This is an optimization exercise on Yosys and OpenROAD, whose aim is small area, a short achievable clock period and few clock cycles, not a production implementation.
RTL that was checked went through simulation tests only; none was proved equivalent to the original.
Some runs may be left out. An edit can pass the tests and still lose a function that they never use.
For runs 1, 2 and 14 to 17, only the layout was checked, not whether the RTL still works.

==> design/flow/design.v <==
module sdiv_op #(parameter INPUTS = 2,
		parameter OUTPUTS = 1,
		parameter DATA_IN_SIZE = 32,
		parameter DATA_OUT_SIZE = 32)
		(
		input clk,
		input rst,
		input [INPUTS * (DATA_IN_SIZE)- 1 : 0]data_in_bus,
		input [INPUTS - 1 : 0]valid_in_bus,
		output [INPUTS - 1 : 0] ready_in_bus,
		output [OUTPUTS * (DATA_OUT_SIZE) - 1 : 0]data_out_bus,
		output [OUTPUTS - 1 : 0]valid_out_bus,
		input [OUTPUTS - 1 : 0] ready_out_bus
);
	localparam S_ACC = 2'd0, S_PRE = 2'd1, S_SHF = 2'd2, S_DIV = 2'd3;
	reg [1:0]  state;
	reg        rdy;       
	reg [1:0]  rin;       
	reg [1:0]  got;       
	reg        ov;        
	reg [31:0] r;         
	reg [31:0] d;         
	reg [31:0] q;         
	reg [4:0]  cnt;       
	reg        xtra;      
	reg [4:0]  ma;        
	reg        pa;        
	reg [4:0]  mb;        
	reg        zq;        
	reg [4:0]  shr;       
	reg        spr;       
	reg        sa, sb;    
	reg        cin_f;     
	reg        sb_f;      
	wire [1:0] rdy2 = {2{rdy}} & ~got;    
	assign ready_in_bus = rin;
	wire [1:0] fire = valid_in_bus & rdy2;
	wire [1:0] got_n = got | fire;
	wire qfree = ~ov | ready_out_bus[0];
	wire pre = (state == S_PRE);
	wire shf = (state == S_SHF);
	wire div = (state == S_DIV);
	wire sq = sa ^ sb;
	wire [31:0] ain = data_in_bus[31:0];
	wire [31:0] bin = data_in_bus[63:32];
	wire [31:0] aabs;
	sdiv_abs u_abs (.a(ain), .y(aabs));
	wire [31:0] aone = ain ^ {32{ain[31]}};
	wire [31:0] bone = bin ^ {32{bin[31]}};
	wire [4:0] ma_in, mb_in;
	sdiv_msb u_ma (.x(aone), .m(ma_in));
	sdiv_msb u_mb (.x(bone), .m(mb_in));
	wire pa_in = ain[31] & ~|(~ain[31:1] & ain[30:0]);
	wire [31:0] diff;
	wire qb, rsel;
	wire ren = (div | (pre & sq & qfree)) & ~rdy2[0];
	sdiv_sub u_sub (.r(r), .d(d), .cin(cin_f), .en(ren), .diff(diff), .ge(qb), .ge_en(rsel));
	wire [4:0] sh;
	wire sp;
	sdiv_shamt u_sh (.ma(ma), .mb(mb), .pa(pa), .sh(sh), .sp(sp));
	wire take = rdy & (&got_n);
	wire [31:0] r_nx;
	sdiv_rnext u_rn (.ld(rdy2[0]), .ldv(aabs), .sel(rsel), .diff(diff), .r(r), .y(r_nx));
	wire [31:0] dsh, d_nx;
	sdiv_shl u_shl (.x(d), .fill(sb_f), .s0(spr), .s(shr), .y(dsh));
	sdiv_dnext u_dn (.ld(rdy2[1]), .ldv(bone), .shf(shf), .dsh(dsh),
		.div(div), .d(d), .y(d_nx));
	assign valid_out_bus = ov;
	assign data_out_bus = q;
	reg [1:0] state_n;
	reg       rdy_n, ov_n;
	reg [1:0] got_nx;
	always @* begin
		state_n = state;
		rdy_n = rdy;
		ov_n = ov & ~ready_out_bus[0];
		got_nx = got;
		if (rdy) got_nx = take ? 2'b00 : got_n;
		case (state)
			S_PRE: if (qfree) begin
				if (~qb) begin
					state_n = S_ACC;
					rdy_n = 1'b1;
				end else
					state_n = S_SHF;
			end
			S_SHF: begin
				state_n = S_DIV;
				rdy_n = (shr == 5'd0) & ~spr;
			end
			S_DIV: begin
				rdy_n = xtra ? (cnt == 5'd0) : (cnt == 5'd1);
				if (cnt == 5'd0 && !xtra) begin
					ov_n = 1'b1;
					if (take) state_n = S_PRE;
					else begin
						state_n = S_ACC;
						rdy_n = 1'b1;
					end
				end
			end
			default: begin
				if (zq) ov_n = 1'b1;
				if (take) begin
					state_n = S_PRE;
					rdy_n = 1'b0;
				end
			end
		endcase
	end
	always @(posedge clk, posedge rst)
		if (rst) begin
			state <= S_ACC;
			zq <= 1'b0;
			rdy <= 1'b1;
			rin <= 2'b11;
			got <= 2'b00;
			ov <= 1'b0;
		end else begin
			state <= state_n;
			zq <= pre & qfree & ~qb;
			rdy <= rdy_n;
			rin <= {2{rdy_n}} & ~got_nx;
			got <= got_nx;
			ov <= ov_n;
		end
	always @(posedge clk) begin
		case (state)
			S_PRE: if (qfree) q <= {32{sq}};
			S_SHF: begin
				cnt <= shr;
				xtra <= spr;
			end
			S_DIV: begin
				q <= {q[30:0], qb ^ sq};
				if (cnt == 5'd0) xtra <= 1'b0;
				else cnt <= cnt - 5'd1;
			end
			default: if (zq) q <= 32'd0;
		endcase
		r <= r_nx;
		d <= d_nx;
		shr <= sh;
		spr <= sp;
		if (rdy2[0]) begin
			sa <= ain[31];
			ma <= ma_in;
			pa <= pa_in;
		end
		if (rdy2[1]) begin
			sb <= bin[31];
			sb_f <= bin[31];
			cin_f <= ~bin[31];
			mb <= mb_in;
		end
	end
endmodule
module sdiv_sub (
	input  [31:0] r,
	input  [31:0] d,
	input         cin,
	input         en,
	output [31:0] diff,
	output        ge,
	output        ge_en
);
	wire [31:0] g0, p0;
	wire [31:0] g1, p1;
	wire [31:0] g2, p2;
	wire [31:0] g3, p3;
	wire [31:0] g4, p4;
	wire [31:0] g5, p5;
	wire [31:0] t;
	sdiv_pg0c u0_0 (.a(r[0]), .b(d[0]), .c(cin), .gn(g0[0]), .pn(p0[0]));
	sdiv_pg0 u0_1 (.a(r[1]), .b(d[1]), .gn(g0[1]), .pn(p0[1]));
	sdiv_pg0 u0_2 (.a(r[2]), .b(d[2]), .gn(g0[2]), .pn(p0[2]));
	sdiv_pg0 u0_3 (.a(r[3]), .b(d[3]), .gn(g0[3]), .pn(p0[3]));
	sdiv_pg0 u0_4 (.a(r[4]), .b(d[4]), .gn(g0[4]), .pn(p0[4]));
	sdiv_pg0 u0_5 (.a(r[5]), .b(d[5]), .gn(g0[5]), .pn(p0[5]));
	sdiv_pg0 u0_6 (.a(r[6]), .b(d[6]), .gn(g0[6]), .pn(p0[6]));
	sdiv_pg0 u0_7 (.a(r[7]), .b(d[7]), .gn(g0[7]), .pn(p0[7]));
	sdiv_pg0 u0_8 (.a(r[8]), .b(d[8]), .gn(g0[8]), .pn(p0[8]));
	sdiv_pg0 u0_9 (.a(r[9]), .b(d[9]), .gn(g0[9]), .pn(p0[9]));
	sdiv_pg0 u0_10 (.a(r[10]), .b(d[10]), .gn(g0[10]), .pn(p0[10]));
	sdiv_pg0 u0_11 (.a(r[11]), .b(d[11]), .gn(g0[11]), .pn(p0[11]));
	sdiv_pg0 u0_12 (.a(r[12]), .b(d[12]), .gn(g0[12]), .pn(p0[12]));
	sdiv_pg0 u0_13 (.a(r[13]), .b(d[13]), .gn(g0[13]), .pn(p0[13]));
	sdiv_pg0 u0_14 (.a(r[14]), .b(d[14]), .gn(g0[14]), .pn(p0[14]));
	sdiv_pg0 u0_15 (.a(r[15]), .b(d[15]), .gn(g0[15]), .pn(p0[15]));
	sdiv_pg0 u0_16 (.a(r[16]), .b(d[16]), .gn(g0[16]), .pn(p0[16]));
	sdiv_pg0 u0_17 (.a(r[17]), .b(d[17]), .gn(g0[17]), .pn(p0[17]));
	sdiv_pg0 u0_18 (.a(r[18]), .b(d[18]), .gn(g0[18]), .pn(p0[18]));
	sdiv_pg0 u0_19 (.a(r[19]), .b(d[19]), .gn(g0[19]), .pn(p0[19]));
	sdiv_pg0 u0_20 (.a(r[20]), .b(d[20]), .gn(g0[20]), .pn(p0[20]));
	sdiv_pg0 u0_21 (.a(r[21]), .b(d[21]), .gn(g0[21]), .pn(p0[21]));
	sdiv_pg0 u0_22 (.a(r[22]), .b(d[22]), .gn(g0[22]), .pn(p0[22]));
	sdiv_pg0 u0_23 (.a(r[23]), .b(d[23]), .gn(g0[23]), .pn(p0[23]));
	sdiv_pg0 u0_24 (.a(r[24]), .b(d[24]), .gn(g0[24]), .pn(p0[24]));
	sdiv_pg0 u0_25 (.a(r[25]), .b(d[25]), .gn(g0[25]), .pn(p0[25]));
	sdiv_pg0 u0_26 (.a(r[26]), .b(d[26]), .gn(g0[26]), .pn(p0[26]));
	sdiv_pg0 u0_27 (.a(r[27]), .b(d[27]), .gn(g0[27]), .pn(p0[27]));
	sdiv_pg0 u0_28 (.a(r[28]), .b(d[28]), .gn(g0[28]), .pn(p0[28]));
	sdiv_pg0 u0_29 (.a(r[29]), .b(d[29]), .gn(g0[29]), .pn(p0[29]));
	sdiv_pg0 u0_30 (.a(r[30]), .b(d[30]), .gn(g0[30]), .pn(p0[30]));
	sdiv_pg0 u0_31 (.a(r[31]), .b(d[31]), .gn(g0[31]), .pn(p0[31]));
	sdiv_xnor ut_0 (.a(r[0]), .b(d[0]), .y(t[0]));
	sdiv_xnor ut_1 (.a(r[1]), .b(d[1]), .y(t[1]));
	sdiv_xnor ut_2 (.a(r[2]), .b(d[2]), .y(t[2]));
	sdiv_xnor ut_3 (.a(r[3]), .b(d[3]), .y(t[3]));
	sdiv_xnor ut_4 (.a(r[4]), .b(d[4]), .y(t[4]));
	sdiv_xnor ut_5 (.a(r[5]), .b(d[5]), .y(t[5]));
	sdiv_xnor ut_6 (.a(r[6]), .b(d[6]), .y(t[6]));
	sdiv_xnor ut_7 (.a(r[7]), .b(d[7]), .y(t[7]));
	sdiv_xnor ut_8 (.a(r[8]), .b(d[8]), .y(t[8]));
	sdiv_xnor ut_9 (.a(r[9]), .b(d[9]), .y(t[9]));
	sdiv_xnor ut_10 (.a(r[10]), .b(d[10]), .y(t[10]));
	sdiv_xnor ut_11 (.a(r[11]), .b(d[11]), .y(t[11]));
	sdiv_xnor ut_12 (.a(r[12]), .b(d[12]), .y(t[12]));
	sdiv_xnor ut_13 (.a(r[13]), .b(d[13]), .y(t[13]));
	sdiv_xnor ut_14 (.a(r[14]), .b(d[14]), .y(t[14]));
	sdiv_xnor ut_15 (.a(r[15]), .b(d[15]), .y(t[15]));
	sdiv_xnor ut_16 (.a(r[16]), .b(d[16]), .y(t[16]));
	sdiv_xnor ut_17 (.a(r[17]), .b(d[17]), .y(t[17]));
	sdiv_xnor ut_18 (.a(r[18]), .b(d[18]), .y(t[18]));
	sdiv_xnor ut_19 (.a(r[19]), .b(d[19]), .y(t[19]));
	sdiv_xnor ut_20 (.a(r[20]), .b(d[20]), .y(t[20]));
	sdiv_xnor ut_21 (.a(r[21]), .b(d[21]), .y(t[21]));
	sdiv_xnor ut_22 (.a(r[22]), .b(d[22]), .y(t[22]));
	sdiv_xnor ut_23 (.a(r[23]), .b(d[23]), .y(t[23]));
	sdiv_xnor ut_24 (.a(r[24]), .b(d[24]), .y(t[24]));
	sdiv_xnor ut_25 (.a(r[25]), .b(d[25]), .y(t[25]));
	sdiv_xnor ut_26 (.a(r[26]), .b(d[26]), .y(t[26]));
	sdiv_xnor ut_27 (.a(r[27]), .b(d[27]), .y(t[27]));
	sdiv_xnor ut_28 (.a(r[28]), .b(d[28]), .y(t[28]));
	sdiv_xnor ut_29 (.a(r[29]), .b(d[29]), .y(t[29]));
	sdiv_xnor ut_30 (.a(r[30]), .b(d[30]), .y(t[30]));
	sdiv_xnor ut_31 (.a(r[31]), .b(d[31]), .y(t[31]));
	sdiv_inv2 u1_0 (.g(g0[0]), .p(p0[0]), .go(g1[0]), .po(p1[0]));
	sdiv_oai u1_1 (.gh(g0[1]), .ph(p0[1]), .gl(g0[0]), .pl(p0[0]), .go(g1[1]), .po(p1[1]));
	sdiv_oai u1_2 (.gh(g0[2]), .ph(p0[2]), .gl(g0[1]), .pl(p0[1]), .go(g1[2]), .po(p1[2]));
	sdiv_oai u1_3 (.gh(g0[3]), .ph(p0[3]), .gl(g0[2]), .pl(p0[2]), .go(g1[3]), .po(p1[3]));
	sdiv_oai u1_4 (.gh(g0[4]), .ph(p0[4]), .gl(g0[3]), .pl(p0[3]), .go(g1[4]), .po(p1[4]));
	sdiv_oai u1_5 (.gh(g0[5]), .ph(p0[5]), .gl(g0[4]), .pl(p0[4]), .go(g1[5]), .po(p1[5]));
	sdiv_oai u1_6 (.gh(g0[6]), .ph(p0[6]), .gl(g0[5]), .pl(p0[5]), .go(g1[6]), .po(p1[6]));
	sdiv_oai u1_7 (.gh(g0[7]), .ph(p0[7]), .gl(g0[6]), .pl(p0[6]), .go(g1[7]), .po(p1[7]));
	sdiv_oai u1_8 (.gh(g0[8]), .ph(p0[8]), .gl(g0[7]), .pl(p0[7]), .go(g1[8]), .po(p1[8]));
	sdiv_oai u1_9 (.gh(g0[9]), .ph(p0[9]), .gl(g0[8]), .pl(p0[8]), .go(g1[9]), .po(p1[9]));
	sdiv_oai u1_10 (.gh(g0[10]), .ph(p0[10]), .gl(g0[9]), .pl(p0[9]), .go(g1[10]), .po(p1[10]));
	sdiv_oai u1_11 (.gh(g0[11]), .ph(p0[11]), .gl(g0[10]), .pl(p0[10]), .go(g1[11]), .po(p1[11]));
	sdiv_oai u1_12 (.gh(g0[12]), .ph(p0[12]), .gl(g0[11]), .pl(p0[11]), .go(g1[12]), .po(p1[12]));
	sdiv_oai u1_13 (.gh(g0[13]), .ph(p0[13]), .gl(g0[12]), .pl(p0[12]), .go(g1[13]), .po(p1[13]));
	sdiv_oai u1_14 (.gh(g0[14]), .ph(p0[14]), .gl(g0[13]), .pl(p0[13]), .go(g1[14]), .po(p1[14]));
	sdiv_oai u1_15 (.gh(g0[15]), .ph(p0[15]), .gl(g0[14]), .pl(p0[14]), .go(g1[15]), .po(p1[15]));
	sdiv_oai u1_16 (.gh(g0[16]), .ph(p0[16]), .gl(g0[15]), .pl(p0[15]), .go(g1[16]), .po(p1[16]));
	sdiv_oai u1_17 (.gh(g0[17]), .ph(p0[17]), .gl(g0[16]), .pl(p0[16]), .go(g1[17]), .po(p1[17]));
	sdiv_oai u1_18 (.gh(g0[18]), .ph(p0[18]), .gl(g0[17]), .pl(p0[17]), .go(g1[18]), .po(p1[18]));
	sdiv_oai u1_19 (.gh(g0[19]), .ph(p0[19]), .gl(g0[18]), .pl(p0[18]), .go(g1[19]), .po(p1[19]));
	sdiv_oai u1_20 (.gh(g0[20]), .ph(p0[20]), .gl(g0[19]), .pl(p0[19]), .go(g1[20]), .po(p1[20]));
	sdiv_oai u1_21 (.gh(g0[21]), .ph(p0[21]), .gl(g0[20]), .pl(p0[20]), .go(g1[21]), .po(p1[21]));
	sdiv_oai u1_22 (.gh(g0[22]), .ph(p0[22]), .gl(g0[21]), .pl(p0[21]), .go(g1[22]), .po(p1[22]));
	sdiv_oai u1_23 (.gh(g0[23]), .ph(p0[23]), .gl(g0[22]), .pl(p0[22]), .go(g1[23]), .po(p1[23]));
	sdiv_oai u1_24 (.gh(g0[24]), .ph(p0[24]), .gl(g0[23]), .pl(p0[23]), .go(g1[24]), .po(p1[24]));
	sdiv_oai u1_25 (.gh(g0[25]), .ph(p0[25]), .gl(g0[24]), .pl(p0[24]), .go(g1[25]), .po(p1[25]));
	sdiv_oai u1_26 (.gh(g0[26]), .ph(p0[26]), .gl(g0[25]), .pl(p0[25]), .go(g1[26]), .po(p1[26]));
	sdiv_oai u1_27 (.gh(g0[27]), .ph(p0[27]), .gl(g0[26]), .pl(p0[26]), .go(g1[27]), .po(p1[27]));
	sdiv_oai u1_28 (.gh(g0[28]), .ph(p0[28]), .gl(g0[27]), .pl(p0[27]), .go(g1[28]), .po(p1[28]));
	sdiv_oai u1_29 (.gh(g0[29]), .ph(p0[29]), .gl(g0[28]), .pl(p0[28]), .go(g1[29]), .po(p1[29]));
	sdiv_oai u1_30 (.gh(g0[30]), .ph(p0[30]), .gl(g0[29]), .pl(p0[29]), .go(g1[30]), .po(p1[30]));
	sdiv_oai u1_31 (.gh(g0[31]), .ph(p0[31]), .gl(g0[30]), .pl(p0[30]), .go(g1[31]), .po(p1[31]));
	sdiv_inv2 u2_0 (.g(g1[0]), .p(p1[0]), .go(g2[0]), .po(p2[0]));
	sdiv_inv2 u2_1 (.g(g1[1]), .p(p1[1]), .go(g2[1]), .po(p2[1]));
	sdiv_aoi u2_2 (.gh(g1[2]), .ph(p1[2]), .gl(g1[0]), .pl(p1[0]), .go(g2[2]), .po(p2[2]));
	sdiv_aoi u2_3 (.gh(g1[3]), .ph(p1[3]), .gl(g1[1]), .pl(p1[1]), .go(g2[3]), .po(p2[3]));
	sdiv_aoi u2_4 (.gh(g1[4]), .ph(p1[4]), .gl(g1[2]), .pl(p1[2]), .go(g2[4]), .po(p2[4]));
	sdiv_aoi u2_5 (.gh(g1[5]), .ph(p1[5]), .gl(g1[3]), .pl(p1[3]), .go(g2[5]), .po(p2[5]));
	sdiv_aoi u2_6 (.gh(g1[6]), .ph(p1[6]), .gl(g1[4]), .pl(p1[4]), .go(g2[6]), .po(p2[6]));
	sdiv_aoi u2_7 (.gh(g1[7]), .ph(p1[7]), .gl(g1[5]), .pl(p1[5]), .go(g2[7]), .po(p2[7]));
	sdiv_aoi u2_8 (.gh(g1[8]), .ph(p1[8]), .gl(g1[6]), .pl(p1[6]), .go(g2[8]), .po(p2[8]));
	sdiv_aoi u2_9 (.gh(g1[9]), .ph(p1[9]), .gl(g1[7]), .pl(p1[7]), .go(g2[9]), .po(p2[9]));
	sdiv_aoi u2_10 (.gh(g1[10]), .ph(p1[10]), .gl(g1[8]), .pl(p1[8]), .go(g2[10]), .po(p2[10]));
	sdiv_aoi u2_11 (.gh(g1[11]), .ph(p1[11]), .gl(g1[9]), .pl(p1[9]), .go(g2[11]), .po(p2[11]));
	sdiv_aoi u2_12 (.gh(g1[12]), .ph(p1[12]), .gl(g1[10]), .pl(p1[10]), .go(g2[12]), .po(p2[12]));
	sdiv_aoi u2_13 (.gh(g1[13]), .ph(p1[13]), .gl(g1[11]), .pl(p1[11]), .go(g2[13]), .po(p2[13]));
	sdiv_aoi u2_14 (.gh(g1[14]), .ph(p1[14]), .gl(g1[12]), .pl(p1[12]), .go(g2[14]), .po(p2[14]));
	sdiv_aoi u2_15 (.gh(g1[15]), .ph(p1[15]), .gl(g1[13]), .pl(p1[13]), .go(g2[15]), .po(p2[15]));
	sdiv_aoi u2_16 (.gh(g1[16]), .ph(p1[16]), .gl(g1[14]), .pl(p1[14]), .go(g2[16]), .po(p2[16]));
	sdiv_aoi u2_17 (.gh(g1[17]), .ph(p1[17]), .gl(g1[15]), .pl(p1[15]), .go(g2[17]), .po(p2[17]));
	sdiv_aoi u2_18 (.gh(g1[18]), .ph(p1[18]), .gl(g1[16]), .pl(p1[16]), .go(g2[18]), .po(p2[18]));
	sdiv_aoi u2_19 (.gh(g1[19]), .ph(p1[19]), .gl(g1[17]), .pl(p1[17]), .go(g2[19]), .po(p2[19]));
	sdiv_aoi u2_20 (.gh(g1[20]), .ph(p1[20]), .gl(g1[18]), .pl(p1[18]), .go(g2[20]), .po(p2[20]));
	sdiv_aoi u2_21 (.gh(g1[21]), .ph(p1[21]), .gl(g1[19]), .pl(p1[19]), .go(g2[21]), .po(p2[21]));
	sdiv_aoi u2_22 (.gh(g1[22]), .ph(p1[22]), .gl(g1[20]), .pl(p1[20]), .go(g2[22]), .po(p2[22]));
	sdiv_aoi u2_23 (.gh(g1[23]), .ph(p1[23]), .gl(g1[21]), .pl(p1[21]), .go(g2[23]), .po(p2[23]));
	sdiv_aoi u2_24 (.gh(g1[24]), .ph(p1[24]), .gl(g1[22]), .pl(p1[22]), .go(g2[24]), .po(p2[24]));
	sdiv_aoi u2_25 (.gh(g1[25]), .ph(p1[25]), .gl(g1[23]), .pl(p1[23]), .go(g2[25]), .po(p2[25]));
	sdiv_aoi u2_26 (.gh(g1[26]), .ph(p1[26]), .gl(g1[24]), .pl(p1[24]), .go(g2[26]), .po(p2[26]));
	sdiv_aoi u2_27 (.gh(g1[27]), .ph(p1[27]), .gl(g1[25]), .pl(p1[25]), .go(g2[27]), .po(p2[27]));
	sdiv_aoi u2_28 (.gh(g1[28]), .ph(p1[28]), .gl(g1[26]), .pl(p1[26]), .go(g2[28]), .po(p2[28]));
	sdiv_aoi u2_29 (.gh(g1[29]), .ph(p1[29]), .gl(g1[27]), .pl(p1[27]), .go(g2[29]), .po(p2[29]));
	sdiv_aoi u2_30 (.gh(g1[30]), .ph(p1[30]), .gl(g1[28]), .pl(p1[28]), .go(g2[30]), .po(p2[30]));
	sdiv_aoi u2_31 (.gh(g1[31]), .ph(p1[31]), .gl(g1[29]), .pl(p1[29]), .go(g2[31]), .po(p2[31]));
	sdiv_inv2 u3_0 (.g(g2[0]), .p(p2[0]), .go(g3[0]), .po(p3[0]));
	sdiv_inv2 u3_1 (.g(g2[1]), .p(p2[1]), .go(g3[1]), .po(p3[1]));
	sdiv_inv2 u3_2 (.g(g2[2]), .p(p2[2]), .go(g3[2]), .po(p3[2]));
	sdiv_inv2 u3_3 (.g(g2[3]), .p(p2[3]), .go(g3[3]), .po(p3[3]));
	sdiv_oai u3_4 (.gh(g2[4]), .ph(p2[4]), .gl(g2[0]), .pl(p2[0]), .go(g3[4]), .po(p3[4]));
	sdiv_oai u3_5 (.gh(g2[5]), .ph(p2[5]), .gl(g2[1]), .pl(p2[1]), .go(g3[5]), .po(p3[5]));
	sdiv_oai u3_6 (.gh(g2[6]), .ph(p2[6]), .gl(g2[2]), .pl(p2[2]), .go(g3[6]), .po(p3[6]));
	sdiv_oai u3_7 (.gh(g2[7]), .ph(p2[7]), .gl(g2[3]), .pl(p2[3]), .go(g3[7]), .po(p3[7]));
	sdiv_oai u3_8 (.gh(g2[8]), .ph(p2[8]), .gl(g2[4]), .pl(p2[4]), .go(g3[8]), .po(p3[8]));
	sdiv_oai u3_9 (.gh(g2[9]), .ph(p2[9]), .gl(g2[5]), .pl(p2[5]), .go(g3[9]), .po(p3[9]));
	sdiv_oai u3_10 (.gh(g2[10]), .ph(p2[10]), .gl(g2[6]), .pl(p2[6]), .go(g3[10]), .po(p3[10]));
	sdiv_oai u3_11 (.gh(g2[11]), .ph(p2[11]), .gl(g2[7]), .pl(p2[7]), .go(g3[11]), .po(p3[11]));
	sdiv_oai u3_12 (.gh(g2[12]), .ph(p2[12]), .gl(g2[8]), .pl(p2[8]), .go(g3[12]), .po(p3[12]));
	sdiv_oai u3_13 (.gh(g2[13]), .ph(p2[13]), .gl(g2[9]), .pl(p2[9]), .go(g3[13]), .po(p3[13]));
	sdiv_oai u3_14 (.gh(g2[14]), .ph(p2[14]), .gl(g2[10]), .pl(p2[10]), .go(g3[14]), .po(p3[14]));
	sdiv_oai u3_15 (.gh(g2[15]), .ph(p2[15]), .gl(g2[11]), .pl(p2[11]), .go(g3[15]), .po(p3[15]));
	sdiv_oai u3_16 (.gh(g2[16]), .ph(p2[16]), .gl(g2[12]), .pl(p2[12]), .go(g3[16]), .po(p3[16]));
	sdiv_oai u3_17 (.gh(g2[17]), .ph(p2[17]), .gl(g2[13]), .pl(p2[13]), .go(g3[17]), .po(p3[17]));
	sdiv_oai u3_18 (.gh(g2[18]), .ph(p2[18]), .gl(g2[14]), .pl(p2[14]), .go(g3[18]), .po(p3[18]));
	sdiv_oai u3_19 (.gh(g2[19]), .ph(p2[19]), .gl(g2[15]), .pl(p2[15]), .go(g3[19]), .po(p3[19]));
	sdiv_oai u3_20 (.gh(g2[20]), .ph(p2[20]), .gl(g2[16]), .pl(p2[16]), .go(g3[20]), .po(p3[20]));
	sdiv_oai u3_21 (.gh(g2[21]), .ph(p2[21]), .gl(g2[17]), .pl(p2[17]), .go(g3[21]), .po(p3[21]));
	sdiv_oai u3_22 (.gh(g2[22]), .ph(p2[22]), .gl(g2[18]), .pl(p2[18]), .go(g3[22]), .po(p3[22]));
	sdiv_oai u3_23 (.gh(g2[23]), .ph(p2[23]), .gl(g2[19]), .pl(p2[19]), .go(g3[23]), .po(p3[23]));
	sdiv_oai u3_24 (.gh(g2[24]), .ph(p2[24]), .gl(g2[20]), .pl(p2[20]), .go(g3[24]), .po(p3[24]));
	sdiv_oai u3_25 (.gh(g2[25]), .ph(p2[25]), .gl(g2[21]), .pl(p2[21]), .go(g3[25]), .po(p3[25]));
	sdiv_oai u3_26 (.gh(g2[26]), .ph(p2[26]), .gl(g2[22]), .pl(p2[22]), .go(g3[26]), .po(p3[26]));
	sdiv_oai u3_27 (.gh(g2[27]), .ph(p2[27]), .gl(g2[23]), .pl(p2[23]), .go(g3[27]), .po(p3[27]));
	sdiv_oai u3_28 (.gh(g2[28]), .ph(p2[28]), .gl(g2[24]), .pl(p2[24]), .go(g3[28]), .po(p3[28]));
	sdiv_oai u3_29 (.gh(g2[29]), .ph(p2[29]), .gl(g2[25]), .pl(p2[25]), .go(g3[29]), .po(p3[29]));
	sdiv_oai u3_30 (.gh(g2[30]), .ph(p2[30]), .gl(g2[26]), .pl(p2[26]), .go(g3[30]), .po(p3[30]));
	sdiv_oai u3_31 (.gh(g2[31]), .ph(p2[31]), .gl(g2[27]), .pl(p2[27]), .go(g3[31]), .po(p3[31]));
	sdiv_inv2 u4_0 (.g(g3[0]), .p(p3[0]), .go(g4[0]), .po(p4[0]));
	sdiv_inv2 u4_1 (.g(g3[1]), .p(p3[1]), .go(g4[1]), .po(p4[1]));
	sdiv_inv2 u4_2 (.g(g3[2]), .p(p3[2]), .go(g4[2]), .po(p4[2]));
	sdiv_inv2 u4_3 (.g(g3[3]), .p(p3[3]), .go(g4[3]), .po(p4[3]));
	sdiv_inv2 u4_4 (.g(g3[4]), .p(p3[4]), .go(g4[4]), .po(p4[4]));
	sdiv_inv2 u4_5 (.g(g3[5]), .p(p3[5]), .go(g4[5]), .po(p4[5]));
	sdiv_inv2 u4_6 (.g(g3[6]), .p(p3[6]), .go(g4[6]), .po(p4[6]));
	sdiv_inv2 u4_7 (.g(g3[7]), .p(p3[7]), .go(g4[7]), .po(p4[7]));
	sdiv_aoi u4_8 (.gh(g3[8]), .ph(p3[8]), .gl(g3[0]), .pl(p3[0]), .go(g4[8]), .po(p4[8]));
	sdiv_aoi u4_9 (.gh(g3[9]), .ph(p3[9]), .gl(g3[1]), .pl(p3[1]), .go(g4[9]), .po(p4[9]));
	sdiv_aoi u4_10 (.gh(g3[10]), .ph(p3[10]), .gl(g3[2]), .pl(p3[2]), .go(g4[10]), .po(p4[10]));
	sdiv_aoi u4_11 (.gh(g3[11]), .ph(p3[11]), .gl(g3[3]), .pl(p3[3]), .go(g4[11]), .po(p4[11]));
	sdiv_aoi u4_12 (.gh(g3[12]), .ph(p3[12]), .gl(g3[4]), .pl(p3[4]), .go(g4[12]), .po(p4[12]));
	sdiv_aoi u4_13 (.gh(g3[13]), .ph(p3[13]), .gl(g3[5]), .pl(p3[5]), .go(g4[13]), .po(p4[13]));
	sdiv_aoi u4_14 (.gh(g3[14]), .ph(p3[14]), .gl(g3[6]), .pl(p3[6]), .go(g4[14]), .po(p4[14]));
	sdiv_aoi u4_15 (.gh(g3[15]), .ph(p3[15]), .gl(g3[7]), .pl(p3[7]), .go(g4[15]), .po(p4[15]));
	sdiv_aoi u4_16 (.gh(g3[16]), .ph(p3[16]), .gl(g3[8]), .pl(p3[8]), .go(g4[16]), .po(p4[16]));
	sdiv_aoi u4_17 (.gh(g3[17]), .ph(p3[17]), .gl(g3[9]), .pl(p3[9]), .go(g4[17]), .po(p4[17]));
	sdiv_aoi u4_18 (.gh(g3[18]), .ph(p3[18]), .gl(g3[10]), .pl(p3[10]), .go(g4[18]), .po(p4[18]));
	sdiv_aoi u4_19 (.gh(g3[19]), .ph(p3[19]), .gl(g3[11]), .pl(p3[11]), .go(g4[19]), .po(p4[19]));
	sdiv_aoi u4_20 (.gh(g3[20]), .ph(p3[20]), .gl(g3[12]), .pl(p3[12]), .go(g4[20]), .po(p4[20]));
	sdiv_aoi u4_21 (.gh(g3[21]), .ph(p3[21]), .gl(g3[13]), .pl(p3[13]), .go(g4[21]), .po(p4[21]));
	sdiv_aoi u4_22 (.gh(g3[22]), .ph(p3[22]), .gl(g3[14]), .pl(p3[14]), .go(g4[22]), .po(p4[22]));
	sdiv_aoi u4_23 (.gh(g3[23]), .ph(p3[23]), .gl(g3[15]), .pl(p3[15]), .go(g4[23]), .po(p4[23]));
	sdiv_aoi u4_24 (.gh(g3[24]), .ph(p3[24]), .gl(g3[16]), .pl(p3[16]), .go(g4[24]), .po(p4[24]));
	sdiv_aoi u4_25 (.gh(g3[25]), .ph(p3[25]), .gl(g3[17]), .pl(p3[17]), .go(g4[25]), .po(p4[25]));
	sdiv_aoi u4_26 (.gh(g3[26]), .ph(p3[26]), .gl(g3[18]), .pl(p3[18]), .go(g4[26]), .po(p4[26]));
	sdiv_aoi u4_27 (.gh(g3[27]), .ph(p3[27]), .gl(g3[19]), .pl(p3[19]), .go(g4[27]), .po(p4[27]));
	sdiv_aoi u4_28 (.gh(g3[28]), .ph(p3[28]), .gl(g3[20]), .pl(p3[20]), .go(g4[28]), .po(p4[28]));
	sdiv_aoi u4_29 (.gh(g3[29]), .ph(p3[29]), .gl(g3[21]), .pl(p3[21]), .go(g4[29]), .po(p4[29]));
	sdiv_aoi u4_30 (.gh(g3[30]), .ph(p3[30]), .gl(g3[22]), .pl(p3[22]), .go(g4[30]), .po(p4[30]));
	sdiv_aoi u4_31 (.gh(g3[31]), .ph(p3[31]), .gl(g3[23]), .pl(p3[23]), .go(g4[31]), .po(p4[31]));
	sdiv_inv2 u5_0 (.g(g4[0]), .p(p4[0]), .go(g5[0]), .po(p5[0]));
	sdiv_inv2 u5_1 (.g(g4[1]), .p(p4[1]), .go(g5[1]), .po(p5[1]));
	sdiv_inv2 u5_2 (.g(g4[2]), .p(p4[2]), .go(g5[2]), .po(p5[2]));
	sdiv_inv2 u5_3 (.g(g4[3]), .p(p4[3]), .go(g5[3]), .po(p5[3]));
	sdiv_inv2 u5_4 (.g(g4[4]), .p(p4[4]), .go(g5[4]), .po(p5[4]));
	sdiv_inv2 u5_5 (.g(g4[5]), .p(p4[5]), .go(g5[5]), .po(p5[5]));
	sdiv_inv2 u5_6 (.g(g4[6]), .p(p4[6]), .go(g5[6]), .po(p5[6]));
	sdiv_inv2 u5_7 (.g(g4[7]), .p(p4[7]), .go(g5[7]), .po(p5[7]));
	sdiv_inv2 u5_8 (.g(g4[8]), .p(p4[8]), .go(g5[8]), .po(p5[8]));
	sdiv_inv2 u5_9 (.g(g4[9]), .p(p4[9]), .go(g5[9]), .po(p5[9]));
	sdiv_inv2 u5_10 (.g(g4[10]), .p(p4[10]), .go(g5[10]), .po(p5[10]));
	sdiv_inv2 u5_11 (.g(g4[11]), .p(p4[11]), .go(g5[11]), .po(p5[11]));
	sdiv_inv2 u5_12 (.g(g4[12]), .p(p4[12]), .go(g5[12]), .po(p5[12]));
	sdiv_inv2 u5_13 (.g(g4[13]), .p(p4[13]), .go(g5[13]), .po(p5[13]));
	sdiv_inv2 u5_14 (.g(g4[14]), .p(p4[14]), .go(g5[14]), .po(p5[14]));
	sdiv_inv2 u5_15 (.g(g4[15]), .p(p4[15]), .go(g5[15]), .po(p5[15]));
	sdiv_oai u5_16 (.gh(g4[16]), .ph(p4[16]), .gl(g4[0]), .pl(p4[0]), .go(g5[16]), .po(p5[16]));
	sdiv_oai u5_17 (.gh(g4[17]), .ph(p4[17]), .gl(g4[1]), .pl(p4[1]), .go(g5[17]), .po(p5[17]));
	sdiv_oai u5_18 (.gh(g4[18]), .ph(p4[18]), .gl(g4[2]), .pl(p4[2]), .go(g5[18]), .po(p5[18]));
	sdiv_oai u5_19 (.gh(g4[19]), .ph(p4[19]), .gl(g4[3]), .pl(p4[3]), .go(g5[19]), .po(p5[19]));
	sdiv_oai u5_20 (.gh(g4[20]), .ph(p4[20]), .gl(g4[4]), .pl(p4[4]), .go(g5[20]), .po(p5[20]));
	sdiv_oai u5_21 (.gh(g4[21]), .ph(p4[21]), .gl(g4[5]), .pl(p4[5]), .go(g5[21]), .po(p5[21]));
	sdiv_oai u5_22 (.gh(g4[22]), .ph(p4[22]), .gl(g4[6]), .pl(p4[6]), .go(g5[22]), .po(p5[22]));
	sdiv_oai u5_23 (.gh(g4[23]), .ph(p4[23]), .gl(g4[7]), .pl(p4[7]), .go(g5[23]), .po(p5[23]));
	sdiv_oai u5_24 (.gh(g4[24]), .ph(p4[24]), .gl(g4[8]), .pl(p4[8]), .go(g5[24]), .po(p5[24]));
	sdiv_oai u5_25 (.gh(g4[25]), .ph(p4[25]), .gl(g4[9]), .pl(p4[9]), .go(g5[25]), .po(p5[25]));
	sdiv_oai u5_26 (.gh(g4[26]), .ph(p4[26]), .gl(g4[10]), .pl(p4[10]), .go(g5[26]), .po(p5[26]));
	sdiv_oai u5_27 (.gh(g4[27]), .ph(p4[27]), .gl(g4[11]), .pl(p4[11]), .go(g5[27]), .po(p5[27]));
	sdiv_oai u5_28 (.gh(g4[28]), .ph(p4[28]), .gl(g4[12]), .pl(p4[12]), .go(g5[28]), .po(p5[28]));
	sdiv_oai u5_29 (.gh(g4[29]), .ph(p4[29]), .gl(g4[13]), .pl(p4[13]), .go(g5[29]), .po(p5[29]));
	sdiv_oai u5_30 (.gh(g4[30]), .ph(p4[30]), .gl(g4[14]), .pl(p4[14]), .go(g5[30]), .po(p5[30]));
	sdiv_oai u5_31 (.gh(g4[31]), .ph(p4[31]), .gl(g4[15]), .pl(p4[15]), .go(g5[31]), .po(p5[31]));
	wire [32:0] c = {g5, cin};
	assign diff = t ^ c[31:0];
	assign ge = c[32];
	sdiv_oai_en ue (.gh(g4[31]), .ph(p4[31]), .gl(g4[15]), .en(en), .y(ge_en));
endmodule
module sdiv_pg0c (input a, input b, input c, output gn, output pn);
	assign gn = ~((a & ~b) | ((a | ~b) & c));
	assign pn = ~(a | ~b);
endmodule
module sdiv_pg0 (input a, input b, output gn, output pn);
	assign gn = ~(a & ~b);
	assign pn = ~(a | ~b);
endmodule
module sdiv_xnor (input a, input b, output y);
	assign y = a ^ ~b;
endmodule
module sdiv_oai_en (input gh, input ph, input gl, input en, output y);
	assign y = ~(gh & (ph | gl)) & en;
endmodule
module sdiv_oai (input gh, input ph, input gl, input pl, output go, output po);
	assign go = ~(gh & (ph | gl));
	assign po = ~(ph | pl);
endmodule
module sdiv_aoi (input gh, input ph, input gl, input pl, output go, output po);
	assign go = ~(gh | (ph & gl));
	assign po = ~(ph & pl);
endmodule
module sdiv_inv2 (input g, input p, output go, output po);
	assign go = ~g;
	assign po = ~p;
endmodule
module sdiv_abs (
	input  [31:0] a,
	output [31:0] y
);
	wire [31:0] o0;
	wire [31:0] o1;
	wire [31:0] o2;
	wire [31:0] o3;
	wire [31:0] o4;
	wire [31:0] o5;
	assign o0 = {a[30:0], 1'b0};    
	sdiv_inv1 v1_0 (.a(o0[0]), .y(o1[0]));
	sdiv_nor2 v1_1 (.a(o0[1]), .b(o0[0]), .y(o1[1]));
	sdiv_nor2 v1_2 (.a(o0[2]), .b(o0[1]), .y(o1[2]));
	sdiv_nor2 v1_3 (.a(o0[3]), .b(o0[2]), .y(o1[3]));
	sdiv_nor2 v1_4 (.a(o0[4]), .b(o0[3]), .y(o1[4]));
	sdiv_nor2 v1_5 (.a(o0[5]), .b(o0[4]), .y(o1[5]));
	sdiv_nor2 v1_6 (.a(o0[6]), .b(o0[5]), .y(o1[6]));
	sdiv_nor2 v1_7 (.a(o0[7]), .b(o0[6]), .y(o1[7]));
	sdiv_nor2 v1_8 (.a(o0[8]), .b(o0[7]), .y(o1[8]));
	sdiv_nor2 v1_9 (.a(o0[9]), .b(o0[8]), .y(o1[9]));
	sdiv_nor2 v1_10 (.a(o0[10]), .b(o0[9]), .y(o1[10]));
	sdiv_nor2 v1_11 (.a(o0[11]), .b(o0[10]), .y(o1[11]));
	sdiv_nor2 v1_12 (.a(o0[12]), .b(o0[11]), .y(o1[12]));
	sdiv_nor2 v1_13 (.a(o0[13]), .b(o0[12]), .y(o1[13]));
	sdiv_nor2 v1_14 (.a(o0[14]), .b(o0[13]), .y(o1[14]));
	sdiv_nor2 v1_15 (.a(o0[15]), .b(o0[14]), .y(o1[15]));
	sdiv_nor2 v1_16 (.a(o0[16]), .b(o0[15]), .y(o1[16]));
	sdiv_nor2 v1_17 (.a(o0[17]), .b(o0[16]), .y(o1[17]));
	sdiv_nor2 v1_18 (.a(o0[18]), .b(o0[17]), .y(o1[18]));
	sdiv_nor2 v1_19 (.a(o0[19]), .b(o0[18]), .y(o1[19]));
	sdiv_nor2 v1_20 (.a(o0[20]), .b(o0[19]), .y(o1[20]));
	sdiv_nor2 v1_21 (.a(o0[21]), .b(o0[20]), .y(o1[21]));
	sdiv_nor2 v1_22 (.a(o0[22]), .b(o0[21]), .y(o1[22]));
	sdiv_nor2 v1_23 (.a(o0[23]), .b(o0[22]), .y(o1[23]));
	sdiv_nor2 v1_24 (.a(o0[24]), .b(o0[23]), .y(o1[24]));
	sdiv_nor2 v1_25 (.a(o0[25]), .b(o0[24]), .y(o1[25]));
	sdiv_nor2 v1_26 (.a(o0[26]), .b(o0[25]), .y(o1[26]));
	sdiv_nor2 v1_27 (.a(o0[27]), .b(o0[26]), .y(o1[27]));
	sdiv_nor2 v1_28 (.a(o0[28]), .b(o0[27]), .y(o1[28]));
	sdiv_nor2 v1_29 (.a(o0[29]), .b(o0[28]), .y(o1[29]));
	sdiv_nor2 v1_30 (.a(o0[30]), .b(o0[29]), .y(o1[30]));
	sdiv_nor2 v1_31 (.a(o0[31]), .b(o0[30]), .y(o1[31]));
	sdiv_inv1 v2_0 (.a(o1[0]), .y(o2[0]));
	sdiv_inv1 v2_1 (.a(o1[1]), .y(o2[1]));
	sdiv_nand2 v2_2 (.a(o1[2]), .b(o1[0]), .y(o2[2]));
	sdiv_nand2 v2_3 (.a(o1[3]), .b(o1[1]), .y(o2[3]));
	sdiv_nand2 v2_4 (.a(o1[4]), .b(o1[2]), .y(o2[4]));
	sdiv_nand2 v2_5 (.a(o1[5]), .b(o1[3]), .y(o2[5]));
	sdiv_nand2 v2_6 (.a(o1[6]), .b(o1[4]), .y(o2[6]));
	sdiv_nand2 v2_7 (.a(o1[7]), .b(o1[5]), .y(o2[7]));
	sdiv_nand2 v2_8 (.a(o1[8]), .b(o1[6]), .y(o2[8]));
	sdiv_nand2 v2_9 (.a(o1[9]), .b(o1[7]), .y(o2[9]));
	sdiv_nand2 v2_10 (.a(o1[10]), .b(o1[8]), .y(o2[10]));
	sdiv_nand2 v2_11 (.a(o1[11]), .b(o1[9]), .y(o2[11]));
	sdiv_nand2 v2_12 (.a(o1[12]), .b(o1[10]), .y(o2[12]));
	sdiv_nand2 v2_13 (.a(o1[13]), .b(o1[11]), .y(o2[13]));
	sdiv_nand2 v2_14 (.a(o1[14]), .b(o1[12]), .y(o2[14]));
	sdiv_nand2 v2_15 (.a(o1[15]), .b(o1[13]), .y(o2[15]));
	sdiv_nand2 v2_16 (.a(o1[16]), .b(o1[14]), .y(o2[16]));
	sdiv_nand2 v2_17 (.a(o1[17]), .b(o1[15]), .y(o2[17]));
	sdiv_nand2 v2_18 (.a(o1[18]), .b(o1[16]), .y(o2[18]));
	sdiv_nand2 v2_19 (.a(o1[19]), .b(o1[17]), .y(o2[19]));
	sdiv_nand2 v2_20 (.a(o1[20]), .b(o1[18]), .y(o2[20]));
	sdiv_nand2 v2_21 (.a(o1[21]), .b(o1[19]), .y(o2[21]));
	sdiv_nand2 v2_22 (.a(o1[22]), .b(o1[20]), .y(o2[22]));
	sdiv_nand2 v2_23 (.a(o1[23]), .b(o1[21]), .y(o2[23]));
	sdiv_nand2 v2_24 (.a(o1[24]), .b(o1[22]), .y(o2[24]));
	sdiv_nand2 v2_25 (.a(o1[25]), .b(o1[23]), .y(o2[25]));
	sdiv_nand2 v2_26 (.a(o1[26]), .b(o1[24]), .y(o2[26]));
	sdiv_nand2 v2_27 (.a(o1[27]), .b(o1[25]), .y(o2[27]));
	sdiv_nand2 v2_28 (.a(o1[28]), .b(o1[26]), .y(o2[28]));
	sdiv_nand2 v2_29 (.a(o1[29]), .b(o1[27]), .y(o2[29]));
	sdiv_nand2 v2_30 (.a(o1[30]), .b(o1[28]), .y(o2[30]));
	sdiv_nand2 v2_31 (.a(o1[31]), .b(o1[29]), .y(o2[31]));
	sdiv_inv1 v3_0 (.a(o2[0]), .y(o3[0]));
	sdiv_inv1 v3_1 (.a(o2[1]), .y(o3[1]));
	sdiv_inv1 v3_2 (.a(o2[2]), .y(o3[2]));
	sdiv_inv1 v3_3 (.a(o2[3]), .y(o3[3]));
	sdiv_nor2 v3_4 (.a(o2[4]), .b(o2[0]), .y(o3[4]));
	sdiv_nor2 v3_5 (.a(o2[5]), .b(o2[1]), .y(o3[5]));
	sdiv_nor2 v3_6 (.a(o2[6]), .b(o2[2]), .y(o3[6]));
	sdiv_nor2 v3_7 (.a(o2[7]), .b(o2[3]), .y(o3[7]));
	sdiv_nor2 v3_8 (.a(o2[8]), .b(o2[4]), .y(o3[8]));
	sdiv_nor2 v3_9 (.a(o2[9]), .b(o2[5]), .y(o3[9]));
	sdiv_nor2 v3_10 (.a(o2[10]), .b(o2[6]), .y(o3[10]));
	sdiv_nor2 v3_11 (.a(o2[11]), .b(o2[7]), .y(o3[11]));
	sdiv_nor2 v3_12 (.a(o2[12]), .b(o2[8]), .y(o3[12]));
	sdiv_nor2 v3_13 (.a(o2[13]), .b(o2[9]), .y(o3[13]));
	sdiv_nor2 v3_14 (.a(o2[14]), .b(o2[10]), .y(o3[14]));
	sdiv_nor2 v3_15 (.a(o2[15]), .b(o2[11]), .y(o3[15]));
	sdiv_nor2 v3_16 (.a(o2[16]), .b(o2[12]), .y(o3[16]));
	sdiv_nor2 v3_17 (.a(o2[17]), .b(o2[13]), .y(o3[17]));
	sdiv_nor2 v3_18 (.a(o2[18]), .b(o2[14]), .y(o3[18]));
	sdiv_nor2 v3_19 (.a(o2[19]), .b(o2[15]), .y(o3[19]));
	sdiv_nor2 v3_20 (.a(o2[20]), .b(o2[16]), .y(o3[20]));
	sdiv_nor2 v3_21 (.a(o2[21]), .b(o2[17]), .y(o3[21]));
	sdiv_nor2 v3_22 (.a(o2[22]), .b(o2[18]), .y(o3[22]));
	sdiv_nor2 v3_23 (.a(o2[23]), .b(o2[19]), .y(o3[23]));
	sdiv_nor2 v3_24 (.a(o2[24]), .b(o2[20]), .y(o3[24]));
	sdiv_nor2 v3_25 (.a(o2[25]), .b(o2[21]), .y(o3[25]));
	sdiv_nor2 v3_26 (.a(o2[26]), .b(o2[22]), .y(o3[26]));
	sdiv_nor2 v3_27 (.a(o2[27]), .b(o2[23]), .y(o3[27]));
	sdiv_nor2 v3_28 (.a(o2[28]), .b(o2[24]), .y(o3[28]));
	sdiv_nor2 v3_29 (.a(o2[29]), .b(o2[25]), .y(o3[29]));
	sdiv_nor2 v3_30 (.a(o2[30]), .b(o2[26]), .y(o3[30]));
	sdiv_nor2 v3_31 (.a(o2[31]), .b(o2[27]), .y(o3[31]));
	sdiv_inv1 v4_0 (.a(o3[0]), .y(o4[0]));
	sdiv_inv1 v4_1 (.a(o3[1]), .y(o4[1]));
	sdiv_inv1 v4_2 (.a(o3[2]), .y(o4[2]));
	sdiv_inv1 v4_3 (.a(o3[3]), .y(o4[3]));
	sdiv_inv1 v4_4 (.a(o3[4]), .y(o4[4]));
	sdiv_inv1 v4_5 (.a(o3[5]), .y(o4[5]));
	sdiv_inv1 v4_6 (.a(o3[6]), .y(o4[6]));
	sdiv_inv1 v4_7 (.a(o3[7]), .y(o4[7]));
	sdiv_nand2 v4_8 (.a(o3[8]), .b(o3[0]), .y(o4[8]));
	sdiv_nand2 v4_9 (.a(o3[9]), .b(o3[1]), .y(o4[9]));
	sdiv_nand2 v4_10 (.a(o3[10]), .b(o3[2]), .y(o4[10]));
	sdiv_nand2 v4_11 (.a(o3[11]), .b(o3[3]), .y(o4[11]));
	sdiv_nand2 v4_12 (.a(o3[12]), .b(o3[4]), .y(o4[12]));
	sdiv_nand2 v4_13 (.a(o3[13]), .b(o3[5]), .y(o4[13]));
	sdiv_nand2 v4_14 (.a(o3[14]), .b(o3[6]), .y(o4[14]));
	sdiv_nand2 v4_15 (.a(o3[15]), .b(o3[7]), .y(o4[15]));
	sdiv_nand2 v4_16 (.a(o3[16]), .b(o3[8]), .y(o4[16]));
	sdiv_nand2 v4_17 (.a(o3[17]), .b(o3[9]), .y(o4[17]));
	sdiv_nand2 v4_18 (.a(o3[18]), .b(o3[10]), .y(o4[18]));
	sdiv_nand2 v4_19 (.a(o3[19]), .b(o3[11]), .y(o4[19]));
	sdiv_nand2 v4_20 (.a(o3[20]), .b(o3[12]), .y(o4[20]));
	sdiv_nand2 v4_21 (.a(o3[21]), .b(o3[13]), .y(o4[21]));
	sdiv_nand2 v4_22 (.a(o3[22]), .b(o3[14]), .y(o4[22]));
	sdiv_nand2 v4_23 (.a(o3[23]), .b(o3[15]), .y(o4[23]));
	sdiv_nand2 v4_24 (.a(o3[24]), .b(o3[16]), .y(o4[24]));
	sdiv_nand2 v4_25 (.a(o3[25]), .b(o3[17]), .y(o4[25]));
	sdiv_nand2 v4_26 (.a(o3[26]), .b(o3[18]), .y(o4[26]));
	sdiv_nand2 v4_27 (.a(o3[27]), .b(o3[19]), .y(o4[27]));
	sdiv_nand2 v4_28 (.a(o3[28]), .b(o3[20]), .y(o4[28]));
	sdiv_nand2 v4_29 (.a(o3[29]), .b(o3[21]), .y(o4[29]));
	sdiv_nand2 v4_30 (.a(o3[30]), .b(o3[22]), .y(o4[30]));
	sdiv_nand2 v4_31 (.a(o3[31]), .b(o3[23]), .y(o4[31]));
	sdiv_inv1 v5_0 (.a(o4[0]), .y(o5[0]));
	sdiv_inv1 v5_1 (.a(o4[1]), .y(o5[1]));
	sdiv_inv1 v5_2 (.a(o4[2]), .y(o5[2]));
	sdiv_inv1 v5_3 (.a(o4[3]), .y(o5[3]));
	sdiv_inv1 v5_4 (.a(o4[4]), .y(o5[4]));
	sdiv_inv1 v5_5 (.a(o4[5]), .y(o5[5]));
	sdiv_inv1 v5_6 (.a(o4[6]), .y(o5[6]));
	sdiv_inv1 v5_7 (.a(o4[7]), .y(o5[7]));
	sdiv_inv1 v5_8 (.a(o4[8]), .y(o5[8]));
	sdiv_inv1 v5_9 (.a(o4[9]), .y(o5[9]));
	sdiv_inv1 v5_10 (.a(o4[10]), .y(o5[10]));
	sdiv_inv1 v5_11 (.a(o4[11]), .y(o5[11]));
	sdiv_inv1 v5_12 (.a(o4[12]), .y(o5[12]));
	sdiv_inv1 v5_13 (.a(o4[13]), .y(o5[13]));
	sdiv_inv1 v5_14 (.a(o4[14]), .y(o5[14]));
	sdiv_inv1 v5_15 (.a(o4[15]), .y(o5[15]));
	sdiv_nor2 v5_16 (.a(o4[16]), .b(o4[0]), .y(o5[16]));
	sdiv_nor2 v5_17 (.a(o4[17]), .b(o4[1]), .y(o5[17]));
	sdiv_nor2 v5_18 (.a(o4[18]), .b(o4[2]), .y(o5[18]));
	sdiv_nor2 v5_19 (.a(o4[19]), .b(o4[3]), .y(o5[19]));
	sdiv_nor2 v5_20 (.a(o4[20]), .b(o4[4]), .y(o5[20]));
	sdiv_nor2 v5_21 (.a(o4[21]), .b(o4[5]), .y(o5[21]));
	sdiv_nor2 v5_22 (.a(o4[22]), .b(o4[6]), .y(o5[22]));
	sdiv_nor2 v5_23 (.a(o4[23]), .b(o4[7]), .y(o5[23]));
	sdiv_nor2 v5_24 (.a(o4[24]), .b(o4[8]), .y(o5[24]));
	sdiv_nor2 v5_25 (.a(o4[25]), .b(o4[9]), .y(o5[25]));
	sdiv_nor2 v5_26 (.a(o4[26]), .b(o4[10]), .y(o5[26]));
	sdiv_nor2 v5_27 (.a(o4[27]), .b(o4[11]), .y(o5[27]));
	sdiv_nor2 v5_28 (.a(o4[28]), .b(o4[12]), .y(o5[28]));
	sdiv_nor2 v5_29 (.a(o4[29]), .b(o4[13]), .y(o5[29]));
	sdiv_nor2 v5_30 (.a(o4[30]), .b(o4[14]), .y(o5[30]));
	sdiv_nor2 v5_31 (.a(o4[31]), .b(o4[15]), .y(o5[31]));
	assign y = a ^ ({32{a[31]}} & ~o5);
endmodule
module sdiv_nor2 (input a, input b, output y);
	assign y = ~(a | b);
endmodule
module sdiv_nand2 (input a, input b, output y);
	assign y = ~(a & b);
endmodule
module sdiv_inv1 (input a, output y);
	assign y = ~a;
endmodule
module sdiv_shl (
	input  [31:0] x,
	input         fill,
	input         s0,
	input  [4:0]  s,
	output [31:0] y
);
	wire [31:0] y0 = s[0] ? {x[30:0],  {1{fill}}}  : x;
	wire [31:0] y1 = s[1] ? {y0[29:0], {2{fill}}}  : y0;
	wire [31:0] y2 = s[2] ? {y1[27:0], {4{fill}}}  : y1;
	wire [31:0] y3 = s[3] ? {y2[23:0], {8{fill}}}  : y2;
	wire [31:0] y4 = s[4] ? {y3[15:0], {16{fill}}} : y3;
	assign y       = s0   ? {y4[30:0], {1{fill}}}  : y4;
endmodule
module sdiv_msb (
input  [31:0] x,
output reg [4:0] m
);
	reg [15:0] v1; reg [15:0] p1;
	reg [7:0]  v2; reg [15:0] p2;
	reg [3:0]  v3; reg [11:0] p3;
	reg [1:0]  v4; reg [7:0]  p4;
	integer i;
	always @* begin
		for (i = 0; i < 16; i = i + 1) begin
			v1[i] = x[2*i+1] | x[2*i];
			p1[i] = x[2*i+1];
		end
		for (i = 0; i < 8; i = i + 1) begin
			v2[i] = v1[2*i+1] | v1[2*i];
			p2[2*i +: 2] = v1[2*i+1] ? {1'b1, p1[2*i+1]} : {1'b0, p1[2*i]};
		end
		for (i = 0; i < 4; i = i + 1) begin
			v3[i] = v2[2*i+1] | v2[2*i];
			p3[3*i +: 3] = v2[2*i+1] ? {1'b1, p2[2*(2*i+1) +: 2]} : {1'b0, p2[2*(2*i) +: 2]};
		end
		for (i = 0; i < 2; i = i + 1) begin
			v4[i] = v3[2*i+1] | v3[2*i];
			p4[4*i +: 4] = v3[2*i+1] ? {1'b1, p3[3*(2*i+1) +: 3]} : {1'b0, p3[3*(2*i) +: 3]};
		end
		m = v4[1] ? {1'b1, p4[7:4]} : {1'b0, p4[3:0]};
	end
endmodule
module sdiv_dnext (
	input         ld,
	input  [31:0] ldv,
	input         shf,
	input  [31:0] dsh,
	input         div,
	input  [31:0] d,
	output [31:0] y
);
	wire [31:0] base = ld ? ldv : (div ? {1'b0, d[31:1]} : d);
	assign y = shf ? dsh : base;
endmodule
module sdiv_rnext (
	input         ld,
	input  [31:0] ldv,
	input         sel,
	input  [31:0] diff,
	input  [31:0] r,
	output [31:0] y
);
	wire [31:0] base = ld ? ldv : r;
	assign y = sel ? diff : base;
endmodule
module sdiv_shamt (
	input  [4:0] ma,
	input  [4:0] mb,
	input        pa,
	output [4:0] sh,
	output       sp
);
	wire [5:0] df = {1'b0, ma} - {1'b0, mb};
	assign sh = df[5] ? 5'd0 : df[4:0];
	assign sp = pa & ~df[5];
endmodule
==> design/flow/flow/run.sh <==
#!/bin/bash
# The standard layout, with small plain buffers on the ports instead of the
# delay cells buffer_ports picks by default. Every port still gets a buffer.
set -euo pipefail
export BUFFER_PORTS_ARGS="-buffer_cell sky130_fd_sc_hd__buf_2"
bash standard.sh > standard.log 2>&1
==> design/flow/standard.sh <==
#!/bin/bash
# synth_recipe.tcl (not shown) runs the flow's synth.tcl, then flattens the netlist and writes it again
# the make line also repeats each setting of config.mk as NAME=value (left out here)
make -C /OpenROAD-flow-scripts/flow DESIGN_CONFIG=/design/flow/config.mk WORK_HOME=/design/flow/orfs CLKGATE_MAP_FILE= SYNTH_SCRIPT=/design/flow/synth_recipe.tcl "${@:-finish}"
==> design/flow/config.mk <==
export PLATFORM = sky130hd
export DESIGN_NAME = sdiv_op
export DESIGN_NICKNAME = sdiv_op
export VERILOG_FILES = /design/flow/design.v
export SDC_FILE = /design/flow/constraint.sdc
export NUM_CORES = 4
export LEC_CHECK = 0
export CAP_MARGIN = 20
export CORE_MARGIN = 2
export CORE_UTILIZATION = 45
export PLACE_DENSITY = 0.6
export SETUP_SLACK_MARGIN = 2.4
export SLEW_MARGIN = 20
export SYNTH_HIERARCHICAL = 1
==> design/flow/constraint.sdc <==
create_clock -name core_clock -period 5.0 [get_ports {clk}]
set_input_delay 1.0000 -clock core_clock [delete_from_list [all_inputs] [get_ports {clk}]]
set_output_delay 1.0000 -clock core_clock [all_outputs]
set_load 0.01 [all_outputs]
==> impl_results.md, run 1 <==
- Routed wire length per instance: 20.0 µm
- DRC viols: 0
- Final Slew Violations: 0
- Hold buffer count at cts: 0
- Detailed-route via count: ~13000
- # IOs: 104
- Number of fill cells in the layout: 3019
- Clock-pin slew on the worst setup and hold paths: around 0.07 ns
- H-tree Lvls: 4
- Initial antenna violation count: 0
- CTS tree: yes
- Status: finished clean
- Critical Path AT: about 2.8 ns
- Post-Syn Area: 14400 µm²
- Fin Setup TNS: 0 ns
- Fmax: about 0.40 GHz
- Antenna viol nets, final: 0
- Clock skew: around 0.014 ns
- Via/cell ratio: roughly 5.8
- Fin crit share: roughly half
- Worst setup SP type: flop
- Share of cells above drive strength 1: 28.3%
- Total gr overflow: 0
- Slew headroom: a little over a quarter
- Clock sinks: ~130
- Clk Latency, worst-skew pair: about 0.44 ns
- 1st-iter DRT viols: about 1100
- First-pass GRT wire length: about 69 mm
- WL final: approximately 45 mm
- Pin count of the biggest net entering global routing: 82
- CTS buffer count: 17
- Synth warnings: 8
- Die W: around 180 µm
- Critical path endpoint category: flop
- Required time worst endpoint: between 5 and 6 ns
- Root buffer cell: clkbuf_16
- CP Max Fanout: 14
- Die Area: 33500 µm²
- Initial Utilization: about 46%
- Port buffer count: 103
- Final HPWL from detailed placement: about 34 mm
- Final setup vio count: 0
- Slew @ Worst Pin: 1.09 ns
- Finished Cell Area: approximately 16000 µm²
- Placement row count: 65
- Area delta synth->final: 10.8%
- Fin crit period: roughly 2.5 ns
- Final hold viol count: 0
- GRT Resource Usage Total: 26.5%
- Pre-antenna DRT Iters: 7
- Kind of critical path: reg -> reg
- Max_cap viols: 0
- Vias in the first global route: between 10000 and 15000
- Unrepaired setup endpoints after global routing: false
- Worst Hold Class: reg -> reg
- Area after DPL: 15200 µm²
- Mapped Cells: around 1700
- DIE HEIGHT: ~180 µm
- Layout Nets: between 1500 and 2000
- Syn Area/Cell: 8.33 µm²
- Routability cong.: 0.956
- Max clock buf depth: 2
==> run 1: final timing paths <==
path | start | end | slack, ns | cells after the start
hold / removal | pa | spr | 0.50 | 1
min in group asynchronous | rst | zq | 0.51 | 2
setup reg to reg | shr[1] | d[26] | 2.50 | 8
hold reg to reg | pa | spr | 0.50 | 1
max in group asynchronous | rst | rin[0] | 4.19 | 2
setup / recovery | shr[1] | d[26] | 2.50 | 8
==> run 1: what timing repair did <==
action | CTS | global route
setup buffers | 2 | 7
cloned | 2 | 0
resized for setup | 12 | 27
pin swaps | 2 | 2
setup endpoints to repair | 67 | 63
==> run 1: placed cells by master, fill, tap and decap left out, types with 8 or more instances in the layout <==
cell,n
a211oi_2,32
a21oi_1,48
a21oi_2,57
a22oi_1,8
buf_2,101
buf_4,23
clkbuf_16,17
conb_1,9
dfxtp_1,55
dfxtp_2,12
edfxtp_1,52
ha_1,11
inv_1,103
mux2_2,21
mux2i_1,103
mux4_2,27
nand2_1,239
nand2b_1,42
nand2b_2,29
nor2_1,187
nor2b_1,49
nor2b_2,33
nor3_1,15
nor3b_1,35
o21a_1,8
o21ai_0,35
o21ai_1,32
o21ai_2,78
xnor2_1,65
xor2_1,88
xor2_2,9
==> run 1: metal layers <==
layer | track usage [%] | wire [µm] | vias to the layer above
li1 | - | - | 6193
met1 | 36.3 | 20200 | 6143
met2 | 42.8 | 20600 | 439
met3 | 3.65 | 2430 | 82
met4 | 9.44 | 1370 | 0
met5 | 0 | 0 | -
==> run 1: cell type report <==
type	count	area, µm²	area share, %
sequential	131	3220	20.1
inverter	104	390	2.44
clock buffer	17	425	2.66
tap	402	503	3.15
antenna	1	2.50	0.0157
timing repair buffer	132	777	4.86
clock inverter	15	158	0.987
multi-input combinational	1423	10500	65.7
==> run 1: registers in the layout, summed over array words and instances, names as in the netlist, 2 cells and up, named ones only <==
register,count
shr,5
cnt,5
q,32
ma,5
d,32
mb,5
got,2
r,32
rin,2
==> run 1: worst max-delay path, cell delays in order (launching register included) <==
cell      delay [ns]
dfxtp_4         0.51
buf_6           0.24
mux2_2          0.38
a22o_1          0.25
o31ai_2         0.41
o21a_1          0.22
mux2i_1         0.11
nor2b_1         0.17
a211oi_2        0.06
==> run 1: stage by stage <==
step | cells | util, % | setup slack [ns] | hold slack (ns)
2_1_floorplan | 1738 | - | 2.35 | 0.429
3_3_place_gp | 2181 | 48.1 | 1.78 | 0.467
3_5_place_dp | 2181 | 48.1 | 1.66 | 0.476
4_1_cts | 2217 | 50.2 | 2.40 | 0.493
5_1_grt | 2224 | 50.6 | 2.33 | 0.511
6_report | 2225 | 50.6 | 2.50 | 0.495
==> run_1/gates.png <==
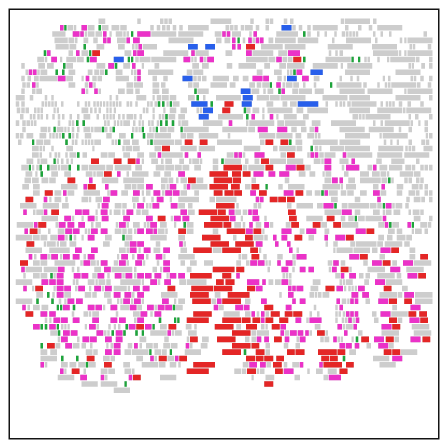
- blue: fa/ha/maj cells (cells 14; most used ha_1; where top center)
- green: inv cells (cells 104; most used inv_1; where widely spread)
- magenta: aoi and oai cells (cells 355; most used o21ai_2; where widely spread)
- red: mux cells (cells 159; most used mux2i_1)
share of cell area taken by multi-input logic gates: 65.7%
commonest non-fill, non-tap cell in the layout: nand2_1

==> run_1/util_map.png <==
Bar = 50 µm. 18 x 18 tiles, from dark purple (low) to yellow (high), 0 to 100% covered.
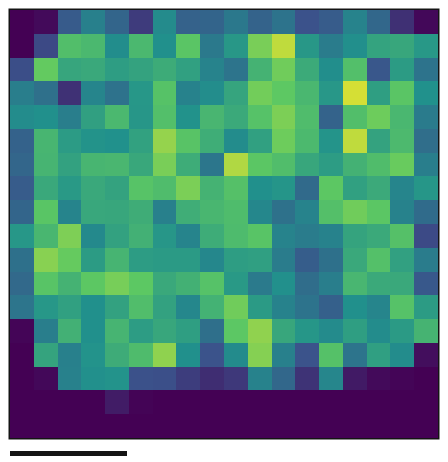
- emptiest ninth of the die: lower right
- mean over tiles: 46%
- fullest tile: 94%
- tiles over 75% full: 7.4%
- nearly empty tiles: 13%
fin util: 50.6%
Core Area: 31600 µm²

==> run_1/pinout.png <==
Bar = 50 µm. Pins as bars across the die edge, other pins in gray.
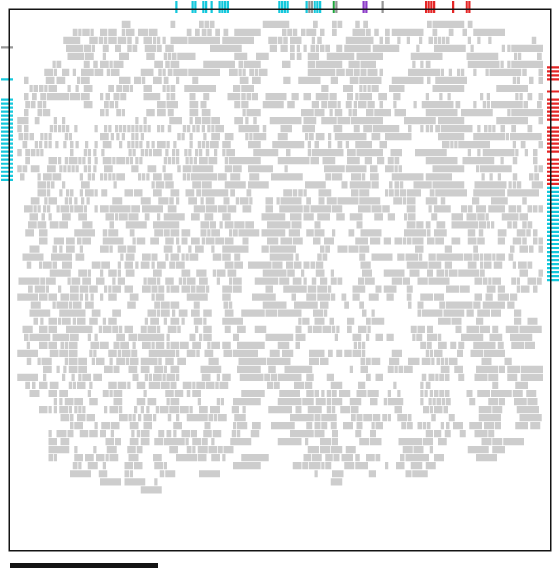
- cyan: data_in_bus (pins 64; direction input; edge 24 right, 22 left, 18 top)
- red: data_out_bus (pins 32; direction output; edge 25 right, 7 top)
- purple: ready_in_bus (pins 2; direction output; edge top)
- green: valid_out_bus (pins 1; direction output; edge top)

==> run_1/class_map.png <==
Bar = 50 µm.
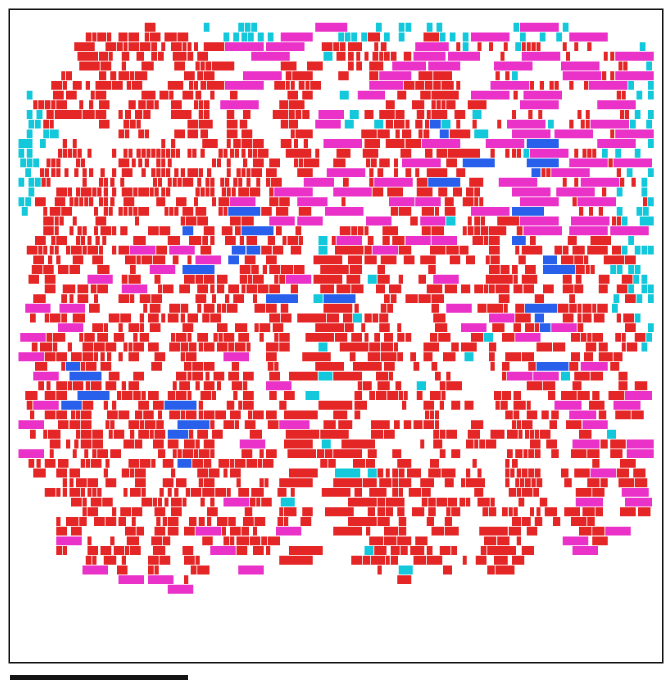

==> inputs of run 2 (changes only) <==
--- a/design/flow/design.v
+++ b/design/flow/design.v
@@ -23,11 +23,6 @@
 	reg [31:0] q;         
 	reg [4:0]  cnt;       
-	reg        xtra;      
-	reg [4:0]  ma;        
-	reg        pa;        
-	reg [4:0]  mb;        
-	reg        zq;        
 	reg [4:0]  shr;       
-	reg        spr;       
+	reg        zq;        
 	reg        sa, sb;    
 	reg        cin_f;     
@@ -38,7 +33,4 @@
 	wire [1:0] got_n = got | fire;
 	wire qfree = ~ov | ready_out_bus[0];
-	wire pre = (state == S_PRE);
-	wire shf = (state == S_SHF);
-	wire div = (state == S_DIV);
 	wire sq = sa ^ sb;
 	wire [31:0] ain = data_in_bus[31:0];
@@ -46,24 +38,17 @@
 	wire [31:0] aabs;
 	sdiv_abs u_abs (.a(ain), .y(aabs));
-	wire [31:0] aone = ain ^ {32{ain[31]}};
-	wire [31:0] bone = bin ^ {32{bin[31]}};
-	wire [4:0] ma_in, mb_in;
-	sdiv_msb u_ma (.x(aone), .m(ma_in));
-	sdiv_msb u_mb (.x(bone), .m(mb_in));
-	wire pa_in = ain[31] & ~|(~ain[31:1] & ain[30:0]);
 	wire [31:0] diff;
-	wire qb, rsel;
-	wire ren = (div | (pre & sq & qfree)) & ~rdy2[0];
-	sdiv_sub u_sub (.r(r), .d(d), .cin(cin_f), .en(ren), .diff(diff), .ge(qb), .ge_en(rsel));
-	wire [4:0] sh;
-	wire sp;
-	sdiv_shamt u_sh (.ma(ma), .mb(mb), .pa(pa), .sh(sh), .sp(sp));
+	wire qb;
+	sdiv_sub u_sub (.r(r), .d(d), .cin(cin_f), .diff(diff), .ge(qb));
 	wire take = rdy & (&got_n);
-	wire [31:0] r_nx;
-	sdiv_rnext u_rn (.ld(rdy2[0]), .ldv(aabs), .sel(rsel), .diff(diff), .r(r), .y(r_nx));
 	wire [31:0] dsh, d_nx;
-	sdiv_shl u_shl (.x(d), .fill(sb_f), .s0(spr), .s(shr), .y(dsh));
-	sdiv_dnext u_dn (.ld(rdy2[1]), .ldv(bone), .shf(shf), .dsh(dsh),
-		.div(div), .d(d), .y(d_nx));
+	sdiv_dnext u_dn (.ld(rdy2[1]), .ldv(bin ^ {32{bin[31]}}), .shf(state == S_SHF), .dsh(dsh),
+		.div(state == S_DIV), .d(d), .y(d_nx));
+	sdiv_shl u_shl (.x(d), .fill(sb_f), .s(shr), .y(dsh));
+	wire [4:0] mr, md, sh;
+	wire sh_ge;
+	sdiv_msb u_mr (.x(r), .m(mr));
+	sdiv_msb u_md (.x(d), .m(md));
+	sdiv_sub5 u_sh (.r(mr), .d(md), .cin(1'b1), .diff(sh), .ge(sh_ge));
 	assign valid_out_bus = ov;
 	assign data_out_bus = q;
@@ -78,4 +63,11 @@
 		if (rdy) got_nx = take ? 2'b00 : got_n;
 		case (state)
+			S_ACC: begin
+				if (zq) ov_n = 1'b1;
+				if (take) begin
+					state_n = S_PRE;
+					rdy_n = 1'b0;
+				end
+			end
 			S_PRE: if (qfree) begin
 				if (~qb) begin
@@ -87,9 +79,9 @@
 			S_SHF: begin
 				state_n = S_DIV;
-				rdy_n = (shr == 5'd0) & ~spr;
+				rdy_n = (shr == 5'd0);
 			end
-			S_DIV: begin
-				rdy_n = xtra ? (cnt == 5'd0) : (cnt == 5'd1);
-				if (cnt == 5'd0 && !xtra) begin
+			default: begin
+				rdy_n = (cnt == 5'd1);
+				if (cnt == 5'd0) begin
 					ov_n = 1'b1;
 					if (take) state_n = S_PRE;
@@ -100,11 +92,4 @@
 				end
 			end
-			default: begin
-				if (zq) ov_n = 1'b1;
-				if (take) begin
-					state_n = S_PRE;
-					rdy_n = 1'b0;
-				end
-			end
 		endcase
 	end
@@ -119,5 +104,5 @@
 		end else begin
 			state <= state_n;
-			zq <= pre & qfree & ~qb;
+			zq <= (state == S_PRE) & qfree & ~qb;
 			rdy <= rdy_n;
 			rin <= {2{rdy_n}} & ~got_nx;
@@ -127,30 +112,27 @@
 	always @(posedge clk) begin
 		case (state)
-			S_PRE: if (qfree) q <= {32{sq}};
-			S_SHF: begin
-				cnt <= shr;
-				xtra <= spr;
+			S_ACC: if (zq) q <= 32'd0;
+			S_PRE: if (qfree) begin
+				q <= {32{sq}};
+				if (sq) r <= diff;
 			end
 			S_DIV: begin
+				if (qb) r <= diff;
 				q <= {q[30:0], qb ^ sq};
-				if (cnt == 5'd0) xtra <= 1'b0;
-				else cnt <= cnt - 5'd1;
+				cnt <= cnt - 5'd1;
 			end
-			default: if (zq) q <= 32'd0;
+			default: ;
 		endcase
-		r <= r_nx;
-		d <= d_nx;
-		shr <= sh;
-		spr <= sp;
 		if (rdy2[0]) begin
+			r <= aabs;
 			sa <= ain[31];
-			ma <= ma_in;
-			pa <= pa_in;
 		end
+		d <= d_nx;
+		shr <= sh;
+		if (state == S_SHF) cnt <= shr;
 		if (rdy2[1]) begin
 			sb <= bin[31];
 			sb_f <= bin[31];
 			cin_f <= ~bin[31];
-			mb <= mb_in;
 		end
 	end
@@ -160,8 +142,6 @@
 	input  [31:0] d,
 	input         cin,
-	input         en,
 	output [31:0] diff,
-	output        ge,
-	output        ge_en
+	output        ge
 );
 	wire [31:0] g0, p0;
@@ -172,36 +152,4 @@
 	wire [31:0] g5, p5;
 	wire [31:0] t;
-	sdiv_pg0c u0_0 (.a(r[0]), .b(d[0]), .c(cin), .gn(g0[0]), .pn(p0[0]));
-	sdiv_pg0 u0_1 (.a(r[1]), .b(d[1]), .gn(g0[1]), .pn(p0[1]));
-	sdiv_pg0 u0_2 (.a(r[2]), .b(d[2]), .gn(g0[2]), .pn(p0[2]));
-	sdiv_pg0 u0_3 (.a(r[3]), .b(d[3]), .gn(g0[3]), .pn(p0[3]));
-	sdiv_pg0 u0_4 (.a(r[4]), .b(d[4]), .gn(g0[4]), .pn(p0[4]));
-	sdiv_pg0 u0_5 (.a(r[5]), .b(d[5]), .gn(g0[5]), .pn(p0[5]));
-	sdiv_pg0 u0_6 (.a(r[6]), .b(d[6]), .gn(g0[6]), .pn(p0[6]));
-	sdiv_pg0 u0_7 (.a(r[7]), .b(d[7]), .gn(g0[7]), .pn(p0[7]));
-	sdiv_pg0 u0_8 (.a(r[8]), .b(d[8]), .gn(g0[8]), .pn(p0[8]));
-	sdiv_pg0 u0_9 (.a(r[9]), .b(d[9]), .gn(g0[9]), .pn(p0[9]));
-	sdiv_pg0 u0_10 (.a(r[10]), .b(d[10]), .gn(g0[10]), .pn(p0[10]));
-	sdiv_pg0 u0_11 (.a(r[11]), .b(d[11]), .gn(g0[11]), .pn(p0[11]));
-	sdiv_pg0 u0_12 (.a(r[12]), .b(d[12]), .gn(g0[12]), .pn(p0[12]));
-	sdiv_pg0 u0_13 (.a(r[13]), .b(d[13]), .gn(g0[13]), .pn(p0[13]));
-	sdiv_pg0 u0_14 (.a(r[14]), .b(d[14]), .gn(g0[14]), .pn(p0[14]));
-	sdiv_pg0 u0_15 (.a(r[15]), .b(d[15]), .gn(g0[15]), .pn(p0[15]));
-	sdiv_pg0 u0_16 (.a(r[16]), .b(d[16]), .gn(g0[16]), .pn(p0[16]));
-	sdiv_pg0 u0_17 (.a(r[17]), .b(d[17]), .gn(g0[17]), .pn(p0[17]));
-	sdiv_pg0 u0_18 (.a(r[18]), .b(d[18]), .gn(g0[18]), .pn(p0[18]));
-	sdiv_pg0 u0_19 (.a(r[19]), .b(d[19]), .gn(g0[19]), .pn(p0[19]));
-	sdiv_pg0 u0_20 (.a(r[20]), .b(d[20]), .gn(g0[20]), .pn(p0[20]));
-	sdiv_pg0 u0_21 (.a(r[21]), .b(d[21]), .gn(g0[21]), .pn(p0[21]));
-	sdiv_pg0 u0_22 (.a(r[22]), .b(d[22]), .gn(g0[22]), .pn(p0[22]));
-	sdiv_pg0 u0_23 (.a(r[23]), .b(d[23]), .gn(g0[23]), .pn(p0[23]));
-	sdiv_pg0 u0_24 (.a(r[24]), .b(d[24]), .gn(g0[24]), .pn(p0[24]));
-	sdiv_pg0 u0_25 (.a(r[25]), .b(d[25]), .gn(g0[25]), .pn(p0[25]));
-	sdiv_pg0 u0_26 (.a(r[26]), .b(d[26]), .gn(g0[26]), .pn(p0[26]));
-	sdiv_pg0 u0_27 (.a(r[27]), .b(d[27]), .gn(g0[27]), .pn(p0[27]));
-	sdiv_pg0 u0_28 (.a(r[28]), .b(d[28]), .gn(g0[28]), .pn(p0[28]));
-	sdiv_pg0 u0_29 (.a(r[29]), .b(d[29]), .gn(g0[29]), .pn(p0[29]));
-	sdiv_pg0 u0_30 (.a(r[30]), .b(d[30]), .gn(g0[30]), .pn(p0[30]));
-	sdiv_pg0 u0_31 (.a(r[31]), .b(d[31]), .gn(g0[31]), .pn(p0[31]));
 	sdiv_xnor ut_0 (.a(r[0]), .b(d[0]), .y(t[0]));
 	sdiv_xnor ut_1 (.a(r[1]), .b(d[1]), .y(t[1]));
@@ -236,4 +184,36 @@
 	sdiv_xnor ut_30 (.a(r[30]), .b(d[30]), .y(t[30]));
 	sdiv_xnor ut_31 (.a(r[31]), .b(d[31]), .y(t[31]));
+	sdiv_pg0c u0_0 (.a(r[0]), .b(d[0]), .c(cin), .gn(g0[0]), .pn(p0[0]));
+	sdiv_pg0 u0_1 (.a(r[1]), .b(d[1]), .gn(g0[1]), .pn(p0[1]));
+	sdiv_pg0 u0_2 (.a(r[2]), .b(d[2]), .gn(g0[2]), .pn(p0[2]));
+	sdiv_pg0 u0_3 (.a(r[3]), .b(d[3]), .gn(g0[3]), .pn(p0[3]));
+	sdiv_pg0 u0_4 (.a(r[4]), .b(d[4]), .gn(g0[4]), .pn(p0[4]));
+	sdiv_pg0 u0_5 (.a(r[5]), .b(d[5]), .gn(g0[5]), .pn(p0[5]));
+	sdiv_pg0 u0_6 (.a(r[6]), .b(d[6]), .gn(g0[6]), .pn(p0[6]));
+	sdiv_pg0 u0_7 (.a(r[7]), .b(d[7]), .gn(g0[7]), .pn(p0[7]));
+	sdiv_pg0 u0_8 (.a(r[8]), .b(d[8]), .gn(g0[8]), .pn(p0[8]));
+	sdiv_pg0 u0_9 (.a(r[9]), .b(d[9]), .gn(g0[9]), .pn(p0[9]));
+	sdiv_pg0 u0_10 (.a(r[10]), .b(d[10]), .gn(g0[10]), .pn(p0[10]));
+	sdiv_pg0 u0_11 (.a(r[11]), .b(d[11]), .gn(g0[11]), .pn(p0[11]));
+	sdiv_pg0 u0_12 (.a(r[12]), .b(d[12]), .gn(g0[12]), .pn(p0[12]));
+	sdiv_pg0 u0_13 (.a(r[13]), .b(d[13]), .gn(g0[13]), .pn(p0[13]));
+	sdiv_pg0 u0_14 (.a(r[14]), .b(d[14]), .gn(g0[14]), .pn(p0[14]));
+	sdiv_pg0 u0_15 (.a(r[15]), .b(d[15]), .gn(g0[15]), .pn(p0[15]));
+	sdiv_pg0 u0_16 (.a(r[16]), .b(d[16]), .gn(g0[16]), .pn(p0[16]));
+	sdiv_pg0 u0_17 (.a(r[17]), .b(d[17]), .gn(g0[17]), .pn(p0[17]));
+	sdiv_pg0 u0_18 (.a(r[18]), .b(d[18]), .gn(g0[18]), .pn(p0[18]));
+	sdiv_pg0 u0_19 (.a(r[19]), .b(d[19]), .gn(g0[19]), .pn(p0[19]));
+	sdiv_pg0 u0_20 (.a(r[20]), .b(d[20]), .gn(g0[20]), .pn(p0[20]));
+	sdiv_pg0 u0_21 (.a(r[21]), .b(d[21]), .gn(g0[21]), .pn(p0[21]));
+	sdiv_pg0 u0_22 (.a(r[22]), .b(d[22]), .gn(g0[22]), .pn(p0[22]));
+	sdiv_pg0 u0_23 (.a(r[23]), .b(d[23]), .gn(g0[23]), .pn(p0[23]));
+	sdiv_pg0 u0_24 (.a(r[24]), .b(d[24]), .gn(g0[24]), .pn(p0[24]));
+	sdiv_pg0 u0_25 (.a(r[25]), .b(d[25]), .gn(g0[25]), .pn(p0[25]));
+	sdiv_pg0 u0_26 (.a(r[26]), .b(d[26]), .gn(g0[26]), .pn(p0[26]));
+	sdiv_pg0 u0_27 (.a(r[27]), .b(d[27]), .gn(g0[27]), .pn(p0[27]));
+	sdiv_pg0 u0_28 (.a(r[28]), .b(d[28]), .gn(g0[28]), .pn(p0[28]));
+	sdiv_pg0 u0_29 (.a(r[29]), .b(d[29]), .gn(g0[29]), .pn(p0[29]));
+	sdiv_pg0 u0_30 (.a(r[30]), .b(d[30]), .gn(g0[30]), .pn(p0[30]));
+	sdiv_pg0 u0_31 (.a(r[31]), .b(d[31]), .gn(g0[31]), .pn(p0[31]));
 	sdiv_inv2 u1_0 (.g(g0[0]), .p(p0[0]), .go(g1[0]), .po(p1[0]));
 	sdiv_oai u1_1 (.gh(g0[1]), .ph(p0[1]), .gl(g0[0]), .pl(p0[0]), .go(g1[1]), .po(p1[1]));
@@ -399,5 +379,45 @@
 	assign diff = t ^ c[31:0];
 	assign ge = c[32];
-	sdiv_oai_en ue (.gh(g4[31]), .ph(p4[31]), .gl(g4[15]), .en(en), .y(ge_en));
+endmodule
+module sdiv_sub5 (
+	input  [4:0] r,
+	input  [4:0] d,
+	input         cin,
+	output [4:0] diff,
+	output        ge
+);
+	wire [4:0] g0, p0;
+	wire [4:0] g1, p1;
+	wire [4:0] g2, p2;
+	wire [4:0] g3, p3;
+	wire [4:0] t;
+	sdiv_xnor ut_0 (.a(r[0]), .b(d[0]), .y(t[0]));
+	sdiv_xnor ut_1 (.a(r[1]), .b(d[1]), .y(t[1]));
+	sdiv_xnor ut_2 (.a(r[2]), .b(d[2]), .y(t[2]));
+	sdiv_xnor ut_3 (.a(r[3]), .b(d[3]), .y(t[3]));
+	sdiv_xnor ut_4 (.a(r[4]), .b(d[4]), .y(t[4]));
+	sdiv_pg0c u0_0 (.a(r[0]), .b(d[0]), .c(cin), .gn(g0[0]), .pn(p0[0]));
+	sdiv_pg0 u0_1 (.a(r[1]), .b(d[1]), .gn(g0[1]), .pn(p0[1]));
+	sdiv_pg0 u0_2 (.a(r[2]), .b(d[2]), .gn(g0[2]), .pn(p0[2]));
+	sdiv_pg0 u0_3 (.a(r[3]), .b(d[3]), .gn(g0[3]), .pn(p0[3]));
+	sdiv_pg0 u0_4 (.a(r[4]), .b(d[4]), .gn(g0[4]), .pn(p0[4]));
+	sdiv_inv2 u1_0 (.g(g0[0]), .p(p0[0]), .go(g1[0]), .po(p1[0]));
+	sdiv_oai u1_1 (.gh(g0[1]), .ph(p0[1]), .gl(g0[0]), .pl(p0[0]), .go(g1[1]), .po(p1[1]));
+	sdiv_oai u1_2 (.gh(g0[2]), .ph(p0[2]), .gl(g0[1]), .pl(p0[1]), .go(g1[2]), .po(p1[2]));
+	sdiv_oai u1_3 (.gh(g0[3]), .ph(p0[3]), .gl(g0[2]), .pl(p0[2]), .go(g1[3]), .po(p1[3]));
+	sdiv_oai u1_4 (.gh(g0[4]), .ph(p0[4]), .gl(g0[3]), .pl(p0[3]), .go(g1[4]), .po(p1[4]));
+	sdiv_inv2 u2_0 (.g(g1[0]), .p(p1[0]), .go(g2[0]), .po(p2[0]));
+	sdiv_inv2 u2_1 (.g(g1[1]), .p(p1[1]), .go(g2[1]), .po(p2[1]));
+	sdiv_aoi u2_2 (.gh(g1[2]), .ph(p1[2]), .gl(g1[0]), .pl(p1[0]), .go(g2[2]), .po(p2[2]));
+	sdiv_aoi u2_3 (.gh(g1[3]), .ph(p1[3]), .gl(g1[1]), .pl(p1[1]), .go(g2[3]), .po(p2[3]));
+	sdiv_aoi u2_4 (.gh(g1[4]), .ph(p1[4]), .gl(g1[2]), .pl(p1[2]), .go(g2[4]), .po(p2[4]));
+	sdiv_inv2 u3_0 (.g(g2[0]), .p(p2[0]), .go(g3[0]), .po(p3[0]));
+	sdiv_inv2 u3_1 (.g(g2[1]), .p(p2[1]), .go(g3[1]), .po(p3[1]));
+	sdiv_inv2 u3_2 (.g(g2[2]), .p(p2[2]), .go(g3[2]), .po(p3[2]));
+	sdiv_inv2 u3_3 (.g(g2[3]), .p(p2[3]), .go(g3[3]), .po(p3[3]));
+	sdiv_oai u3_4 (.gh(g2[4]), .ph(p2[4]), .gl(g2[0]), .pl(p2[0]), .go(g3[4]), .po(p3[4]));
+	wire [5:0] c = {g3, cin};
+	assign diff = t ^ c[4:0];
+	assign ge = c[5];
 endmodule
 module sdiv_pg0c (input a, input b, input c, output gn, output pn);
@@ -412,7 +432,4 @@
 	assign y = a ^ ~b;
 endmodule
-module sdiv_oai_en (input gh, input ph, input gl, input en, output y);
-	assign y = ~(gh & (ph | gl)) & en;
-endmodule
 module sdiv_oai (input gh, input ph, input gl, input pl, output go, output po);
 	assign go = ~(gh & (ph | gl));
@@ -612,5 +629,4 @@
 	input  [31:0] x,
 	input         fill,
-	input         s0,
 	input  [4:0]  s,
 	output [31:0] y
@@ -620,35 +636,110 @@
 	wire [31:0] y2 = s[2] ? {y1[27:0], {4{fill}}}  : y1;
 	wire [31:0] y3 = s[3] ? {y2[23:0], {8{fill}}}  : y2;
-	wire [31:0] y4 = s[4] ? {y3[15:0], {16{fill}}} : y3;
-	assign y       = s0   ? {y4[30:0], {1{fill}}}  : y4;
+	assign y       = s[4] ? {y3[15:0], {16{fill}}} : y3;
 endmodule
 module sdiv_msb (
-input  [31:0] x,
-output reg [4:0] m
+	input  [31:0] x,
+	output [4:0]  m
 );
-	reg [15:0] v1; reg [15:0] p1;
-	reg [7:0]  v2; reg [15:0] p2;
-	reg [3:0]  v3; reg [11:0] p3;
-	reg [1:0]  v4; reg [7:0]  p4;
-	integer i;
-	always @* begin
-		for (i = 0; i < 16; i = i + 1) begin
-			v1[i] = x[2*i+1] | x[2*i];
-			p1[i] = x[2*i+1];
-		end
-		for (i = 0; i < 8; i = i + 1) begin
-			v2[i] = v1[2*i+1] | v1[2*i];
-			p2[2*i +: 2] = v1[2*i+1] ? {1'b1, p1[2*i+1]} : {1'b0, p1[2*i]};
-		end
-		for (i = 0; i < 4; i = i + 1) begin
-			v3[i] = v2[2*i+1] | v2[2*i];
-			p3[3*i +: 3] = v2[2*i+1] ? {1'b1, p2[2*(2*i+1) +: 2]} : {1'b0, p2[2*(2*i) +: 2]};
-		end
-		for (i = 0; i < 2; i = i + 1) begin
-			v4[i] = v3[2*i+1] | v3[2*i];
-			p4[4*i +: 4] = v3[2*i+1] ? {1'b1, p3[3*(2*i+1) +: 3]} : {1'b0, p3[3*(2*i) +: 3]};
-		end
-		m = v4[1] ? {1'b1, p4[7:4]} : {1'b0, p4[3:0]};
-	end
+	wire [31:0] a0 = x;
+	wire [15:0] a1;
+	sdiv_or2 o1_0 (.a(a0[1]), .b(a0[0]), .y(a1[0]));
+	sdiv_or2 o1_1 (.a(a0[3]), .b(a0[2]), .y(a1[1]));
+	sdiv_or2 o1_2 (.a(a0[5]), .b(a0[4]), .y(a1[2]));
+	sdiv_or2 o1_3 (.a(a0[7]), .b(a0[6]), .y(a1[3]));
+	sdiv_or2 o1_4 (.a(a0[9]), .b(a0[8]), .y(a1[4]));
+	sdiv_or2 o1_5 (.a(a0[11]), .b(a0[10]), .y(a1[5]));
+	sdiv_or2 o1_6 (.a(a0[13]), .b(a0[12]), .y(a1[6]));
+	sdiv_or2 o1_7 (.a(a0[15]), .b(a0[14]), .y(a1[7]));
+	sdiv_or2 o1_8 (.a(a0[17]), .b(a0[16]), .y(a1[8]));
+	sdiv_or2 o1_9 (.a(a0[19]), .b(a0[18]), .y(a1[9]));
+	sdiv_or2 o1_10 (.a(a0[21]), .b(a0[20]), .y(a1[10]));
+	sdiv_or2 o1_11 (.a(a0[23]), .b(a0[22]), .y(a1[11]));
+	sdiv_or2 o1_12 (.a(a0[25]), .b(a0[24]), .y(a1[12]));
+	sdiv_or2 o1_13 (.a(a0[27]), .b(a0[26]), .y(a1[13]));
+	sdiv_or2 o1_14 (.a(a0[29]), .b(a0[28]), .y(a1[14]));
+	sdiv_or2 o1_15 (.a(a0[31]), .b(a0[30]), .y(a1[15]));
+	wire [7:0] a2;
+	sdiv_or2 o2_0 (.a(a1[1]), .b(a1[0]), .y(a2[0]));
+	sdiv_or2 o2_1 (.a(a1[3]), .b(a1[2]), .y(a2[1]));
+	sdiv_or2 o2_2 (.a(a1[5]), .b(a1[4]), .y(a2[2]));
+	sdiv_or2 o2_3 (.a(a1[7]), .b(a1[6]), .y(a2[3]));
+	sdiv_or2 o2_4 (.a(a1[9]), .b(a1[8]), .y(a2[4]));
+	sdiv_or2 o2_5 (.a(a1[11]), .b(a1[10]), .y(a2[5]));
+	sdiv_or2 o2_6 (.a(a1[13]), .b(a1[12]), .y(a2[6]));
+	sdiv_or2 o2_7 (.a(a1[15]), .b(a1[14]), .y(a2[7]));
+	wire [3:0] a3;
+	sdiv_or2 o3_0 (.a(a2[1]), .b(a2[0]), .y(a3[0]));
+	sdiv_or2 o3_1 (.a(a2[3]), .b(a2[2]), .y(a3[1]));
+	sdiv_or2 o3_2 (.a(a2[5]), .b(a2[4]), .y(a3[2]));
+	sdiv_or2 o3_3 (.a(a2[7]), .b(a2[6]), .y(a3[3]));
+	wire [1:0] a4;
+	sdiv_or2 o4_0 (.a(a3[1]), .b(a3[0]), .y(a4[0]));
+	sdiv_or2 o4_1 (.a(a3[3]), .b(a3[2]), .y(a4[1]));
+	wire [0:0] a5;
+	sdiv_or2 o5_0 (.a(a4[1]), .b(a4[0]), .y(a5[0]));
+	wire f0_0_0;
+	sdiv_pm p0_0_0 (.fh(a0[3]), .ah(a1[1]), .fl(a0[1]), .f(f0_0_0));
+	wire f0_0_1;
+	sdiv_pm p0_0_1 (.fh(a0[7]), .ah(a1[3]), .fl(a0[5]), .f(f0_0_1));
+	wire f0_0_2;
+	sdiv_pm p0_0_2 (.fh(a0[11]), .ah(a1[5]), .fl(a0[9]), .f(f0_0_2));
+	wire f0_0_3;
+	sdiv_pm p0_0_3 (.fh(a0[15]), .ah(a1[7]), .fl(a0[13]), .f(f0_0_3));
+	wire f0_0_4;
+	sdiv_pm p0_0_4 (.fh(a0[19]), .ah(a1[9]), .fl(a0[17]), .f(f0_0_4));
+	wire f0_0_5;
+	sdiv_pm p0_0_5 (.fh(a0[23]), .ah(a1[11]), .fl(a0[21]), .f(f0_0_5));
+	wire f0_0_6;
+	sdiv_pm p0_0_6 (.fh(a0[27]), .ah(a1[13]), .fl(a0[25]), .f(f0_0_6));
+	wire f0_0_7;
+	sdiv_pm p0_0_7 (.fh(a0[31]), .ah(a1[15]), .fl(a0[29]), .f(f0_0_7));
+	wire f0_1_0;
+	sdiv_pm p0_1_0 (.fh(f0_0_1), .ah(a2[1]), .fl(f0_0_0), .f(f0_1_0));
+	wire f0_1_1;
+	sdiv_pm p0_1_1 (.fh(f0_0_3), .ah(a2[3]), .fl(f0_0_2), .f(f0_1_1));
+	wire f0_1_2;
+	sdiv_pm p0_1_2 (.fh(f0_0_5), .ah(a2[5]), .fl(f0_0_4), .f(f0_1_2));
+	wire f0_1_3;
+	sdiv_pm p0_1_3 (.fh(f0_0_7), .ah(a2[7]), .fl(f0_0_6), .f(f0_1_3));
+	wire f0_2_0;
+	sdiv_pm p0_2_0 (.fh(f0_1_1), .ah(a3[1]), .fl(f0_1_0), .f(f0_2_0));
+	wire f0_2_1;
+	sdiv_pm p0_2_1 (.fh(f0_1_3), .ah(a3[3]), .fl(f0_1_2), .f(f0_2_1));
+	wire f0_3_0;
+	sdiv_pm p0_3_0 (.fh(f0_2_1), .ah(a4[1]), .fl(f0_2_0), .f(f0_3_0));
+	assign m[0] = f0_3_0;
+	wire f1_0_0;
+	sdiv_pm p1_0_0 (.fh(a1[3]), .ah(a2[1]), .fl(a1[1]), .f(f1_0_0));
+	wire f1_0_1;
+	sdiv_pm p1_0_1 (.fh(a1[7]), .ah(a2[3]), .fl(a1[5]), .f(f1_0_1));
+	wire f1_0_2;
+	sdiv_pm p1_0_2 (.fh(a1[11]), .ah(a2[5]), .fl(a1[9]), .f(f1_0_2));
+	wire f1_0_3;
+	sdiv_pm p1_0_3 (.fh(a1[15]), .ah(a2[7]), .fl(a1[13]), .f(f1_0_3));
+	wire f1_1_0;
+	sdiv_pm p1_1_0 (.fh(f1_0_1), .ah(a3[1]), .fl(f1_0_0), .f(f1_1_0));
+	wire f1_1_1;
+	sdiv_pm p1_1_1 (.fh(f1_0_3), .ah(a3[3]), .fl(f1_0_2), .f(f1_1_1));
+	wire f1_2_0;
+	sdiv_pm p1_2_0 (.fh(f1_1_1), .ah(a4[1]), .fl(f1_1_0), .f(f1_2_0));
+	assign m[1] = f1_2_0;
+	wire f2_0_0;
+	sdiv_pm p2_0_0 (.fh(a2[3]), .ah(a3[1]), .fl(a2[1]), .f(f2_0_0));
+	wire f2_0_1;
+	sdiv_pm p2_0_1 (.fh(a2[7]), .ah(a3[3]), .fl(a2[5]), .f(f2_0_1));
+	wire f2_1_0;
+	sdiv_pm p2_1_0 (.fh(f2_0_1), .ah(a4[1]), .fl(f2_0_0), .f(f2_1_0));
+	assign m[2] = f2_1_0;
+	wire f3_0_0;
+	sdiv_pm p3_0_0 (.fh(a3[3]), .ah(a4[1]), .fl(a3[1]), .f(f3_0_0));
+	assign m[3] = f3_0_0;
+	assign m[4] = a4[1];
+endmodule
+module sdiv_pm (input fh, input ah, input fl, output f);
+	assign f = fh | (~ah & fl);
+endmodule
+module sdiv_or2 (input a, input b, output y);
+	assign y = a | b;
 endmodule
 module sdiv_dnext (
@@ -664,24 +755,2 @@
 	assign y = shf ? dsh : base;
 endmodule
-module sdiv_rnext (
-	input         ld,
-	input  [31:0] ldv,
-	input         sel,
-	input  [31:0] diff,
-	input  [31:0] r,
-	output [31:0] y
-);
-	wire [31:0] base = ld ? ldv : r;
-	assign y = sel ? diff : base;
-endmodule
-module sdiv_shamt (
-	input  [4:0] ma,
-	input  [4:0] mb,
-	input        pa,
-	output [4:0] sh,
-	output       sp
-);
-	wire [5:0] df = {1'b0, ma} - {1'b0, mb};
-	assign sh = df[5] ? 5'd0 : df[4:0];
-	assign sp = pa & ~df[5];
-endmodule
==> design/flow/flow/run.sh (replaced) <==
#!/bin/bash
# The standard layout, with small plain buffers on the ports instead of the
# delay cells buffer_ports picks by default. Every port still gets a buffer.
set -euo pipefail
export BUFFER_PORTS_ARGS="-buffer_cell sky130_fd_sc_hd__buf_1"
bash standard.sh > standard.log 2>&1
--- a/design/flow/config.mk
+++ b/design/flow/config.mk
@@ -8,6 +8,7 @@
 export CAP_MARGIN = 20
 export CORE_MARGIN = 2
-export CORE_UTILIZATION = 45
-export PLACE_DENSITY = 0.6
+export CORE_UTILIZATION = 55
+export CTS_BUF_LIST = sky130_fd_sc_hd__clkbuf_4 sky130_fd_sc_hd__clkbuf_8
+export PLACE_DENSITY = 0.65
 export SETUP_SLACK_MARGIN = 2.4
 export SLEW_MARGIN = 20
==> run_2/class_map.png <==
Bar = 50 µm.
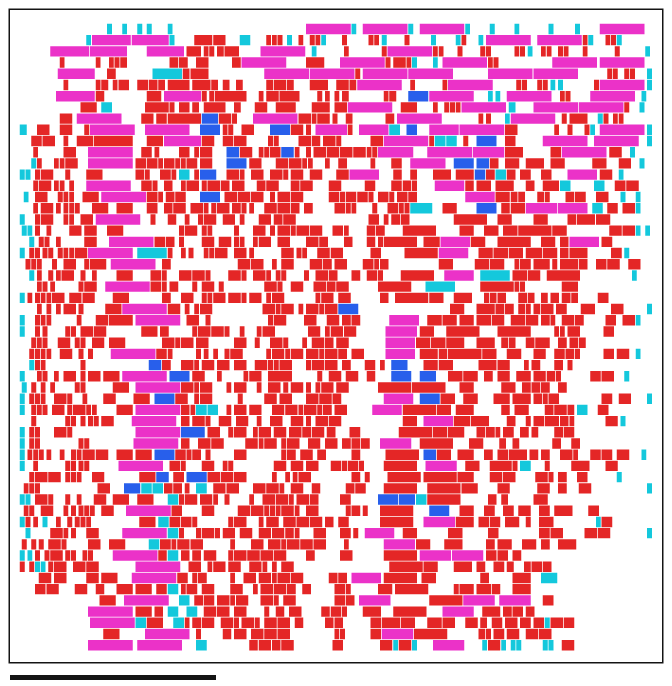
- magenta: sequential cells (cells 118)
- blue: clock drivers and dummy loads (cells 32)
- red: remaining logic cells (cells 1334)
- cyan: remaining buffers and delay cells (cells 139)

==> run 2 against run 1 <==
Effect of this change:
- largest cell class unchanged
- synthesized cell count down 12%
- critical endpoint is now r[19]
- global-route usage grew 3.2 points
==> impl_results.md, run 2 <==
- Post-Syn Area: 13100 µm² (-9.2%)
- Reg-to-reg startpoint: d[25]
- Area after DPL: 13600 µm² (-11%)
- Status: finished clean
- Max clock buf depth: 2 (unchanged)
- Vias in the first global route: 10600 (-14%)
- Kind of critical path: reg -> reg
- Die Area: 25100 µm² (-25%)
- Fin crit share: 51.0% (+0.86 points)
- H-tree Lvls: 4 (unchanged)
- Mapped Cells: 1520 (-12%)
- Top Registers: d: 32 flops, q: 32 flops, r: 32 flops
- Required time worst endpoint: 5.17 ns (-0.10 ns)
- Register area: 3160 µm² (-1.8%)
- Syn Area/Cell: 8.61 µm² (+3.4%)
- Hold buffer count at cts: 0 (unchanged)
- Clock-pin slew on the worst setup and hold paths: 0.09 ns (+0.02 ns)
- Finished Cell Area: 14300 µm² (-11%)
- Root buffer cell: clkbuf_8
- Final HPWL from detailed placement: 28.1 mm (-17%)
- Layout Nets: 1686 (-11%)
- Met2 global-route usage: 48.8% (+5.9 points)
- # IOs: 104 (unchanged)
- Critical Path AT: 2.72 ns (-0.06 ns)
- Placed Cells: 1887 (-13%)
- Placement row count: 56 (-14%)
- Initial antenna violation count: 0 (unchanged)
- Clk Latency, worst-skew pair: 0.46 ns (+0.02 ns)
- WL final: 37.2 mm (-17%)
- Met1 usage: 39.7% (+3.4 points)
- Detailed-route via count: 11100 (-14%)
- Final setup vio count: 0 (unchanged)
- Fin Setup TNS: 0 ns (unchanged)
- Critical path endpoint category: flop
- Fin util: 60.9% (+10 points)
- Via/cell ratio: 5.71 (-1.2%)
- Initial Utilization: 55.9% (+10 points)
- Area delta synth->final: 8.92%
- Core Area: 23400 µm² (-26%)
- Slew headroom: 30.8% (+3.6 points)
- Pre-antenna DRT Iters: 5 (-2)
- Number of antenna repair diodes: 0 (-1)
- Routed wire length per instance: 19.2 µm (-4.5%)
- CTS buffer count: 17 (unchanged)
- Unrepaired setup endpoints after global routing: false
- Final hold viol count: 0 (unchanged)
- Final Slew Violations: 0 (unchanged)
- Pin count of the biggest net entering global routing: 75 (-8.5%)
- Synth warnings: 7 (-1)
- GR peak layer: met2
- CTS tree: yes
- Area of the multi-input gates: 9090 µm² (-13%)
- DRC viols: 0 (unchanged)
- Commonest non-fill, non-tap cell in the layout: nand2_1
- CP Max Fanout: 16 (+2)
- Clock sinks: 118 (-9.9%)
- GRT Resource Usage Total: 29.7% (+3.2 points)
- Worst setup SP type: flop
- Fmax: 0.393 GHz (-1.7%)
- Final worst setup slack: 2.45 ns (-0.0430 ns)
==> run_2/pinout.png <==
Bar = 50 µm. Pins as bars across the die edge, other pins in gray.
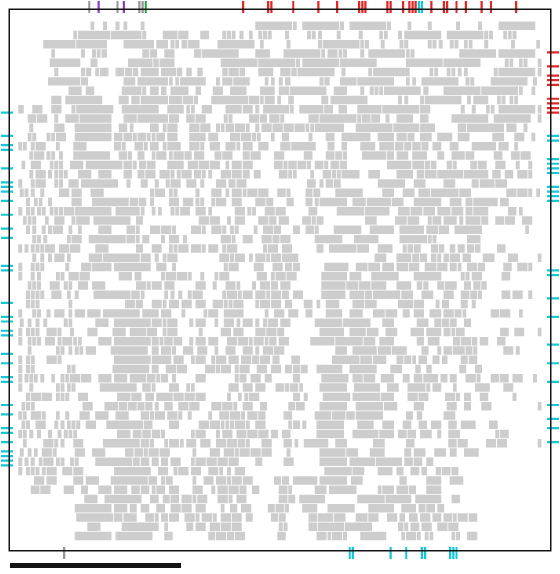
- red: data_out_bus (pins 32; direction output; edge 23 top, 9 right)
- purple: ready_in_bus (pins 2; direction output; edge top)
- green: valid_out_bus (pins 1; direction output; edge top)
- cyan: data_in_bus (pins 64; direction input; edge 32 left, 21 right, 9 bottom, 2 top)
- all pins by edge: 32 left, 32 top, 30 right, 10 bottom
port buffer count: 103
Die W: 158 µm
DIE HEIGHT: 158 µm

[run 2: layout make-up]
type / instances / area share [%]
Sequential cell: 118 / 22.2
Timing Repair Buffer: 139 / 5.05
Clock inverter: 15 / 1.06
Tap cell: 319 / 2.80
Multi-Input combinational cell: 1200 / 63.8
Inverter: 134 / 3.53
Clock buffer: 17 / 1.64
[run 2: repair_timing]
item,in CTS,in global routing
cloned,1,0
pin swaps,2,0
setup buffers,8,13
endpoints found under the setup margin,54,40
gates resized for setup,7,25
[run 2: worst paths after layout]
check / slack [ns] / end / cells past startpoint
setup / recovery: 2.45 / r[19] / 9
hold / removal: 0.46 / ov / 2
setup reg to reg: 2.45 / r[19] / 9
hold reg to reg: 0.55 / q[27] / 2
max in group asynchronous: 4.25 / rin[1] / 2
min in group core_clock: 0.55 / q[27] / 2
[run 2: metal layers]
metal | wire length, µm | vias up
li1 | - | 5365
met1 | 16500 | 5224
met2 | 17400 | 410
met3 | 1970 | 92
met4 | 1330 | 0
met5 | 0 | -
[run 2: critical path, cell delays in order, from the launching register on]
cell	delay, ns
dfxtp_1	0.42
nor2b_2	0.22
nor2_1	0.22
nand2_1	0.14
nor2_1	0.27
nand2_1	0.14
o21ai_4	0.28
mux2i_4	0.17
o21ai_4	0.21
buf_12	0.18
==> run_2/routed.png <==
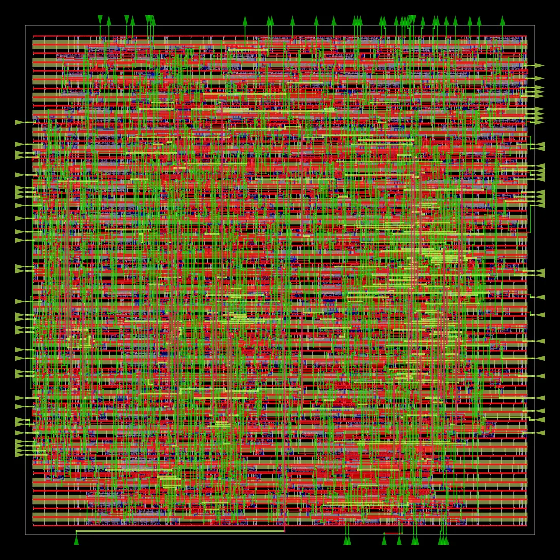

==> inputs of run 3 (changes only) <==
--- a/design/flow/design.v
+++ b/design/flow/design.v
@@ -13,6 +13,6 @@
 		input [OUTPUTS - 1 : 0] ready_out_bus
 );
-	localparam S_ACC = 2'd0, S_PRE = 2'd1, S_SHF = 2'd2, S_DIV = 2'd3;
-	reg [1:0]  state;
+	localparam S_ACC = 4'b0001, S_PRE = 4'b0010, S_SHF = 4'b0100, S_DIV = 4'b1000;
+	reg [3:0]  state;
 	reg        rdy;       
 	reg [1:0]  rin;       
@@ -42,8 +42,7 @@
 	sdiv_sub u_sub (.r(r), .d(d), .cin(cin_f), .diff(diff), .ge(qb));
 	wire take = rdy & (&got_n);
-	wire [31:0] dsh, d_nx;
-	sdiv_dnext u_dn (.ld(rdy2[1]), .ldv(bin ^ {32{bin[31]}}), .shf(state == S_SHF), .dsh(dsh),
-		.div(state == S_DIV), .d(d), .y(d_nx));
-	sdiv_shl u_shl (.x(d), .fill(sb_f), .s(shr), .y(dsh));
+	wire [31:0] d_nx;
+	sdiv_dnext u_dn (.ld(rdy2[1]), .ldv(bin ^ {32{bin[31]}}), .shf(state[2]), .fill(sb_f), .s(shr),
+		.div(state[3]), .d(d), .y(d_nx));
 	wire [4:0] mr, md, sh;
 	wire sh_ge;
@@ -53,5 +52,5 @@
 	assign valid_out_bus = ov;
 	assign data_out_bus = q;
-	reg [1:0] state_n;
+	reg [3:0] state_n;
 	reg       rdy_n, ov_n;
 	reg [1:0] got_nx;
@@ -62,6 +61,6 @@
 		got_nx = got;
 		if (rdy) got_nx = take ? 2'b00 : got_n;
-		case (state)
-			S_ACC: begin
+		case (1'b1)
+			state[0]: begin
 				if (zq) ov_n = 1'b1;
 				if (take) begin
@@ -70,5 +69,5 @@
 				end
 			end
-			S_PRE: if (qfree) begin
+			state[1]: if (qfree) begin
 				if (~qb) begin
 					state_n = S_ACC;
@@ -77,5 +76,5 @@
 					state_n = S_SHF;
 			end
-			S_SHF: begin
+			state[2]: begin
 				state_n = S_DIV;
 				rdy_n = (shr == 5'd0);
@@ -104,5 +103,5 @@
 		end else begin
 			state <= state_n;
-			zq <= (state == S_PRE) & qfree & ~qb;
+			zq <= state[1] & qfree & ~qb;
 			rdy <= rdy_n;
 			rin <= {2{rdy_n}} & ~got_nx;
@@ -111,11 +110,11 @@
 		end
 	always @(posedge clk) begin
-		case (state)
-			S_ACC: if (zq) q <= 32'd0;
-			S_PRE: if (qfree) begin
+		case (1'b1)
+			state[0]: if (zq) q <= 32'd0;
+			state[1]: if (qfree) begin
 				q <= {32{sq}};
 				if (sq) r <= diff;
 			end
-			S_DIV: begin
+			state[3]: begin
 				if (qb) r <= diff;
 				q <= {q[30:0], qb ^ sq};
@@ -130,5 +129,5 @@
 		d <= d_nx;
 		shr <= sh;
-		if (state == S_SHF) cnt <= shr;
+		if (state[2]) cnt <= shr;
 		if (rdy2[1]) begin
 			sb <= bin[31];
@@ -626,16 +625,4 @@
 	assign y = ~a;
 endmodule
-module sdiv_shl (
-	input  [31:0] x,
-	input         fill,
-	input  [4:0]  s,
-	output [31:0] y
-);
-	wire [31:0] y0 = s[0] ? {x[30:0],  {1{fill}}}  : x;
-	wire [31:0] y1 = s[1] ? {y0[29:0], {2{fill}}}  : y0;
-	wire [31:0] y2 = s[2] ? {y1[27:0], {4{fill}}}  : y1;
-	wire [31:0] y3 = s[3] ? {y2[23:0], {8{fill}}}  : y2;
-	assign y       = s[4] ? {y3[15:0], {16{fill}}} : y3;
-endmodule
 module sdiv_msb (
 	input  [31:0] x,
@@ -747,9 +734,15 @@
 	input  [31:0] ldv,
 	input         shf,
-	input  [31:0] dsh,
+	input         fill,
+	input  [4:0]  s,
 	input         div,
 	input  [31:0] d,
 	output [31:0] y
 );
+	wire [31:0] y0 = s[0] ? {d[30:0],  {1{fill}}}  : d;
+	wire [31:0] y1 = s[1] ? {y0[29:0], {2{fill}}}  : y0;
+	wire [31:0] y2 = s[2] ? {y1[27:0], {4{fill}}}  : y1;
+	wire [31:0] y3 = s[3] ? {y2[23:0], {8{fill}}}  : y2;
+	wire [31:0] dsh = s[4] ? {y3[15:0], {16{fill}}} : y3;
 	wire [31:0] base = ld ? ldv : (div ? {1'b0, d[31:1]} : d);
 	assign y = shf ? dsh : base;
--- a/design/flow/config.mk
+++ b/design/flow/config.mk
@@ -11,5 +11,5 @@
 export CTS_BUF_LIST = sky130_fd_sc_hd__clkbuf_4 sky130_fd_sc_hd__clkbuf_8
 export PLACE_DENSITY = 0.65
-export SETUP_SLACK_MARGIN = 2.4
+export SETUP_SLACK_MARGIN = 2.7
 export SLEW_MARGIN = 20
 export SYNTH_HIERARCHICAL = 1
==> run_3/routed.png <==
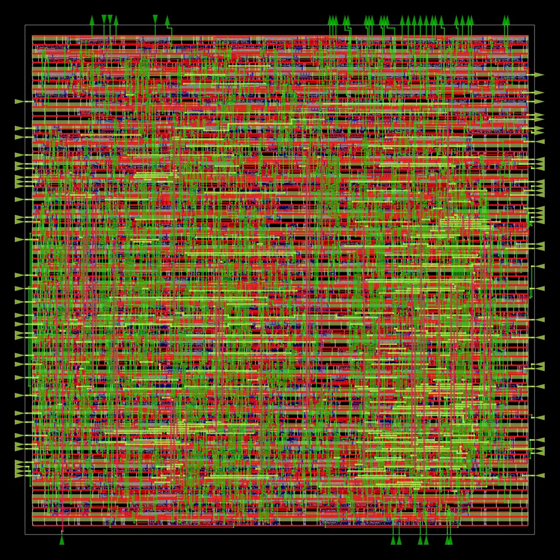
Max Used Layer: met4
met3 wire length: 2.87 mm
detailed-route via count: 11500
routed wire length per instance: 20.5 µm

==> run 3 against run 2 <==
Effect of this change:
- setup slack gained 0.12 ns
- sequential share of layout area shrank 0.13 points
- count of clock-buffer cells in the layout is the same
- global-route usage grew 3.0 points
- register-to-register slack gained 0.12 ns
- worst hold slack gained 0.023 ns
- synthesized cell count shrank 0.66%
- design area grew 4.2%
- die area shrank 3.3%
- via count grew 3.7%
- critical endpoint is now r[26]
==> impl_results.md, run 3 <==
- Top Registers: d: 32 flops, q: 32 flops, r: 32 flops
- Initial Utilization: 55.9% (-0.074 points)
- CP Max Fanout: 7 (-9)
- Clock sinks: 120 (+1.7%)
- H-tree Lvls: 4 (unchanged)
- Placement row count: 55 (-1.8%)
- Clock skew: around 0.02 ns
- # IOs: 104 (unchanged)
- Most frequent cells in the layout: 166 x nor2_1, 148 x nand2_1, 122 x inv_1
- Port buffer count: 103 (unchanged)
- Reg2Reg Setup Slack: 2.57 ns (+0.12 ns)
- Synth warnings: 7 (unchanged)
- DRC viols: 0 (unchanged)
- DIE HEIGHT: 156 µm (-1.7%)
- Crit Reg-Reg Endpoint: r[26]
- Slew headroom: 29.7% (-1.0 points)
- Layout Nets: 1748 (+3.7%)
- CTS buffer count: 17 (unchanged)
- Finished Cell Area: 14900 µm² (+4.2%)
- Pre-antenna DRT Iters: 5 (unchanged)
- Area of the multi-input gates: 9040 µm² (-0.51%)
- Clk Latency, worst-skew pair: 0.46 ns (about the same)
- Critical path buffers and inverters: 2 (+1)
- Worst setup SP type: flop
- Final HPWL from detailed placement: 28.9 mm (+2.8%)
- Initial antenna violation count: 0 (unchanged)
- Antenna viol nets, final: 0
- Root buffer cell: clkbuf_8
- Number of antenna repair diodes: 0 (unchanged)
- Area delta synth->final: 17.5%
- Final hold viol count: 0 (unchanged)
- Number of fill cells in the layout: 1953
- CTS tree: yes
- Kind of critical path: reg -> reg
- Post-route insts no fill: approximately 2000
- Fin crit share: 48.5% (-2.4 points)
- Vias in the first global route: 10800 (+1.5%)
- CP startpoint: r[23]
- Clock-pin slew on the worst setup and hold paths: 0.09 ns (about the same)
- Cells along the critical path: buf_6, nor2b_4, o21ai_2, a21oi_2, o21ai_2, a21oi_2, o21ai_4, nor2b_4, a2bb2oi_4, o21ai_4, buf_6
- Area after DPL: 13200 µm² (-2.4%)
- Fin Setup TNS: 0 ns (unchanged)
- Slew @ Worst Pin: approximately 1.0 ns
- Mapped Cells: 1510 (-0.66%)
- Share of cells above drive strength 1: a little under a third
- Die Area: 24200 µm² (-3.3%)
- Unrepaired setup endpoints after global routing: true
- GRT Resource Usage Total: 32.7% (+3.0 points)
- Critical path endpoint category: flop
- Register area: 3270 µm² (+3.6%)
- WP depth: 11 (+2)
- Placed Cells: 1840 (-2.5%)
- Worst Hold Class: in -> async
- Max clock buf depth: 2 (unchanged)
- Max_cap viols: 0
- Pin count of the biggest net entering global routing: 53 (-29%)
- Family with the most delay on the worst path: compound AO/OA/AOI/OAI gates
- Max stage delay on crit path: 0.48 ns (+0.06 ns)
- Total gr overflow: 0
- Worst-case reg-to-reg path depth: 11 (+2)
- Fin util: 65.6% (+4.7 points)
- Core Area: 22600 µm² (-3.3%)
- First-pass GRT wire length: 60.3 mm
- Post-Syn Area: 12600 µm² (-3.4%)
- Fmax: 0.412 GHz (+5.0%)
- WL final: 40.4 mm (+8.5%)
- Routability cong.: ~1
- Final Slew Violations: 0 (unchanged)
- 1st-iter DRT viols: 939
- Die W: 156 µm (-1.7%)
- Critical Path AT: 2.65 ns (-0.07 ns)
- Via/cell ratio: 5.82 (+2.0%)
- Syn Area/Cell: 8.38 µm² (-2.7%)
- Fin crit period: between 2 and 2.5 ns
- Status: finished clean
- Required time worst endpoint: 5.22 ns (+0.05 ns)
- Reg-to-reg startpoint: r[23]
- Final setup vio count: 0 (unchanged)
- Crit-path slowest cell: edfxtp_1
Testbench counts for the RTL of run 3, summed over its fixed seeds: cycles 16,327.
==> run_3/gates.png <==
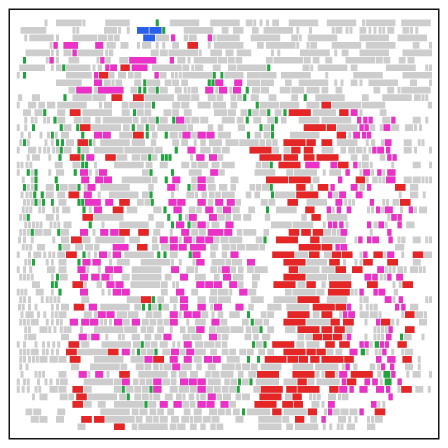
- green: inv cells (cells 133; most used inv_1)
- magenta: aoi and oai cells (cells 258; most used o21ai_2; where widely spread)
- blue: fa/ha/maj cells (cells 3; most used ha_1)
- red: mux cells (cells 142; most used mux2i_1)
commonest non-fill, non-tap cell in the layout: nor2_1
share of cell area taken by multi-input logic gates: 60.9%

==> run 3: worst max path at each step <==
stage / end / slack, ns
final: r[26] / 2.57
after global routing: r[25] / 2.48
after CTS: r[6] / 2.63
after detailed placement: r[30] / 1.92
after global placement: r[31] / 1.98
after floorplan: r[0] / 2.54
==> run 3: cell type report <==
| cell class | count | area share (%) |
|---|---|---|
| well taps | 285 | 2.40 |
| clock buffers | 17 | 1.57 |
| multi-input cells | 1193 | 60.9 |
| clock inverters | 15 | 1.06 |
| inverters | 131 | 3.36 |
| flip-flops and latches | 120 | 22.0 |
| repair buffers | 211 | 8.64 |
| repair inverters | 2 | 0.0674 |
==> run 3: layer usage <==
layer | wire (µm) | vias up | GRT usage, %
li1 | - | 5464 | -
met2 | 18500 | 510 | 52.2
met1 | 17300 | 5422 | 44.8
met5 | 0 | - | 0
met3 | 2870 | 100 | 4.50
met4 | 1700 | 0 | 13.7
==> run 3: through the flow <==
| stage | hold WS (ns) | worst slack, ns |
|---|---|---|
| floorplan | 0.510 | 2.54 |
| global placement | 0.522 | 1.98 |
| detailed placement | 0.533 | 1.92 |
| CTS | 0.474 | 2.63 |
| global route | 0.523 | 2.48 |
| finish | 0.480 | 2.57 |
==> run 3: what timing repair did <==
action,CTS,global route
setup buffers,54,41
cloned,5,2
resized for setup,56,68
pin swaps,21,20
endpoints found under the setup margin,70,70
hold buffers,0,0
==> run_3/util_map.png <==
Bar = 50 µm. 16 x 16 tiles, from dark purple (low) to yellow (high), 0 to 100% covered.
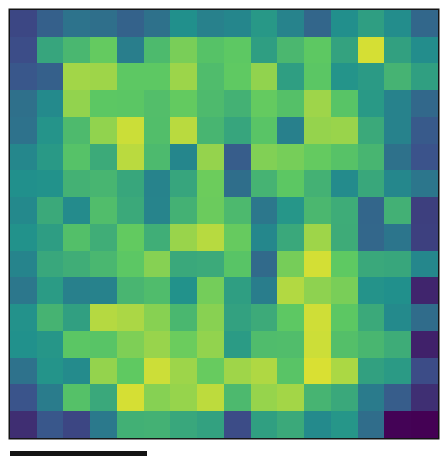

==> inputs of run 4 (changes only) <==
--- a/design/flow/config.mk
+++ b/design/flow/config.mk
@@ -11,5 +11,5 @@
 export CTS_BUF_LIST = sky130_fd_sc_hd__clkbuf_4 sky130_fd_sc_hd__clkbuf_8
 export PLACE_DENSITY = 0.65
-export SETUP_SLACK_MARGIN = 2.7
+export SETUP_SLACK_MARGIN = 2.3
 export SLEW_MARGIN = 20
 export SYNTH_HIERARCHICAL = 1
==> run_4/util_map.png <==
Bar = 50 µm. 16 x 16 tiles, from dark purple (low) to yellow (high), 0 to 100% covered.
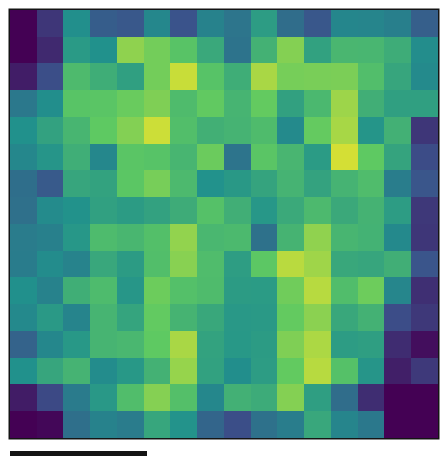
- fullest tile: 94%
- emptiest ninth of the die: lower right
- nearly empty tiles: 3.1%
- tiles over 75% full: 17%
- mean over tiles: 55%
Initial Utilization: 55.9%
Core Area: 22600 µm²
fin util: 60.6%

==> run 4 against run 3 <==
Effect of this change:
- flip-flop and latch count stayed put
- global-route usage fell by 2.8 points
- still clean on timing, DRC and antenna
- count of clock-buffer cells in the layout unchanged
==> impl_results.md, run 4 <==
- Worst setup SP type: flop
- Root buffer cell: clkbuf_8
- Unrepaired setup endpoints after global routing: false
- Met2 Wirelength: 16.6 mm (-10%)
- Crit Reg-Reg Endpoint: r[17]
- Total gr overflow: 0 (unchanged)
- Routability cong.: 0.983 (-1.4%)
- Die Area: 24200 µm² (unchanged)
- Slew headroom: 32.2% (+2.4 points)
- Status: finished clean
- Synth warnings: 7 (unchanged)
- Met3 wire length: 2.23 mm (-23%)
- Final setup vio count: 0 (unchanged)
- GRT Resource Usage Total: 29.9% (-2.8 points)
- Final Slew Violations: 0 (unchanged)
- Reg-to-reg startpoint: d[0]
- DRT met1 WL: 16.1 mm (-6.9%)
- # IOs: 104 (unchanged)
- Fmax: 0.382 GHz (-7.4%)
- 1st-iter DRT viols: 1073 (+14%)
- DRC viols: 0 (unchanged)
- Post-Syn Area: 12600 µm² (unchanged)
- Critical Path AT: 2.78 ns (+0.13 ns)
- WL final: 36.1 mm (-11%)
- Clk Latency, worst-skew pair: 0.46 ns (about the same)
- Vias in the first global route: 10300 (-4.4%)
- Max clock buf depth: 2 (unchanged)
- Worst Hold Class: in -> async
- Clock skew: 0.0154 ns (-0.00465 ns)
- Worst-case reg-to-reg path depth: 10 (-1)
- Detailed-route via count: 10900 (-5.0%)
- First-pass GRT wire length: 55.8 mm (-7.5%)
- Post-route insts no fill: 1880 (-4.8%)
- Antenna viol nets, final: 0 (unchanged)
- Most frequent cells in the layout: 183 x nor2_1, 155 x nand2_1, 128 x inv_1
- Fin Setup TNS: 0 ns (unchanged)
- Critical path endpoint category: flop
- Routed wire length per instance: 19.2 µm (-6.1%)
- DP Worst Slack: 1.71 ns (-0.212 ns)
- Max Used Layer: met4
- CTS tree: yes
- Pre-antenna DRT Iters: 6 (+1)
- Slew @ Worst Pin: 1.02 ns (-0.0324 ns)
- CP Max Fanout: 16 (+9)
- Die W: 156 µm (unchanged)
- Number of antenna repair diodes: 0 (unchanged)
- Clock sinks: 120 (unchanged)
- Required time worst endpoint: 5.16 ns (-0.06 ns)
- Fin crit period: 2.62 ns (+0.193 ns)
- Layout Nets: 1654 (-5.4%)
- CTS buffer count: 17 (unchanged)
- Top Registers: d: 32 flops, q: 32 flops, r: 32 flops
- Fin crit share: 52.4% (+3.9 points)
- Max_cap viols: 0 (unchanged)
- Hold buffer count at cts: 0 (unchanged)
- Share of cells above drive strength 1: 22.9% (-8.4 points)
- Final worst setup slack: 2.38 ns (-0.193 ns)
- Area delta synth->final: 8.42%
- Via/cell ratio: 5.81 (-0.27%)
- Final hold viol count: 0 (unchanged)
- DIE HEIGHT: 156 µm (unchanged)
- Initial antenna violation count: 0 (unchanged)
- Kind of critical path: reg -> reg
- Mapped Cells: 1510 (unchanged)
- Pin count of the biggest net entering global routing: 43 (-19%)
- Commonest non-fill, non-tap cell in the layout: nor2_1
- Port buffer count: 103 (unchanged)
- Clock-pin slew on the worst setup and hold paths: 0.08 ns (about the same)
- Reg2Reg Setup Slack: 2.38 ns (-0.19 ns)
- Placed Cells: 1842 (+0.11%)
- Syn Area/Cell: 8.38 µm² (unchanged)
- Final HPWL from detailed placement: 27.9 mm (-3.4%)
- H-tree Lvls: 4 (unchanged)
==> run_4/class_map.png <==
Bar = 50 µm.
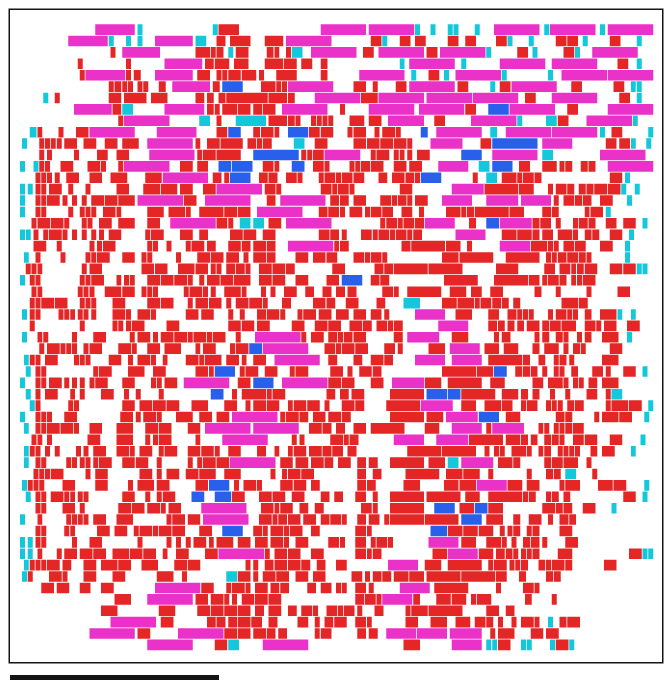
- red: remaining logic cells (cells 1322)
- blue: clock drivers and dummy loads (cells 32)
- magenta: sequential cells (cells 120)
- cyan: remaining buffers and delay cells (cells 121)
placement row count: 55
sequential share of cell area: 23.4%
Finished Cell Area: 13700 µm²

==> run 4: stage by stage <==
step / hold WS (ns) / util, % / cell area [µm²]
after floorplan: 0.476 / - / 12700
after global placement: 0.523 / 58.1 / 13100
after detailed placement: 0.520 / 58.1 / 13100
after CTS: 0.486 / 60.3 / 13600
after global routing: 0.501 / 60.6 / 13700
final: 0.486 / 60.6 / 13700
==> run 4: repair_timing <==
| item | 4_1_cts | 5_1_grt |
|---|---|---|
| gates resized for setup | 9 | 25 |
| gates cloned | 1 | 0 |
| setup buffers | 3 | 2 |
| endpoints found under the setup margin | 39 | 43 |
| pin swaps | 2 | 1 |
==> run 4: routing by layer <==
metal | vias up | global-route usage, %
met5 | - | 0
met4 | 0 | 11.6
met3 | 76 | 3.67
met2 | 459 | 48.3
met1 | 5107 | 41.2
li1 | 5277 | -
==> run 4: worst max-delay path, cell delays in order, from the launching register on <==
cell,delay [ns]
dfxtp_1,0.46
o21a_1,0.28
o21ai_2,0.18
a21oi_2,0.09
o21ai_2,0.18
a21oi_2,0.10
o21ai_4,0.27
nor2b_4,0.24
a2bb2oi_2,0.12
o21ai_4,0.21
buf_12,0.18
==> run 4: area by class of cell <==
| type | instances | area [µm²] |
|---|---|---|
| Clock inverter | 15 | 175 |
| Inverter | 131 | 492 |
| Tap cell | 285 | 357 |
| Multi-Input combinational cell | 1191 | 8710 |
| Sequential cell | 120 | 3210 |
| Timing Repair Buffer | 121 | 541 |
| Clock buffer | 17 | 234 |
| Fill cell | 2058 | 8930 |
==> run 4: worst max-delay path by stage <==
stage | slack (ns) | depth (start not counted) | endpoint | from
global placement | 1.77 | 9 | r[30] | d[27]
floorplan | 2.38 | 9 | r[0] | d[23]
finish | 2.38 | 10 | r[17] | d[0]
global route | 2.29 | 10 | r[21] | d[13]
CTS | 2.32 | 10 | rin[1] | d[19]
detailed placement | 1.71 | 9 | r[31] | d[19]
==> run_4/routed.png <==
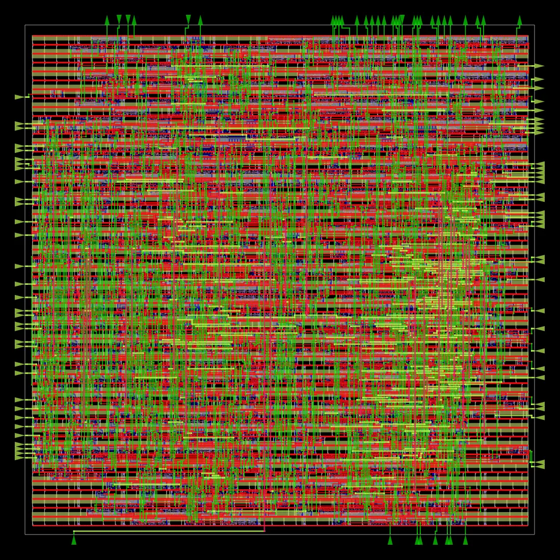

==> inputs of run 5 (changes only) <==
--- a/design/flow/config.mk
+++ b/design/flow/config.mk
@@ -11,5 +11,5 @@
 export CTS_BUF_LIST = sky130_fd_sc_hd__clkbuf_4 sky130_fd_sc_hd__clkbuf_8
 export PLACE_DENSITY = 0.65
-export SETUP_SLACK_MARGIN = 2.3
+export SETUP_SLACK_MARGIN = 2.5
 export SLEW_MARGIN = 20
 export SYNTH_HIERARCHICAL = 1
==> run_5/routed.png <==
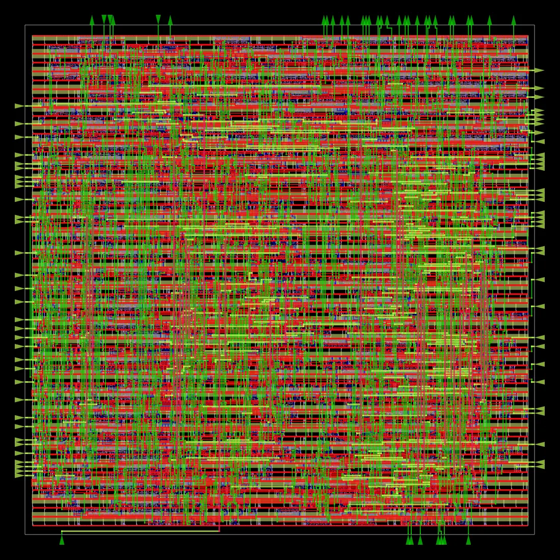
Met2 Wirelength: 17.3 mm
WL final: 37.7 mm

==> run 5 against run 4 <==
Effect of this change:
- worst hold slack worse by 0.0072 ns
- via count up 1.1%
- synthesized area unchanged
- flip-flop and latch count unchanged
- wire length up 4.5%
==> impl_results.md, run 5 <==
- Status: finished clean
- Critical path endpoint category: flop
- Final Slew Violations: 0 (unchanged)
- Routed wire length per instance: 19.7 µm (+2.8%)
- Total gr overflow: 0 (unchanged)
- Layout Nets: 1684 (+1.8%)
- Number of antenna repair diodes: 0 (unchanged)
- Area delta synth->final: 11.0%
- Final HPWL from detailed placement: 28.4 mm (+1.9%)
- Initial antenna violation count: 0 (unchanged)
- Fmax: 0.393 GHz (+2.9%)
- Final hold viol count: 0 (unchanged)
- Final worst setup slack: 2.45 ns (+0.0734 ns)
- Max_cap viols: 0 (unchanged)
- CP startpoint: r[27]
- Kind of critical path: reg -> reg
- DIE HEIGHT: 156 µm (unchanged)
- CP Max Fanout: 5 (-11)
- Clk Latency, worst-skew pair: 0.46 ns (about the same)
- Final setup vio count: 0 (unchanged)
- Required time worst endpoint: 5.40 ns (+0.24 ns)
- Detailed-route via count: 11000 (+1.1%)
- Top Registers: d: 32 flops, q: 32 flops, r: 32 flops
- Unrepaired setup endpoints after global routing: true
- Most frequent cells in the layout: 178 x nor2_1, 151 x nand2_1, 127 x inv_1
- Fin crit period: 2.55 ns (-0.0734 ns)
- Die W: 156 µm (unchanged)
- H-tree Lvls: 4 (unchanged)
- Port buffer count: 103 (unchanged)
- Number of fill cells in the layout: 2014 (-2.1%)
- Core Area: 22600 µm² (unchanged)
- Placed Cells: 1843 (+0.054%)
- Pin count of the biggest net entering global routing: 45 (+4.7%)
- Slew @ Worst Pin: 0.975 ns (-0.0429 ns)
- Max clock buf depth: 2 (unchanged)
- Root buffer cell: clkbuf_8
- Worst Hold Class: in -> async
- Antenna viol nets, final: 0 (unchanged)
- Clock sinks: 120 (unchanged)
- CTS buffer count: 17 (unchanged)
- Vias in the first global route: 10400 (+0.88%)
- Via/cell ratio: 5.78 (-0.53%)
- Commonest non-fill, non-tap cell in the layout: nor2_1
- Fin crit share: 50.9% (-1.5 points)
- Routability cong.: 1.01 (+2.4%)
- Post-Syn Area: 12600 µm² (unchanged)
- Clock skew: 0.0176 ns (+0.00227 ns)
- Mapped Cells: 1510 (unchanged)
- Placement row count: 55 (unchanged)
- Fin Setup TNS: 0 ns (unchanged)
- Clock-pin slew on the worst setup and hold paths: 0.09 ns (about the same)
- Initial Utilization: 55.9% (unchanged)
- DP Worst Slack: 1.90 ns (+0.190 ns)
- Worst setup SP type: flop
- Slew headroom: 35.0% (+2.9 points)
- Pre-antenna DRT Iters: 5 (-1)
- Synth warnings: 7 (unchanged)
- # IOs: 104 (unchanged)
- Share of cells above drive strength 1: 26.5% (+3.6 points)
- Reg-to-reg startpoint: r[27]
- GRT Resource Usage Total: 30.7% (+0.79 points)
- Post-route insts no fill: 1910 (+1.6%)
- Die Area: 24200 µm² (unchanged)
- First-pass GRT wire length: 56.7 mm (+1.6%)
- DRC viols: 0 (unchanged)
- 1st-iter DRT viols: 812 (-24%)
- Syn Area/Cell: 8.38 µm² (unchanged)
- Critical Path AT: 2.94 ns (+0.16 ns)
- CTS tree: yes
==> run_5/pinout.png <==
Bar = 50 µm. Pins as bars across the die edge, other pins in gray.
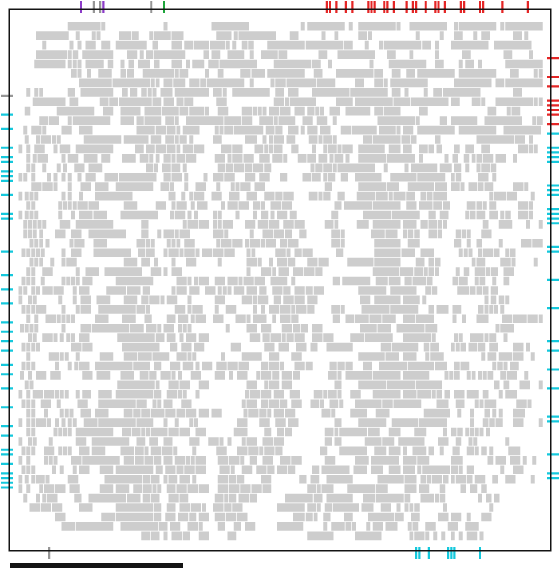
- purple: ready_in_bus (pins 2; direction output; edge top)
- green: valid_out_bus (pins 1; direction output; edge top)
- cyan: data_in_bus (pins 64; direction input; edge 32 left, 25 right, 7 bottom)
- red: data_out_bus (pins 32; direction output; edge 24 top, 8 right)
- all pins by edge: 33 left, 33 right, 30 top, 8 bottom

[run 5: metal layers]
layer / vias up / global-route usage, % / wire length, µm / part of all wire, %
li1: 5328 / - / - / -
met1: 5153 / 42.3 / 16400 / 43
met2: 470 / 49.7 / 17300 / 46
met3: 83 / 3.47 / 2590 / 6.9
met4: 0 / 11.9 / 1430 / 3.8
met5: - / 0 / 0 / 0
[run 5: critical path: stages (launching register included)]
cell and delay, ns:
edfxtp_1 0.48, or2_1 0.30, or2_1 0.24, or2_4 0.28
or2_4 0.29, buf_4 0.15, inv_1 0.05, a21o_1 0.23
nor2b_2 0.08, nor2_1 0.12, a21oi_2 0.07, inv_1 0.07
xor2_1 0.12
[run 5: repair_timing]
item,in CTS,in global routing
pin swaps,5,12
gates cloned,1,2
setup buffers,14,18
gates resized for setup,26,25
hold buffers,0,0
endpoints found under the setup margin,52,48
[run 5: worst paths after layout]
kind | end | slack [ns] | cells after the start
max | shr[4] | 2.45 | 12
max in group asynchronous | rin[0] | 4.20 | 2
min in group core_clock | ov | 0.53 | 2
max reg2reg | shr[4] | 2.45 | 12
min | state[3] | 0.48 | 2
min reg2reg | ov | 0.53 | 2
[run 5: layout make-up]
cell class	instances	area [µm²]	area share, %
clock buffers	17	234	1.67
clock inverters	15	156	1.11
inverters	131	492	3.50
multi-input cells	1192	8780	62.6
flip-flops and latches	120	3230	23.0
well taps	285	357	2.54
repair buffers	150	781	5.56
[run 5: stage by stage]
stage                     area (µm²)  utilization [%]  hold slack (ns)
after floorplan                12700                -            0.476
after global placement         13200             58.4            0.506
after detailed placement       13200             58.4            0.503
after CTS                      13800             61.0            0.483
after global routing           14000             62.0            0.526
final                          14000             62.0            0.479
==> run_5/util_map.png <==
Bar = 50 µm. 16 x 16 tiles, from dark purple (low) to yellow (high), 0 to 100% covered.
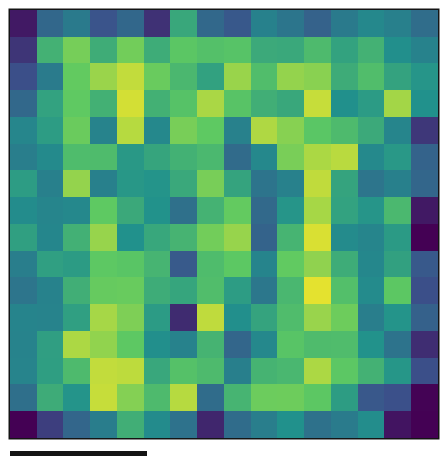

==> inputs of run 6 (changes only) <==
--- a/design/flow/config.mk
+++ b/design/flow/config.mk
@@ -11,5 +11,6 @@
 export CTS_BUF_LIST = sky130_fd_sc_hd__clkbuf_4 sky130_fd_sc_hd__clkbuf_8
 export PLACE_DENSITY = 0.65
-export SETUP_SLACK_MARGIN = 2.5
+export SETUP_SLACK_MARGIN = 2.4
 export SLEW_MARGIN = 20
 export SYNTH_HIERARCHICAL = 1
+export TNS_END_PERCENT = 10
==> run_6/util_map.png <==
Bar = 50 µm. 16 x 16 tiles, from dark purple (low) to yellow (high), 0 to 100% covered.
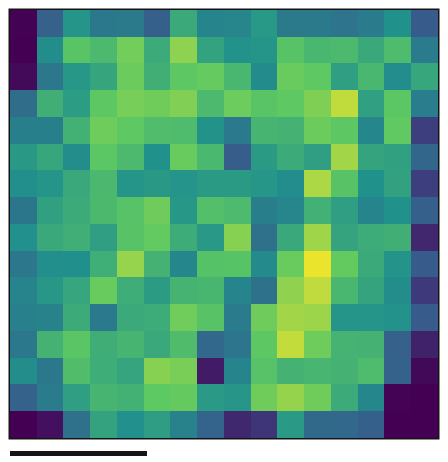
- nearly empty tiles: 2.7%
- fullest tile: 97%
- emptiest ninth of the die: lower right

==> run 6 against run 5 <==
Effect of this change:
- register-to-register slack worse by 0.07 ns
- core utilization shrank 1.1 points
- flip-flop and latch count stayed put
- design area down 1.8%
- non-clock buffer count decreased by 20
- critical path depth is 6 lower
- synthesized area unchanged
- setup slack got worse by 0.072 ns
- global-route usage shrank 0.73 points
- critical path type unchanged
- highest routed layer unchanged
==> impl_results.md, run 6 <==
- Status: finished clean
- Area delta synth->final: 8.95%
- Syn Area/Cell: 8.38 µm² (unchanged)
- Max clock buf depth: 2 (unchanged)
- Max stage delay on crit path: 0.72 ns (+0.24 ns)
- DRT met1 WL: 16.5 mm (+1.0%)
- Clock-pin slew on the worst setup and hold paths: 0.09 ns (about the same)
- Critical path endpoint category: flop
- Die W: 156 µm (unchanged)
- Initial Utilization: 55.9% (unchanged)
- Root buffer cell: clkbuf_8
- Clock skew: 0.0227 ns (+0.00503 ns)
- Pre-antenna DRT Iters: 5 (unchanged)
- Kind of critical path: reg -> reg
- Worst setup SP type: flop
- Core Area: 22600 µm² (unchanged)
- Share of cells above drive strength 1: 23.5% (-3.0 points)
- Via/cell ratio: 5.68 (-1.8%)
- Port buffer count: 103 (unchanged)
- Register area: 3210 µm² (-0.74%)
- Critical Path AT: 2.96 ns (+0.02 ns)
- Pin count of the biggest net entering global routing: 40 (-11%)
- Mapped Cells: 1510 (unchanged)
- Post-Syn Area: 12600 µm² (unchanged)
- First-pass GRT wire length: 55.7 mm (-1.7%)
- Met3 wire length: 1.95 mm (-25%)
- Fin crit period: 2.62 ns (+0.0718 ns)
- Number of fill cells in the layout: 2121 (+5.3%)
- Commonest non-fill, non-tap cell in the layout: nor2_1
- Worst Hold Class: in -> async
- CTS buffer count: 17 (unchanged)
- Number of antenna repair diodes: 0 (unchanged)
- Routability cong.: 0.996 (-1.1%)
- Max Used Layer: met4
- Most used cell, CP: nor2_1
- Final worst setup slack: 2.38 ns (-0.0718 ns)
- CTS tree: yes
- Final Slew Violations: 0 (unchanged)
- Max_cap viols: 0 (unchanged)
- Final hold viol count: 0 (unchanged)
- 1st-iter DRT viols: 814 (+0.25%)
- Fmax: 0.382 GHz (-2.7%)
- Layout Nets: 1663 (-1.2%)
- Initial antenna violation count: 0 (unchanged)
- Required time worst endpoint: 5.34 ns (-0.06 ns)
- Antenna viol nets, final: 0 (unchanged)
- GRT Resource Usage Total: 30.0% (-0.73 points)
- Final HPWL from detailed placement: 27.9 mm (-1.7%)
- Routed wire length per instance: 19.3 µm (-2.5%)
- Total gr overflow: 0 (unchanged)
- Cells along the critical path: buf_4, inv_1, nor2_1, a2111oi_0, nor2_1, o21ai_0
- Clock sinks: 120 (unchanged)
- Fin Setup TNS: 0 ns (unchanged)
- Die Area: 24200 µm² (unchanged)
- CP Max Fanout: 21 (+16)
- Top Registers: d: 32 flops, q: 32 flops, r: 32 flops
- DP Worst Slack: 1.67 ns (-0.230 ns)
- Fin crit share: 52.4% (+1.4 points)
- Area of the multi-input gates: 8710 µm² (-0.83%)
- Placement row count: 55 (unchanged)
- DRC viols: 0 (unchanged)
- Most frequent cells in the layout: 183 x nor2_1, 155 x nand2_1, 128 x inv_1
- Final setup vio count: 0 (unchanged)
- Vias in the first global route: 10200 (-2.0%)
- Met2 Wirelength: 16.8 mm (-3.2%)
- Slew @ Worst Pin: 0.988 ns (+0.0135 ns)
- Crit-path slowest cell: a2111oi_0
- Detailed-route via count: 10700 (-2.8%)
- Unrepaired setup endpoints after global routing: true
- # IOs: 104 (unchanged)
- DIE HEIGHT: 156 µm (unchanged)
- H-tree Lvls: 4 (unchanged)
==> run_6/class_map.png <==
Bar = 50 µm.
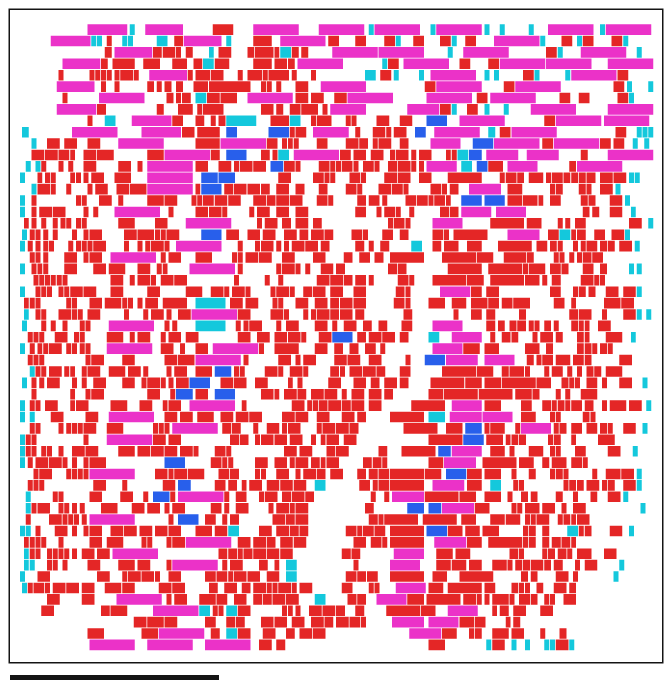
- magenta: sequential cells (cells 120)
- cyan: remaining buffers and delay cells (cells 130)
- blue: clock drivers and dummy loads (cells 32)
- red: remaining logic cells (cells 1322)

run 6: final timing paths:
check,from,to,depth (start not counted)
setup / recovery,shr[3],d[20],6
hold / removal,rst,got[1],2
max in group asynchronous,rst,rdy,2
hold reg to reg,zq,ov,2
min in group core_clock,zq,ov,2
setup reg to reg,shr[3],d[20],6
run 6: critical path: cells and delay by family (launching register included):
kind | cells | cell delay, ns
flip-flops | 1 | 0.49
AND/OR/NAND/NOR | 2 | 0.30
buffers and inverters | 2 | 0.83
AO/OA/AOI/OAI | 2 | 0.87
run 6: metrics by stage:
step | std cells | instance area [µm²] | hold slack, ns | util, %
floorplan | 1513 | 12700 | 0.476 | -
global placement | 1842 | 13200 | 0.517 | 58.2
detailed placement | 1842 | 13200 | 0.497 | 58.2
CTS | 1878 | 13700 | 0.468 | 60.4
global route | 1889 | 13800 | 0.484 | 60.9
finish | 1889 | 13800 | 0.485 | 60.9
run 6: final cells by class:
| type | instances | area share, % |
|---|---|---|
| multi-input combinational | 1191 | 63.2 |
| sequential | 120 | 23.3 |
| timing repair buffer | 130 | 4.59 |
| inverter | 131 | 3.57 |
| tap | 285 | 2.59 |
| clock buffer | 17 | 1.70 |
| clock inverter | 15 | 1.05 |
run 6: what timing repair did:
| action | in CTS | in global routing |
|---|---|---|
| gates cloned | 1 | 0 |
| pin swaps | 2 | 5 |
| buffers inserted | 3 | 11 |
| hold buffers | 0 | 0 |
| endpoints found under the setup margin | 53 | 45 |
| endpoints found under the hold margin | 0 | 0 |
| gates resized for setup | 17 | 12 |
run 6: routing by layer:
| layer | up-vias | global-route usage, % |
|---|---|---|
| met5 | - | 0 |
| met4 | 0 | 11.3 |
| met3 | 75 | 2.86 |
| met2 | 399 | 47.7 |
| met1 | 4951 | 42.5 |
| li1 | 5296 | - |
==> run_6/pinout.png <==
Bar = 50 µm. Pins as bars across the die edge, other pins in gray.
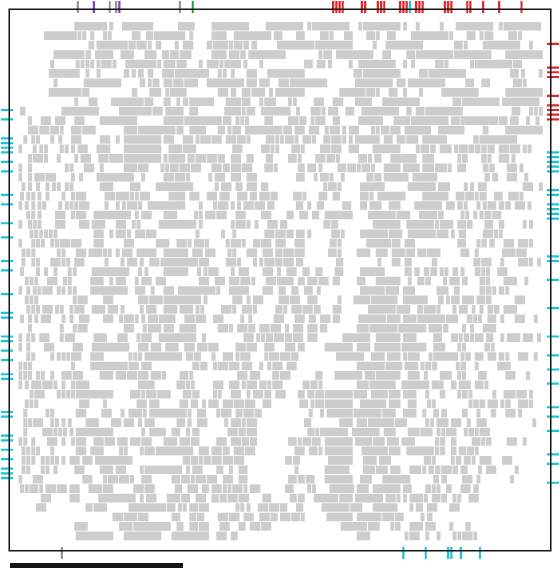

==> inputs of run 7 (changes only) <==
--- a/design/flow/config.mk
+++ b/design/flow/config.mk
@@ -14,3 +14,2 @@
 export SLEW_MARGIN = 20
 export SYNTH_HIERARCHICAL = 1
-export TNS_END_PERCENT = 10
==> run_7/pinout.png <==
Bar = 50 µm. Pins as bars across the die edge, other pins in gray.
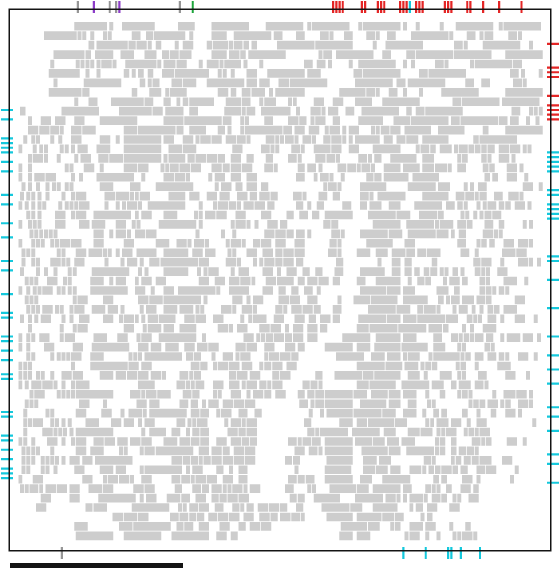
- green: valid_out_bus (pins 1; direction output; edge top)
- cyan: data_in_bus (pins 64; direction input; edge 32 left, 25 right, 6 bottom, 1 top)
- purple: ready_in_bus (pins 2; direction output; edge top)
- red: data_out_bus (pins 32; direction output; edge 23 top, 9 right)
- all pins by edge: 34 right, 32 left, 31 top, 7 bottom
DIE HEIGHT: 156 µm
Die W: 156 µm

==> run 7 against run 6 <==
Effect of this change:
- flip-flop and latch count stayed put
- setup slack better by 0.060 ns
- highest routed layer unchanged
- maximum frequency is 2.3% higher
==> impl_results.md, run 7 <==
- Top Registers: d: 32 flops, q: 32 flops, r: 32 flops
- WL final: between 30 and 40 mm
- Fin crit share: 51.2% (-1.2 points)
- Layout Nets: 1669 (+0.36%)
- Area of the multi-input gates: 8730 µm² (+0.26%)
- Hold buffer count at cts: 0 (unchanged)
- Fin Setup TNS: 0 ns (unchanged)
- Kind of critical path: reg -> reg
- Number of fill cells in the layout: 2105 (-0.75%)
- Worst setup SP type: flop
- Critical Path AT: 2.85 ns (-0.11 ns)
- CP Max Fanout: 21 (unchanged)
- Initial antenna violation count: 0 (unchanged)
- Clock skew: 0.0243 ns (+0.00163 ns)
- # IOs: 104 (unchanged)
- Die Area: 24200 µm² (unchanged)
- Area after DPL: 13200 µm² (unchanged)
- Number of antenna repair diodes: 0 (unchanged)
- Slew headroom: 34.7%
- Vias in the first global route: 10200 (+0.20%)
- Worst Hold Class: in -> async
- Root buffer cell: clkbuf_8
- Routed wire length per instance: 19.3 µm (+0.47%)
- Pre-antenna DRT Iters: 7 (+2)
- Core Area: 22600 µm² (unchanged)
- Max stage delay on crit path: 0.66 ns (-0.06 ns)
- Most frequent cells in the layout: 179 x nor2_1, 154 x nand2_1, 127 x inv_1
- Placement row count: 55 (unchanged)
- Mapped Cells: 1510 (unchanged)
- Register area: 3230 µm² (+0.51%)
- Clock sinks: 120 (unchanged)
- Via/cell ratio: 5.72 (+0.74%)
- Final hold viol count: 0 (unchanged)
- Fmax: 0.391 GHz (+2.3%)
- Post-Syn Area: 12600 µm² (unchanged)
- Synth warnings: 7
- Unrepaired setup endpoints after global routing: true
- Syn Area/Cell: 8.38 µm² (unchanged)
- Status: finished clean
- Critical path endpoint category: flop
- Critical path buffers and inverters: 2 (unchanged)
- Max_cap viols: 0 (unchanged)
- H-tree Lvls: 4 (unchanged)
- Family with the most delay on the worst path: buffers and inverters
- CTS tree: yes
- Area delta synth->final: 9.67%
- Slew @ Worst Pin: 0.980 ns (-0.00808 ns)
- Max clock buf depth: 2 (unchanged)
- Pin count of the biggest net entering global routing: 40 (unchanged)
- CTS buffer count: 17 (unchanged)
- Final worst setup slack: 2.44 ns (+0.0599 ns)
- Final setup vio count: 0 (unchanged)
- Final HPWL from detailed placement: 27.9 mm (unchanged)
- Share of cells above drive strength 1: 25.0% (+1.5 points)
- Port buffer count: 103 (unchanged)
- First-pass GRT wire length: 55.8 mm (+0.17%)
- Total gr overflow: 0 (unchanged)
- Fin crit period: 2.56 ns (-0.0599 ns)
- Crit-path slowest cell: dfxtp_2
- Clock-pin slew on the worst setup and hold paths: 0.09 ns (about the same)
- GRT Resource Usage Total: 30.0% (+0.036 points)
- Clk Latency, worst-skew pair: roughly 0.46 ns
- Cells along the critical path: buf_4, clkinvlp_4, nand2_1, a21oi_1, o21ai_0, a31oi_1
- DRC viols: 0 (unchanged)
- Antenna viol nets, final: 0 (unchanged)
- Final Slew Violations: 0 (unchanged)
- Finished Cell Area: 13900 µm² (+0.66%)
- DP Worst Slack: 1.67 ns (unchanged)
- Required time worst endpoint: 5.30 ns (-0.04 ns)
- Initial Utilization: 55.9% (unchanged)
- Detailed-route via count: 10800 (+1.1%)
- Commonest non-fill, non-tap cell in the layout: nor2_1
- 1st-iter DRT viols: 860 (+5.7%)
- Routability cong.: 0.996 (unchanged)
==> run_7/util_map.png <==
Bar = 50 µm. 16 x 16 tiles, from dark purple (low) to yellow (high), 0 to 100% covered.
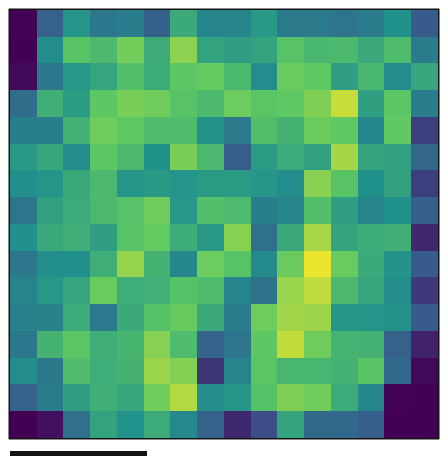
- emptiest ninth of the die: lower right
- fullest tile: 97%
- mean over tiles: 56%
- nearly empty tiles: 2.7%
- tiles over 75% full: 16%
fin util: 61.3%

[run 7: path summary, 6_finish.rpt]
check	start	endpoint	slack (ns)	cells after the start
max reg2reg	shr[3]	d[28]	2.44	6
min reg2reg	zq	ov	0.53	2
min	rst	got[1]	0.48	2
min in group core_clock	zq	ov	0.53	2
max in group asynchronous	rst	rdy	4.19	2
max	shr[3]	d[28]	2.44	6
[run 7: per-stage QoR]
stage,std cells,hold slack [ns]
3_5_place_dp,1842,0.497
5_1_grt,1895,0.484
3_3_place_gp,1842,0.517
2_1_floorplan,1513,0.476
6_report,1895,0.485
4_1_cts,1881,0.468
[run 7: area by class of cell]
type                            count  area share [%]
Timing Repair Buffer              136            4.92
Multi-Input combinational cell   1191            63.0
Clock buffer                       17            1.69
Tap cell                          285            2.57
Clock inverter                     15            1.05
Sequential cell                   120            23.3
Inverter                          131            3.57
[run 7: per-layer routing]
metal	share of wire [%]	GRT usage, %	wire length, µm
met1	46	42.5	16700
met3	5.1	2.86	1880
met5	0	0	0
met4	3.0	11.3	1080
met2	46	47.9	17000
[run 7: what timing repair did]
item,CTS,global route
cloned,1,0
pin swaps,3,2
endpoints found under the setup margin,53,44
buffers inserted,6,14
gates resized for setup,22,28
==> run_7/routed.png <==
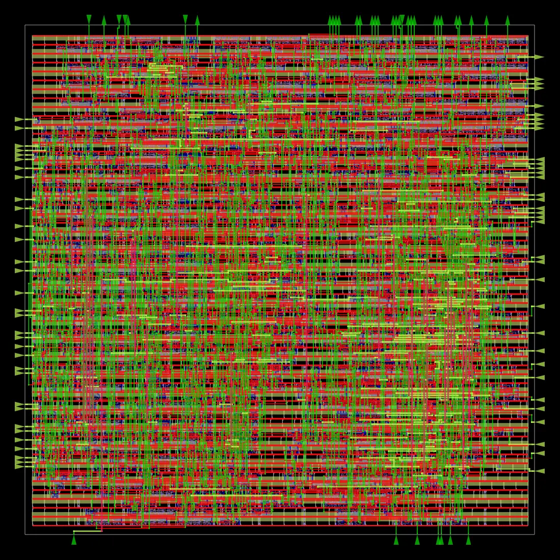

==> inputs of run 8 (changes only) <==
--- a/design/flow/config.mk
+++ b/design/flow/config.mk
@@ -8,7 +8,7 @@
 export CAP_MARGIN = 20
 export CORE_MARGIN = 2
-export CORE_UTILIZATION = 55
+export CORE_UTILIZATION = 65
 export CTS_BUF_LIST = sky130_fd_sc_hd__clkbuf_4 sky130_fd_sc_hd__clkbuf_8
-export PLACE_DENSITY = 0.65
+export PLACE_DENSITY = 0.75
 export SETUP_SLACK_MARGIN = 2.4
 export SLEW_MARGIN = 20
==> run_8/routed.png <==
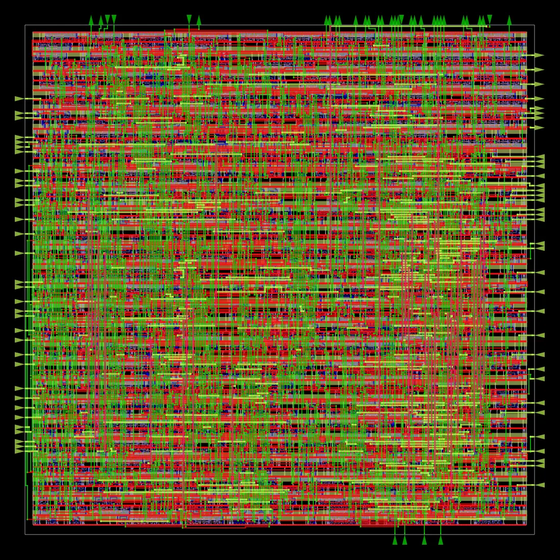
DRT met1 WL: 16.1 mm
GRT Resource Usage Total: 36.0%
detailed-route via count: 11200
routed wire length per instance: 20.2 µm
Met2 Wirelength: 17.6 mm

==> run 8 against run 7 <==
Effect of this change:
- wire length rose by 3.3%
- core utilization rose by 11 points
- setup slack improved by 0.024 ns
- still clean
==> impl_results.md, run 8 <==
- Met1 usage: 47.7% (+5.2 points)
- Reg-to-reg startpoint: r[23]
- Placed Cells: 1822 (-1.1%)
- Fin crit share: 50.7% (-0.48 points)
- Share of cells above drive strength 1: 25.2% (+0.19 points)
- WL final: 37.9 mm (+3.3%)
- Final Slew Violations: 0 (unchanged)
- Clock sinks: 120 (unchanged)
- Fin Setup TNS: 0 ns (unchanged)
- Final setup vio count: 0 (unchanged)
- H-tree Lvls: 4 (unchanged)
- Port buffer count: 103 (unchanged)
- Finished Cell Area: 13800 µm² (-0.17%)
- Clock skew: 0.0178 ns (-0.00652 ns)
- Initial Utilization: 65.6% (+9.8 points)
- Mapped Cells: 1510 (unchanged)
- Reg2Reg Setup Slack: 2.47 ns (+0.02 ns)
- Critical Path AT: 2.75 ns (-0.10 ns)
- Kind of critical path: reg -> reg
- 1st-iter DRT viols: 1115 (+30%)
- Fmax: 0.395 GHz (+0.95%)
- Clock-pin slew on the worst setup and hold paths: 0.10 ns (about the same)
- Setup crit end: r[0]
- Routability cong.: 1.02 (+2.7%)
- DP Worst Slack: 1.68 ns (+0.0183 ns)
- Fin crit period: 2.53 ns (-0.0240 ns)
- Clk Latency, worst-skew pair: 0.46 ns (about the same)
- Number of antenna repair diodes: 0 (unchanged)
- Antenna viol nets, final: 0 (unchanged)
- Status: finished clean
- Number of fill cells in the layout: 1606 (-24%)
- Worst-case reg-to-reg path depth: 11 (+5)
- DRC viols: 0 (unchanged)
- Root buffer cell: clkbuf_8
- Slew headroom: 33.9% (-0.81 points)
- Max_cap viols: 0 (unchanged)
- Post-Syn Area: 12600 µm² (unchanged)
- Vias in the first global route: 10400 (+2.1%)
- CTS tree: yes
- CP Max Fanout: 8 (-62%)
- Unrepaired setup endpoints after global routing: true
- Synth warnings: 7 (unchanged)
- First-pass GRT wire length: 56.1 mm (+0.47%)
- CTS buffer count: 17 (unchanged)
- Crit Reg-Reg Endpoint: r[0]
- CP startpoint: r[23]
- Placement row count: 51 (-7.3%)
- Via/cell ratio: 5.99 (+4.7%)
- Required time worst endpoint: 5.22 ns (-0.08 ns)
- Die Area: 20600 µm² (-15%)
- Core Area: 19300 µm² (-15%)
- Layout Nets: 1669 (unchanged)
- Worst setup SP type: flop
- Post-route insts no fill: 1875 (-1.1%)
- Area delta synth->final: 9.49%
- Met2 global-route usage: 59.3% (+11 points)
- GR Util met3: 5.00% (+2.1 points)
- Final HPWL from detailed placement: 28.5 mm (+2.1%)
- Initial antenna violation count: 0 (unchanged)
- Slew @ Worst Pin: 0.992 ns (+0.0121 ns)
- Top Registers: d: 32 flops, q: 32 flops, r: 32 flops
- Pin count of the biggest net entering global routing: 39 (-2.5%)
- Worst Hold Class: in -> async
- Final worst setup slack: 2.47 ns (+0.0240 ns)
- Area after DPL: 13100 µm² (-0.19%)
- Commonest non-fill, non-tap cell in the layout: nor2_1
- Pre-antenna DRT Iters: 5 (-2)
- GR peak layer: met2
- # IOs: 104 (unchanged)
- Final hold viol count: 0 (unchanged)
- Area of the multi-input gates: 8750 µm² (+0.14%)
- Total gr overflow: 0 (unchanged)
- Most frequent cells in the layout: 180 x nor2_1, 155 x nand2_1, 128 x inv_1
- Max clock buf depth: 2 (unchanged)
- Syn Area/Cell: 8.38 µm² (unchanged)
- Register area: 3230 µm² (+0.16%)
- Critical path endpoint category: flop
==> run_8/pinout.png <==
Bar = 50 µm. Pins as bars across the die edge, other pins in gray.
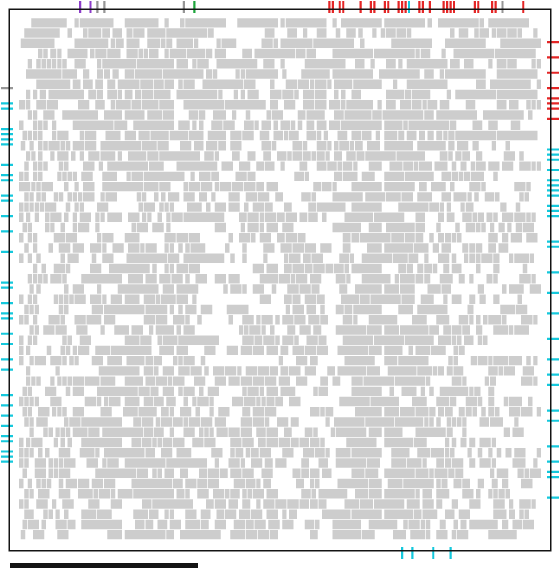
- green: valid_out_bus (pins 1; direction output; edge top)
- red: data_out_bus (pins 32; direction output; edge 24 top, 8 right)
- cyan: data_in_bus (pins 64; direction input; edge 32 left, 27 right, 4 bottom, 1 top)
- purple: ready_in_bus (pins 2; direction output; edge top)
- all pins by edge: 35 right, 33 left, 32 top, 4 bottom
Die W: 143 µm
DIE HEIGHT: 143 µm

-- run 8: cell types whose count changed in the layout (fill, tap and decap cells not counted), moves of 2 or more --
| cell | before | now |
|---|---|---|
| clkinv_4 | 0 | 2 |
| dfxtp_1 | 9 | 4 |
| buf_12 | 3 | 1 |
| or2_1 | 50 | 48 |
| dfxtp_2 | 26 | 31 |
| clkinvlp_4 | 4 | 2 |
| or2_4 | 3 | 5 |
| inv_6 | 5 | 3 |
-- run 8: area by class of cell --
cell class	instances	share of cell area, %
clock buffer	17	1.69
clock inverter	15	1.11
inverter	131	3.55
multi-input combinational	1192	63.2
sequential	120	23.3
tap	265	2.39
timing repair buffer	135	4.77
-- run 8: per-layer routing --
metal | vias to the layer above | routed length (µm)
li1 | 5291 | -
met1 | 5334 | 16100
met2 | 520 | 17600
met3 | 82 | 2710
met4 | 0 | 1460
met5 | - | 0
-- run 8: repair_timing --
item                                    in CTS  in global routing
buffers inserted                             9                 10
endpoints found under the setup margin      40                 50
pin swaps                                    2                  5
resized for setup                           24                 35
hold buffers                                 0                  0
gates cloned                                 1                  1
-- run 8: critical path, stage by stage, from the launching register on --
cell and delay (ns):
edfxtp_1 0.42, buf_4 0.18, nor2b_2 0.20, nor2_2 0.10, a21oi_2 0.21, o21ai_2 0.10
a21oi_2 0.18, o21ai_4 0.11, nor2b_4 0.15, a2bb2oi_2 0.35, o21ai_4 0.12, buf_6 0.18
-- run 8: worst min-delay path by stage --
stage | start | end | slack, ns | depth (start not counted)
after floorplan | zq | ov | 0.48 | 2
final | rst | got[0] | 0.48 | 2
after global routing | rst | got[0] | 0.50 | 2
after global placement | zq | ov | 0.50 | 2
after CTS | rst | got[0] | 0.48 | 2
after detailed placement | zq | ov | 0.50 | 2
-- run 8: metrics by stage --
stage,hold slack (ns),util [%]
2_1_floorplan,0.476,-
3_3_place_gp,0.501,68.2
3_5_place_dp,0.497,68.2
4_1_cts,0.481,71.0
5_1_grt,0.504,71.9
6_report,0.476,71.9
==> run_8/util_map.png <==
Bar = 50 µm. 14 x 14 tiles, from dark purple (low) to yellow (high), 0 to 100% covered.
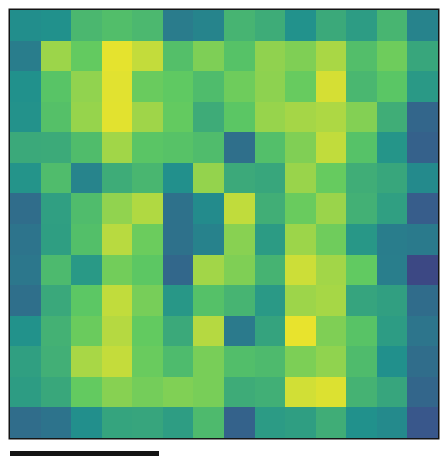

==> inputs of run 9 (changes only) <==
--- a/design/flow/design.v
+++ b/design/flow/design.v
@@ -39,6 +39,7 @@
 	sdiv_abs u_abs (.a(ain), .y(aabs));
 	wire [31:0] diff;
-	wire qb;
-	sdiv_sub u_sub (.r(r), .d(d), .cin(cin_f), .diff(diff), .ge(qb));
+	wire qb, rsel;
+	wire ren = state[3] | (state[1] & sq & qfree);
+	sdiv_sub u_sub (.r(r), .d(d), .cin(cin_f), .en(ren), .diff(diff), .ge(qb), .ge_en(rsel));
 	wire take = rdy & (&got_n);
 	wire [31:0] d_nx;
@@ -114,8 +115,6 @@
 			state[1]: if (qfree) begin
 				q <= {32{sq}};
-				if (sq) r <= diff;
 			end
 			state[3]: begin
-				if (qb) r <= diff;
 				q <= {q[30:0], qb ^ sq};
 				cnt <= cnt - 5'd1;
@@ -123,8 +122,7 @@
 			default: ;
 		endcase
-		if (rdy2[0]) begin
-			r <= aabs;
-			sa <= ain[31];
-		end
+		if (rdy2[0]) r <= aabs;
+		else if (rsel) r <= diff;
+		if (rdy2[0]) sa <= ain[31];
 		d <= d_nx;
 		shr <= sh;
@@ -141,6 +139,8 @@
 	input  [31:0] d,
 	input         cin,
+	input         en,
 	output [31:0] diff,
-	output        ge
+	output        ge,
+	output        ge_en
 );
 	wire [31:0] g0, p0;
@@ -378,4 +378,5 @@
 	assign diff = t ^ c[31:0];
 	assign ge = c[32];
+	sdiv_oai_en ue (.gh(g4[31]), .ph(p4[31]), .gl(g4[15]), .en(en), .y(ge_en));
 endmodule
 module sdiv_sub5 (
@@ -431,4 +432,7 @@
 	assign y = a ^ ~b;
 endmodule
+module sdiv_oai_en (input gh, input ph, input gl, input en, output y);
+	assign y = ~(gh & (ph | gl)) & en;
+endmodule
 module sdiv_oai (input gh, input ph, input gl, input pl, output go, output po);
 	assign go = ~(gh & (ph | gl));
==> run_9/util_map.png <==
Bar = 50 µm. 14 x 14 tiles, from dark purple (low) to yellow (high), 0 to 100% covered.
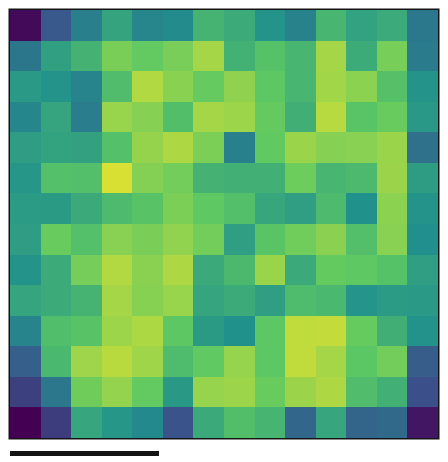
- fullest tile: 94%
- nearly empty tiles: 0.50%
- tiles over 75% full: 37%
- mean over tiles: 66%
fin util: 71.9%
Initial Utilization: 65.7%
Core Area: 19300 µm²

==> run 9 against run 8 <==
Effect of this change:
- highest routed layer unchanged
- first-iteration DRC count is 13% higher
- critical endpoint is now r[5]
- still clean on timing, DRC and antenna
- setup slack worse by 0.0013 ns
==> impl_results.md, run 9 <==
- Critical path endpoint category: flop
- Routability cong.: 1.01 (-1.1%)
- Fmax: 0.394 GHz (about the same)
- Slew headroom: 33.6% (-0.25 points)
- Area after DPL: 13100 µm² (about the same)
- Detailed-route via count: 11200 (-0.28%)
- Die W: 144 µm (about the same)
- Required time worst endpoint: 5.14 ns (-0.08 ns)
- Share of cells above drive strength 1: 24.9% (-0.22 points)
- Final Slew Violations: 0 (unchanged)
- Syn Area/Cell: 8.37 µm² (about the same)
- Fin crit share: 50.7% (about the same)
- DRC viols: 0 (unchanged)
- DIE HEIGHT: 144 µm (about the same)
- Synth warnings: 7 (unchanged)
- Status: finished clean
- Final setup vio count: 0 (unchanged)
- Fin Setup TNS: 0 ns (unchanged)
- Commonest non-fill, non-tap cell in the layout: nor2_1
- Kind of critical path: reg -> reg
- GRT Resource Usage Total: 34.7% (-1.3 points)
- Max_cap viols: 0 (unchanged)
- Final hold viol count: 0 (unchanged)
- CP Max Fanout: 16 (+8)
- Clock skew: 0.0185 ns (+0.000683 ns)
- Mapped Cells: 1511 (+0.066%)
- Vias in the first global route: 10300 (-1.2%)
- WL final: 36.2 mm (-4.5%)
- # IOs: 104 (unchanged)
- Post-Syn Area: 12700 µm² (about the same)
- Max clock buf depth: 2 (unchanged)
- Clock-pin slew on the worst setup and hold paths: 0.09 ns (about the same)
- Pin count of the biggest net entering global routing: 55 (+41%)
- Worst Hold Class: in -> async
- CTS buffer count: 17 (unchanged)
- 1st-iter DRT viols: 1263 (+13%)
- Max stage delay on crit path: 0.49 ns (+0.07 ns)
- Die Area: 20600 µm² (about the same)
- Clk Latency, worst-skew pair: 0.47 ns (about the same)
- H-tree Lvls: 4 (unchanged)
- Via/cell ratio: 5.93 (-1.0%)
- Pre-antenna DRT Iters: 6 (+1)
- CTS tree: yes
- Unrepaired setup endpoints after global routing: true
- Crit-path slowest cell: dfxtp_1
- Worst setup SP type: flop
- CP startpoint: d[16]
- Worst-case reg-to-reg path depth: 8 (-3)
- Critical Path AT: 2.67 ns (-0.08 ns)
- Layout Nets: 1683 (+0.84%)
- Critical path buffers and inverters: 0 (-2)
- Number of antenna repair diodes: 0 (unchanged)
- Fin crit period: 2.53 ns (+0.00130 ns)
- Routed wire length per instance: 19.1 µm (-5.2%)
- Finished Cell Area: 13900 µm² (about the same)
- Area delta synth->final: 9.46% (about the same)
- First-pass GRT wire length: 54.7 mm (-2.4%)
- Final HPWL from detailed placement: 27.0 mm (-5.4%)
- Antenna viol nets, final: 0 (unchanged)
- Root buffer cell: clkbuf_8
- Cells along the critical path: nor2b_2, nor2_1, nand2_1, nor2_1, nand2_1, o21ai_1, and2_1, nand2b_4
- Initial antenna violation count: 0 (unchanged)
- Most frequent cells in the layout: 189 x nor2_1, 153 x nand2_1, 132 x inv_1
- Clock sinks: 120 (unchanged)
- Placement row count: 51 (unchanged)
- Top Registers: d: 32 flops, q: 32 flops, r: 32 flops
- Port buffer count: 103 (unchanged)
- Family with the most delay on the worst path: simple AND/OR/NAND/NOR gates
- Slew @ Worst Pin: 0.996 ns (+0.00378 ns)
- Total gr overflow: 0 (unchanged)
- WP depth: 8 (-3)
- Reg-to-reg startpoint: d[16]
Testbench counts for the RTL of run 9, summed over its fixed seeds: cycles 16,327.
==> run_9/class_map.png <==
Bar = 50 µm.
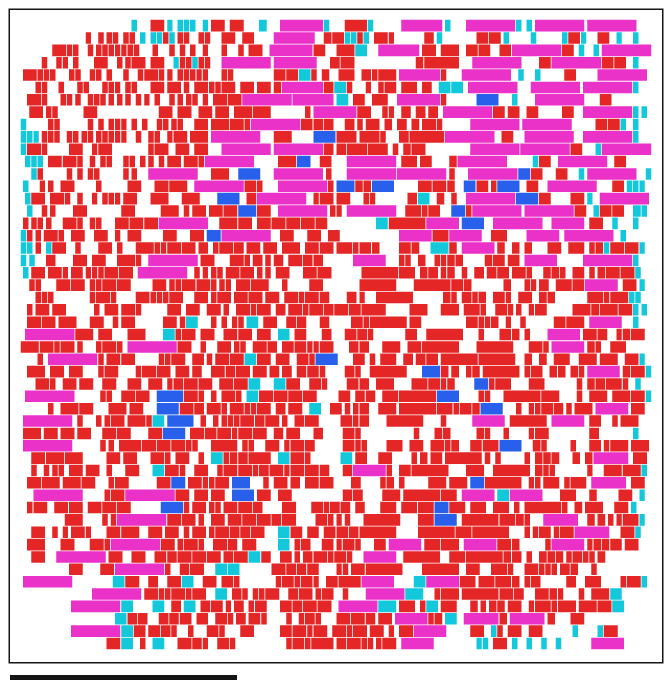
- blue: clock drivers and dummy loads (cells 32)
- red: remaining logic cells (cells 1323)
- magenta: sequential cells (cells 120)
- cyan: remaining buffers and delay cells (cells 149)

## run 9: metrics by stage
step                      setup slack (ns)  instances  utilization (%)  hold slack [ns]
after global routing                  2.32       1889             71.9            0.495
after floorplan                       2.47       1514                -            0.512
after detailed placement              1.93       1824             68.2            0.535
final                                 2.47       1889             71.9            0.480
after global placement                1.96       1824             68.2            0.527
after CTS                             2.43       1856             70.3            0.464
## run 9: final timing paths
path	slack, ns	to
setup / recovery	2.47	r[5]
hold / removal	0.48	ov
setup reg to reg	2.47	r[5]
hold reg to reg	0.55	q[18]
max in group asynchronous	4.19	rdy
min in group core_clock	0.55	q[18]
## run 9: metal layers
layer	GRT usage (%)	vias up	wire (µm)
met4	12.9	0	1380
met1	47.4	5207	15100
met2	55.9	560	16900
li1	-	5332	-
met5	0	-	0
met3	5.26	97	2770
## run 9: worst register-to-register path: stages, from the launching register on
cell,delay [ns]
dfxtp_1,0.49
nor2b_2,0.27
nor2_1,0.21
nand2_1,0.15
nor2_1,0.26
nand2_1,0.17
o21ai_1,0.13
and2_1,0.19
nand2b_4,0.33
## run 9: final cells by class
cell class	count	area, µm²
Clock inverter	15	154
Inverter	132	495
Timing Repair Buffer	149	746
Tap cell	265	332
Fill cell	1640	5420
Clock buffer	17	234
Sequential cell	120	3200
Multi-Input combinational cell	1191	8690
## run 9: repair_timing
| item | in CTS | in global routing |
|---|---|---|
| gates resized for setup | 4 | 17 |
| gates cloned | 0 | 1 |
| endpoints found under the setup margin | 41 | 44 |
| buffers inserted | 0 | 32 |
| hold buffers | 0 | 0 |
| pin swaps | 0 | 2 |
==> run_9/pinout.png <==
Bar = 50 µm. Pins as bars across the die edge, other pins in gray.
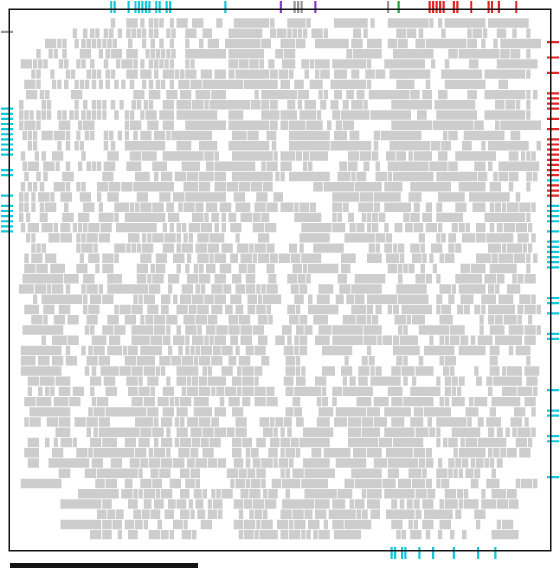

==> inputs of run 10 (changes only) <==
--- a/design/flow/config.mk
+++ b/design/flow/config.mk
@@ -11,5 +11,5 @@
 export CTS_BUF_LIST = sky130_fd_sc_hd__clkbuf_4 sky130_fd_sc_hd__clkbuf_8
 export PLACE_DENSITY = 0.75
-export SETUP_SLACK_MARGIN = 2.4
+export SETUP_SLACK_MARGIN = 2.5
 export SLEW_MARGIN = 20
 export SYNTH_HIERARCHICAL = 1
==> run_10/pinout.png <==
Bar = 50 µm. Pins as bars across the die edge, other pins in gray.
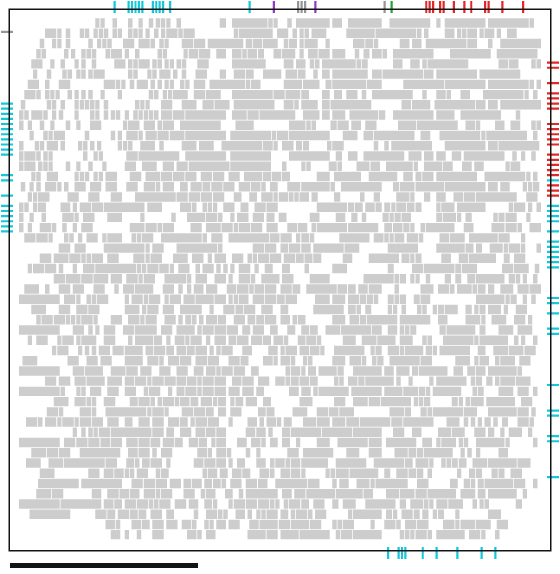
- purple: ready_in_bus (pins 2; direction output; edge top)
- green: valid_out_bus (pins 1; direction output; edge top)
- red: data_out_bus (pins 32; direction output; edge 20 right, 12 top)
- cyan: data_in_bus (pins 64; direction input; edge 23 right, 20 left, 12 top, 9 bottom)
- all pins by edge: 43 right, 31 top, 21 left, 9 bottom
Die W: 144 µm
DIE HEIGHT: 144 µm

==> run_10/class_map.png <==
Bar = 50 µm.
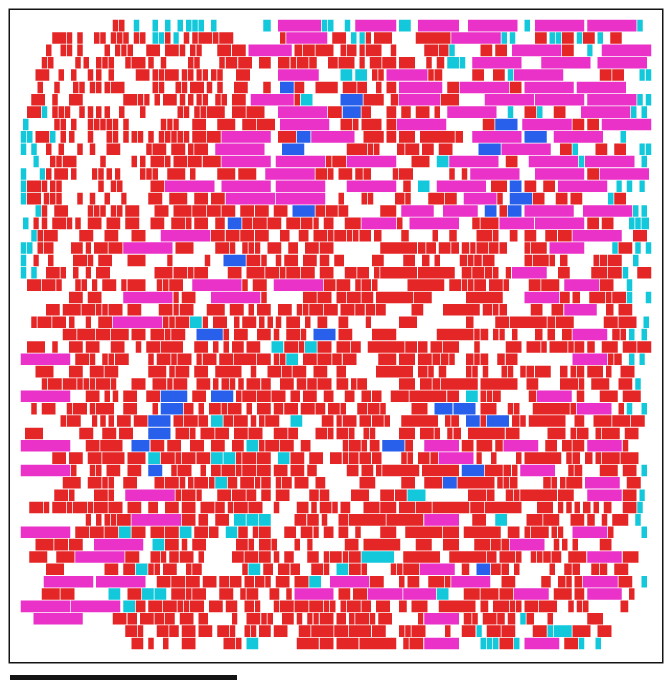
- red: remaining logic cells (cells 1325)
- blue: clock drivers and dummy loads (cells 32)
- magenta: sequential cells (cells 120)
- cyan: remaining buffers and delay cells (cells 144)

==> run 10 against run 9 <==
Effect of this change:
- still clean
- synthesized cell count stayed put
- sequential share of layout area increased by 0.13 points
- count of clock-buffer cells in the layout unchanged
- cell count fell by 0.16%
- worst hold slack improved by 0.018 ns
- global-route usage down 0.17 points
- critical path type unchanged
- largest cell class unchanged
==> impl_results.md, run 10 <==
- Vias in the first global route: 10400 (+0.93%)
- Critical path endpoint category: flop
- Area delta synth->final: 10.0%
- Worst Hold Class: in -> async
- Clock sinks: 120 (unchanged)
- Mapped Cells: 1511 (unchanged)
- Placement row count: 51 (unchanged)
- Placed Cells: 1821 (-0.16%)
- CTS tree: yes
- Post-route insts no fill: 1886 (-0.16%)
- Final setup vio count: 0 (unchanged)
- Fin crit share: 49.2% (-1.5 points)
- Kind of critical path: reg -> reg
- Root buffer cell: clkbuf_8
- Final worst setup slack: 2.54 ns (+0.0730 ns)
- Synth warnings: 7 (unchanged)
- Post-Syn Area: 12700 µm² (unchanged)
- Commonest non-fill, non-tap cell in the layout: nor2_1
- Core Area: 19300 µm² (unchanged)
- Routed wire length per instance: 19.2 µm (+0.17%)
- Initial antenna violation count: 0 (unchanged)
- Layout Nets: 1680 (-0.18%)
- Fin util: 72.2% (+0.36 points)
- WL final: 36.2 mm (about the same)
- Reg-to-reg startpoint: r[21]
- Required time worst endpoint: 5.36 ns (+0.22 ns)
- Slew @ Worst Pin: 1.00 ns (+0.00466 ns)
- Clock-pin slew on the worst setup and hold paths: 0.09 ns (about the same)
- # IOs: 104 (unchanged)
- Worst-case reg-to-reg path depth: 11 (+3)
- Initial Utilization: 65.7% (unchanged)
- Final Slew Violations: 0 (unchanged)
- Number of antenna repair diodes: 0 (unchanged)
- GRT Resource Usage Total: 34.5% (-0.17 points)
- Hold buffer count at cts: 0 (unchanged)
- Critical Path AT: 2.82 ns (+0.15 ns)
- Final hold viol count: 0 (unchanged)
- Top Registers: d: 32 flops, q: 32 flops, r: 32 flops
- Final HPWL from detailed placement: 26.8 mm (-0.49%)
- CTS buffer count: 17 (unchanged)
- Total gr overflow: 0 (unchanged)
- Most frequent cells in the layout: 185 x nor2_1, 153 x nand2_1, 132 x inv_1
- Status: finished clean
- DP Worst Slack: 2.01 ns (+0.0778 ns)
- Antenna viol nets, final: 0 (unchanged)
- Fmax: 0.406 GHz (+3.0%)
- DRC viols: 0 (unchanged)
- Max clock buf depth: 2 (unchanged)
- Die Area: 20600 µm² (unchanged)
- Routability cong.: 1.03 (+1.9%)
- Reg2Reg Setup Slack: 2.54 ns (+0.07 ns)
- Fin crit period: 2.46 ns (-0.0730 ns)
- Detailed-route via count: 11300 (+1.1%)
- Clock skew: 0.0161 ns (-0.00236 ns)
- WHS: 0.498 ns (+0.0175 ns)
- Syn Area/Cell: 8.37 µm² (unchanged)
- Worst setup SP type: flop
- First-pass GRT wire length: 54.9 mm (+0.33%)
- Port buffer count: 103 (unchanged)
- Clk Latency, worst-skew pair: 0.46 ns (about the same)
- Via/cell ratio: 6.00 (+1.3%)
- Share of cells above drive strength 1: 27.0% (+2.0 points)
- Fin Setup TNS: 0 ns (unchanged)
- Pin count of the biggest net entering global routing: 55 (unchanged)
- CP Max Fanout: 5 (-11)
- H-tree Lvls: 4 (unchanged)
- Unrepaired setup endpoints after global routing: true
- 1st-iter DRT viols: 1018 (-19%)
- Pre-antenna DRT Iters: 5 (-1)
- Crit Reg-Reg Endpoint: rin[1]
- Max_cap viols: 0 (unchanged)
- Slew headroom: 33.3% (-0.31 points)
[run 10: worst max path at each step]
| stage | startpoint | endpoint | slack [ns] | cells past startpoint |
|---|---|---|---|---|
| floorplan | ready_out_bus[0] | q[0] | 2.51 | 2 |
| global placement | ready_out_bus[0] | r[25] | 2.00 | 6 |
| detailed placement | ready_out_bus[0] | r[25] | 2.01 | 6 |
| CTS | r[22] | shr[4] | 2.51 | 12 |
| global route | r[21] | rin[0] | 2.43 | 11 |
| finish | r[21] | rin[1] | 2.54 | 11 |
[run 10: timing repair]
action                                  in CTS  in global routing
cloned                                       1                  2
pin swaps                                    0                 11
gates resized for setup                     11                 48
endpoints found under the setup margin      55                 46
buffers inserted                             8                 22
[run 10: layout make-up]
cell class	count	area [µm²]
Multi-Input combinational cell	1193	8760
Fill cell	1580	5350
Sequential cell	120	3230
Timing Repair Buffer	144	717
Inverter	132	495
Tap cell	265	332
Clock buffer	17	234
Clock inverter	15	151
[run 10: per-stage QoR]
stage / area [µm²]
floorplan: 12700
global placement: 13100
detailed placement: 13100
CTS: 13600
global route: 13900
finish: 13900
[run 10: metal layers]
layer / vias up / global-route usage [%] / share of wire [%]
li1: 5338 / - / -
met4: 0 / 10.9 / 3.1
met1: 5315 / 46.6 / 42
met3: 96 / 5.76 / 7.8
met2: 572 / 57.0 / 47
met5: - / 0 / 0
[run 10: worst max-delay path, stage by stage, from the launching register on]
cell and delay, ns:
edfxtp_1 0.47, buf_4 0.16, nor2b_2 0.05, nor2_1 0.26, nand2_1 0.18, nor2_2 0.22, nand2_1 0.15, o21ai_4 0.27
nor2_1 0.07, a222oi_1 0.30, buf_4 0.18, a211oi_1 0.05
==> run_10/util_map.png <==
Bar = 50 µm. 14 x 14 tiles, from dark purple (low) to yellow (high), 0 to 100% covered.
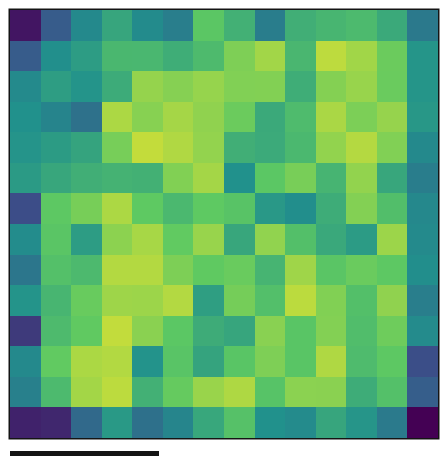

==> inputs of run 11 (changes only) <==
--- a/design/flow/config.mk
+++ b/design/flow/config.mk
@@ -11,5 +11,5 @@
 export CTS_BUF_LIST = sky130_fd_sc_hd__clkbuf_4 sky130_fd_sc_hd__clkbuf_8
 export PLACE_DENSITY = 0.75
-export SETUP_SLACK_MARGIN = 2.5
+export SETUP_SLACK_MARGIN = 2.8
 export SLEW_MARGIN = 20
 export SYNTH_HIERARCHICAL = 1
==> run_11/util_map.png <==
Bar = 50 µm. 14 x 14 tiles, from dark purple (low) to yellow (high), 0 to 100% covered.
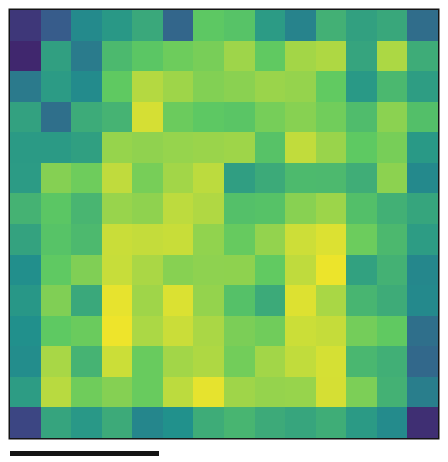
- mean over tiles: 71%
- emptiest ninth of the die: upper left
- fullest tile: 98%
- tiles over 75% full: 51%

==> run_11/class_map.png <==
Bar = 50 µm.
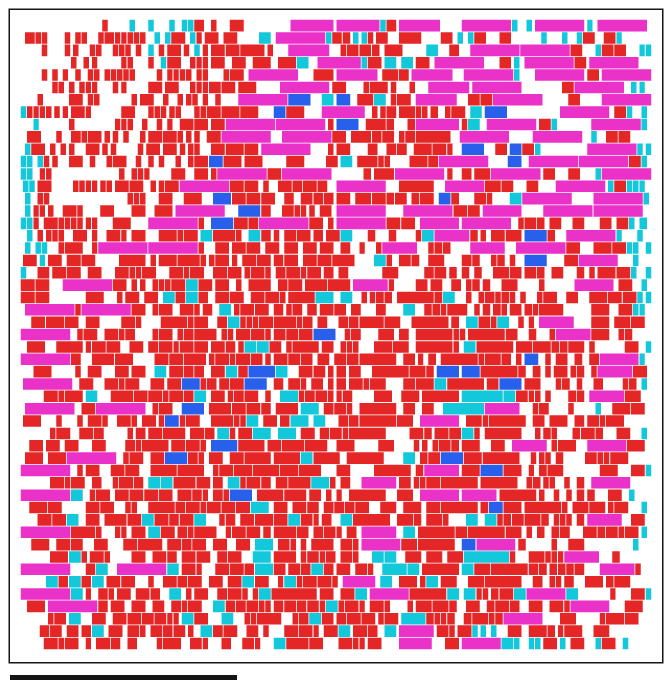
- blue: clock drivers and dummy loads (cells 32)
- cyan: remaining buffers and delay cells (cells 208)
- magenta: sequential cells (cells 120)
- red: remaining logic cells (cells 1326)
fin util: 77.4%
sequential share of cell area: 21.9%
placement row count: 51

==> run 11 against run 10 <==
Effect of this change:
- highest routed layer unchanged
- synthesized area did not move
- worst hold slack got worse by 0.019 ns
- critical path depth rose by 2
- maximum frequency rose by 2.3%
- non-clock buffer count is 64 higher
- core utilization is 5.2 points higher
- design area up 7.2%
- register-to-register slack gained 0.06 ns
- largest cell class unchanged
- global-route usage rose by 2.9 points
==> impl_results.md, run 11 <==
- Clk Latency, worst-skew pair: 0.48 ns (+0.02 ns)
- CTS buffer count: 17 (unchanged)
- Most frequent cells in the layout: 153 x nor2_1, 150 x nand2_1, 117 x inv_1
- Vias in the first global route: 11100 (+6.7%)
- DIE HEIGHT: 144 µm (unchanged)
- Worst Hold Class: in -> async
- GRT Resource Usage Total: 37.4% (+2.9 points)
- Status: finished clean
- Required time worst endpoint: 5.36 ns (about the same)
- Pre-antenna DRT Iters: 6 (+1)
- Detailed-route via count: 12100 (+6.8%)
- Final Slew Violations: 0 (unchanged)
- Mapped Cells: 1511 (unchanged)
- Fin crit share: 48.1% (-1.1 points)
- Clock sinks: 120 (unchanged)
- First-pass GRT wire length: 59.0 mm (+7.4%)
- Number of antenna repair diodes: 0 (unchanged)
- # IOs: 104 (unchanged)
- Via/cell ratio: 6.20 (+3.3%)
- Final HPWL from detailed placement: 27.2 mm (+1.3%)
- 1st-iter DRT viols: 1214 (+19%)
- CTS tree: yes
- Kind of critical path: reg -> reg
- Fin Setup TNS: 0 ns (unchanged)
- Commonest non-fill, non-tap cell in the layout: nor2_1
- Synth warnings: 7 (unchanged)
- Critical path buffers and inverters: 7 (+5)
- WL final: 40.5 mm (+12%)
- Max stage delay on crit path: 0.53 ns (+0.06 ns)
- CP Max Fanout: 3 (-2)
- Family with the most delay on the worst path: buffers and inverters
- Initial Utilization: 65.7% (unchanged)
- Share of cells above drive strength 1: 33.6% (+6.7 points)
- Final hold viol count: 0 (unchanged)
- Max_cap viols: 0 (unchanged)
- Cells along the critical path: buf_4, buf_6, buf_6, a21o_1, a21o_1, a21o_1, a21o_1, buf_4, buf_6, buf_6, buf_6, xnor2_4, xor2_1
- Routability cong.: 0.980 (-4.9%)
- Clock skew: 0.0175 ns (+0.00137 ns)
- Fmax: 0.415 GHz (+2.3%)
- Antenna viol nets, final: 0 (unchanged)
- Initial antenna violation count: 0 (unchanged)
- Slew @ Worst Pin: 0.967 ns (-0.0339 ns)
- Critical Path AT: 2.77 ns (-0.05 ns)
- Max clock buf depth: 2 (unchanged)
- Port buffer count: 103 (unchanged)
- Core Area: 19300 µm² (unchanged)
- Root buffer cell: clkbuf_8
- Area delta synth->final: 17.9%
- Routed wire length per instance: 20.7 µm (+8.1%)
- Die Area: 20600 µm² (unchanged)
- Total gr overflow: 0 (unchanged)
- Hold buffer count at cts: 0 (unchanged)
- DRC viols: 0 (unchanged)
- Worst setup SP type: flop
- Most used cell, CP: buf_6
- Clock-pin slew on the worst setup and hold paths: 0.09 ns (about the same)
- Top Registers: d: 32 flops, q: 32 flops, r: 32 flops
- Pin count of the biggest net entering global routing: 55 (unchanged)
- Crit-path slowest cell: edfxtp_1
- Syn Area/Cell: 8.37 µm² (unchanged)
- Unrepaired setup endpoints after global routing: true
- Slew headroom: 35.6% (+2.3 points)
- Final setup vio count: 0 (unchanged)
- Die W: 144 µm (unchanged)
- Fin crit period: 2.41 ns (-0.0551 ns)
- Critical path endpoint category: flop
- Post-Syn Area: 12700 µm² (unchanged)
- Layout Nets: 1745 (+3.9%)
- H-tree Lvls: 4 (unchanged)
run 11: changes by cell type in the layout (fill, tap and decap cells not counted), sizes merged:
cell / delta
buf: +62
clkinvlp: +3
clkbuf: +2
inv: -2
run 11: worst register-to-register path: stages (launching register included):
cell	delay, ns
edfxtp_1	0.53
buf_4	0.20
buf_6	0.11
buf_6	0.12
a21o_1	0.15
a21o_1	0.14
a21o_1	0.20
a21o_1	0.17
buf_4	0.13
buf_6	0.10
buf_6	0.10
buf_6	0.12
xnor2_4	0.16
xor2_1	0.08
run 11: area by class of cell:
class,instances,area (µm²)
Multi-Input combinational cell,1193,9140
Clock buffer,17,234
Sequential cell,120,3270
Inverter,132,499
Tap cell,265,332
Fill cell,1394,4350
Clock inverter,15,150
Timing Repair Buffer,208,1290
Timing Repair inverter,1,5.00
run 11: path summary, 6_finish.rpt:
kind | slack, ns | endpoint | depth (start not counted) | startpoint
min in group core_clock | 0.54 | state[3] | 1 | state[3]
hold / removal | 0.48 | state[1] | 2 | rst
setup reg to reg | 2.59 | shr[0] | 13 | r[17]
hold reg to reg | 0.54 | state[3] | 1 | state[3]
max in group asynchronous | 4.19 | state[0] | 2 | rst
setup / recovery | 2.59 | shr[0] | 13 | r[17]
run 11: what timing repair did:
action                     in CTS  in global routing
gates cloned                    3                  3
resized for setup             101                 82
setup endpoints to repair      98                 74
setup buffers                  62                 29
pin swaps                      34                 35
run 11: stage by stage:
stage | instance area (µm²) | hold slack, ns | setup WS, ns | instances
floorplan | 12700 | 0.512 | 2.51 | 1514
global placement | 13200 | 0.510 | 2.19 | 1822
detailed placement | 13200 | 0.525 | 2.14 | 1822
CTS | 14300 | 0.488 | 2.67 | 1919
global route | 14900 | 0.499 | 2.47 | 1951
finish | 14900 | 0.479 | 2.59 | 1951
run 11: routing by layer:
layer	GRT usage [%]	vias up	share of wire (%)	wire, µm
li1	-	5485	-	-
met3	6.13	212	9.2	3740
met2	61.7	735	46	18500
met1	47.5	5663	38	15500
met4	19.0	0	6.7	2710
met5	0	-	0	0
==> run_11/routed.png <==
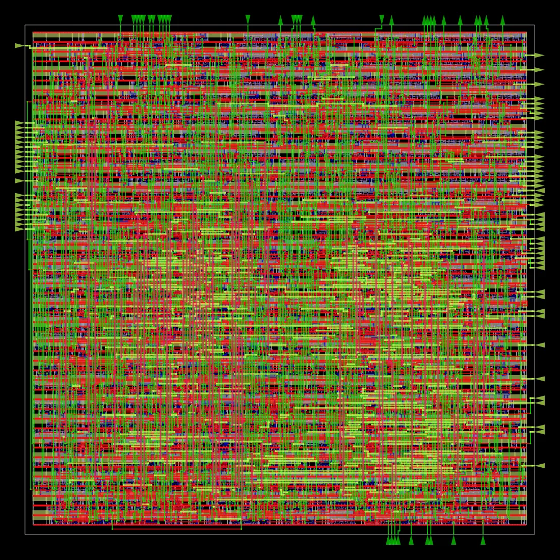

==> inputs of run 12 (changes only) <==
--- a/design/flow/config.mk
+++ b/design/flow/config.mk
@@ -11,5 +11,5 @@
 export CTS_BUF_LIST = sky130_fd_sc_hd__clkbuf_4 sky130_fd_sc_hd__clkbuf_8
 export PLACE_DENSITY = 0.75
-export SETUP_SLACK_MARGIN = 2.8
+export SETUP_SLACK_MARGIN = 2.7
 export SLEW_MARGIN = 20
 export SYNTH_HIERARCHICAL = 1
==> run_12/routed.png <==
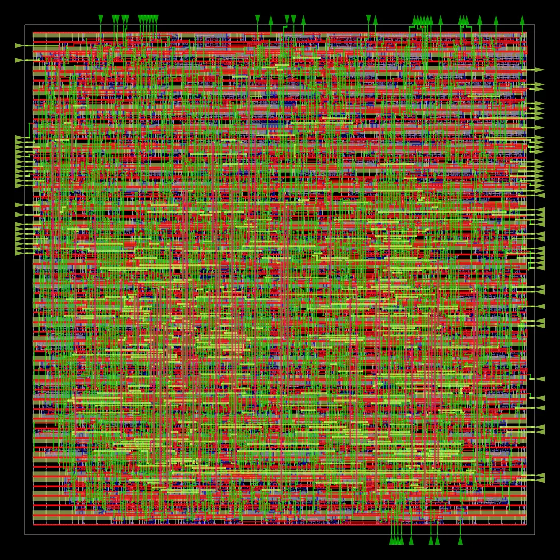
routed wire length per instance: 19.9 µm
met3 wire length: 2.90 mm

==> run_12/pinout.png <==
Bar = 50 µm. Pins as bars across the die edge, other pins in gray.
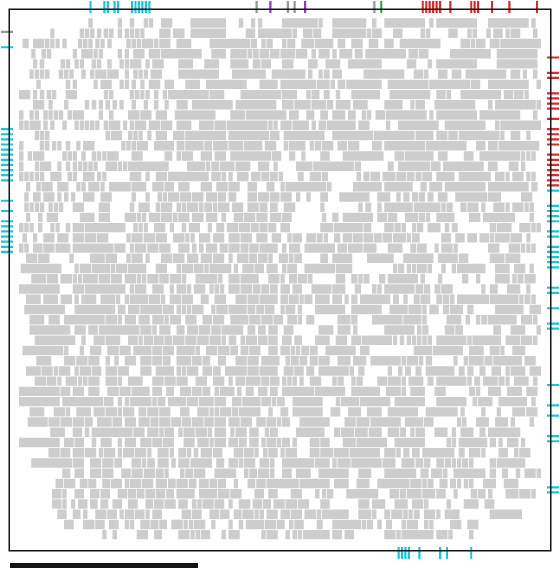
- red: data_out_bus (pins 32; direction output; edge 19 right, 13 top)
- purple: ready_in_bus (pins 2; direction output; edge top)
- green: valid_out_bus (pins 1; direction output; edge top)
- cyan: data_in_bus (pins 64; direction input; edge 24 right, 21 left, 11 top, 8 bottom)

==> run 12 against run 11 <==
Effect of this change:
- still clean on timing, DRC and antenna
- critical path depth down 7
- die area unchanged
- maximum frequency up 0.49%
- cell count down 0.72%
- first-iteration DRC count up 1.5%
- non-clock buffer count down 13
- worst hold slack better by 0.0082 ns
- critical path type unchanged
- critical endpoint is now d[28]
- largest cell class unchanged
==> impl_results.md, run 12 <==
- Max clock buf depth: 2 (unchanged)
- Die Area: 20600 µm² (unchanged)
- Mapped Cells: 1511 (unchanged)
- Final Slew Violations: 0 (unchanged)
- Root buffer cell: clkbuf_8
- Synth warnings: 7 (unchanged)
- DIE HEIGHT: 144 µm (unchanged)
- Met2 global-route usage: 60.1% (-1.7 points)
- Unrepaired setup endpoints after global routing: true
- Die W: 144 µm (unchanged)
- GR peak layer: met2
- Critical path endpoint category: flop
- Final HPWL from detailed placement: 26.6 mm (-2.1%)
- Met1 usage: 46.7% (-0.78 points)
- Clock sinks: 120 (unchanged)
- First-pass GRT wire length: 57.8 mm (-2.0%)
- Pre-antenna DRT Iters: 5 (-1)
- Layout Nets: 1731 (-0.80%)
- Finished Cell Area: 14600 µm² (-2.4%)
- Hold buffer count at cts: 0 (unchanged)
- Clock skew: 0.0235 ns (+0.00605 ns)
- Status: finished clean
- Worst Hold Class: in -> async
- Final hold viol count: 0 (unchanged)
- Via/cell ratio: 6.14 (-0.93%)
- 1st-iter DRT viols: 1232 (+1.5%)
- Family with the most delay on the worst path: flip-flops
- Placement row count: 51 (unchanged)
- Kind of critical path: reg -> reg
- Most frequent cells in the layout: 171 x nor2_1, 151 x nand2_1, 123 x inv_1
- Worst setup SP type: flop
- Fin crit period: 2.40 ns (-0.0117 ns)
- Syn Area/Cell: 8.37 µm² (unchanged)
- Core Area: 19300 µm² (unchanged)
- Initial antenna violation count: 0 (unchanged)
- Fin crit share: 47.9% (-0.23 points)
- CTS tree: yes
- Fin Setup TNS: 0 ns (unchanged)
- Initial Utilization: 65.7% (unchanged)
- Antenna viol nets, final: 0 (unchanged)
- Max stage delay on crit path: 0.57 ns (+0.04 ns)
- DRC viols: 0 (unchanged)
- Post-Syn Area: 12700 µm² (unchanged)
- GR Util met3: 6.06% (-0.067 points)
- WL final: 38.5 mm (-4.8%)
- Pin count of the biggest net entering global routing: 48 (-13%)
- Commonest non-fill, non-tap cell in the layout: nor2_1
- Final setup vio count: 0 (unchanged)
- Vias in the first global route: 11100 (+0.027%)
- Reg2Reg Setup Slack: 2.60 ns (about the same)
- Fmax: 0.418 GHz (+0.49%)
- Port buffer count: 103 (unchanged)
- Share of cells above drive strength 1: 31.2% (-2.4 points)
- H-tree Lvls: 4 (unchanged)
- Top Registers: d: 32 flops, q: 32 flops, r: 32 flops
- GRT Resource Usage Total: 36.6% (-0.85 points)
- Clk Latency, worst-skew pair: 0.48 ns (about the same)
- Clock-pin slew on the worst setup and hold paths: 0.10 ns (about the same)
- Routability cong.: 0.973 (-0.73%)
- Detailed-route via count: 11900 (-1.6%)
- Number of fill cells in the layout: 1483 (+6.4%)
- Number of antenna repair diodes: 0 (unchanged)
- Crit-path slowest cell: dfxtp_2
- CP Max Fanout: 21 (+18)
- Slew headroom: 34.1% (-1.5 points)
- Slew @ Worst Pin: 0.989 ns (+0.0220 ns)
- Critical path buffers and inverters: 1 (-6)
- CTS buffer count: 17 (unchanged)
- Critical Path AT: 2.71 ns (-0.06 ns)
- Max_cap viols: 0 (unchanged)
- Area after DPL: 13100 µm² (-0.27%)
- Cells along the critical path: buf_4, mux2_2, nor3b_1, nor4_2, o21ai_0, a31oi_1
- Required time worst endpoint: 5.32 ns (-0.04 ns)
- # IOs: 104 (unchanged)
- Area delta synth->final: 15.1%
- Total gr overflow: 0 (unchanged)
run 12: changes by cell type in the layout (fill, tap and decap cells not counted), sizes merged:
cell and change:
clkbuf -2, clkinvlp -3, inv +1, bufinv +1, buf -11
run 12: worst register-to-register path: cells and delay by family, from the launching register on:
kind,cells,cell delay (ns)
and+or+nand+nor,2,0.44
AOI/OAI and AO/OA,2,0.51
DFF,1,0.57
muxes,1,0.37
buffers and inverters,1,0.35
run 12: per-stage QoR:
| step | setup slack (ns) | instances | utilization [%] | hold WS [ns] |
|---|---|---|---|---|
| after global routing | 2.52 | 1937 | 75.6 | 0.513 |
| after CTS | 2.68 | 1923 | 73.8 | 0.478 |
| after global placement | 2.19 | 1820 | 68.1 | 0.525 |
| after floorplan | 2.51 | 1514 | - | 0.512 |
| final | 2.60 | 1937 | 75.6 | 0.487 |
| after detailed placement | 2.23 | 1820 | 68.1 | 0.533 |
run 12: worst paths after layout:
path	start	endpoint	depth (start not counted)
max	shr[3]	d[28]	6
min	rst	state[2]	2
max in group asynchronous	rst	rin[0]	2
min reg2reg	q[14]	q[15]	1
min in group core_clock	q[14]	q[15]	1
max reg2reg	shr[3]	d[28]	6
run 12: layer usage:
layer	share of wire [%]	wire [µm]
met4	5.1	1950
met2	48	18300
met3	7.5	2900
met5	0	0
met1	40	15300
run 12: area by class of cell:
cell class	instances	area [µm²]	area share, %
tap	265	332	2.28
multi-input combinational	1193	8930	61.3
sequential	120	3270	22.5
timing repair buffer	195	1120	7.71
clock buffer	17	234	1.61
clock inverter	15	175	1.20
inverter	132	495	3.40
run 12: what timing repair did:
action	in CTS	in global routing
gates resized for setup	71	60
gates cloned	3	0
pin swaps	25	29
setup buffers	68	14
endpoints found under the setup margin	80	68
==> run_12/util_map.png <==
Bar = 50 µm. 14 x 14 tiles, from dark purple (low) to yellow (high), 0 to 100% covered.
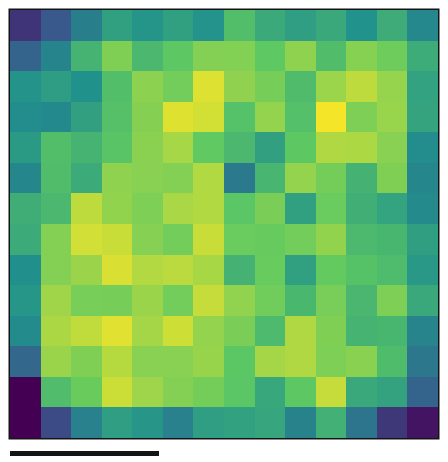

==> inputs of run 13 (changes only) <==
--- a/design/flow/config.mk
+++ b/design/flow/config.mk
@@ -11,5 +11,5 @@
 export CTS_BUF_LIST = sky130_fd_sc_hd__clkbuf_4 sky130_fd_sc_hd__clkbuf_8
 export PLACE_DENSITY = 0.75
-export SETUP_SLACK_MARGIN = 2.7
+export SETUP_SLACK_MARGIN = 2.6
 export SLEW_MARGIN = 20
 export SYNTH_HIERARCHICAL = 1
==> run_13/util_map.png <==
Bar = 50 µm. 14 x 14 tiles, from dark purple (low) to yellow (high), 0 to 100% covered.
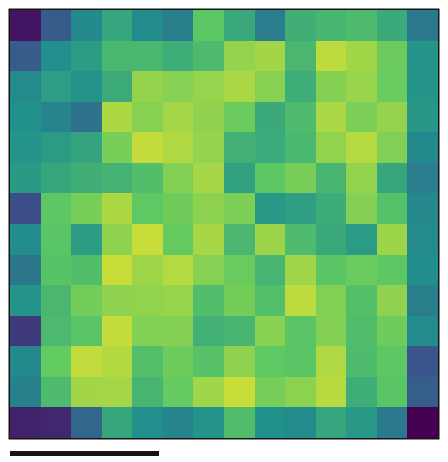
- tiles over 75% full: 41%
- emptiest ninth of the die: upper left
- mean over tiles: 67%
- fullest tile: 92%
- nearly empty tiles: 0.50%

==> run 13 against run 12 <==
Effect of this change:
- still clean on timing, DRC and antenna
- critical path depth increased by 5
- via count decreased by 4.1%
- first-iteration DRC count decreased by 11%
- design area decreased by 3.1%
- register-to-register slack got worse by 0.05 ns
- critical path type unchanged
- sequential share of layout area increased by 0.48 points
==> impl_results.md, run 13 <==
- Status: finished clean
- Worst-case reg-to-reg path depth: 11 (+5)
- Routability cong.: 1.03 (+6.0%)
- Required time worst endpoint: 5.34 ns (+0.02 ns)
- WL final: 36.5 mm (-5.3%)
- Fin Setup TNS: 0 ns (unchanged)
- # IOs: 104 (unchanged)
- Placed Cells: 1821 (+0.055%)
- Met3 wire length: 2.62 mm (-9.6%)
- First-pass GRT wire length: 55.6 mm (-3.9%)
- Post-route insts no fill: 1901 (-1.9%)
- Fin crit period: 2.44 ns (+0.0485 ns)
- Die Area: 20600 µm² (unchanged)
- Area after DPL: 13100 µm² (unchanged)
- CTS tree: yes
- Fmax: 0.409 GHz (-2.0%)
- Final hold viol count: 0 (unchanged)
- WHS: 0.500 ns (+0.0125 ns)
- Pin count of the biggest net entering global routing: 55 (+15%)
- Initial Utilization: 65.7% (unchanged)
- DP Worst Slack: 2.01 ns (-0.221 ns)
- Top Registers: d: 32 flops, q: 32 flops, r: 32 flops
- Final worst setup slack: 2.56 ns (-0.0485 ns)
- Slew headroom: 33.3% (-0.75 points)
- H-tree Lvls: 4 (unchanged)
- Layout Nets: 1695 (-2.1%)
- Max Used Layer: met4
- Worst setup SP type: flop
- Syn Area/Cell: 8.37 µm² (unchanged)
- Total gr overflow: 0 (unchanged)
- Number of fill cells in the layout: 1554 (+4.8%)
- Mapped Cells: 1511 (unchanged)
- Routed wire length per instance: 19.2 µm (-3.5%)
- Die W: 144 µm (unchanged)
- Critical Path AT: 2.78 ns (+0.07 ns)
- Max_cap viols: 0 (unchanged)
- Post-Syn Area: 12700 µm² (unchanged)
- Synth warnings: 7 (unchanged)
- Detailed-route via count: 11400 (-4.1%)
- Vias in the first global route: 10600 (-4.8%)
- Final Slew Violations: 0 (unchanged)
- CP Max Fanout: 8 (-62%)
- Unrepaired setup endpoints after global routing: true
- GRT Resource Usage Total: 34.9% (-1.6 points)
- Root buffer cell: clkbuf_8
- Share of cells above drive strength 1: 28.9% (-2.4 points)
- DRC viols: 0 (unchanged)
- Critical path endpoint category: flop
- Number of antenna repair diodes: 0 (unchanged)
- Commonest non-fill, non-tap cell in the layout: nor2_1
- Clock-pin slew on the worst setup and hold paths: 0.09 ns (about the same)
- Clock skew: 0.0171 ns (-0.00643 ns)
- Clk Latency, worst-skew pair: 0.46 ns (-0.02 ns)
- Slew @ Worst Pin: 1.00 ns (+0.0112 ns)
- Most frequent cells in the layout: 174 x nor2_1, 152 x nand2_1, 127 x inv_1
- Finished Cell Area: 14100 µm² (-3.1%)
- Via/cell ratio: 6.00 (-2.3%)
- DIE HEIGHT: 144 µm (unchanged)
- Final HPWL from detailed placement: 26.8 mm (+0.83%)
- Worst Hold Class: in -> async
- Hold buffer count at cts: 0 (unchanged)
- Antenna viol nets, final: 0 (unchanged)
- Met2 Wirelength: 17.3 mm (-5.3%)
- Placement row count: 51 (unchanged)
- Kind of critical path: reg -> reg
- Port buffer count: 103 (unchanged)
- DRT met1 WL: 15.2 mm (-1.1%)
- Initial antenna violation count: 0 (unchanged)
- Core Area: 19300 µm² (unchanged)
- Area delta synth->final: 11.5%
- Final setup vio count: 0 (unchanged)
- Fin util: 73.2% (-2.3 points)
- Clock sinks: 120 (unchanged)
==> run_13/gates.png <==
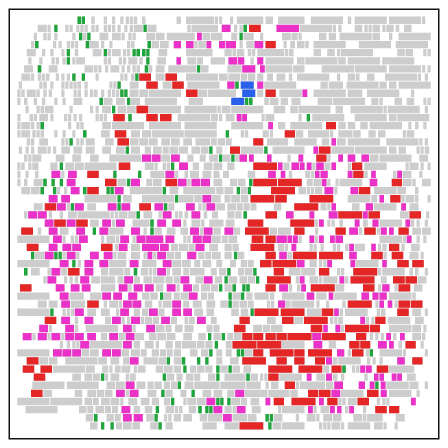
- magenta: aoi and oai cells (cells 261; most used o21ai_2)
- green: inv cells (cells 132; most used inv_1)
- blue: fa/ha/maj cells (cells 3; most used ha_1)
- red: mux cells (cells 142; most used mux2_2)

==> run 13: timing repair <==
action | CTS | global route
gates cloned | 3 | 0
setup buffers | 28 | 17
endpoints found under the setup margin | 62 | 66
gates resized for setup | 29 | 58
pin swaps | 3 | 14
hold endpoints to repair | 0 | 0
==> run 13: path summary, 6_finish.rpt <==
path                        from  endpoint  slack, ns
min reg2reg                q[17]     q[18]       0.55
min                          rst        ov       0.50
max in group asynchronous    rst       rdy       4.16
min in group core_clock    q[17]     q[18]       0.55
max                        d[31]    shr[4]       2.56
max reg2reg                d[31]    shr[4]       2.56
==> run 13: area by class of cell <==
class,instances,area [µm²],area share (%)
Timing Repair Buffer,159,833,5.90
Clock inverter,15,151,1.07
Tap cell,265,332,2.35
Inverter,132,495,3.51
Clock buffer,17,234,1.66
Multi-Input combinational cell,1193,8830,62.6
Sequential cell,120,3240,22.9
==> run 13: critical path, cell delays in order, from the launching register on <==
cell	delay, ns
dfxtp_2	0.39
or2_1	0.25
or2_4	0.27
or2_4	0.27
or2_4	0.28
inv_1	0.06
a21o_1	0.18
nor2b_4	0.19
nor2_1	0.07
a21oi_2	0.14
inv_1	0.07
xor2_1	0.15
==> run 13: metal layers <==
metal,global-route usage [%],up-vias
met5,0,-
met2,57.2,534
met3,6.03,104
met4,12.5,0
met1,46.7,5404
li1,-,5369
==> run_13/pinout.png <==
Bar = 50 µm. Pins as bars across the die edge, other pins in gray.
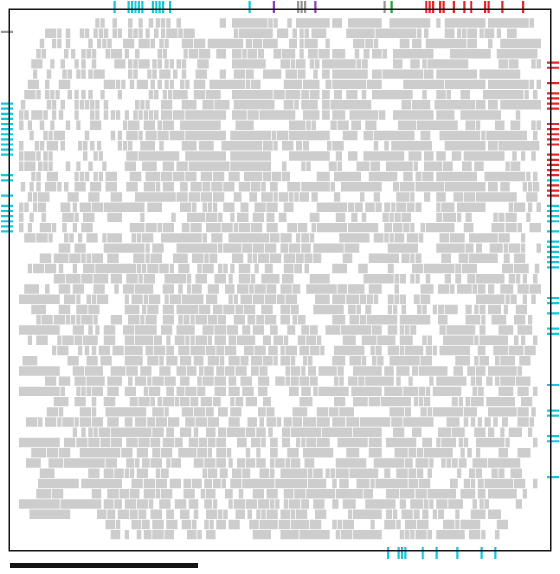

==> inputs of run 14 (changes only) <==
--- a/design/flow/design.v
+++ b/design/flow/design.v
@@ -24,4 +24,5 @@
 	reg [4:0]  cnt;       
 	reg [4:0]  shr;       
+	reg [4:0]  shr2;      
 	reg        zq;        
 	reg        sa, sb;    
@@ -44,5 +45,5 @@
 	wire take = rdy & (&got_n);
 	wire [31:0] d_nx;
-	sdiv_dnext u_dn (.ld(rdy2[1]), .ldv(bin ^ {32{bin[31]}}), .shf(state[2]), .fill(sb_f), .s(shr),
+	sdiv_dnext u_dn (.ld(rdy2[1]), .ldv(bin ^ {32{bin[31]}}), .shf(state[2]), .fill(sb_f), .s(shr), .s2(shr2),
 		.div(state[3]), .d(d), .y(d_nx));
 	wire [4:0] mr, md, sh;
@@ -51,4 +52,7 @@
 	sdiv_msb u_md (.x(d), .m(md));
 	sdiv_sub5 u_sh (.r(mr), .d(md), .cin(1'b1), .diff(sh), .ge(sh_ge));
+	wire [4:0] sh2;
+	wire sh2_ge;
+	sdiv_sub5 u_sh2 (.r(mr), .d(md), .cin(1'b1), .diff(sh2), .ge(sh2_ge));
 	assign valid_out_bus = ov;
 	assign data_out_bus = q;
@@ -127,4 +131,5 @@
 		d <= d_nx;
 		shr <= sh;
+		shr2 <= sh2;
 		if (state[2]) cnt <= shr;
 		if (rdy2[1]) begin
@@ -740,13 +745,21 @@
 	input         fill,
 	input  [4:0]  s,
+	input  [4:0]  s2,
 	input         div,
 	input  [31:0] d,
 	output [31:0] y
 );
-	wire [31:0] y0 = s[0] ? {d[30:0],  {1{fill}}}  : d;
-	wire [31:0] y1 = s[1] ? {y0[29:0], {2{fill}}}  : y0;
-	wire [31:0] y2 = s[2] ? {y1[27:0], {4{fill}}}  : y1;
-	wire [31:0] y3 = s[3] ? {y2[23:0], {8{fill}}}  : y2;
-	wire [31:0] dsh = s[4] ? {y3[15:0], {16{fill}}} : y3;
+	wire [31:0] y0, y1, y2, y3, dsh;
+	genvar i;
+	generate
+		for (i = 0; i < 32; i = i + 1) begin : g
+			wire [4:0] c = (i < 16) ? s : s2;
+			assign y0[i]  = c[0] ? ((i >= 1)  ? d[i-1]   : fill) : d[i];
+			assign y1[i]  = c[1] ? ((i >= 2)  ? y0[i-2]  : fill) : y0[i];
+			assign y2[i]  = c[2] ? ((i >= 4)  ? y1[i-4]  : fill) : y1[i];
+			assign y3[i]  = c[3] ? ((i >= 8)  ? y2[i-8]  : fill) : y2[i];
+			assign dsh[i] = c[4] ? ((i >= 16) ? y3[i-16] : fill) : y3[i];
+		end
+	endgenerate
 	wire [31:0] base = ld ? ldv : (div ? {1'b0, d[31:1]} : d);
 	assign y = shf ? dsh : base;
--- a/design/flow/config.mk
+++ b/design/flow/config.mk
@@ -8,8 +8,8 @@
 export CAP_MARGIN = 20
 export CORE_MARGIN = 2
-export CORE_UTILIZATION = 65
+export CORE_UTILIZATION = 55
 export CTS_BUF_LIST = sky130_fd_sc_hd__clkbuf_4 sky130_fd_sc_hd__clkbuf_8
-export PLACE_DENSITY = 0.75
-export SETUP_SLACK_MARGIN = 2.6
+export PLACE_DENSITY = 0.65
+export SETUP_SLACK_MARGIN = 2.4
 export SLEW_MARGIN = 20
 export SYNTH_HIERARCHICAL = 1
==> run_14/pinout.png <==
Bar = 50 µm. Pins as bars across the die edge, other pins in gray.
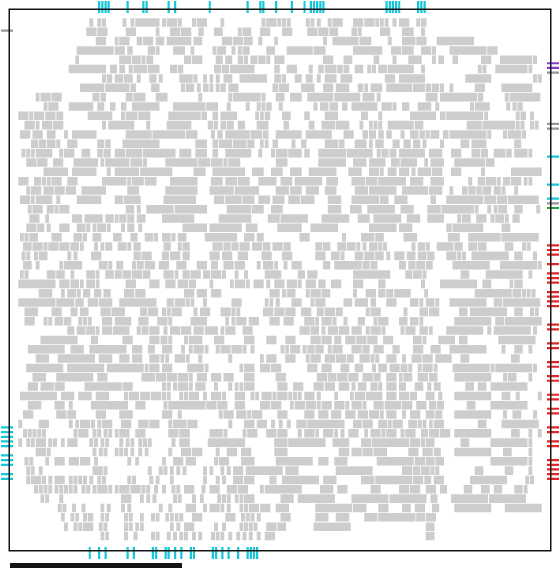
- purple: ready_in_bus (pins 2; direction output; edge right)
- cyan: data_in_bus (pins 64; direction input; edge 29 top, 22 bottom, 10 left, 3 right)
- green: valid_out_bus (pins 1; direction output; edge right)
- red: data_out_bus (pins 32; direction output; edge right)

==> run_14/gates.png <==
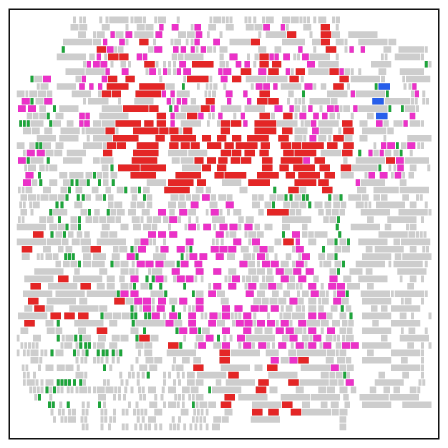
- magenta: aoi and oai cells (cells 249; most used o21ai_2)
- red: mux cells (cells 159; most used mux2i_1)
- green: inv cells (cells 142; most used inv_1; where widely spread)
- blue: fa/ha/maj cells (cells 3; most used ha_1)
share of cell area taken by multi-input logic gates: 62.4%
post-route insts no fill: 1941

==> run 14 against run 13 <==
Effect of this change:
- clock skew rose by 0.0024 ns
- sequential share of layout area up 0.43 points
- register-to-register slack worse by 0.11 ns
- cell count increased by 2.1%
- via count down 4.5%
- synthesized area grew 2.1%
- largest cell class unchanged
==> impl_results.md, run 14 <==
- Status: finished clean
- Max_cap viols: 0 (unchanged)
- Pin count of the biggest net entering global routing: 57 (+3.6%)
- WL final: 35.9 mm (-1.5%)
- Worst Hold Class: in -> async
- Area delta synth->final: 9.64%
- Fin crit period: 2.55 ns (+0.106 ns)
- Critical Path AT: 2.88 ns (+0.10 ns)
- DRC viols: 0 (unchanged)
- Port buffer count: 103 (unchanged)
- Final Slew Violations: 0 (unchanged)
- # IOs: 104 (unchanged)
- Initial Utilization: 55.6% (-10 points)
- Worst-case reg-to-reg path depth: 10 (-1)
- Critical path buffers and inverters: 3 (+1)
- Critical path endpoint category: flop
- Worst setup SP type: flop
- Clock-pin slew on the worst setup and hold paths: 0.09 ns (about the same)
- Post-Syn Area: 12900 µm² (+2.1%)
- WP depth: 10 (-1)
- Most used cell, CP: or2_4
- Fin Setup TNS: 0 ns (unchanged)
- Crit-path slowest cell: edfxtp_1
- Crit Reg-Reg Endpoint: shr2[0]
- Final hold viol count: 0 (unchanged)
- Routed wire length per instance: 18.5 µm (-3.5%)
- Commonest non-fill, non-tap cell in the layout: nor2_1
- Cells along the critical path: or2_1, or2_4, or2_4, or2_4, inv_1, a21o_1, buf_4, buf_4, xnor2_1, xor2_1
- Reg-to-reg startpoint: r[30]
- Final setup vio count: 0 (unchanged)
- Reg2Reg Setup Slack: 2.45 ns (-0.11 ns)
- Core Area: 23300 µm² (+21%)
- Total gr overflow: 0 (unchanged)
- Kind of critical path: reg -> reg
- Initial antenna violation count: 0 (unchanged)
- Number of antenna repair diodes: 0 (unchanged)
- Slew headroom: 34.1% (+0.72 points)
- Synth warnings: 7 (unchanged)
- Via/cell ratio: 5.61 (-6.5%)
- Slew @ Worst Pin: 0.989 ns (-0.0108 ns)
- Detailed-route via count: 10900 (-4.5%)
- Placed Cells: 1883 (+3.4%)
- DIE HEIGHT: 157 µm (+9.6%)
- Clock skew: 0.0195 ns (+0.00243 ns)
- Share of cells above drive strength 1: 23.1% (-5.8 points)
- Unrepaired setup endpoints after global routing: true
- Die Area: 24700 µm² (+20%)
- Top Registers: d: 32 flops, q: 32 flops, r: 32 flops
- Required time worst endpoint: 5.33 ns (about the same)
- Family with the most delay on the worst path: simple AND/OR/NAND/NOR gates
- Area of the multi-input gates: 8850 µm² (+0.23%)
- Max stage delay on crit path: 0.43 ns (+0.04 ns)
- Syn Area/Cell: 8.54 µm² (+2.0%)
- Antenna viol nets, final: 0 (unchanged)
- Layout Nets: 1681 (-0.83%)
- First-pass GRT wire length: 54.4 mm (-2.1%)
- Most frequent cells in the layout: 188 x nor2_1, 141 x nand2_1, 140 x inv_1
- Die W: 157 µm (+9.6%)
- Mapped Cells: 1513 (+0.13%)
- Number of fill cells in the layout: 2175 (+40%)
- H-tree Lvls: 4 (unchanged)
- 1st-iter DRT viols: around 1000
- Clock sinks: 125 (+4.2%)
- Fmax: 0.392 GHz (-4.1%)
- Clk Latency, worst-skew pair: 0.47 ns (about the same)
- CP startpoint: r[30]
- Routability cong.: 0.945 (-8.3%)
- Final HPWL from detailed placement: 27.7 mm (+3.2%)
- Vias in the first global route: 9920 (-6.0%)
- Register area: 3310 µm² (+2.3%)
- Root buffer cell: clkbuf_8
- GRT Resource Usage Total: 28.8% (-6.1 points)
- CP Max Fanout: 6 (-2)
- CTS tree: yes
- Placement row count: 56 (+9.8%)
## run 14: worst max-delay path by stage
stage / end / slack [ns]
5_1_grt: shr[4] / 2.37
3_3_place_gp: r[8] / 2.12
6_report: shr2[0] / 2.45
3_5_place_dp: r[8] / 2.09
4_1_cts: shr2[3] / 2.40
2_1_floorplan: shr2[4] / 2.63
## run 14: worst register-to-register path, cell delays in order (launching register included)
cell and delay, ns:
edfxtp_1 0.43, or2_1 0.30, or2_4 0.27, or2_4 0.30
or2_4 0.28, inv_1 0.06, a21o_1 0.14, buf_4 0.11
buf_4 0.12, xnor2_1 0.08, xor2_1 0.32
## run 14: per-layer routing
metal  wire length (µm)  GRT usage [%]  vias to the layer above
met5                  0              0                        -
met4               1040           9.87                        0
met3               2450           5.40                       63
met2              16200           44.6                      391
met1              16300           40.4                     5114
li1                   -              -                     5325
## run 14: timing repair
action                                  CTS  global route
endpoints found under the setup margin   40            42
pin swaps                                 1             6
hold buffers                              0             0
buffers inserted                          9            16
cloned                                    0             1
resized for setup                        13            27
## run 14: layout make-up
cell class	count	share of cell area [%]
multi-input cells	1186	62.4
flip-flops and latches	125	23.4
repair buffers	137	4.55
inverters	142	3.76
well taps	319	2.82
clock buffers	17	1.65
clock inverters	15	1.41
## run 14: metrics by stage
stage	instance area (µm²)	utilization [%]	hold slack [ns]	setup slack (ns)
4_1_cts	14000	60.1	0.480	2.40
3_5_place_dp	13400	57.8	0.492	2.09
2_1_floorplan	12900	-	0.467	2.63
5_1_grt	14200	60.9	0.504	2.37
3_3_place_gp	13400	57.8	0.489	2.12
6_report	14200	60.9	0.485	2.45
==> run_14/routed.png <==
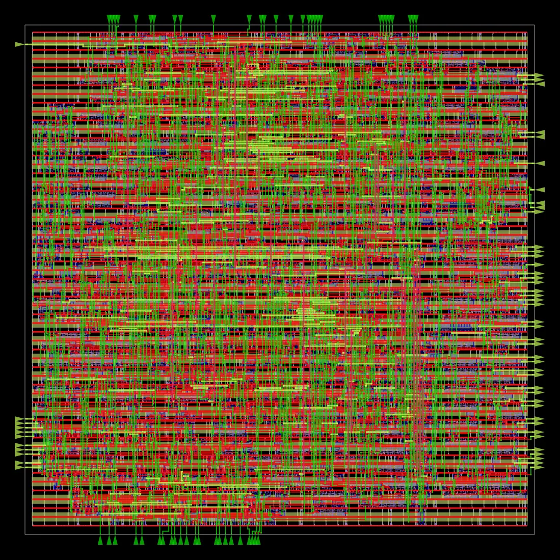

==> inputs of run 15 (changes only) <==
--- a/design/flow/config.mk
+++ b/design/flow/config.mk
@@ -11,5 +11,5 @@
 export CTS_BUF_LIST = sky130_fd_sc_hd__clkbuf_4 sky130_fd_sc_hd__clkbuf_8
 export PLACE_DENSITY = 0.65
-export SETUP_SLACK_MARGIN = 2.4
+export SETUP_SLACK_MARGIN = 2.7
 export SLEW_MARGIN = 20
 export SYNTH_HIERARCHICAL = 1
==> run_15/routed.png <==
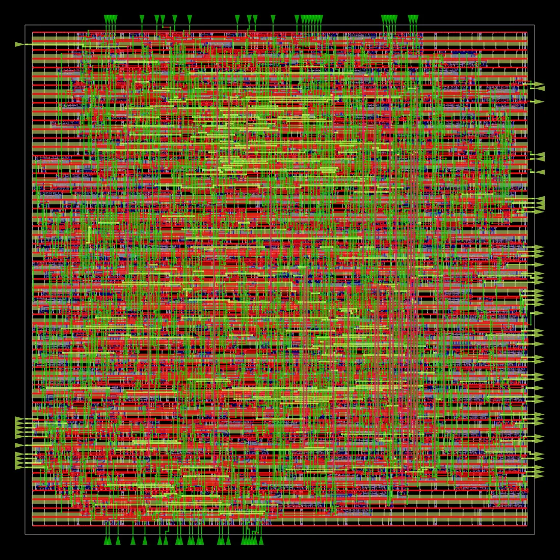
DRT met1 WL: 17.3 mm
routed wire length per instance: 19.1 µm
WL final: 38.4 mm

==> run 15 against run 14 <==
Effect of this change:
- flip-flop and latch count unchanged
- register-to-register slack gained 0.13 ns
- worst hold slack worse by 0.0020 ns
- cell count rose by 3.6%
==> impl_results.md, run 15 <==
- CTS buffer count: 17
- DP Worst Slack: 2.27 ns (+0.182 ns)
- Number of antenna repair diodes: 0 (unchanged)
- Kind of critical path: reg -> reg
- Fin Setup TNS: 0 ns (unchanged)
- Synth warnings: 7 (unchanged)
- DRC viols: 0 (unchanged)
- Mapped Cells: 1513 (unchanged)
- Total gr overflow: 0 (unchanged)
- Root buffer cell: clkbuf_8
- Clock sinks: 125 (unchanged)
- Area delta synth->final: 16.7%
- Clk Latency, worst-skew pair: 0.47 ns (about the same)
- Fin crit share: between 40% and 50%
- Vias in the first global route: 10400 (+5.0%)
- GRT Resource Usage Total: 30.7% (+1.9 points)
- Syn Area/Cell: 8.54 µm² (unchanged)
- Routability cong.: 0.963 (+1.9%)
- Via/cell ratio: 5.62 (about the same)
- Hold buffer count at cts: 0 (unchanged)
- Final hold viol count: 0 (unchanged)
- Slew headroom: 33.3% (-0.72 points)
- Detailed-route via count: 11300 (+3.7%)
- Pre-antenna DRT Iters: 5
- Max clock buf depth: 2
- Max_cap viols: 0 (unchanged)
- 1st-iter DRT viols: 1095 (+9.3%)
- Area after DPL: 13500 µm² (about the same)
- Top Registers: d: 32 flops, q: 32 flops, r: 32 flops
- CP Max Fanout: 6 (unchanged)
- Status: finished clean
- Fin crit period: 2.41 ns (-0.135 ns)
- Antenna viol nets, final: 0 (unchanged)
- Critical Path AT: 2.80 ns (-0.08 ns)
- DIE HEIGHT: 157 µm (unchanged)
- H-tree Lvls: 4 (unchanged)
- Worst setup SP type: flop
- Commonest non-fill, non-tap cell in the layout: nor2_1
- Final setup vio count: 0 (unchanged)
- Unrepaired setup endpoints after global routing: true
- Share of cells above drive strength 1: 30.8% (+7.7 points)
- Worst Hold Class: in -> async
- Port buffer count: 103 (unchanged)
- Post-Syn Area: 12900 µm² (unchanged)
- Final worst setup slack: 2.59 ns (+0.135 ns)
- Required time worst endpoint: 5.39 ns (+0.06 ns)
- Layout Nets: 1751 (+4.2%)
- CTS tree: yes
- # IOs: 104 (unchanged)
- Final Slew Violations: 0 (unchanged)
- Clock-pin slew on the worst setup and hold paths: 0.09 ns (about the same)
- Fmax: 0.414 GHz (+5.6%)
- Critical path endpoint category: flop
- Slew @ Worst Pin: 1.00 ns (+0.0109 ns)
- Initial Utilization: 55.6% (unchanged)
- Clock skew: 0.0187 ns (-0.000823 ns)
- Die Area: 24700 µm² (unchanged)
- Final HPWL from detailed placement: 27.4 mm (-0.93%)
- Most frequent cells in the layout: 163 x nor2_1, 138 x nand2_1, 128 x inv_1
- Initial antenna violation count: 0 (unchanged)
- Pin count of the biggest net entering global routing: 57 (unchanged)
- Die W: 157 µm (unchanged)
- First-pass GRT wire length: 58.0 mm (+6.7%)
==> run_15/class_map.png <==
Bar = 50 µm.
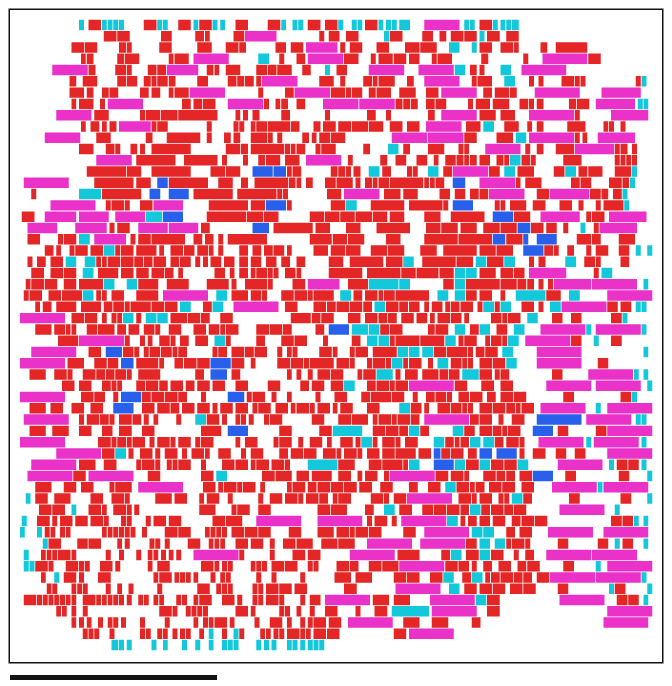
- blue: clock drivers and dummy loads (cells 32)
- magenta: sequential cells (cells 125)
- red: remaining logic cells (cells 1329)
- cyan: remaining buffers and delay cells (cells 206)
Finished Cell Area: 15100 µm²
placement row count: 56
Core Area: 23300 µm²
fin util: 64.8%

## run 15: cell count changes in the layout (fill, tap and decap cells not counted), sizes merged
cell | previous run | this run
clkinv | 3 | 5
clkinvlp | 1 | 2
bufinv | 3 | 1
clkbuf | 19 | 20
inv | 150 | 149
nand2b | 80 | 81
buf | 135 | 203
## run 15: worst paths after layout
path	start	endpoint	slack [ns]	depth (start not counted)
worst max register to register	r[27]	shr2[4]	2.59	12
min in group core_clock	zq	ov	0.49	2
worst max-delay path	r[27]	shr2[4]	2.59	12
max in group asynchronous	rst	state[0]	4.17	2
worst min register to register	zq	ov	0.49	2
worst min-delay path	rst	got[0]	0.48	2
## run 15: critical path, stage by stage, from the launching register on
cell and delay (ns):
edfxtp_1 0.40, or2_1 0.28, or2_1 0.28, or2_4 0.28, buf_6 0.12, inv_2 0.04
a21o_1 0.21, a21o_4 0.21, nor2b_4 0.07, o21ai_2 0.17, a21oi_2 0.07, inv_1 0.06
xor2_1 0.14
## run 15: routing by layer
metal	vias to the layer above	GRT usage, %	routed length [µm]
met5	-	0	0
met4	0	11.0	1450
met3	71	5.01	2710
met2	417	46.9	17000
met1	5332	43.9	17300
li1	5474	-	-
## run 15: repair_timing
item,CTS,global route
resized for setup,81,80
cloned,2,1
endpoints found under the setup margin,81,75
pin swaps,24,41
setup buffers,62,32
## run 15: area by class of cell
| type | instances | area [µm²] |
|---|---|---|
| Clock buffer | 17 | 234 |
| Clock inverter | 15 | 151 |
| Fill cell | 2022 | 8180 |
| Inverter | 142 | 533 |
| Multi-Input combinational cell | 1187 | 9110 |
| Sequential cell | 125 | 3400 |
| Tap cell | 319 | 399 |
| Timing Repair Buffer | 206 | 1250 |
## run 15: through the flow
stage               hold slack, ns  util [%]  instances
floorplan                    0.467         -       1519
global placement             0.481      57.8       1882
detailed placement           0.493      57.8       1882
CTS                          0.484      62.6       1978
global route                 0.492      64.8       2011
finish                       0.483      64.8       2011
==> run_15/gates.png <==
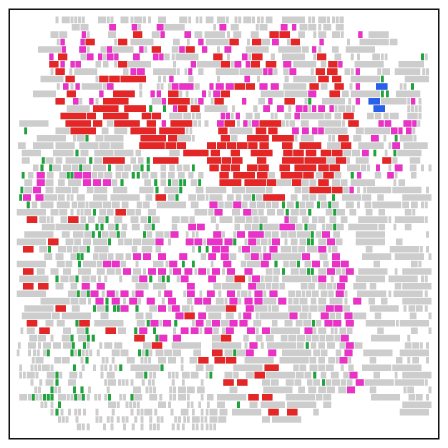

==> inputs of run 16 (changes only) <==
--- a/design/flow/design.v
+++ b/design/flow/design.v
@@ -13,6 +13,6 @@
 		input [OUTPUTS - 1 : 0] ready_out_bus
 );
-	localparam S_ACC = 4'b0001, S_PRE = 4'b0010, S_SHF = 4'b0100, S_DIV = 4'b1000;
-	reg [3:0]  state;
+	localparam S_ACC = 3'b001, S_PRE = 3'b010, S_DIV = 3'b100;
+	reg [2:0]  state;
 	reg        rdy;       
 	reg [1:0]  rin;       
@@ -23,6 +23,10 @@
 	reg [31:0] q;         
 	reg [4:0]  cnt;       
+	reg        xtra;      
+	reg [4:0]  ma;        
+	reg        pa;        
+	reg [4:0]  mb;        
 	reg [4:0]  shr;       
-	reg [4:0]  shr2;      
+	reg        spr;       
 	reg        zq;        
 	reg        sa, sb;    
@@ -39,23 +43,24 @@
 	wire [31:0] aabs;
 	sdiv_abs u_abs (.a(ain), .y(aabs));
+	wire [31:0] bone = bin ^ {32{bin[31]}};
+	wire [4:0] ma_in, mb_in;
+	sdiv_msb u_ma (.x(ain ^ {32{ain[31]}}), .m(ma_in));
+	sdiv_msb u_mb (.x(bone), .m(mb_in));
+	wire pa_in = ain[31] & ~|(~ain[31:1] & ain[30:0]);
+	wire [4:0] sh;
+	wire sp;
+	sdiv_shamt u_sh (.ma(rdy2[0] ? ma_in : ma), .mb(rdy2[1] ? mb_in : mb),
+		.pa(rdy2[0] ? pa_in : pa), .sh(sh), .sp(sp));
 	wire [31:0] diff;
-	wire qb, rsel;
-	wire ren = state[3] | (state[1] & sq & qfree);
-	sdiv_sub u_sub (.r(r), .d(d), .cin(cin_f), .en(ren), .diff(diff), .ge(qb), .ge_en(rsel));
+	wire qb;
+	sdiv_sub u_sub (.r(r), .d(d), .cin(cin_f), .diff(diff), .ge(qb));
 	wire take = rdy & (&got_n);
+	wire align = state[1] & qfree;     
 	wire [31:0] d_nx;
-	sdiv_dnext u_dn (.ld(rdy2[1]), .ldv(bin ^ {32{bin[31]}}), .shf(state[2]), .fill(sb_f), .s(shr), .s2(shr2),
-		.div(state[3]), .d(d), .y(d_nx));
-	wire [4:0] mr, md, sh;
-	wire sh_ge;
-	sdiv_msb u_mr (.x(r), .m(mr));
-	sdiv_msb u_md (.x(d), .m(md));
-	sdiv_sub5 u_sh (.r(mr), .d(md), .cin(1'b1), .diff(sh), .ge(sh_ge));
-	wire [4:0] sh2;
-	wire sh2_ge;
-	sdiv_sub5 u_sh2 (.r(mr), .d(md), .cin(1'b1), .diff(sh2), .ge(sh2_ge));
+	sdiv_dnext u_dn (.ld(rdy2[1]), .ldv(bone), .shf(align), .fill(sb_f), .s(shr), .s0(spr),
+		.div(state[2]), .d(d), .y(d_nx));
 	assign valid_out_bus = ov;
 	assign data_out_bus = q;
-	reg [3:0] state_n;
+	reg [2:0] state_n;
 	reg       rdy_n, ov_n;
 	reg [1:0] got_nx;
@@ -78,14 +83,12 @@
 					state_n = S_ACC;
 					rdy_n = 1'b1;
-				end else
-					state_n = S_SHF;
-			end
-			state[2]: begin
-				state_n = S_DIV;
-				rdy_n = (shr == 5'd0);
+				end else begin
+					state_n = S_DIV;
+					rdy_n = (shr == 5'd0) & ~spr;
+				end
 			end
 			default: begin
-				rdy_n = (cnt == 5'd1);
-				if (cnt == 5'd0) begin
+				rdy_n = xtra ? (cnt == 5'd0) : (cnt == 5'd1);
+				if (cnt == 5'd0 && !xtra) begin
 					ov_n = 1'b1;
 					if (take) state_n = S_PRE;
@@ -119,22 +122,32 @@
 			state[1]: if (qfree) begin
 				q <= {32{sq}};
+				if (sq) r <= diff;
+				cnt <= shr;
+				xtra <= spr;
 			end
-			state[3]: begin
+			state[2]: begin
+				if (qb) r <= diff;
 				q <= {q[30:0], qb ^ sq};
-				cnt <= cnt - 5'd1;
+				if (cnt == 5'd0) xtra <= 1'b0;
+				else cnt <= cnt - 5'd1;
 			end
 			default: ;
 		endcase
-		if (rdy2[0]) r <= aabs;
-		else if (rsel) r <= diff;
-		if (rdy2[0]) sa <= ain[31];
+		if (rdy2[0]) begin
+			r <= aabs;
+			sa <= ain[31];
+			ma <= ma_in;
+			pa <= pa_in;
+		end
 		d <= d_nx;
-		shr <= sh;
-		shr2 <= sh2;
-		if (state[2]) cnt <= shr;
+		if (~state[1]) begin
+			shr <= sh;
+			spr <= sp;
+		end
 		if (rdy2[1]) begin
 			sb <= bin[31];
 			sb_f <= bin[31];
 			cin_f <= ~bin[31];
+			mb <= mb_in;
 		end
 	end
@@ -144,8 +157,6 @@
 	input  [31:0] d,
 	input         cin,
-	input         en,
 	output [31:0] diff,
-	output        ge,
-	output        ge_en
+	output        ge
 );
 	wire [31:0] g0, p0;
@@ -383,5 +394,4 @@
 	assign diff = t ^ c[31:0];
 	assign ge = c[32];
-	sdiv_oai_en ue (.gh(g4[31]), .ph(p4[31]), .gl(g4[15]), .en(en), .y(ge_en));
 endmodule
 module sdiv_sub5 (
@@ -437,7 +447,4 @@
 	assign y = a ^ ~b;
 endmodule
-module sdiv_oai_en (input gh, input ph, input gl, input en, output y);
-	assign y = ~(gh & (ph | gl)) & en;
-endmodule
 module sdiv_oai (input gh, input ph, input gl, input pl, output go, output po);
 	assign go = ~(gh & (ph | gl));
@@ -745,22 +752,27 @@
 	input         fill,
 	input  [4:0]  s,
-	input  [4:0]  s2,
+	input         s0,
 	input         div,
 	input  [31:0] d,
 	output [31:0] y
 );
-	wire [31:0] y0, y1, y2, y3, dsh;
-	genvar i;
-	generate
-		for (i = 0; i < 32; i = i + 1) begin : g
-			wire [4:0] c = (i < 16) ? s : s2;
-			assign y0[i]  = c[0] ? ((i >= 1)  ? d[i-1]   : fill) : d[i];
-			assign y1[i]  = c[1] ? ((i >= 2)  ? y0[i-2]  : fill) : y0[i];
-			assign y2[i]  = c[2] ? ((i >= 4)  ? y1[i-4]  : fill) : y1[i];
-			assign y3[i]  = c[3] ? ((i >= 8)  ? y2[i-8]  : fill) : y2[i];
-			assign dsh[i] = c[4] ? ((i >= 16) ? y3[i-16] : fill) : y3[i];
-		end
-	endgenerate
+	wire [31:0] y0 = s[0] ? {d[30:0],  {1{fill}}}  : d;
+	wire [31:0] y1 = s[1] ? {y0[29:0], {2{fill}}}  : y0;
+	wire [31:0] y2 = s[2] ? {y1[27:0], {4{fill}}}  : y1;
+	wire [31:0] y3 = s[3] ? {y2[23:0], {8{fill}}}  : y2;
+	wire [31:0] y4 = s[4] ? {y3[15:0], {16{fill}}} : y3;
+	wire [31:0] dsh = s0  ? {y4[30:0], {1{fill}}}  : y4;
 	wire [31:0] base = ld ? ldv : (div ? {1'b0, d[31:1]} : d);
 	assign y = shf ? dsh : base;
 endmodule
+module sdiv_shamt (
+	input  [4:0] ma,
+	input  [4:0] mb,
+	input        pa,
+	output [4:0] sh,
+	output       sp
+);
+	wire [5:0] df = {1'b0, ma} - {1'b0, mb};
+	assign sh = df[5] ? 5'd0 : df[4:0];
+	assign sp = pa & ~df[5];
+endmodule
--- a/design/flow/config.mk
+++ b/design/flow/config.mk
@@ -11,5 +11,5 @@
 export CTS_BUF_LIST = sky130_fd_sc_hd__clkbuf_4 sky130_fd_sc_hd__clkbuf_8
 export PLACE_DENSITY = 0.65
-export SETUP_SLACK_MARGIN = 2.7
+export SETUP_SLACK_MARGIN = 2.4
 export SLEW_MARGIN = 20
 export SYNTH_HIERARCHICAL = 1
==> run_16/gates.png <==
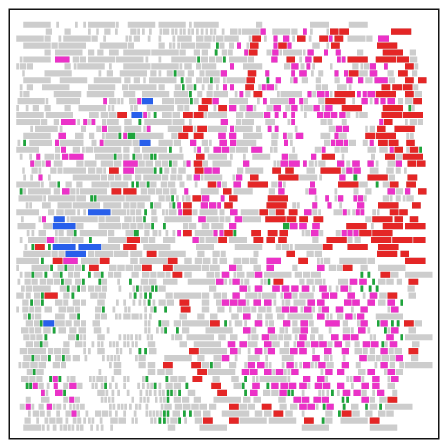
- green: inv cells (cells 147; most used inv_1; where widely spread)
- red: mux cells (cells 169; most used mux2i_1)
- magenta: aoi and oai cells (cells 320; most used o21ai_2)
- blue: fa/ha/maj cells (cells 10; most used ha_1; where middle left)
share of cell area taken by multi-input logic gates: 63.1%
post-route insts no fill: 2223

==> run 16 against run 15 <==
Effect of this change:
- wire length rose by 28%
- clock skew rose by 0.0056 ns
- count of clock-buffer cells in the layout did not move
- still clean on timing, DRC and antenna
- largest cell class unchanged
- die area rose by 14%
- global-route usage rose by 3.7 points
- design area rose by 12%
- maximum frequency fell by 34%
==> impl_results.md, run 16 <==
- Worst-case reg-to-reg path depth: 10 (-2)
- CP Max Fanout: 8 (+2)
- Critical path endpoint category: flop
- WL final: 49.0 mm (+28%)
- DIE HEIGHT: 168 µm (+6.6%)
- H-tree Lvls: 4 (unchanged)
- Slew headroom: 42.5% (+9.2 points)
- Register area: 3510 µm² (+3.2%)
- WHS: 0.459 ns (-0.0248 ns)
- Critical Path AT: 3.97 ns (+1.17 ns)
- Layout Nets: 1954 (+12%)
- Unrepaired setup endpoints after global routing: true
- Reg-to-reg startpoint: got[0]
- Kind of critical path: in -> reg
- Number of antenna repair diodes: 0 (unchanged)
- Initial Utilization: 56.2% (+0.62 points)
- Fin crit share: 73.1% (+25 points)
- Fin crit period: 3.66 ns (+1.24 ns)
- Finished Cell Area: 16900 µm² (+12%)
- Top Registers: d: 32 flops, q: 32 flops, r: 32 flops
- Root buffer cell: clkbuf_8
- Status: finished clean
- Reg2Reg Setup Slack: 2.29 ns (-0.30 ns)
- Core Area: 26200 µm² (+13%)
- Share of cells above drive strength 1: 27.2% (-3.6 points)
- 1st-iter DRT viols: 1482 (+35%)
- Final setup vio count: 0 (unchanged)
- Fin Setup TNS: 0 ns (unchanged)
- Worst Hold Class: in -> async
- Worst setup SP type: input pin
- Routability cong.: 1.00 (+3.8%)
- Final Slew Violations: 0 (unchanged)
- Antenna viol nets, final: 0 (unchanged)
- Total gr overflow: 0 (unchanged)
- CTS tree: yes
- Area delta synth->final: 14.5%
- Max_cap viols: 0 (unchanged)
- Pin count of the biggest net entering global routing: 75 (+32%)
- Detailed-route via count: 13600 (+20%)
- Max clock buf depth: 2 (unchanged)
- Synth warnings: 7 (unchanged)
- Die Area: 28100 µm² (+14%)
- DRC viols: 0 (unchanged)
- Hold buffer count at cts: 0 (unchanged)
- Clk Latency, worst-skew pair: 0.47 ns (about the same)
- Via/cell ratio: 6.11 (+8.8%)
- Area after DPL: 15400 µm² (+15%)
- Fmax: 0.273 GHz (-34%)
- Area of the multi-input gates: 10600 µm² (+17%)
- Clock skew: 0.0243 ns (+0.00559 ns)
- Final HPWL from detailed placement: 35.0 mm (+28%)
- Initial antenna violation count: 2 (+2)
- Pre-antenna DRT Iters: 5 (unchanged)
- CTS buffer count: 17 (unchanged)
- Slew @ Worst Pin: 0.859 ns (-0.141 ns)
- Placement row count: 59 (+5.4%)
- Post-Syn Area: 14700 µm² (+14%)
- # IOs: 104 (unchanged)
- Clock-pin slew on the worst setup and hold paths: 0.10 ns (about the same)
- Final hold viol count: 0 (unchanged)
- Number of fill cells in the layout: 2258 (+12%)
- Port buffer count: 103 (unchanged)
- GRT Resource Usage Total: 34.4% (+3.7 points)
- Routed wire length per instance: 22.0 µm (+15%)
- Fin util: 64.4% (-0.47 points)
- Most frequent cells in the layout: 179 x nor2_1, 153 x nand2_1, 135 x inv_1
- Die W: 168 µm (+6.6%)
- First-pass GRT wire length: 75.0 mm (+29%)
- Clock sinks: 132 (+5.6%)
- Crit Reg-Reg Endpoint: shr[4]
- Syn Area/Cell: 8.37 µm² (-2.1%)
- Mapped Cells: 1760 (+16%)
- Required time worst endpoint: 5.31 ns (-0.08 ns)
- Vias in the first global route: 13000 (+25%)
- Commonest non-fill, non-tap cell in the layout: nor2_1
==> run_16/class_map.png <==
Bar = 50 µm.
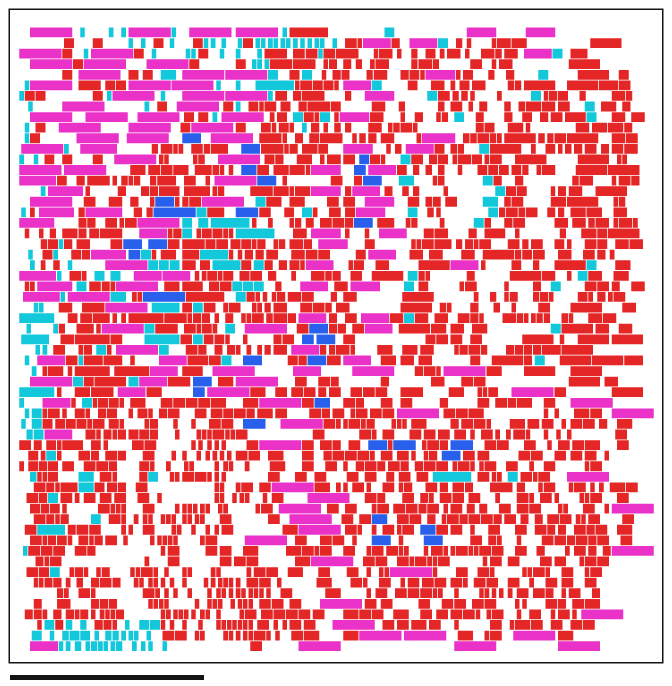
- cyan: remaining buffers and delay cells (cells 191)
- red: remaining logic cells (cells 1533)
- blue: clock drivers and dummy loads (cells 32)
- magenta: sequential cells (cells 132)

run 16: routing by layer:
layer / GRT usage, % / vias to the layer above / share of wire (%) / wire length (µm)
li1: - / 6302 / - / -
met1: 49.2 / 6517 / 43 / 21300
met2: 53.3 / 674 / 45 / 21900
met3: 6.07 / 91 / 9.0 / 4420
met4: 10.3 / 2 / 2.6 / 1290
met5: 0 / - / 0.027 / 13
run 16: worst max-delay path by stage:
stage | to | slack [ns] | cells after the start | startpoint
finish | shr[4] | 1.34 | 16 | data_in_bus[63]
global route | shr[4] | 1.32 | 17 | data_in_bus[31]
CTS | shr[4] | 1.49 | 17 | data_in_bus[31]
detailed placement | shr[4] | 0.51 | 18 | data_in_bus[31]
global placement | shr[4] | 0.62 | 18 | data_in_bus[31]
floorplan | shr[4] | 0.93 | 18 | data_in_bus[31]
run 16: area by class of cell:
class                      count  area share [%]
clock buffer                  17            1.39
multi-input combinational   1386            63.1
inverter                     146            3.32
timing repair inverter         1          0.0297
timing repair buffer         191            7.62
tap                          335            2.49
sequential                   132            20.8
clock inverter                15            1.26
run 16: timing repair:
| action | in CTS | in global routing |
|---|---|---|
| gates cloned | 5 | 2 |
| gates resized for setup | 84 | 41 |
| buffers inserted | 37 | 5 |
| pin swaps | 23 | 6 |
| setup endpoints to repair | 82 | 98 |
run 16: critical path, cell delays in order:
cell and delay, ns:
clkbuf_16 0.15, buf_16 0.17, xor2_2 0.23, or2_1 0.16, inv_1 0.05, a21o_1 0.18, a21o_1 0.16, a21o_1 0.18
a21o_1 0.20, mux2_4 0.30, ha_4 0.18, fa_2 0.34, nand2b_4 0.16, a21oi_4 0.15, xor2_1 0.19, o2bb2ai_1 0.14
run 16: through the flow:
step                worst slack, ns  std cells
finish                         1.34       2223
global route                   1.32       2223
CTS                            1.49       2216
detailed placement            0.510       2142
global placement              0.619       2141
floorplan                     0.926       1765
==> run_16/util_map.png <==
Bar = 50 µm. 17 x 17 tiles, from dark purple (low) to yellow (high), 0 to 100% covered.
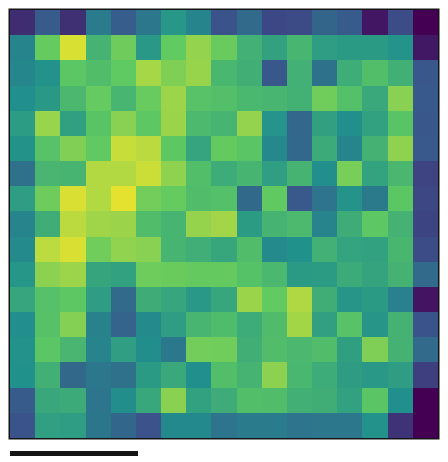

--- run 17: outline of the changes from run 16 ---
design/flow/design.v: 778 -> 766 lines; modules unchanged: 11
  sdiv_op: edited, 154 -> 141 lines
  sdiv_sub: edited, 242 -> 245 lines
  sdiv_oai_en: new, 3 lines
  sdiv_msb: edited, 99 -> 99 lines
  sdiv_pmt: new, 3 lines
  sdiv_pmi: new, 3 lines
  sdiv_dnext: edited, 20 -> 26 lines
  removed: sdiv_pm, sdiv_or2, sdiv_shamt
==> module sdiv_op as of run 17 <==
module sdiv_op #(parameter INPUTS = 2,
		parameter OUTPUTS = 1,
		parameter DATA_IN_SIZE = 32,
		parameter DATA_OUT_SIZE = 32)
		(
		input clk,
		input rst,
		input [INPUTS * (DATA_IN_SIZE)- 1 : 0]data_in_bus,
		input [INPUTS - 1 : 0]valid_in_bus,
		output [INPUTS - 1 : 0] ready_in_bus,
		output [OUTPUTS * (DATA_OUT_SIZE) - 1 : 0]data_out_bus,
		output [OUTPUTS - 1 : 0]valid_out_bus,
		input [OUTPUTS - 1 : 0] ready_out_bus
);
	localparam S_ACC = 4'b0001, S_PRE = 4'b0010, S_SHF = 4'b0100, S_DIV = 4'b1000;
	reg [3:0]  state;
	reg        rdy;       
	reg [1:0]  rin;       
	reg [1:0]  got;       
	reg        ov;        
	reg [31:0] r;         
	reg [31:0] d;         
	reg [31:0] q;         
	reg [4:0]  cnt;       
	reg [4:0]  shr;       
	reg [4:0]  shr2;      
	reg        zq;        
	reg        sa, sb;    
	reg        cin_f;     
	reg        sb_f;      
	wire [1:0] rdy2 = {2{rdy}} & ~got;    
	assign ready_in_bus = rin;
	wire [1:0] fire = valid_in_bus & rdy2;
	wire [1:0] got_n = got | fire;
	wire qfree = ~ov | ready_out_bus[0];
	wire sq = sa ^ sb;
	wire [31:0] ain = data_in_bus[31:0];
	wire [31:0] bin = data_in_bus[63:32];
	wire [31:0] aabs;
	sdiv_abs u_abs (.a(ain), .y(aabs));
	wire [31:0] diff;
	wire qb, rsel;
	wire ren = state[3] | (state[1] & sq & qfree);
	sdiv_sub u_sub (.r(r), .d(d), .cin(cin_f), .en(ren), .diff(diff), .ge(qb), .ge_en(rsel));
	wire take = rdy & (&got_n);
	wire [31:0] d_nx;
	sdiv_dnext u_dn (.ld(rdy2[1]), .ldv(bin ^ {32{bin[31]}}), .shf(state[2]), .fill(sb_f), .s(shr), .s2(shr2),
		.div(state[3]), .d(d), .y(d_nx));
	wire [4:0] mr, md, sh;
	wire sh_ge;
	sdiv_msb u_mr (.x(r), .m(mr));
	sdiv_msb u_md (.x(d), .m(md));
	sdiv_sub5 u_sh (.r(mr), .d(md), .cin(1'b1), .diff(sh), .ge(sh_ge));
	wire [4:0] sh2;
	wire sh2_ge;
	sdiv_sub5 u_sh2 (.r(mr), .d(md), .cin(1'b1), .diff(sh2), .ge(sh2_ge));
	assign valid_out_bus = ov;
	assign data_out_bus = q;
	reg [3:0] state_n;
	reg       rdy_n, ov_n;
	reg [1:0] got_nx;
	always @* begin
		state_n = state;
		rdy_n = rdy;
		ov_n = ov & ~ready_out_bus[0];
		got_nx = got;
		if (rdy) got_nx = take ? 2'b00 : got_n;
		case (1'b1)
			state[0]: begin
				if (zq) ov_n = 1'b1;
				if (take) begin
					state_n = S_PRE;
					rdy_n = 1'b0;
				end
			end
			state[1]: if (qfree) begin
				if (~qb) begin
					state_n = S_ACC;
					rdy_n = 1'b1;
				end else
					state_n = S_SHF;
			end
			state[2]: begin
				state_n = S_DIV;
				rdy_n = (shr == 5'd0);
			end
			default: begin
				rdy_n = (cnt == 5'd1);
				if (cnt == 5'd0) begin
					ov_n = 1'b1;
					if (take) state_n = S_PRE;
					else begin
						state_n = S_ACC;
						rdy_n = 1'b1;
					end
				end
			end
		endcase
	end
	always @(posedge clk, posedge rst)
		if (rst) begin
			state <= S_ACC;
			zq <= 1'b0;
			rdy <= 1'b1;
			rin <= 2'b11;
			got <= 2'b00;
			ov <= 1'b0;
		end else begin
			state <= state_n;
			zq <= state[1] & qfree & ~qb;
			rdy <= rdy_n;
			rin <= {2{rdy_n}} & ~got_nx;
			got <= got_nx;
			ov <= ov_n;
		end
	always @(posedge clk) begin
		case (1'b1)
			state[0]: if (zq) q <= 32'd0;
			state[1]: if (qfree) begin
				q <= {32{sq}};
			end
			state[3]: begin
				q <= {q[30:0], qb ^ sq};
				cnt <= cnt - 5'd1;
			end
			default: ;
		endcase
		if (rdy2[0]) r <= aabs;
		else if (rsel) r <= diff;
		if (rdy2[0]) sa <= ain[31];
		d <= d_nx;
		shr <= sh;
		shr2 <= sh2;
		if (state[2]) cnt <= shr;
		if (rdy2[1]) begin
			sb <= bin[31];
			sb_f <= bin[31];
			cin_f <= ~bin[31];
		end
	end
endmodule
==> module sdiv_oai_en as of run 17 <==
module sdiv_oai_en (input gh, input ph, input gl, input en, output y);
	assign y = ~(gh & (ph | gl)) & en;
endmodule
==> module sdiv_pmt as of run 17 <==
module sdiv_pmt (input fh, input ahn, input fl, output fn);
	assign fn = ~(fh | (ahn & fl));
endmodule
==> module sdiv_pmi as of run 17 <==
module sdiv_pmi (input fhn, input ah, input fln, output f);
	assign f = ~(fhn & (ah | fln));
endmodule
--- a/design/flow/config.mk
+++ b/design/flow/config.mk
@@ -8,8 +8,8 @@
 export CAP_MARGIN = 20
 export CORE_MARGIN = 2
-export CORE_UTILIZATION = 55
+export CORE_UTILIZATION = 65
 export CTS_BUF_LIST = sky130_fd_sc_hd__clkbuf_4 sky130_fd_sc_hd__clkbuf_8
-export PLACE_DENSITY = 0.65
-export SETUP_SLACK_MARGIN = 2.4
+export PLACE_DENSITY = 0.75
+export SETUP_SLACK_MARGIN = 2.6
 export SLEW_MARGIN = 20
 export SYNTH_HIERARCHICAL = 1
==> run_17/util_map.png <==
Bar = 50 µm. 14 x 14 tiles, from dark purple (low) to yellow (high), 0 to 100% covered.
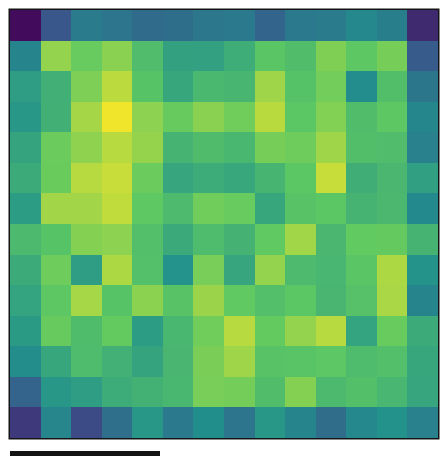
- tiles over 75% full: 32%
- fullest tile: 98%
- densest ninth of the die: middle left

==> run_17/pinout.png <==
Bar = 50 µm. Pins as bars across the die edge, other pins in gray.
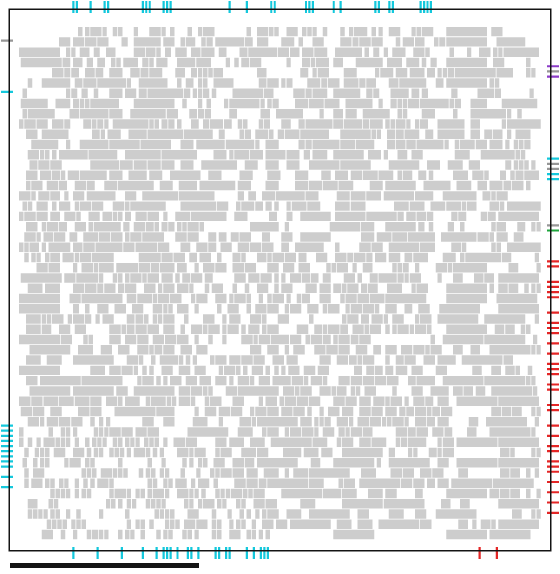
- purple: ready_in_bus (pins 2; direction output; edge right)
- cyan: data_in_bus (pins 64; direction input; edge 28 top, 21 bottom, 12 left, 3 right)
- red: data_out_bus (pins 32; direction output; edge 30 right, 2 bottom)
- green: valid_out_bus (pins 1; direction output; edge right)
- all pins by edge: 40 right, 28 top, 23 bottom, 13 left

==> run 17 against run 16 <==
Effect of this change:
- first-iteration DRC count down 26%
- critical path depth down 8
- register-to-register slack better by 0.32 ns
- sequential share of layout area up 3.2 points
- worst hold slack better by 0.036 ns
- cell count down 18%
- setup slack better by 1.3 ns
- flip-flop and latch count down 7
- non-clock buffer count down 63
- wire length down 30%
- via count down 21%
- largest cell class unchanged
==> impl_results.md, run 17 <==
- Post-Syn Area: 12600 µm² (-15%)
- Crit-path slowest cell: dfxtp_1
- Required time worst endpoint: 5.15 ns (-0.16 ns)
- Pin count of the biggest net entering global routing: 57 (-24%)
- Slew @ Worst Pin: 1.00 ns (+0.145 ns)
- Reg2Reg Setup Slack: 2.61 ns (+0.32 ns)
- Clk Latency, worst-skew pair: 0.47 ns (about the same)
- Initial Utilization: 66.8% (+11 points)
- Slew headroom: 33.1% (-9.4 points)
- Final setup vio count: 0 (unchanged)
- Unrepaired setup endpoints after global routing: true
- Area of the multi-input gates: 8810 µm² (-17%)
- H-tree Lvls: 4 (unchanged)
- Register area: 3310 µm² (-5.7%)
- Layout Nets: 1620 (-17%)
- Die Area: 20500 µm² (-27%)
- Fin crit period: 2.39 ns (-1.27 ns)
- Commonest non-fill, non-tap cell in the layout: nor2_1
- Syn Area/Cell: 8.61 µm² (+2.9%)
- Top Registers: d: 32 flops, q: 32 flops, r: 32 flops
- Antenna viol nets, final: 0 (unchanged)
- Reg-to-reg startpoint: d[21]
- DRC viols: 0 (unchanged)
- Routability cong.: 0.991 (-0.93%)
- Worst-case reg-to-reg path depth: 8 (-2)
- Clock skew: 0.0162 ns (-0.00811 ns)
- Detailed-route via count: 10800 (-21%)
- Number of fill cells in the layout: 1512 (-33%)
- Fin crit share: 47.7% (-25 points)
- Cells along the critical path: nor2b_2, o21ai_2, a21oi_2, o21ai_2, a21oi_2, o21ai_1, and2_1, nand2b_4
- Total gr overflow: 0 (unchanged)
- Via/cell ratio: 5.93 (-3.0%)
- Placement row count: 50 (-15%)
- DIE HEIGHT: 143 µm (-15%)
- Routed wire length per instance: 18.8 µm (-15%)
- Hold buffer count at cts: 0 (unchanged)
- Die W: 143 µm (-15%)
- 1st-iter DRT viols: 1098 (-26%)
- Worst setup SP type: flop
- Fin util: 73.1% (+8.7 points)
- Finished Cell Area: 13800 µm² (-18%)
- Fin Setup TNS: 0 ns (unchanged)
- Status: finished clean
- Area delta synth->final: 9.42%
- Critical Path AT: 2.54 ns (-1.43 ns)
- Root buffer cell: clkbuf_8
- First-pass GRT wire length: 52.9 mm (-29%)
- # IOs: 104 (unchanged)
- Initial antenna violation count: 0 (-2)
- Fmax: 0.419 GHz (+53%)
- Worst Hold Class: in -> async
- Final Slew Violations: 0 (unchanged)
- WL final: 34.3 mm (-30%)
- Critical path endpoint category: flop
- Max stage delay on crit path: 0.61 ns (+0.27 ns)
- Synth warnings: 7 (unchanged)
- Share of cells above drive strength 1: 26.2% (-0.97 points)
-- run 17: cell types whose count changed in the layout (fill, tap and decap cells not counted), moves of 11 or more --
cell / delta
a21o_1: -51
a21oi_2: +29
and2_1: -13
buf_4: -48
inv_1: -47
mux4_1: +14
mux4_2: -15
nor2_1: +27
o21ai_0: -19
o21ai_1: +12
o22ai_1: -11
or2_1: -43
xnor2_1: +11
xor2_2: -13
-- run 17: cell type report --
| cell class | count | area share (%) |
|---|---|---|
| multi-input combinational | 1186 | 64.0 |
| timing repair buffer | 128 | 4.22 |
| sequential | 125 | 24.1 |
| tap | 260 | 2.36 |
| inverter | 90 | 2.46 |
| clock buffer | 17 | 1.70 |
| clock inverter | 15 | 1.20 |
-- run 17: worst max-delay path by stage --
stage	end	startpoint
after CTS	shr2[2]	r[31]
final	r[1]	d[21]
after global routing	rin[1]	r[7]
after detailed placement	shr[4]	r[31]
after global placement	shr[4]	r[31]
after floorplan	r[0]	ready_out_bus[0]
-- run 17: through the flow --
step / worst slack, ns / std cells
6_report: 2.61 / 1821
5_1_grt: 2.51 / 1821
4_1_cts: 2.60 / 1805
3_5_place_dp: 2.01 / 1772
3_3_place_gp: 2.14 / 1772
2_1_floorplan: 2.67 / 1467
-- run 17: repair_timing --
item	CTS	global route
endpoints found under the setup margin	44	77
resized for setup	28	38
pin swaps	0	5
gates cloned	1	0
buffers inserted	0	16
-- run 17: critical path: cells and delay by family (launching register included) --
kind	cells	cell delay [ns]
AOI/OAI and AO/OA	5	0.66
DFF	1	0.61
and+or+nand+nor	3	0.79
-- run 17: routing by layer --
metal  vias up  track usage [%]  share of wire (%)
li1       5211                -                  -
met1      5071             46.8                 44
met2       466             53.5                 46
met3        49             6.10                8.0
met4         0             10.0                1.9
met5         -                0                  0

separate check: timing with driven ports:
In the flow no input, the clock included, has a driving cell. The finished layouts below were timed again as built, in two steps.
Step 1: set_driving_cell puts a clkbuf_16 on clk and a buf_2 on each other input, an assumption about the parent block.
Step 2 adds t to the input delays and takes it off the output delays; t is the mean of the earliest and latest rising clock arrival at the registers after step 1. Input paths then give back, and output paths get back, about the clock's delay inside the block.
Three values: ideal ports, drivers, drivers and shift; two values: the first two.
run	shift t [ns]	slack for setup (ns)	hold WS [ns]	worst setup path at the end
run 1	0.480	2.495 / 2.495 / 2.023	0.495 / 0.484 / 0.495	input to register
run 2	0.498	2.452 / 2.452 / 2.314	0.457 / 0.435 / 0.549	input to register
run 3	0.496	2.574 / 2.574 / 2.255	0.480 / 0.457 / 0.539	input to register
run 4	0.490	2.381 / 2.381 / 2.289	0.486 / 0.467 / 0.546	input to register
run 5	0.499	2.454 / 2.454 / 2.264	0.479 / 0.457 / 0.527	input to register
run 6	0.496	2.382 / 2.382 / 2.274	0.485 / 0.464 / 0.522	input to register
run 7	0.497	2.442 / 2.442 / 2.281	0.485 / 0.462 / 0.527	input to register
run 8	0.498	2.466 / 2.466 / 2.292	0.476 / 0.453 / 0.524	input to register
run 9	0.508	2.465 / 2.465 / 2.233	0.480 / 0.458 / 0.546	input to register
run 10	0.494	2.538 / 2.538 / 2.234	0.498 / 0.476 / 0.552	input to register
run 11	0.514	2.593 / 2.593 / 2.389	0.479 / 0.454 / 0.537	input to register
run 12	0.514	2.605 / 2.605 / 2.284	0.487 / 0.465 / 0.553	input to register
run 13	0.489	2.556 / 2.556 / 2.237	0.500 / 0.481 / 0.552	input to register
run 14	0.504	2.451 / 2.451 / 2.274	0.485 / 0.461 / 0.516	input to register
run 15	0.504	2.585 / 2.585 / 2.283	0.483 / 0.457 / 0.493	input to register
run 16	0.506	1.343 / 1.349 / 0.842	0.459 / 0.432 / 0.487	input to register
run 17	0.512	2.614 / 2.614 / 2.255	0.495 / 0.467 / 0.495	input to register
After both steps every run listed still meets setup and hold. The setup slack of run 16, which loses most, moves by +0.006 ns with the drivers and by -0.501 ns with both steps.
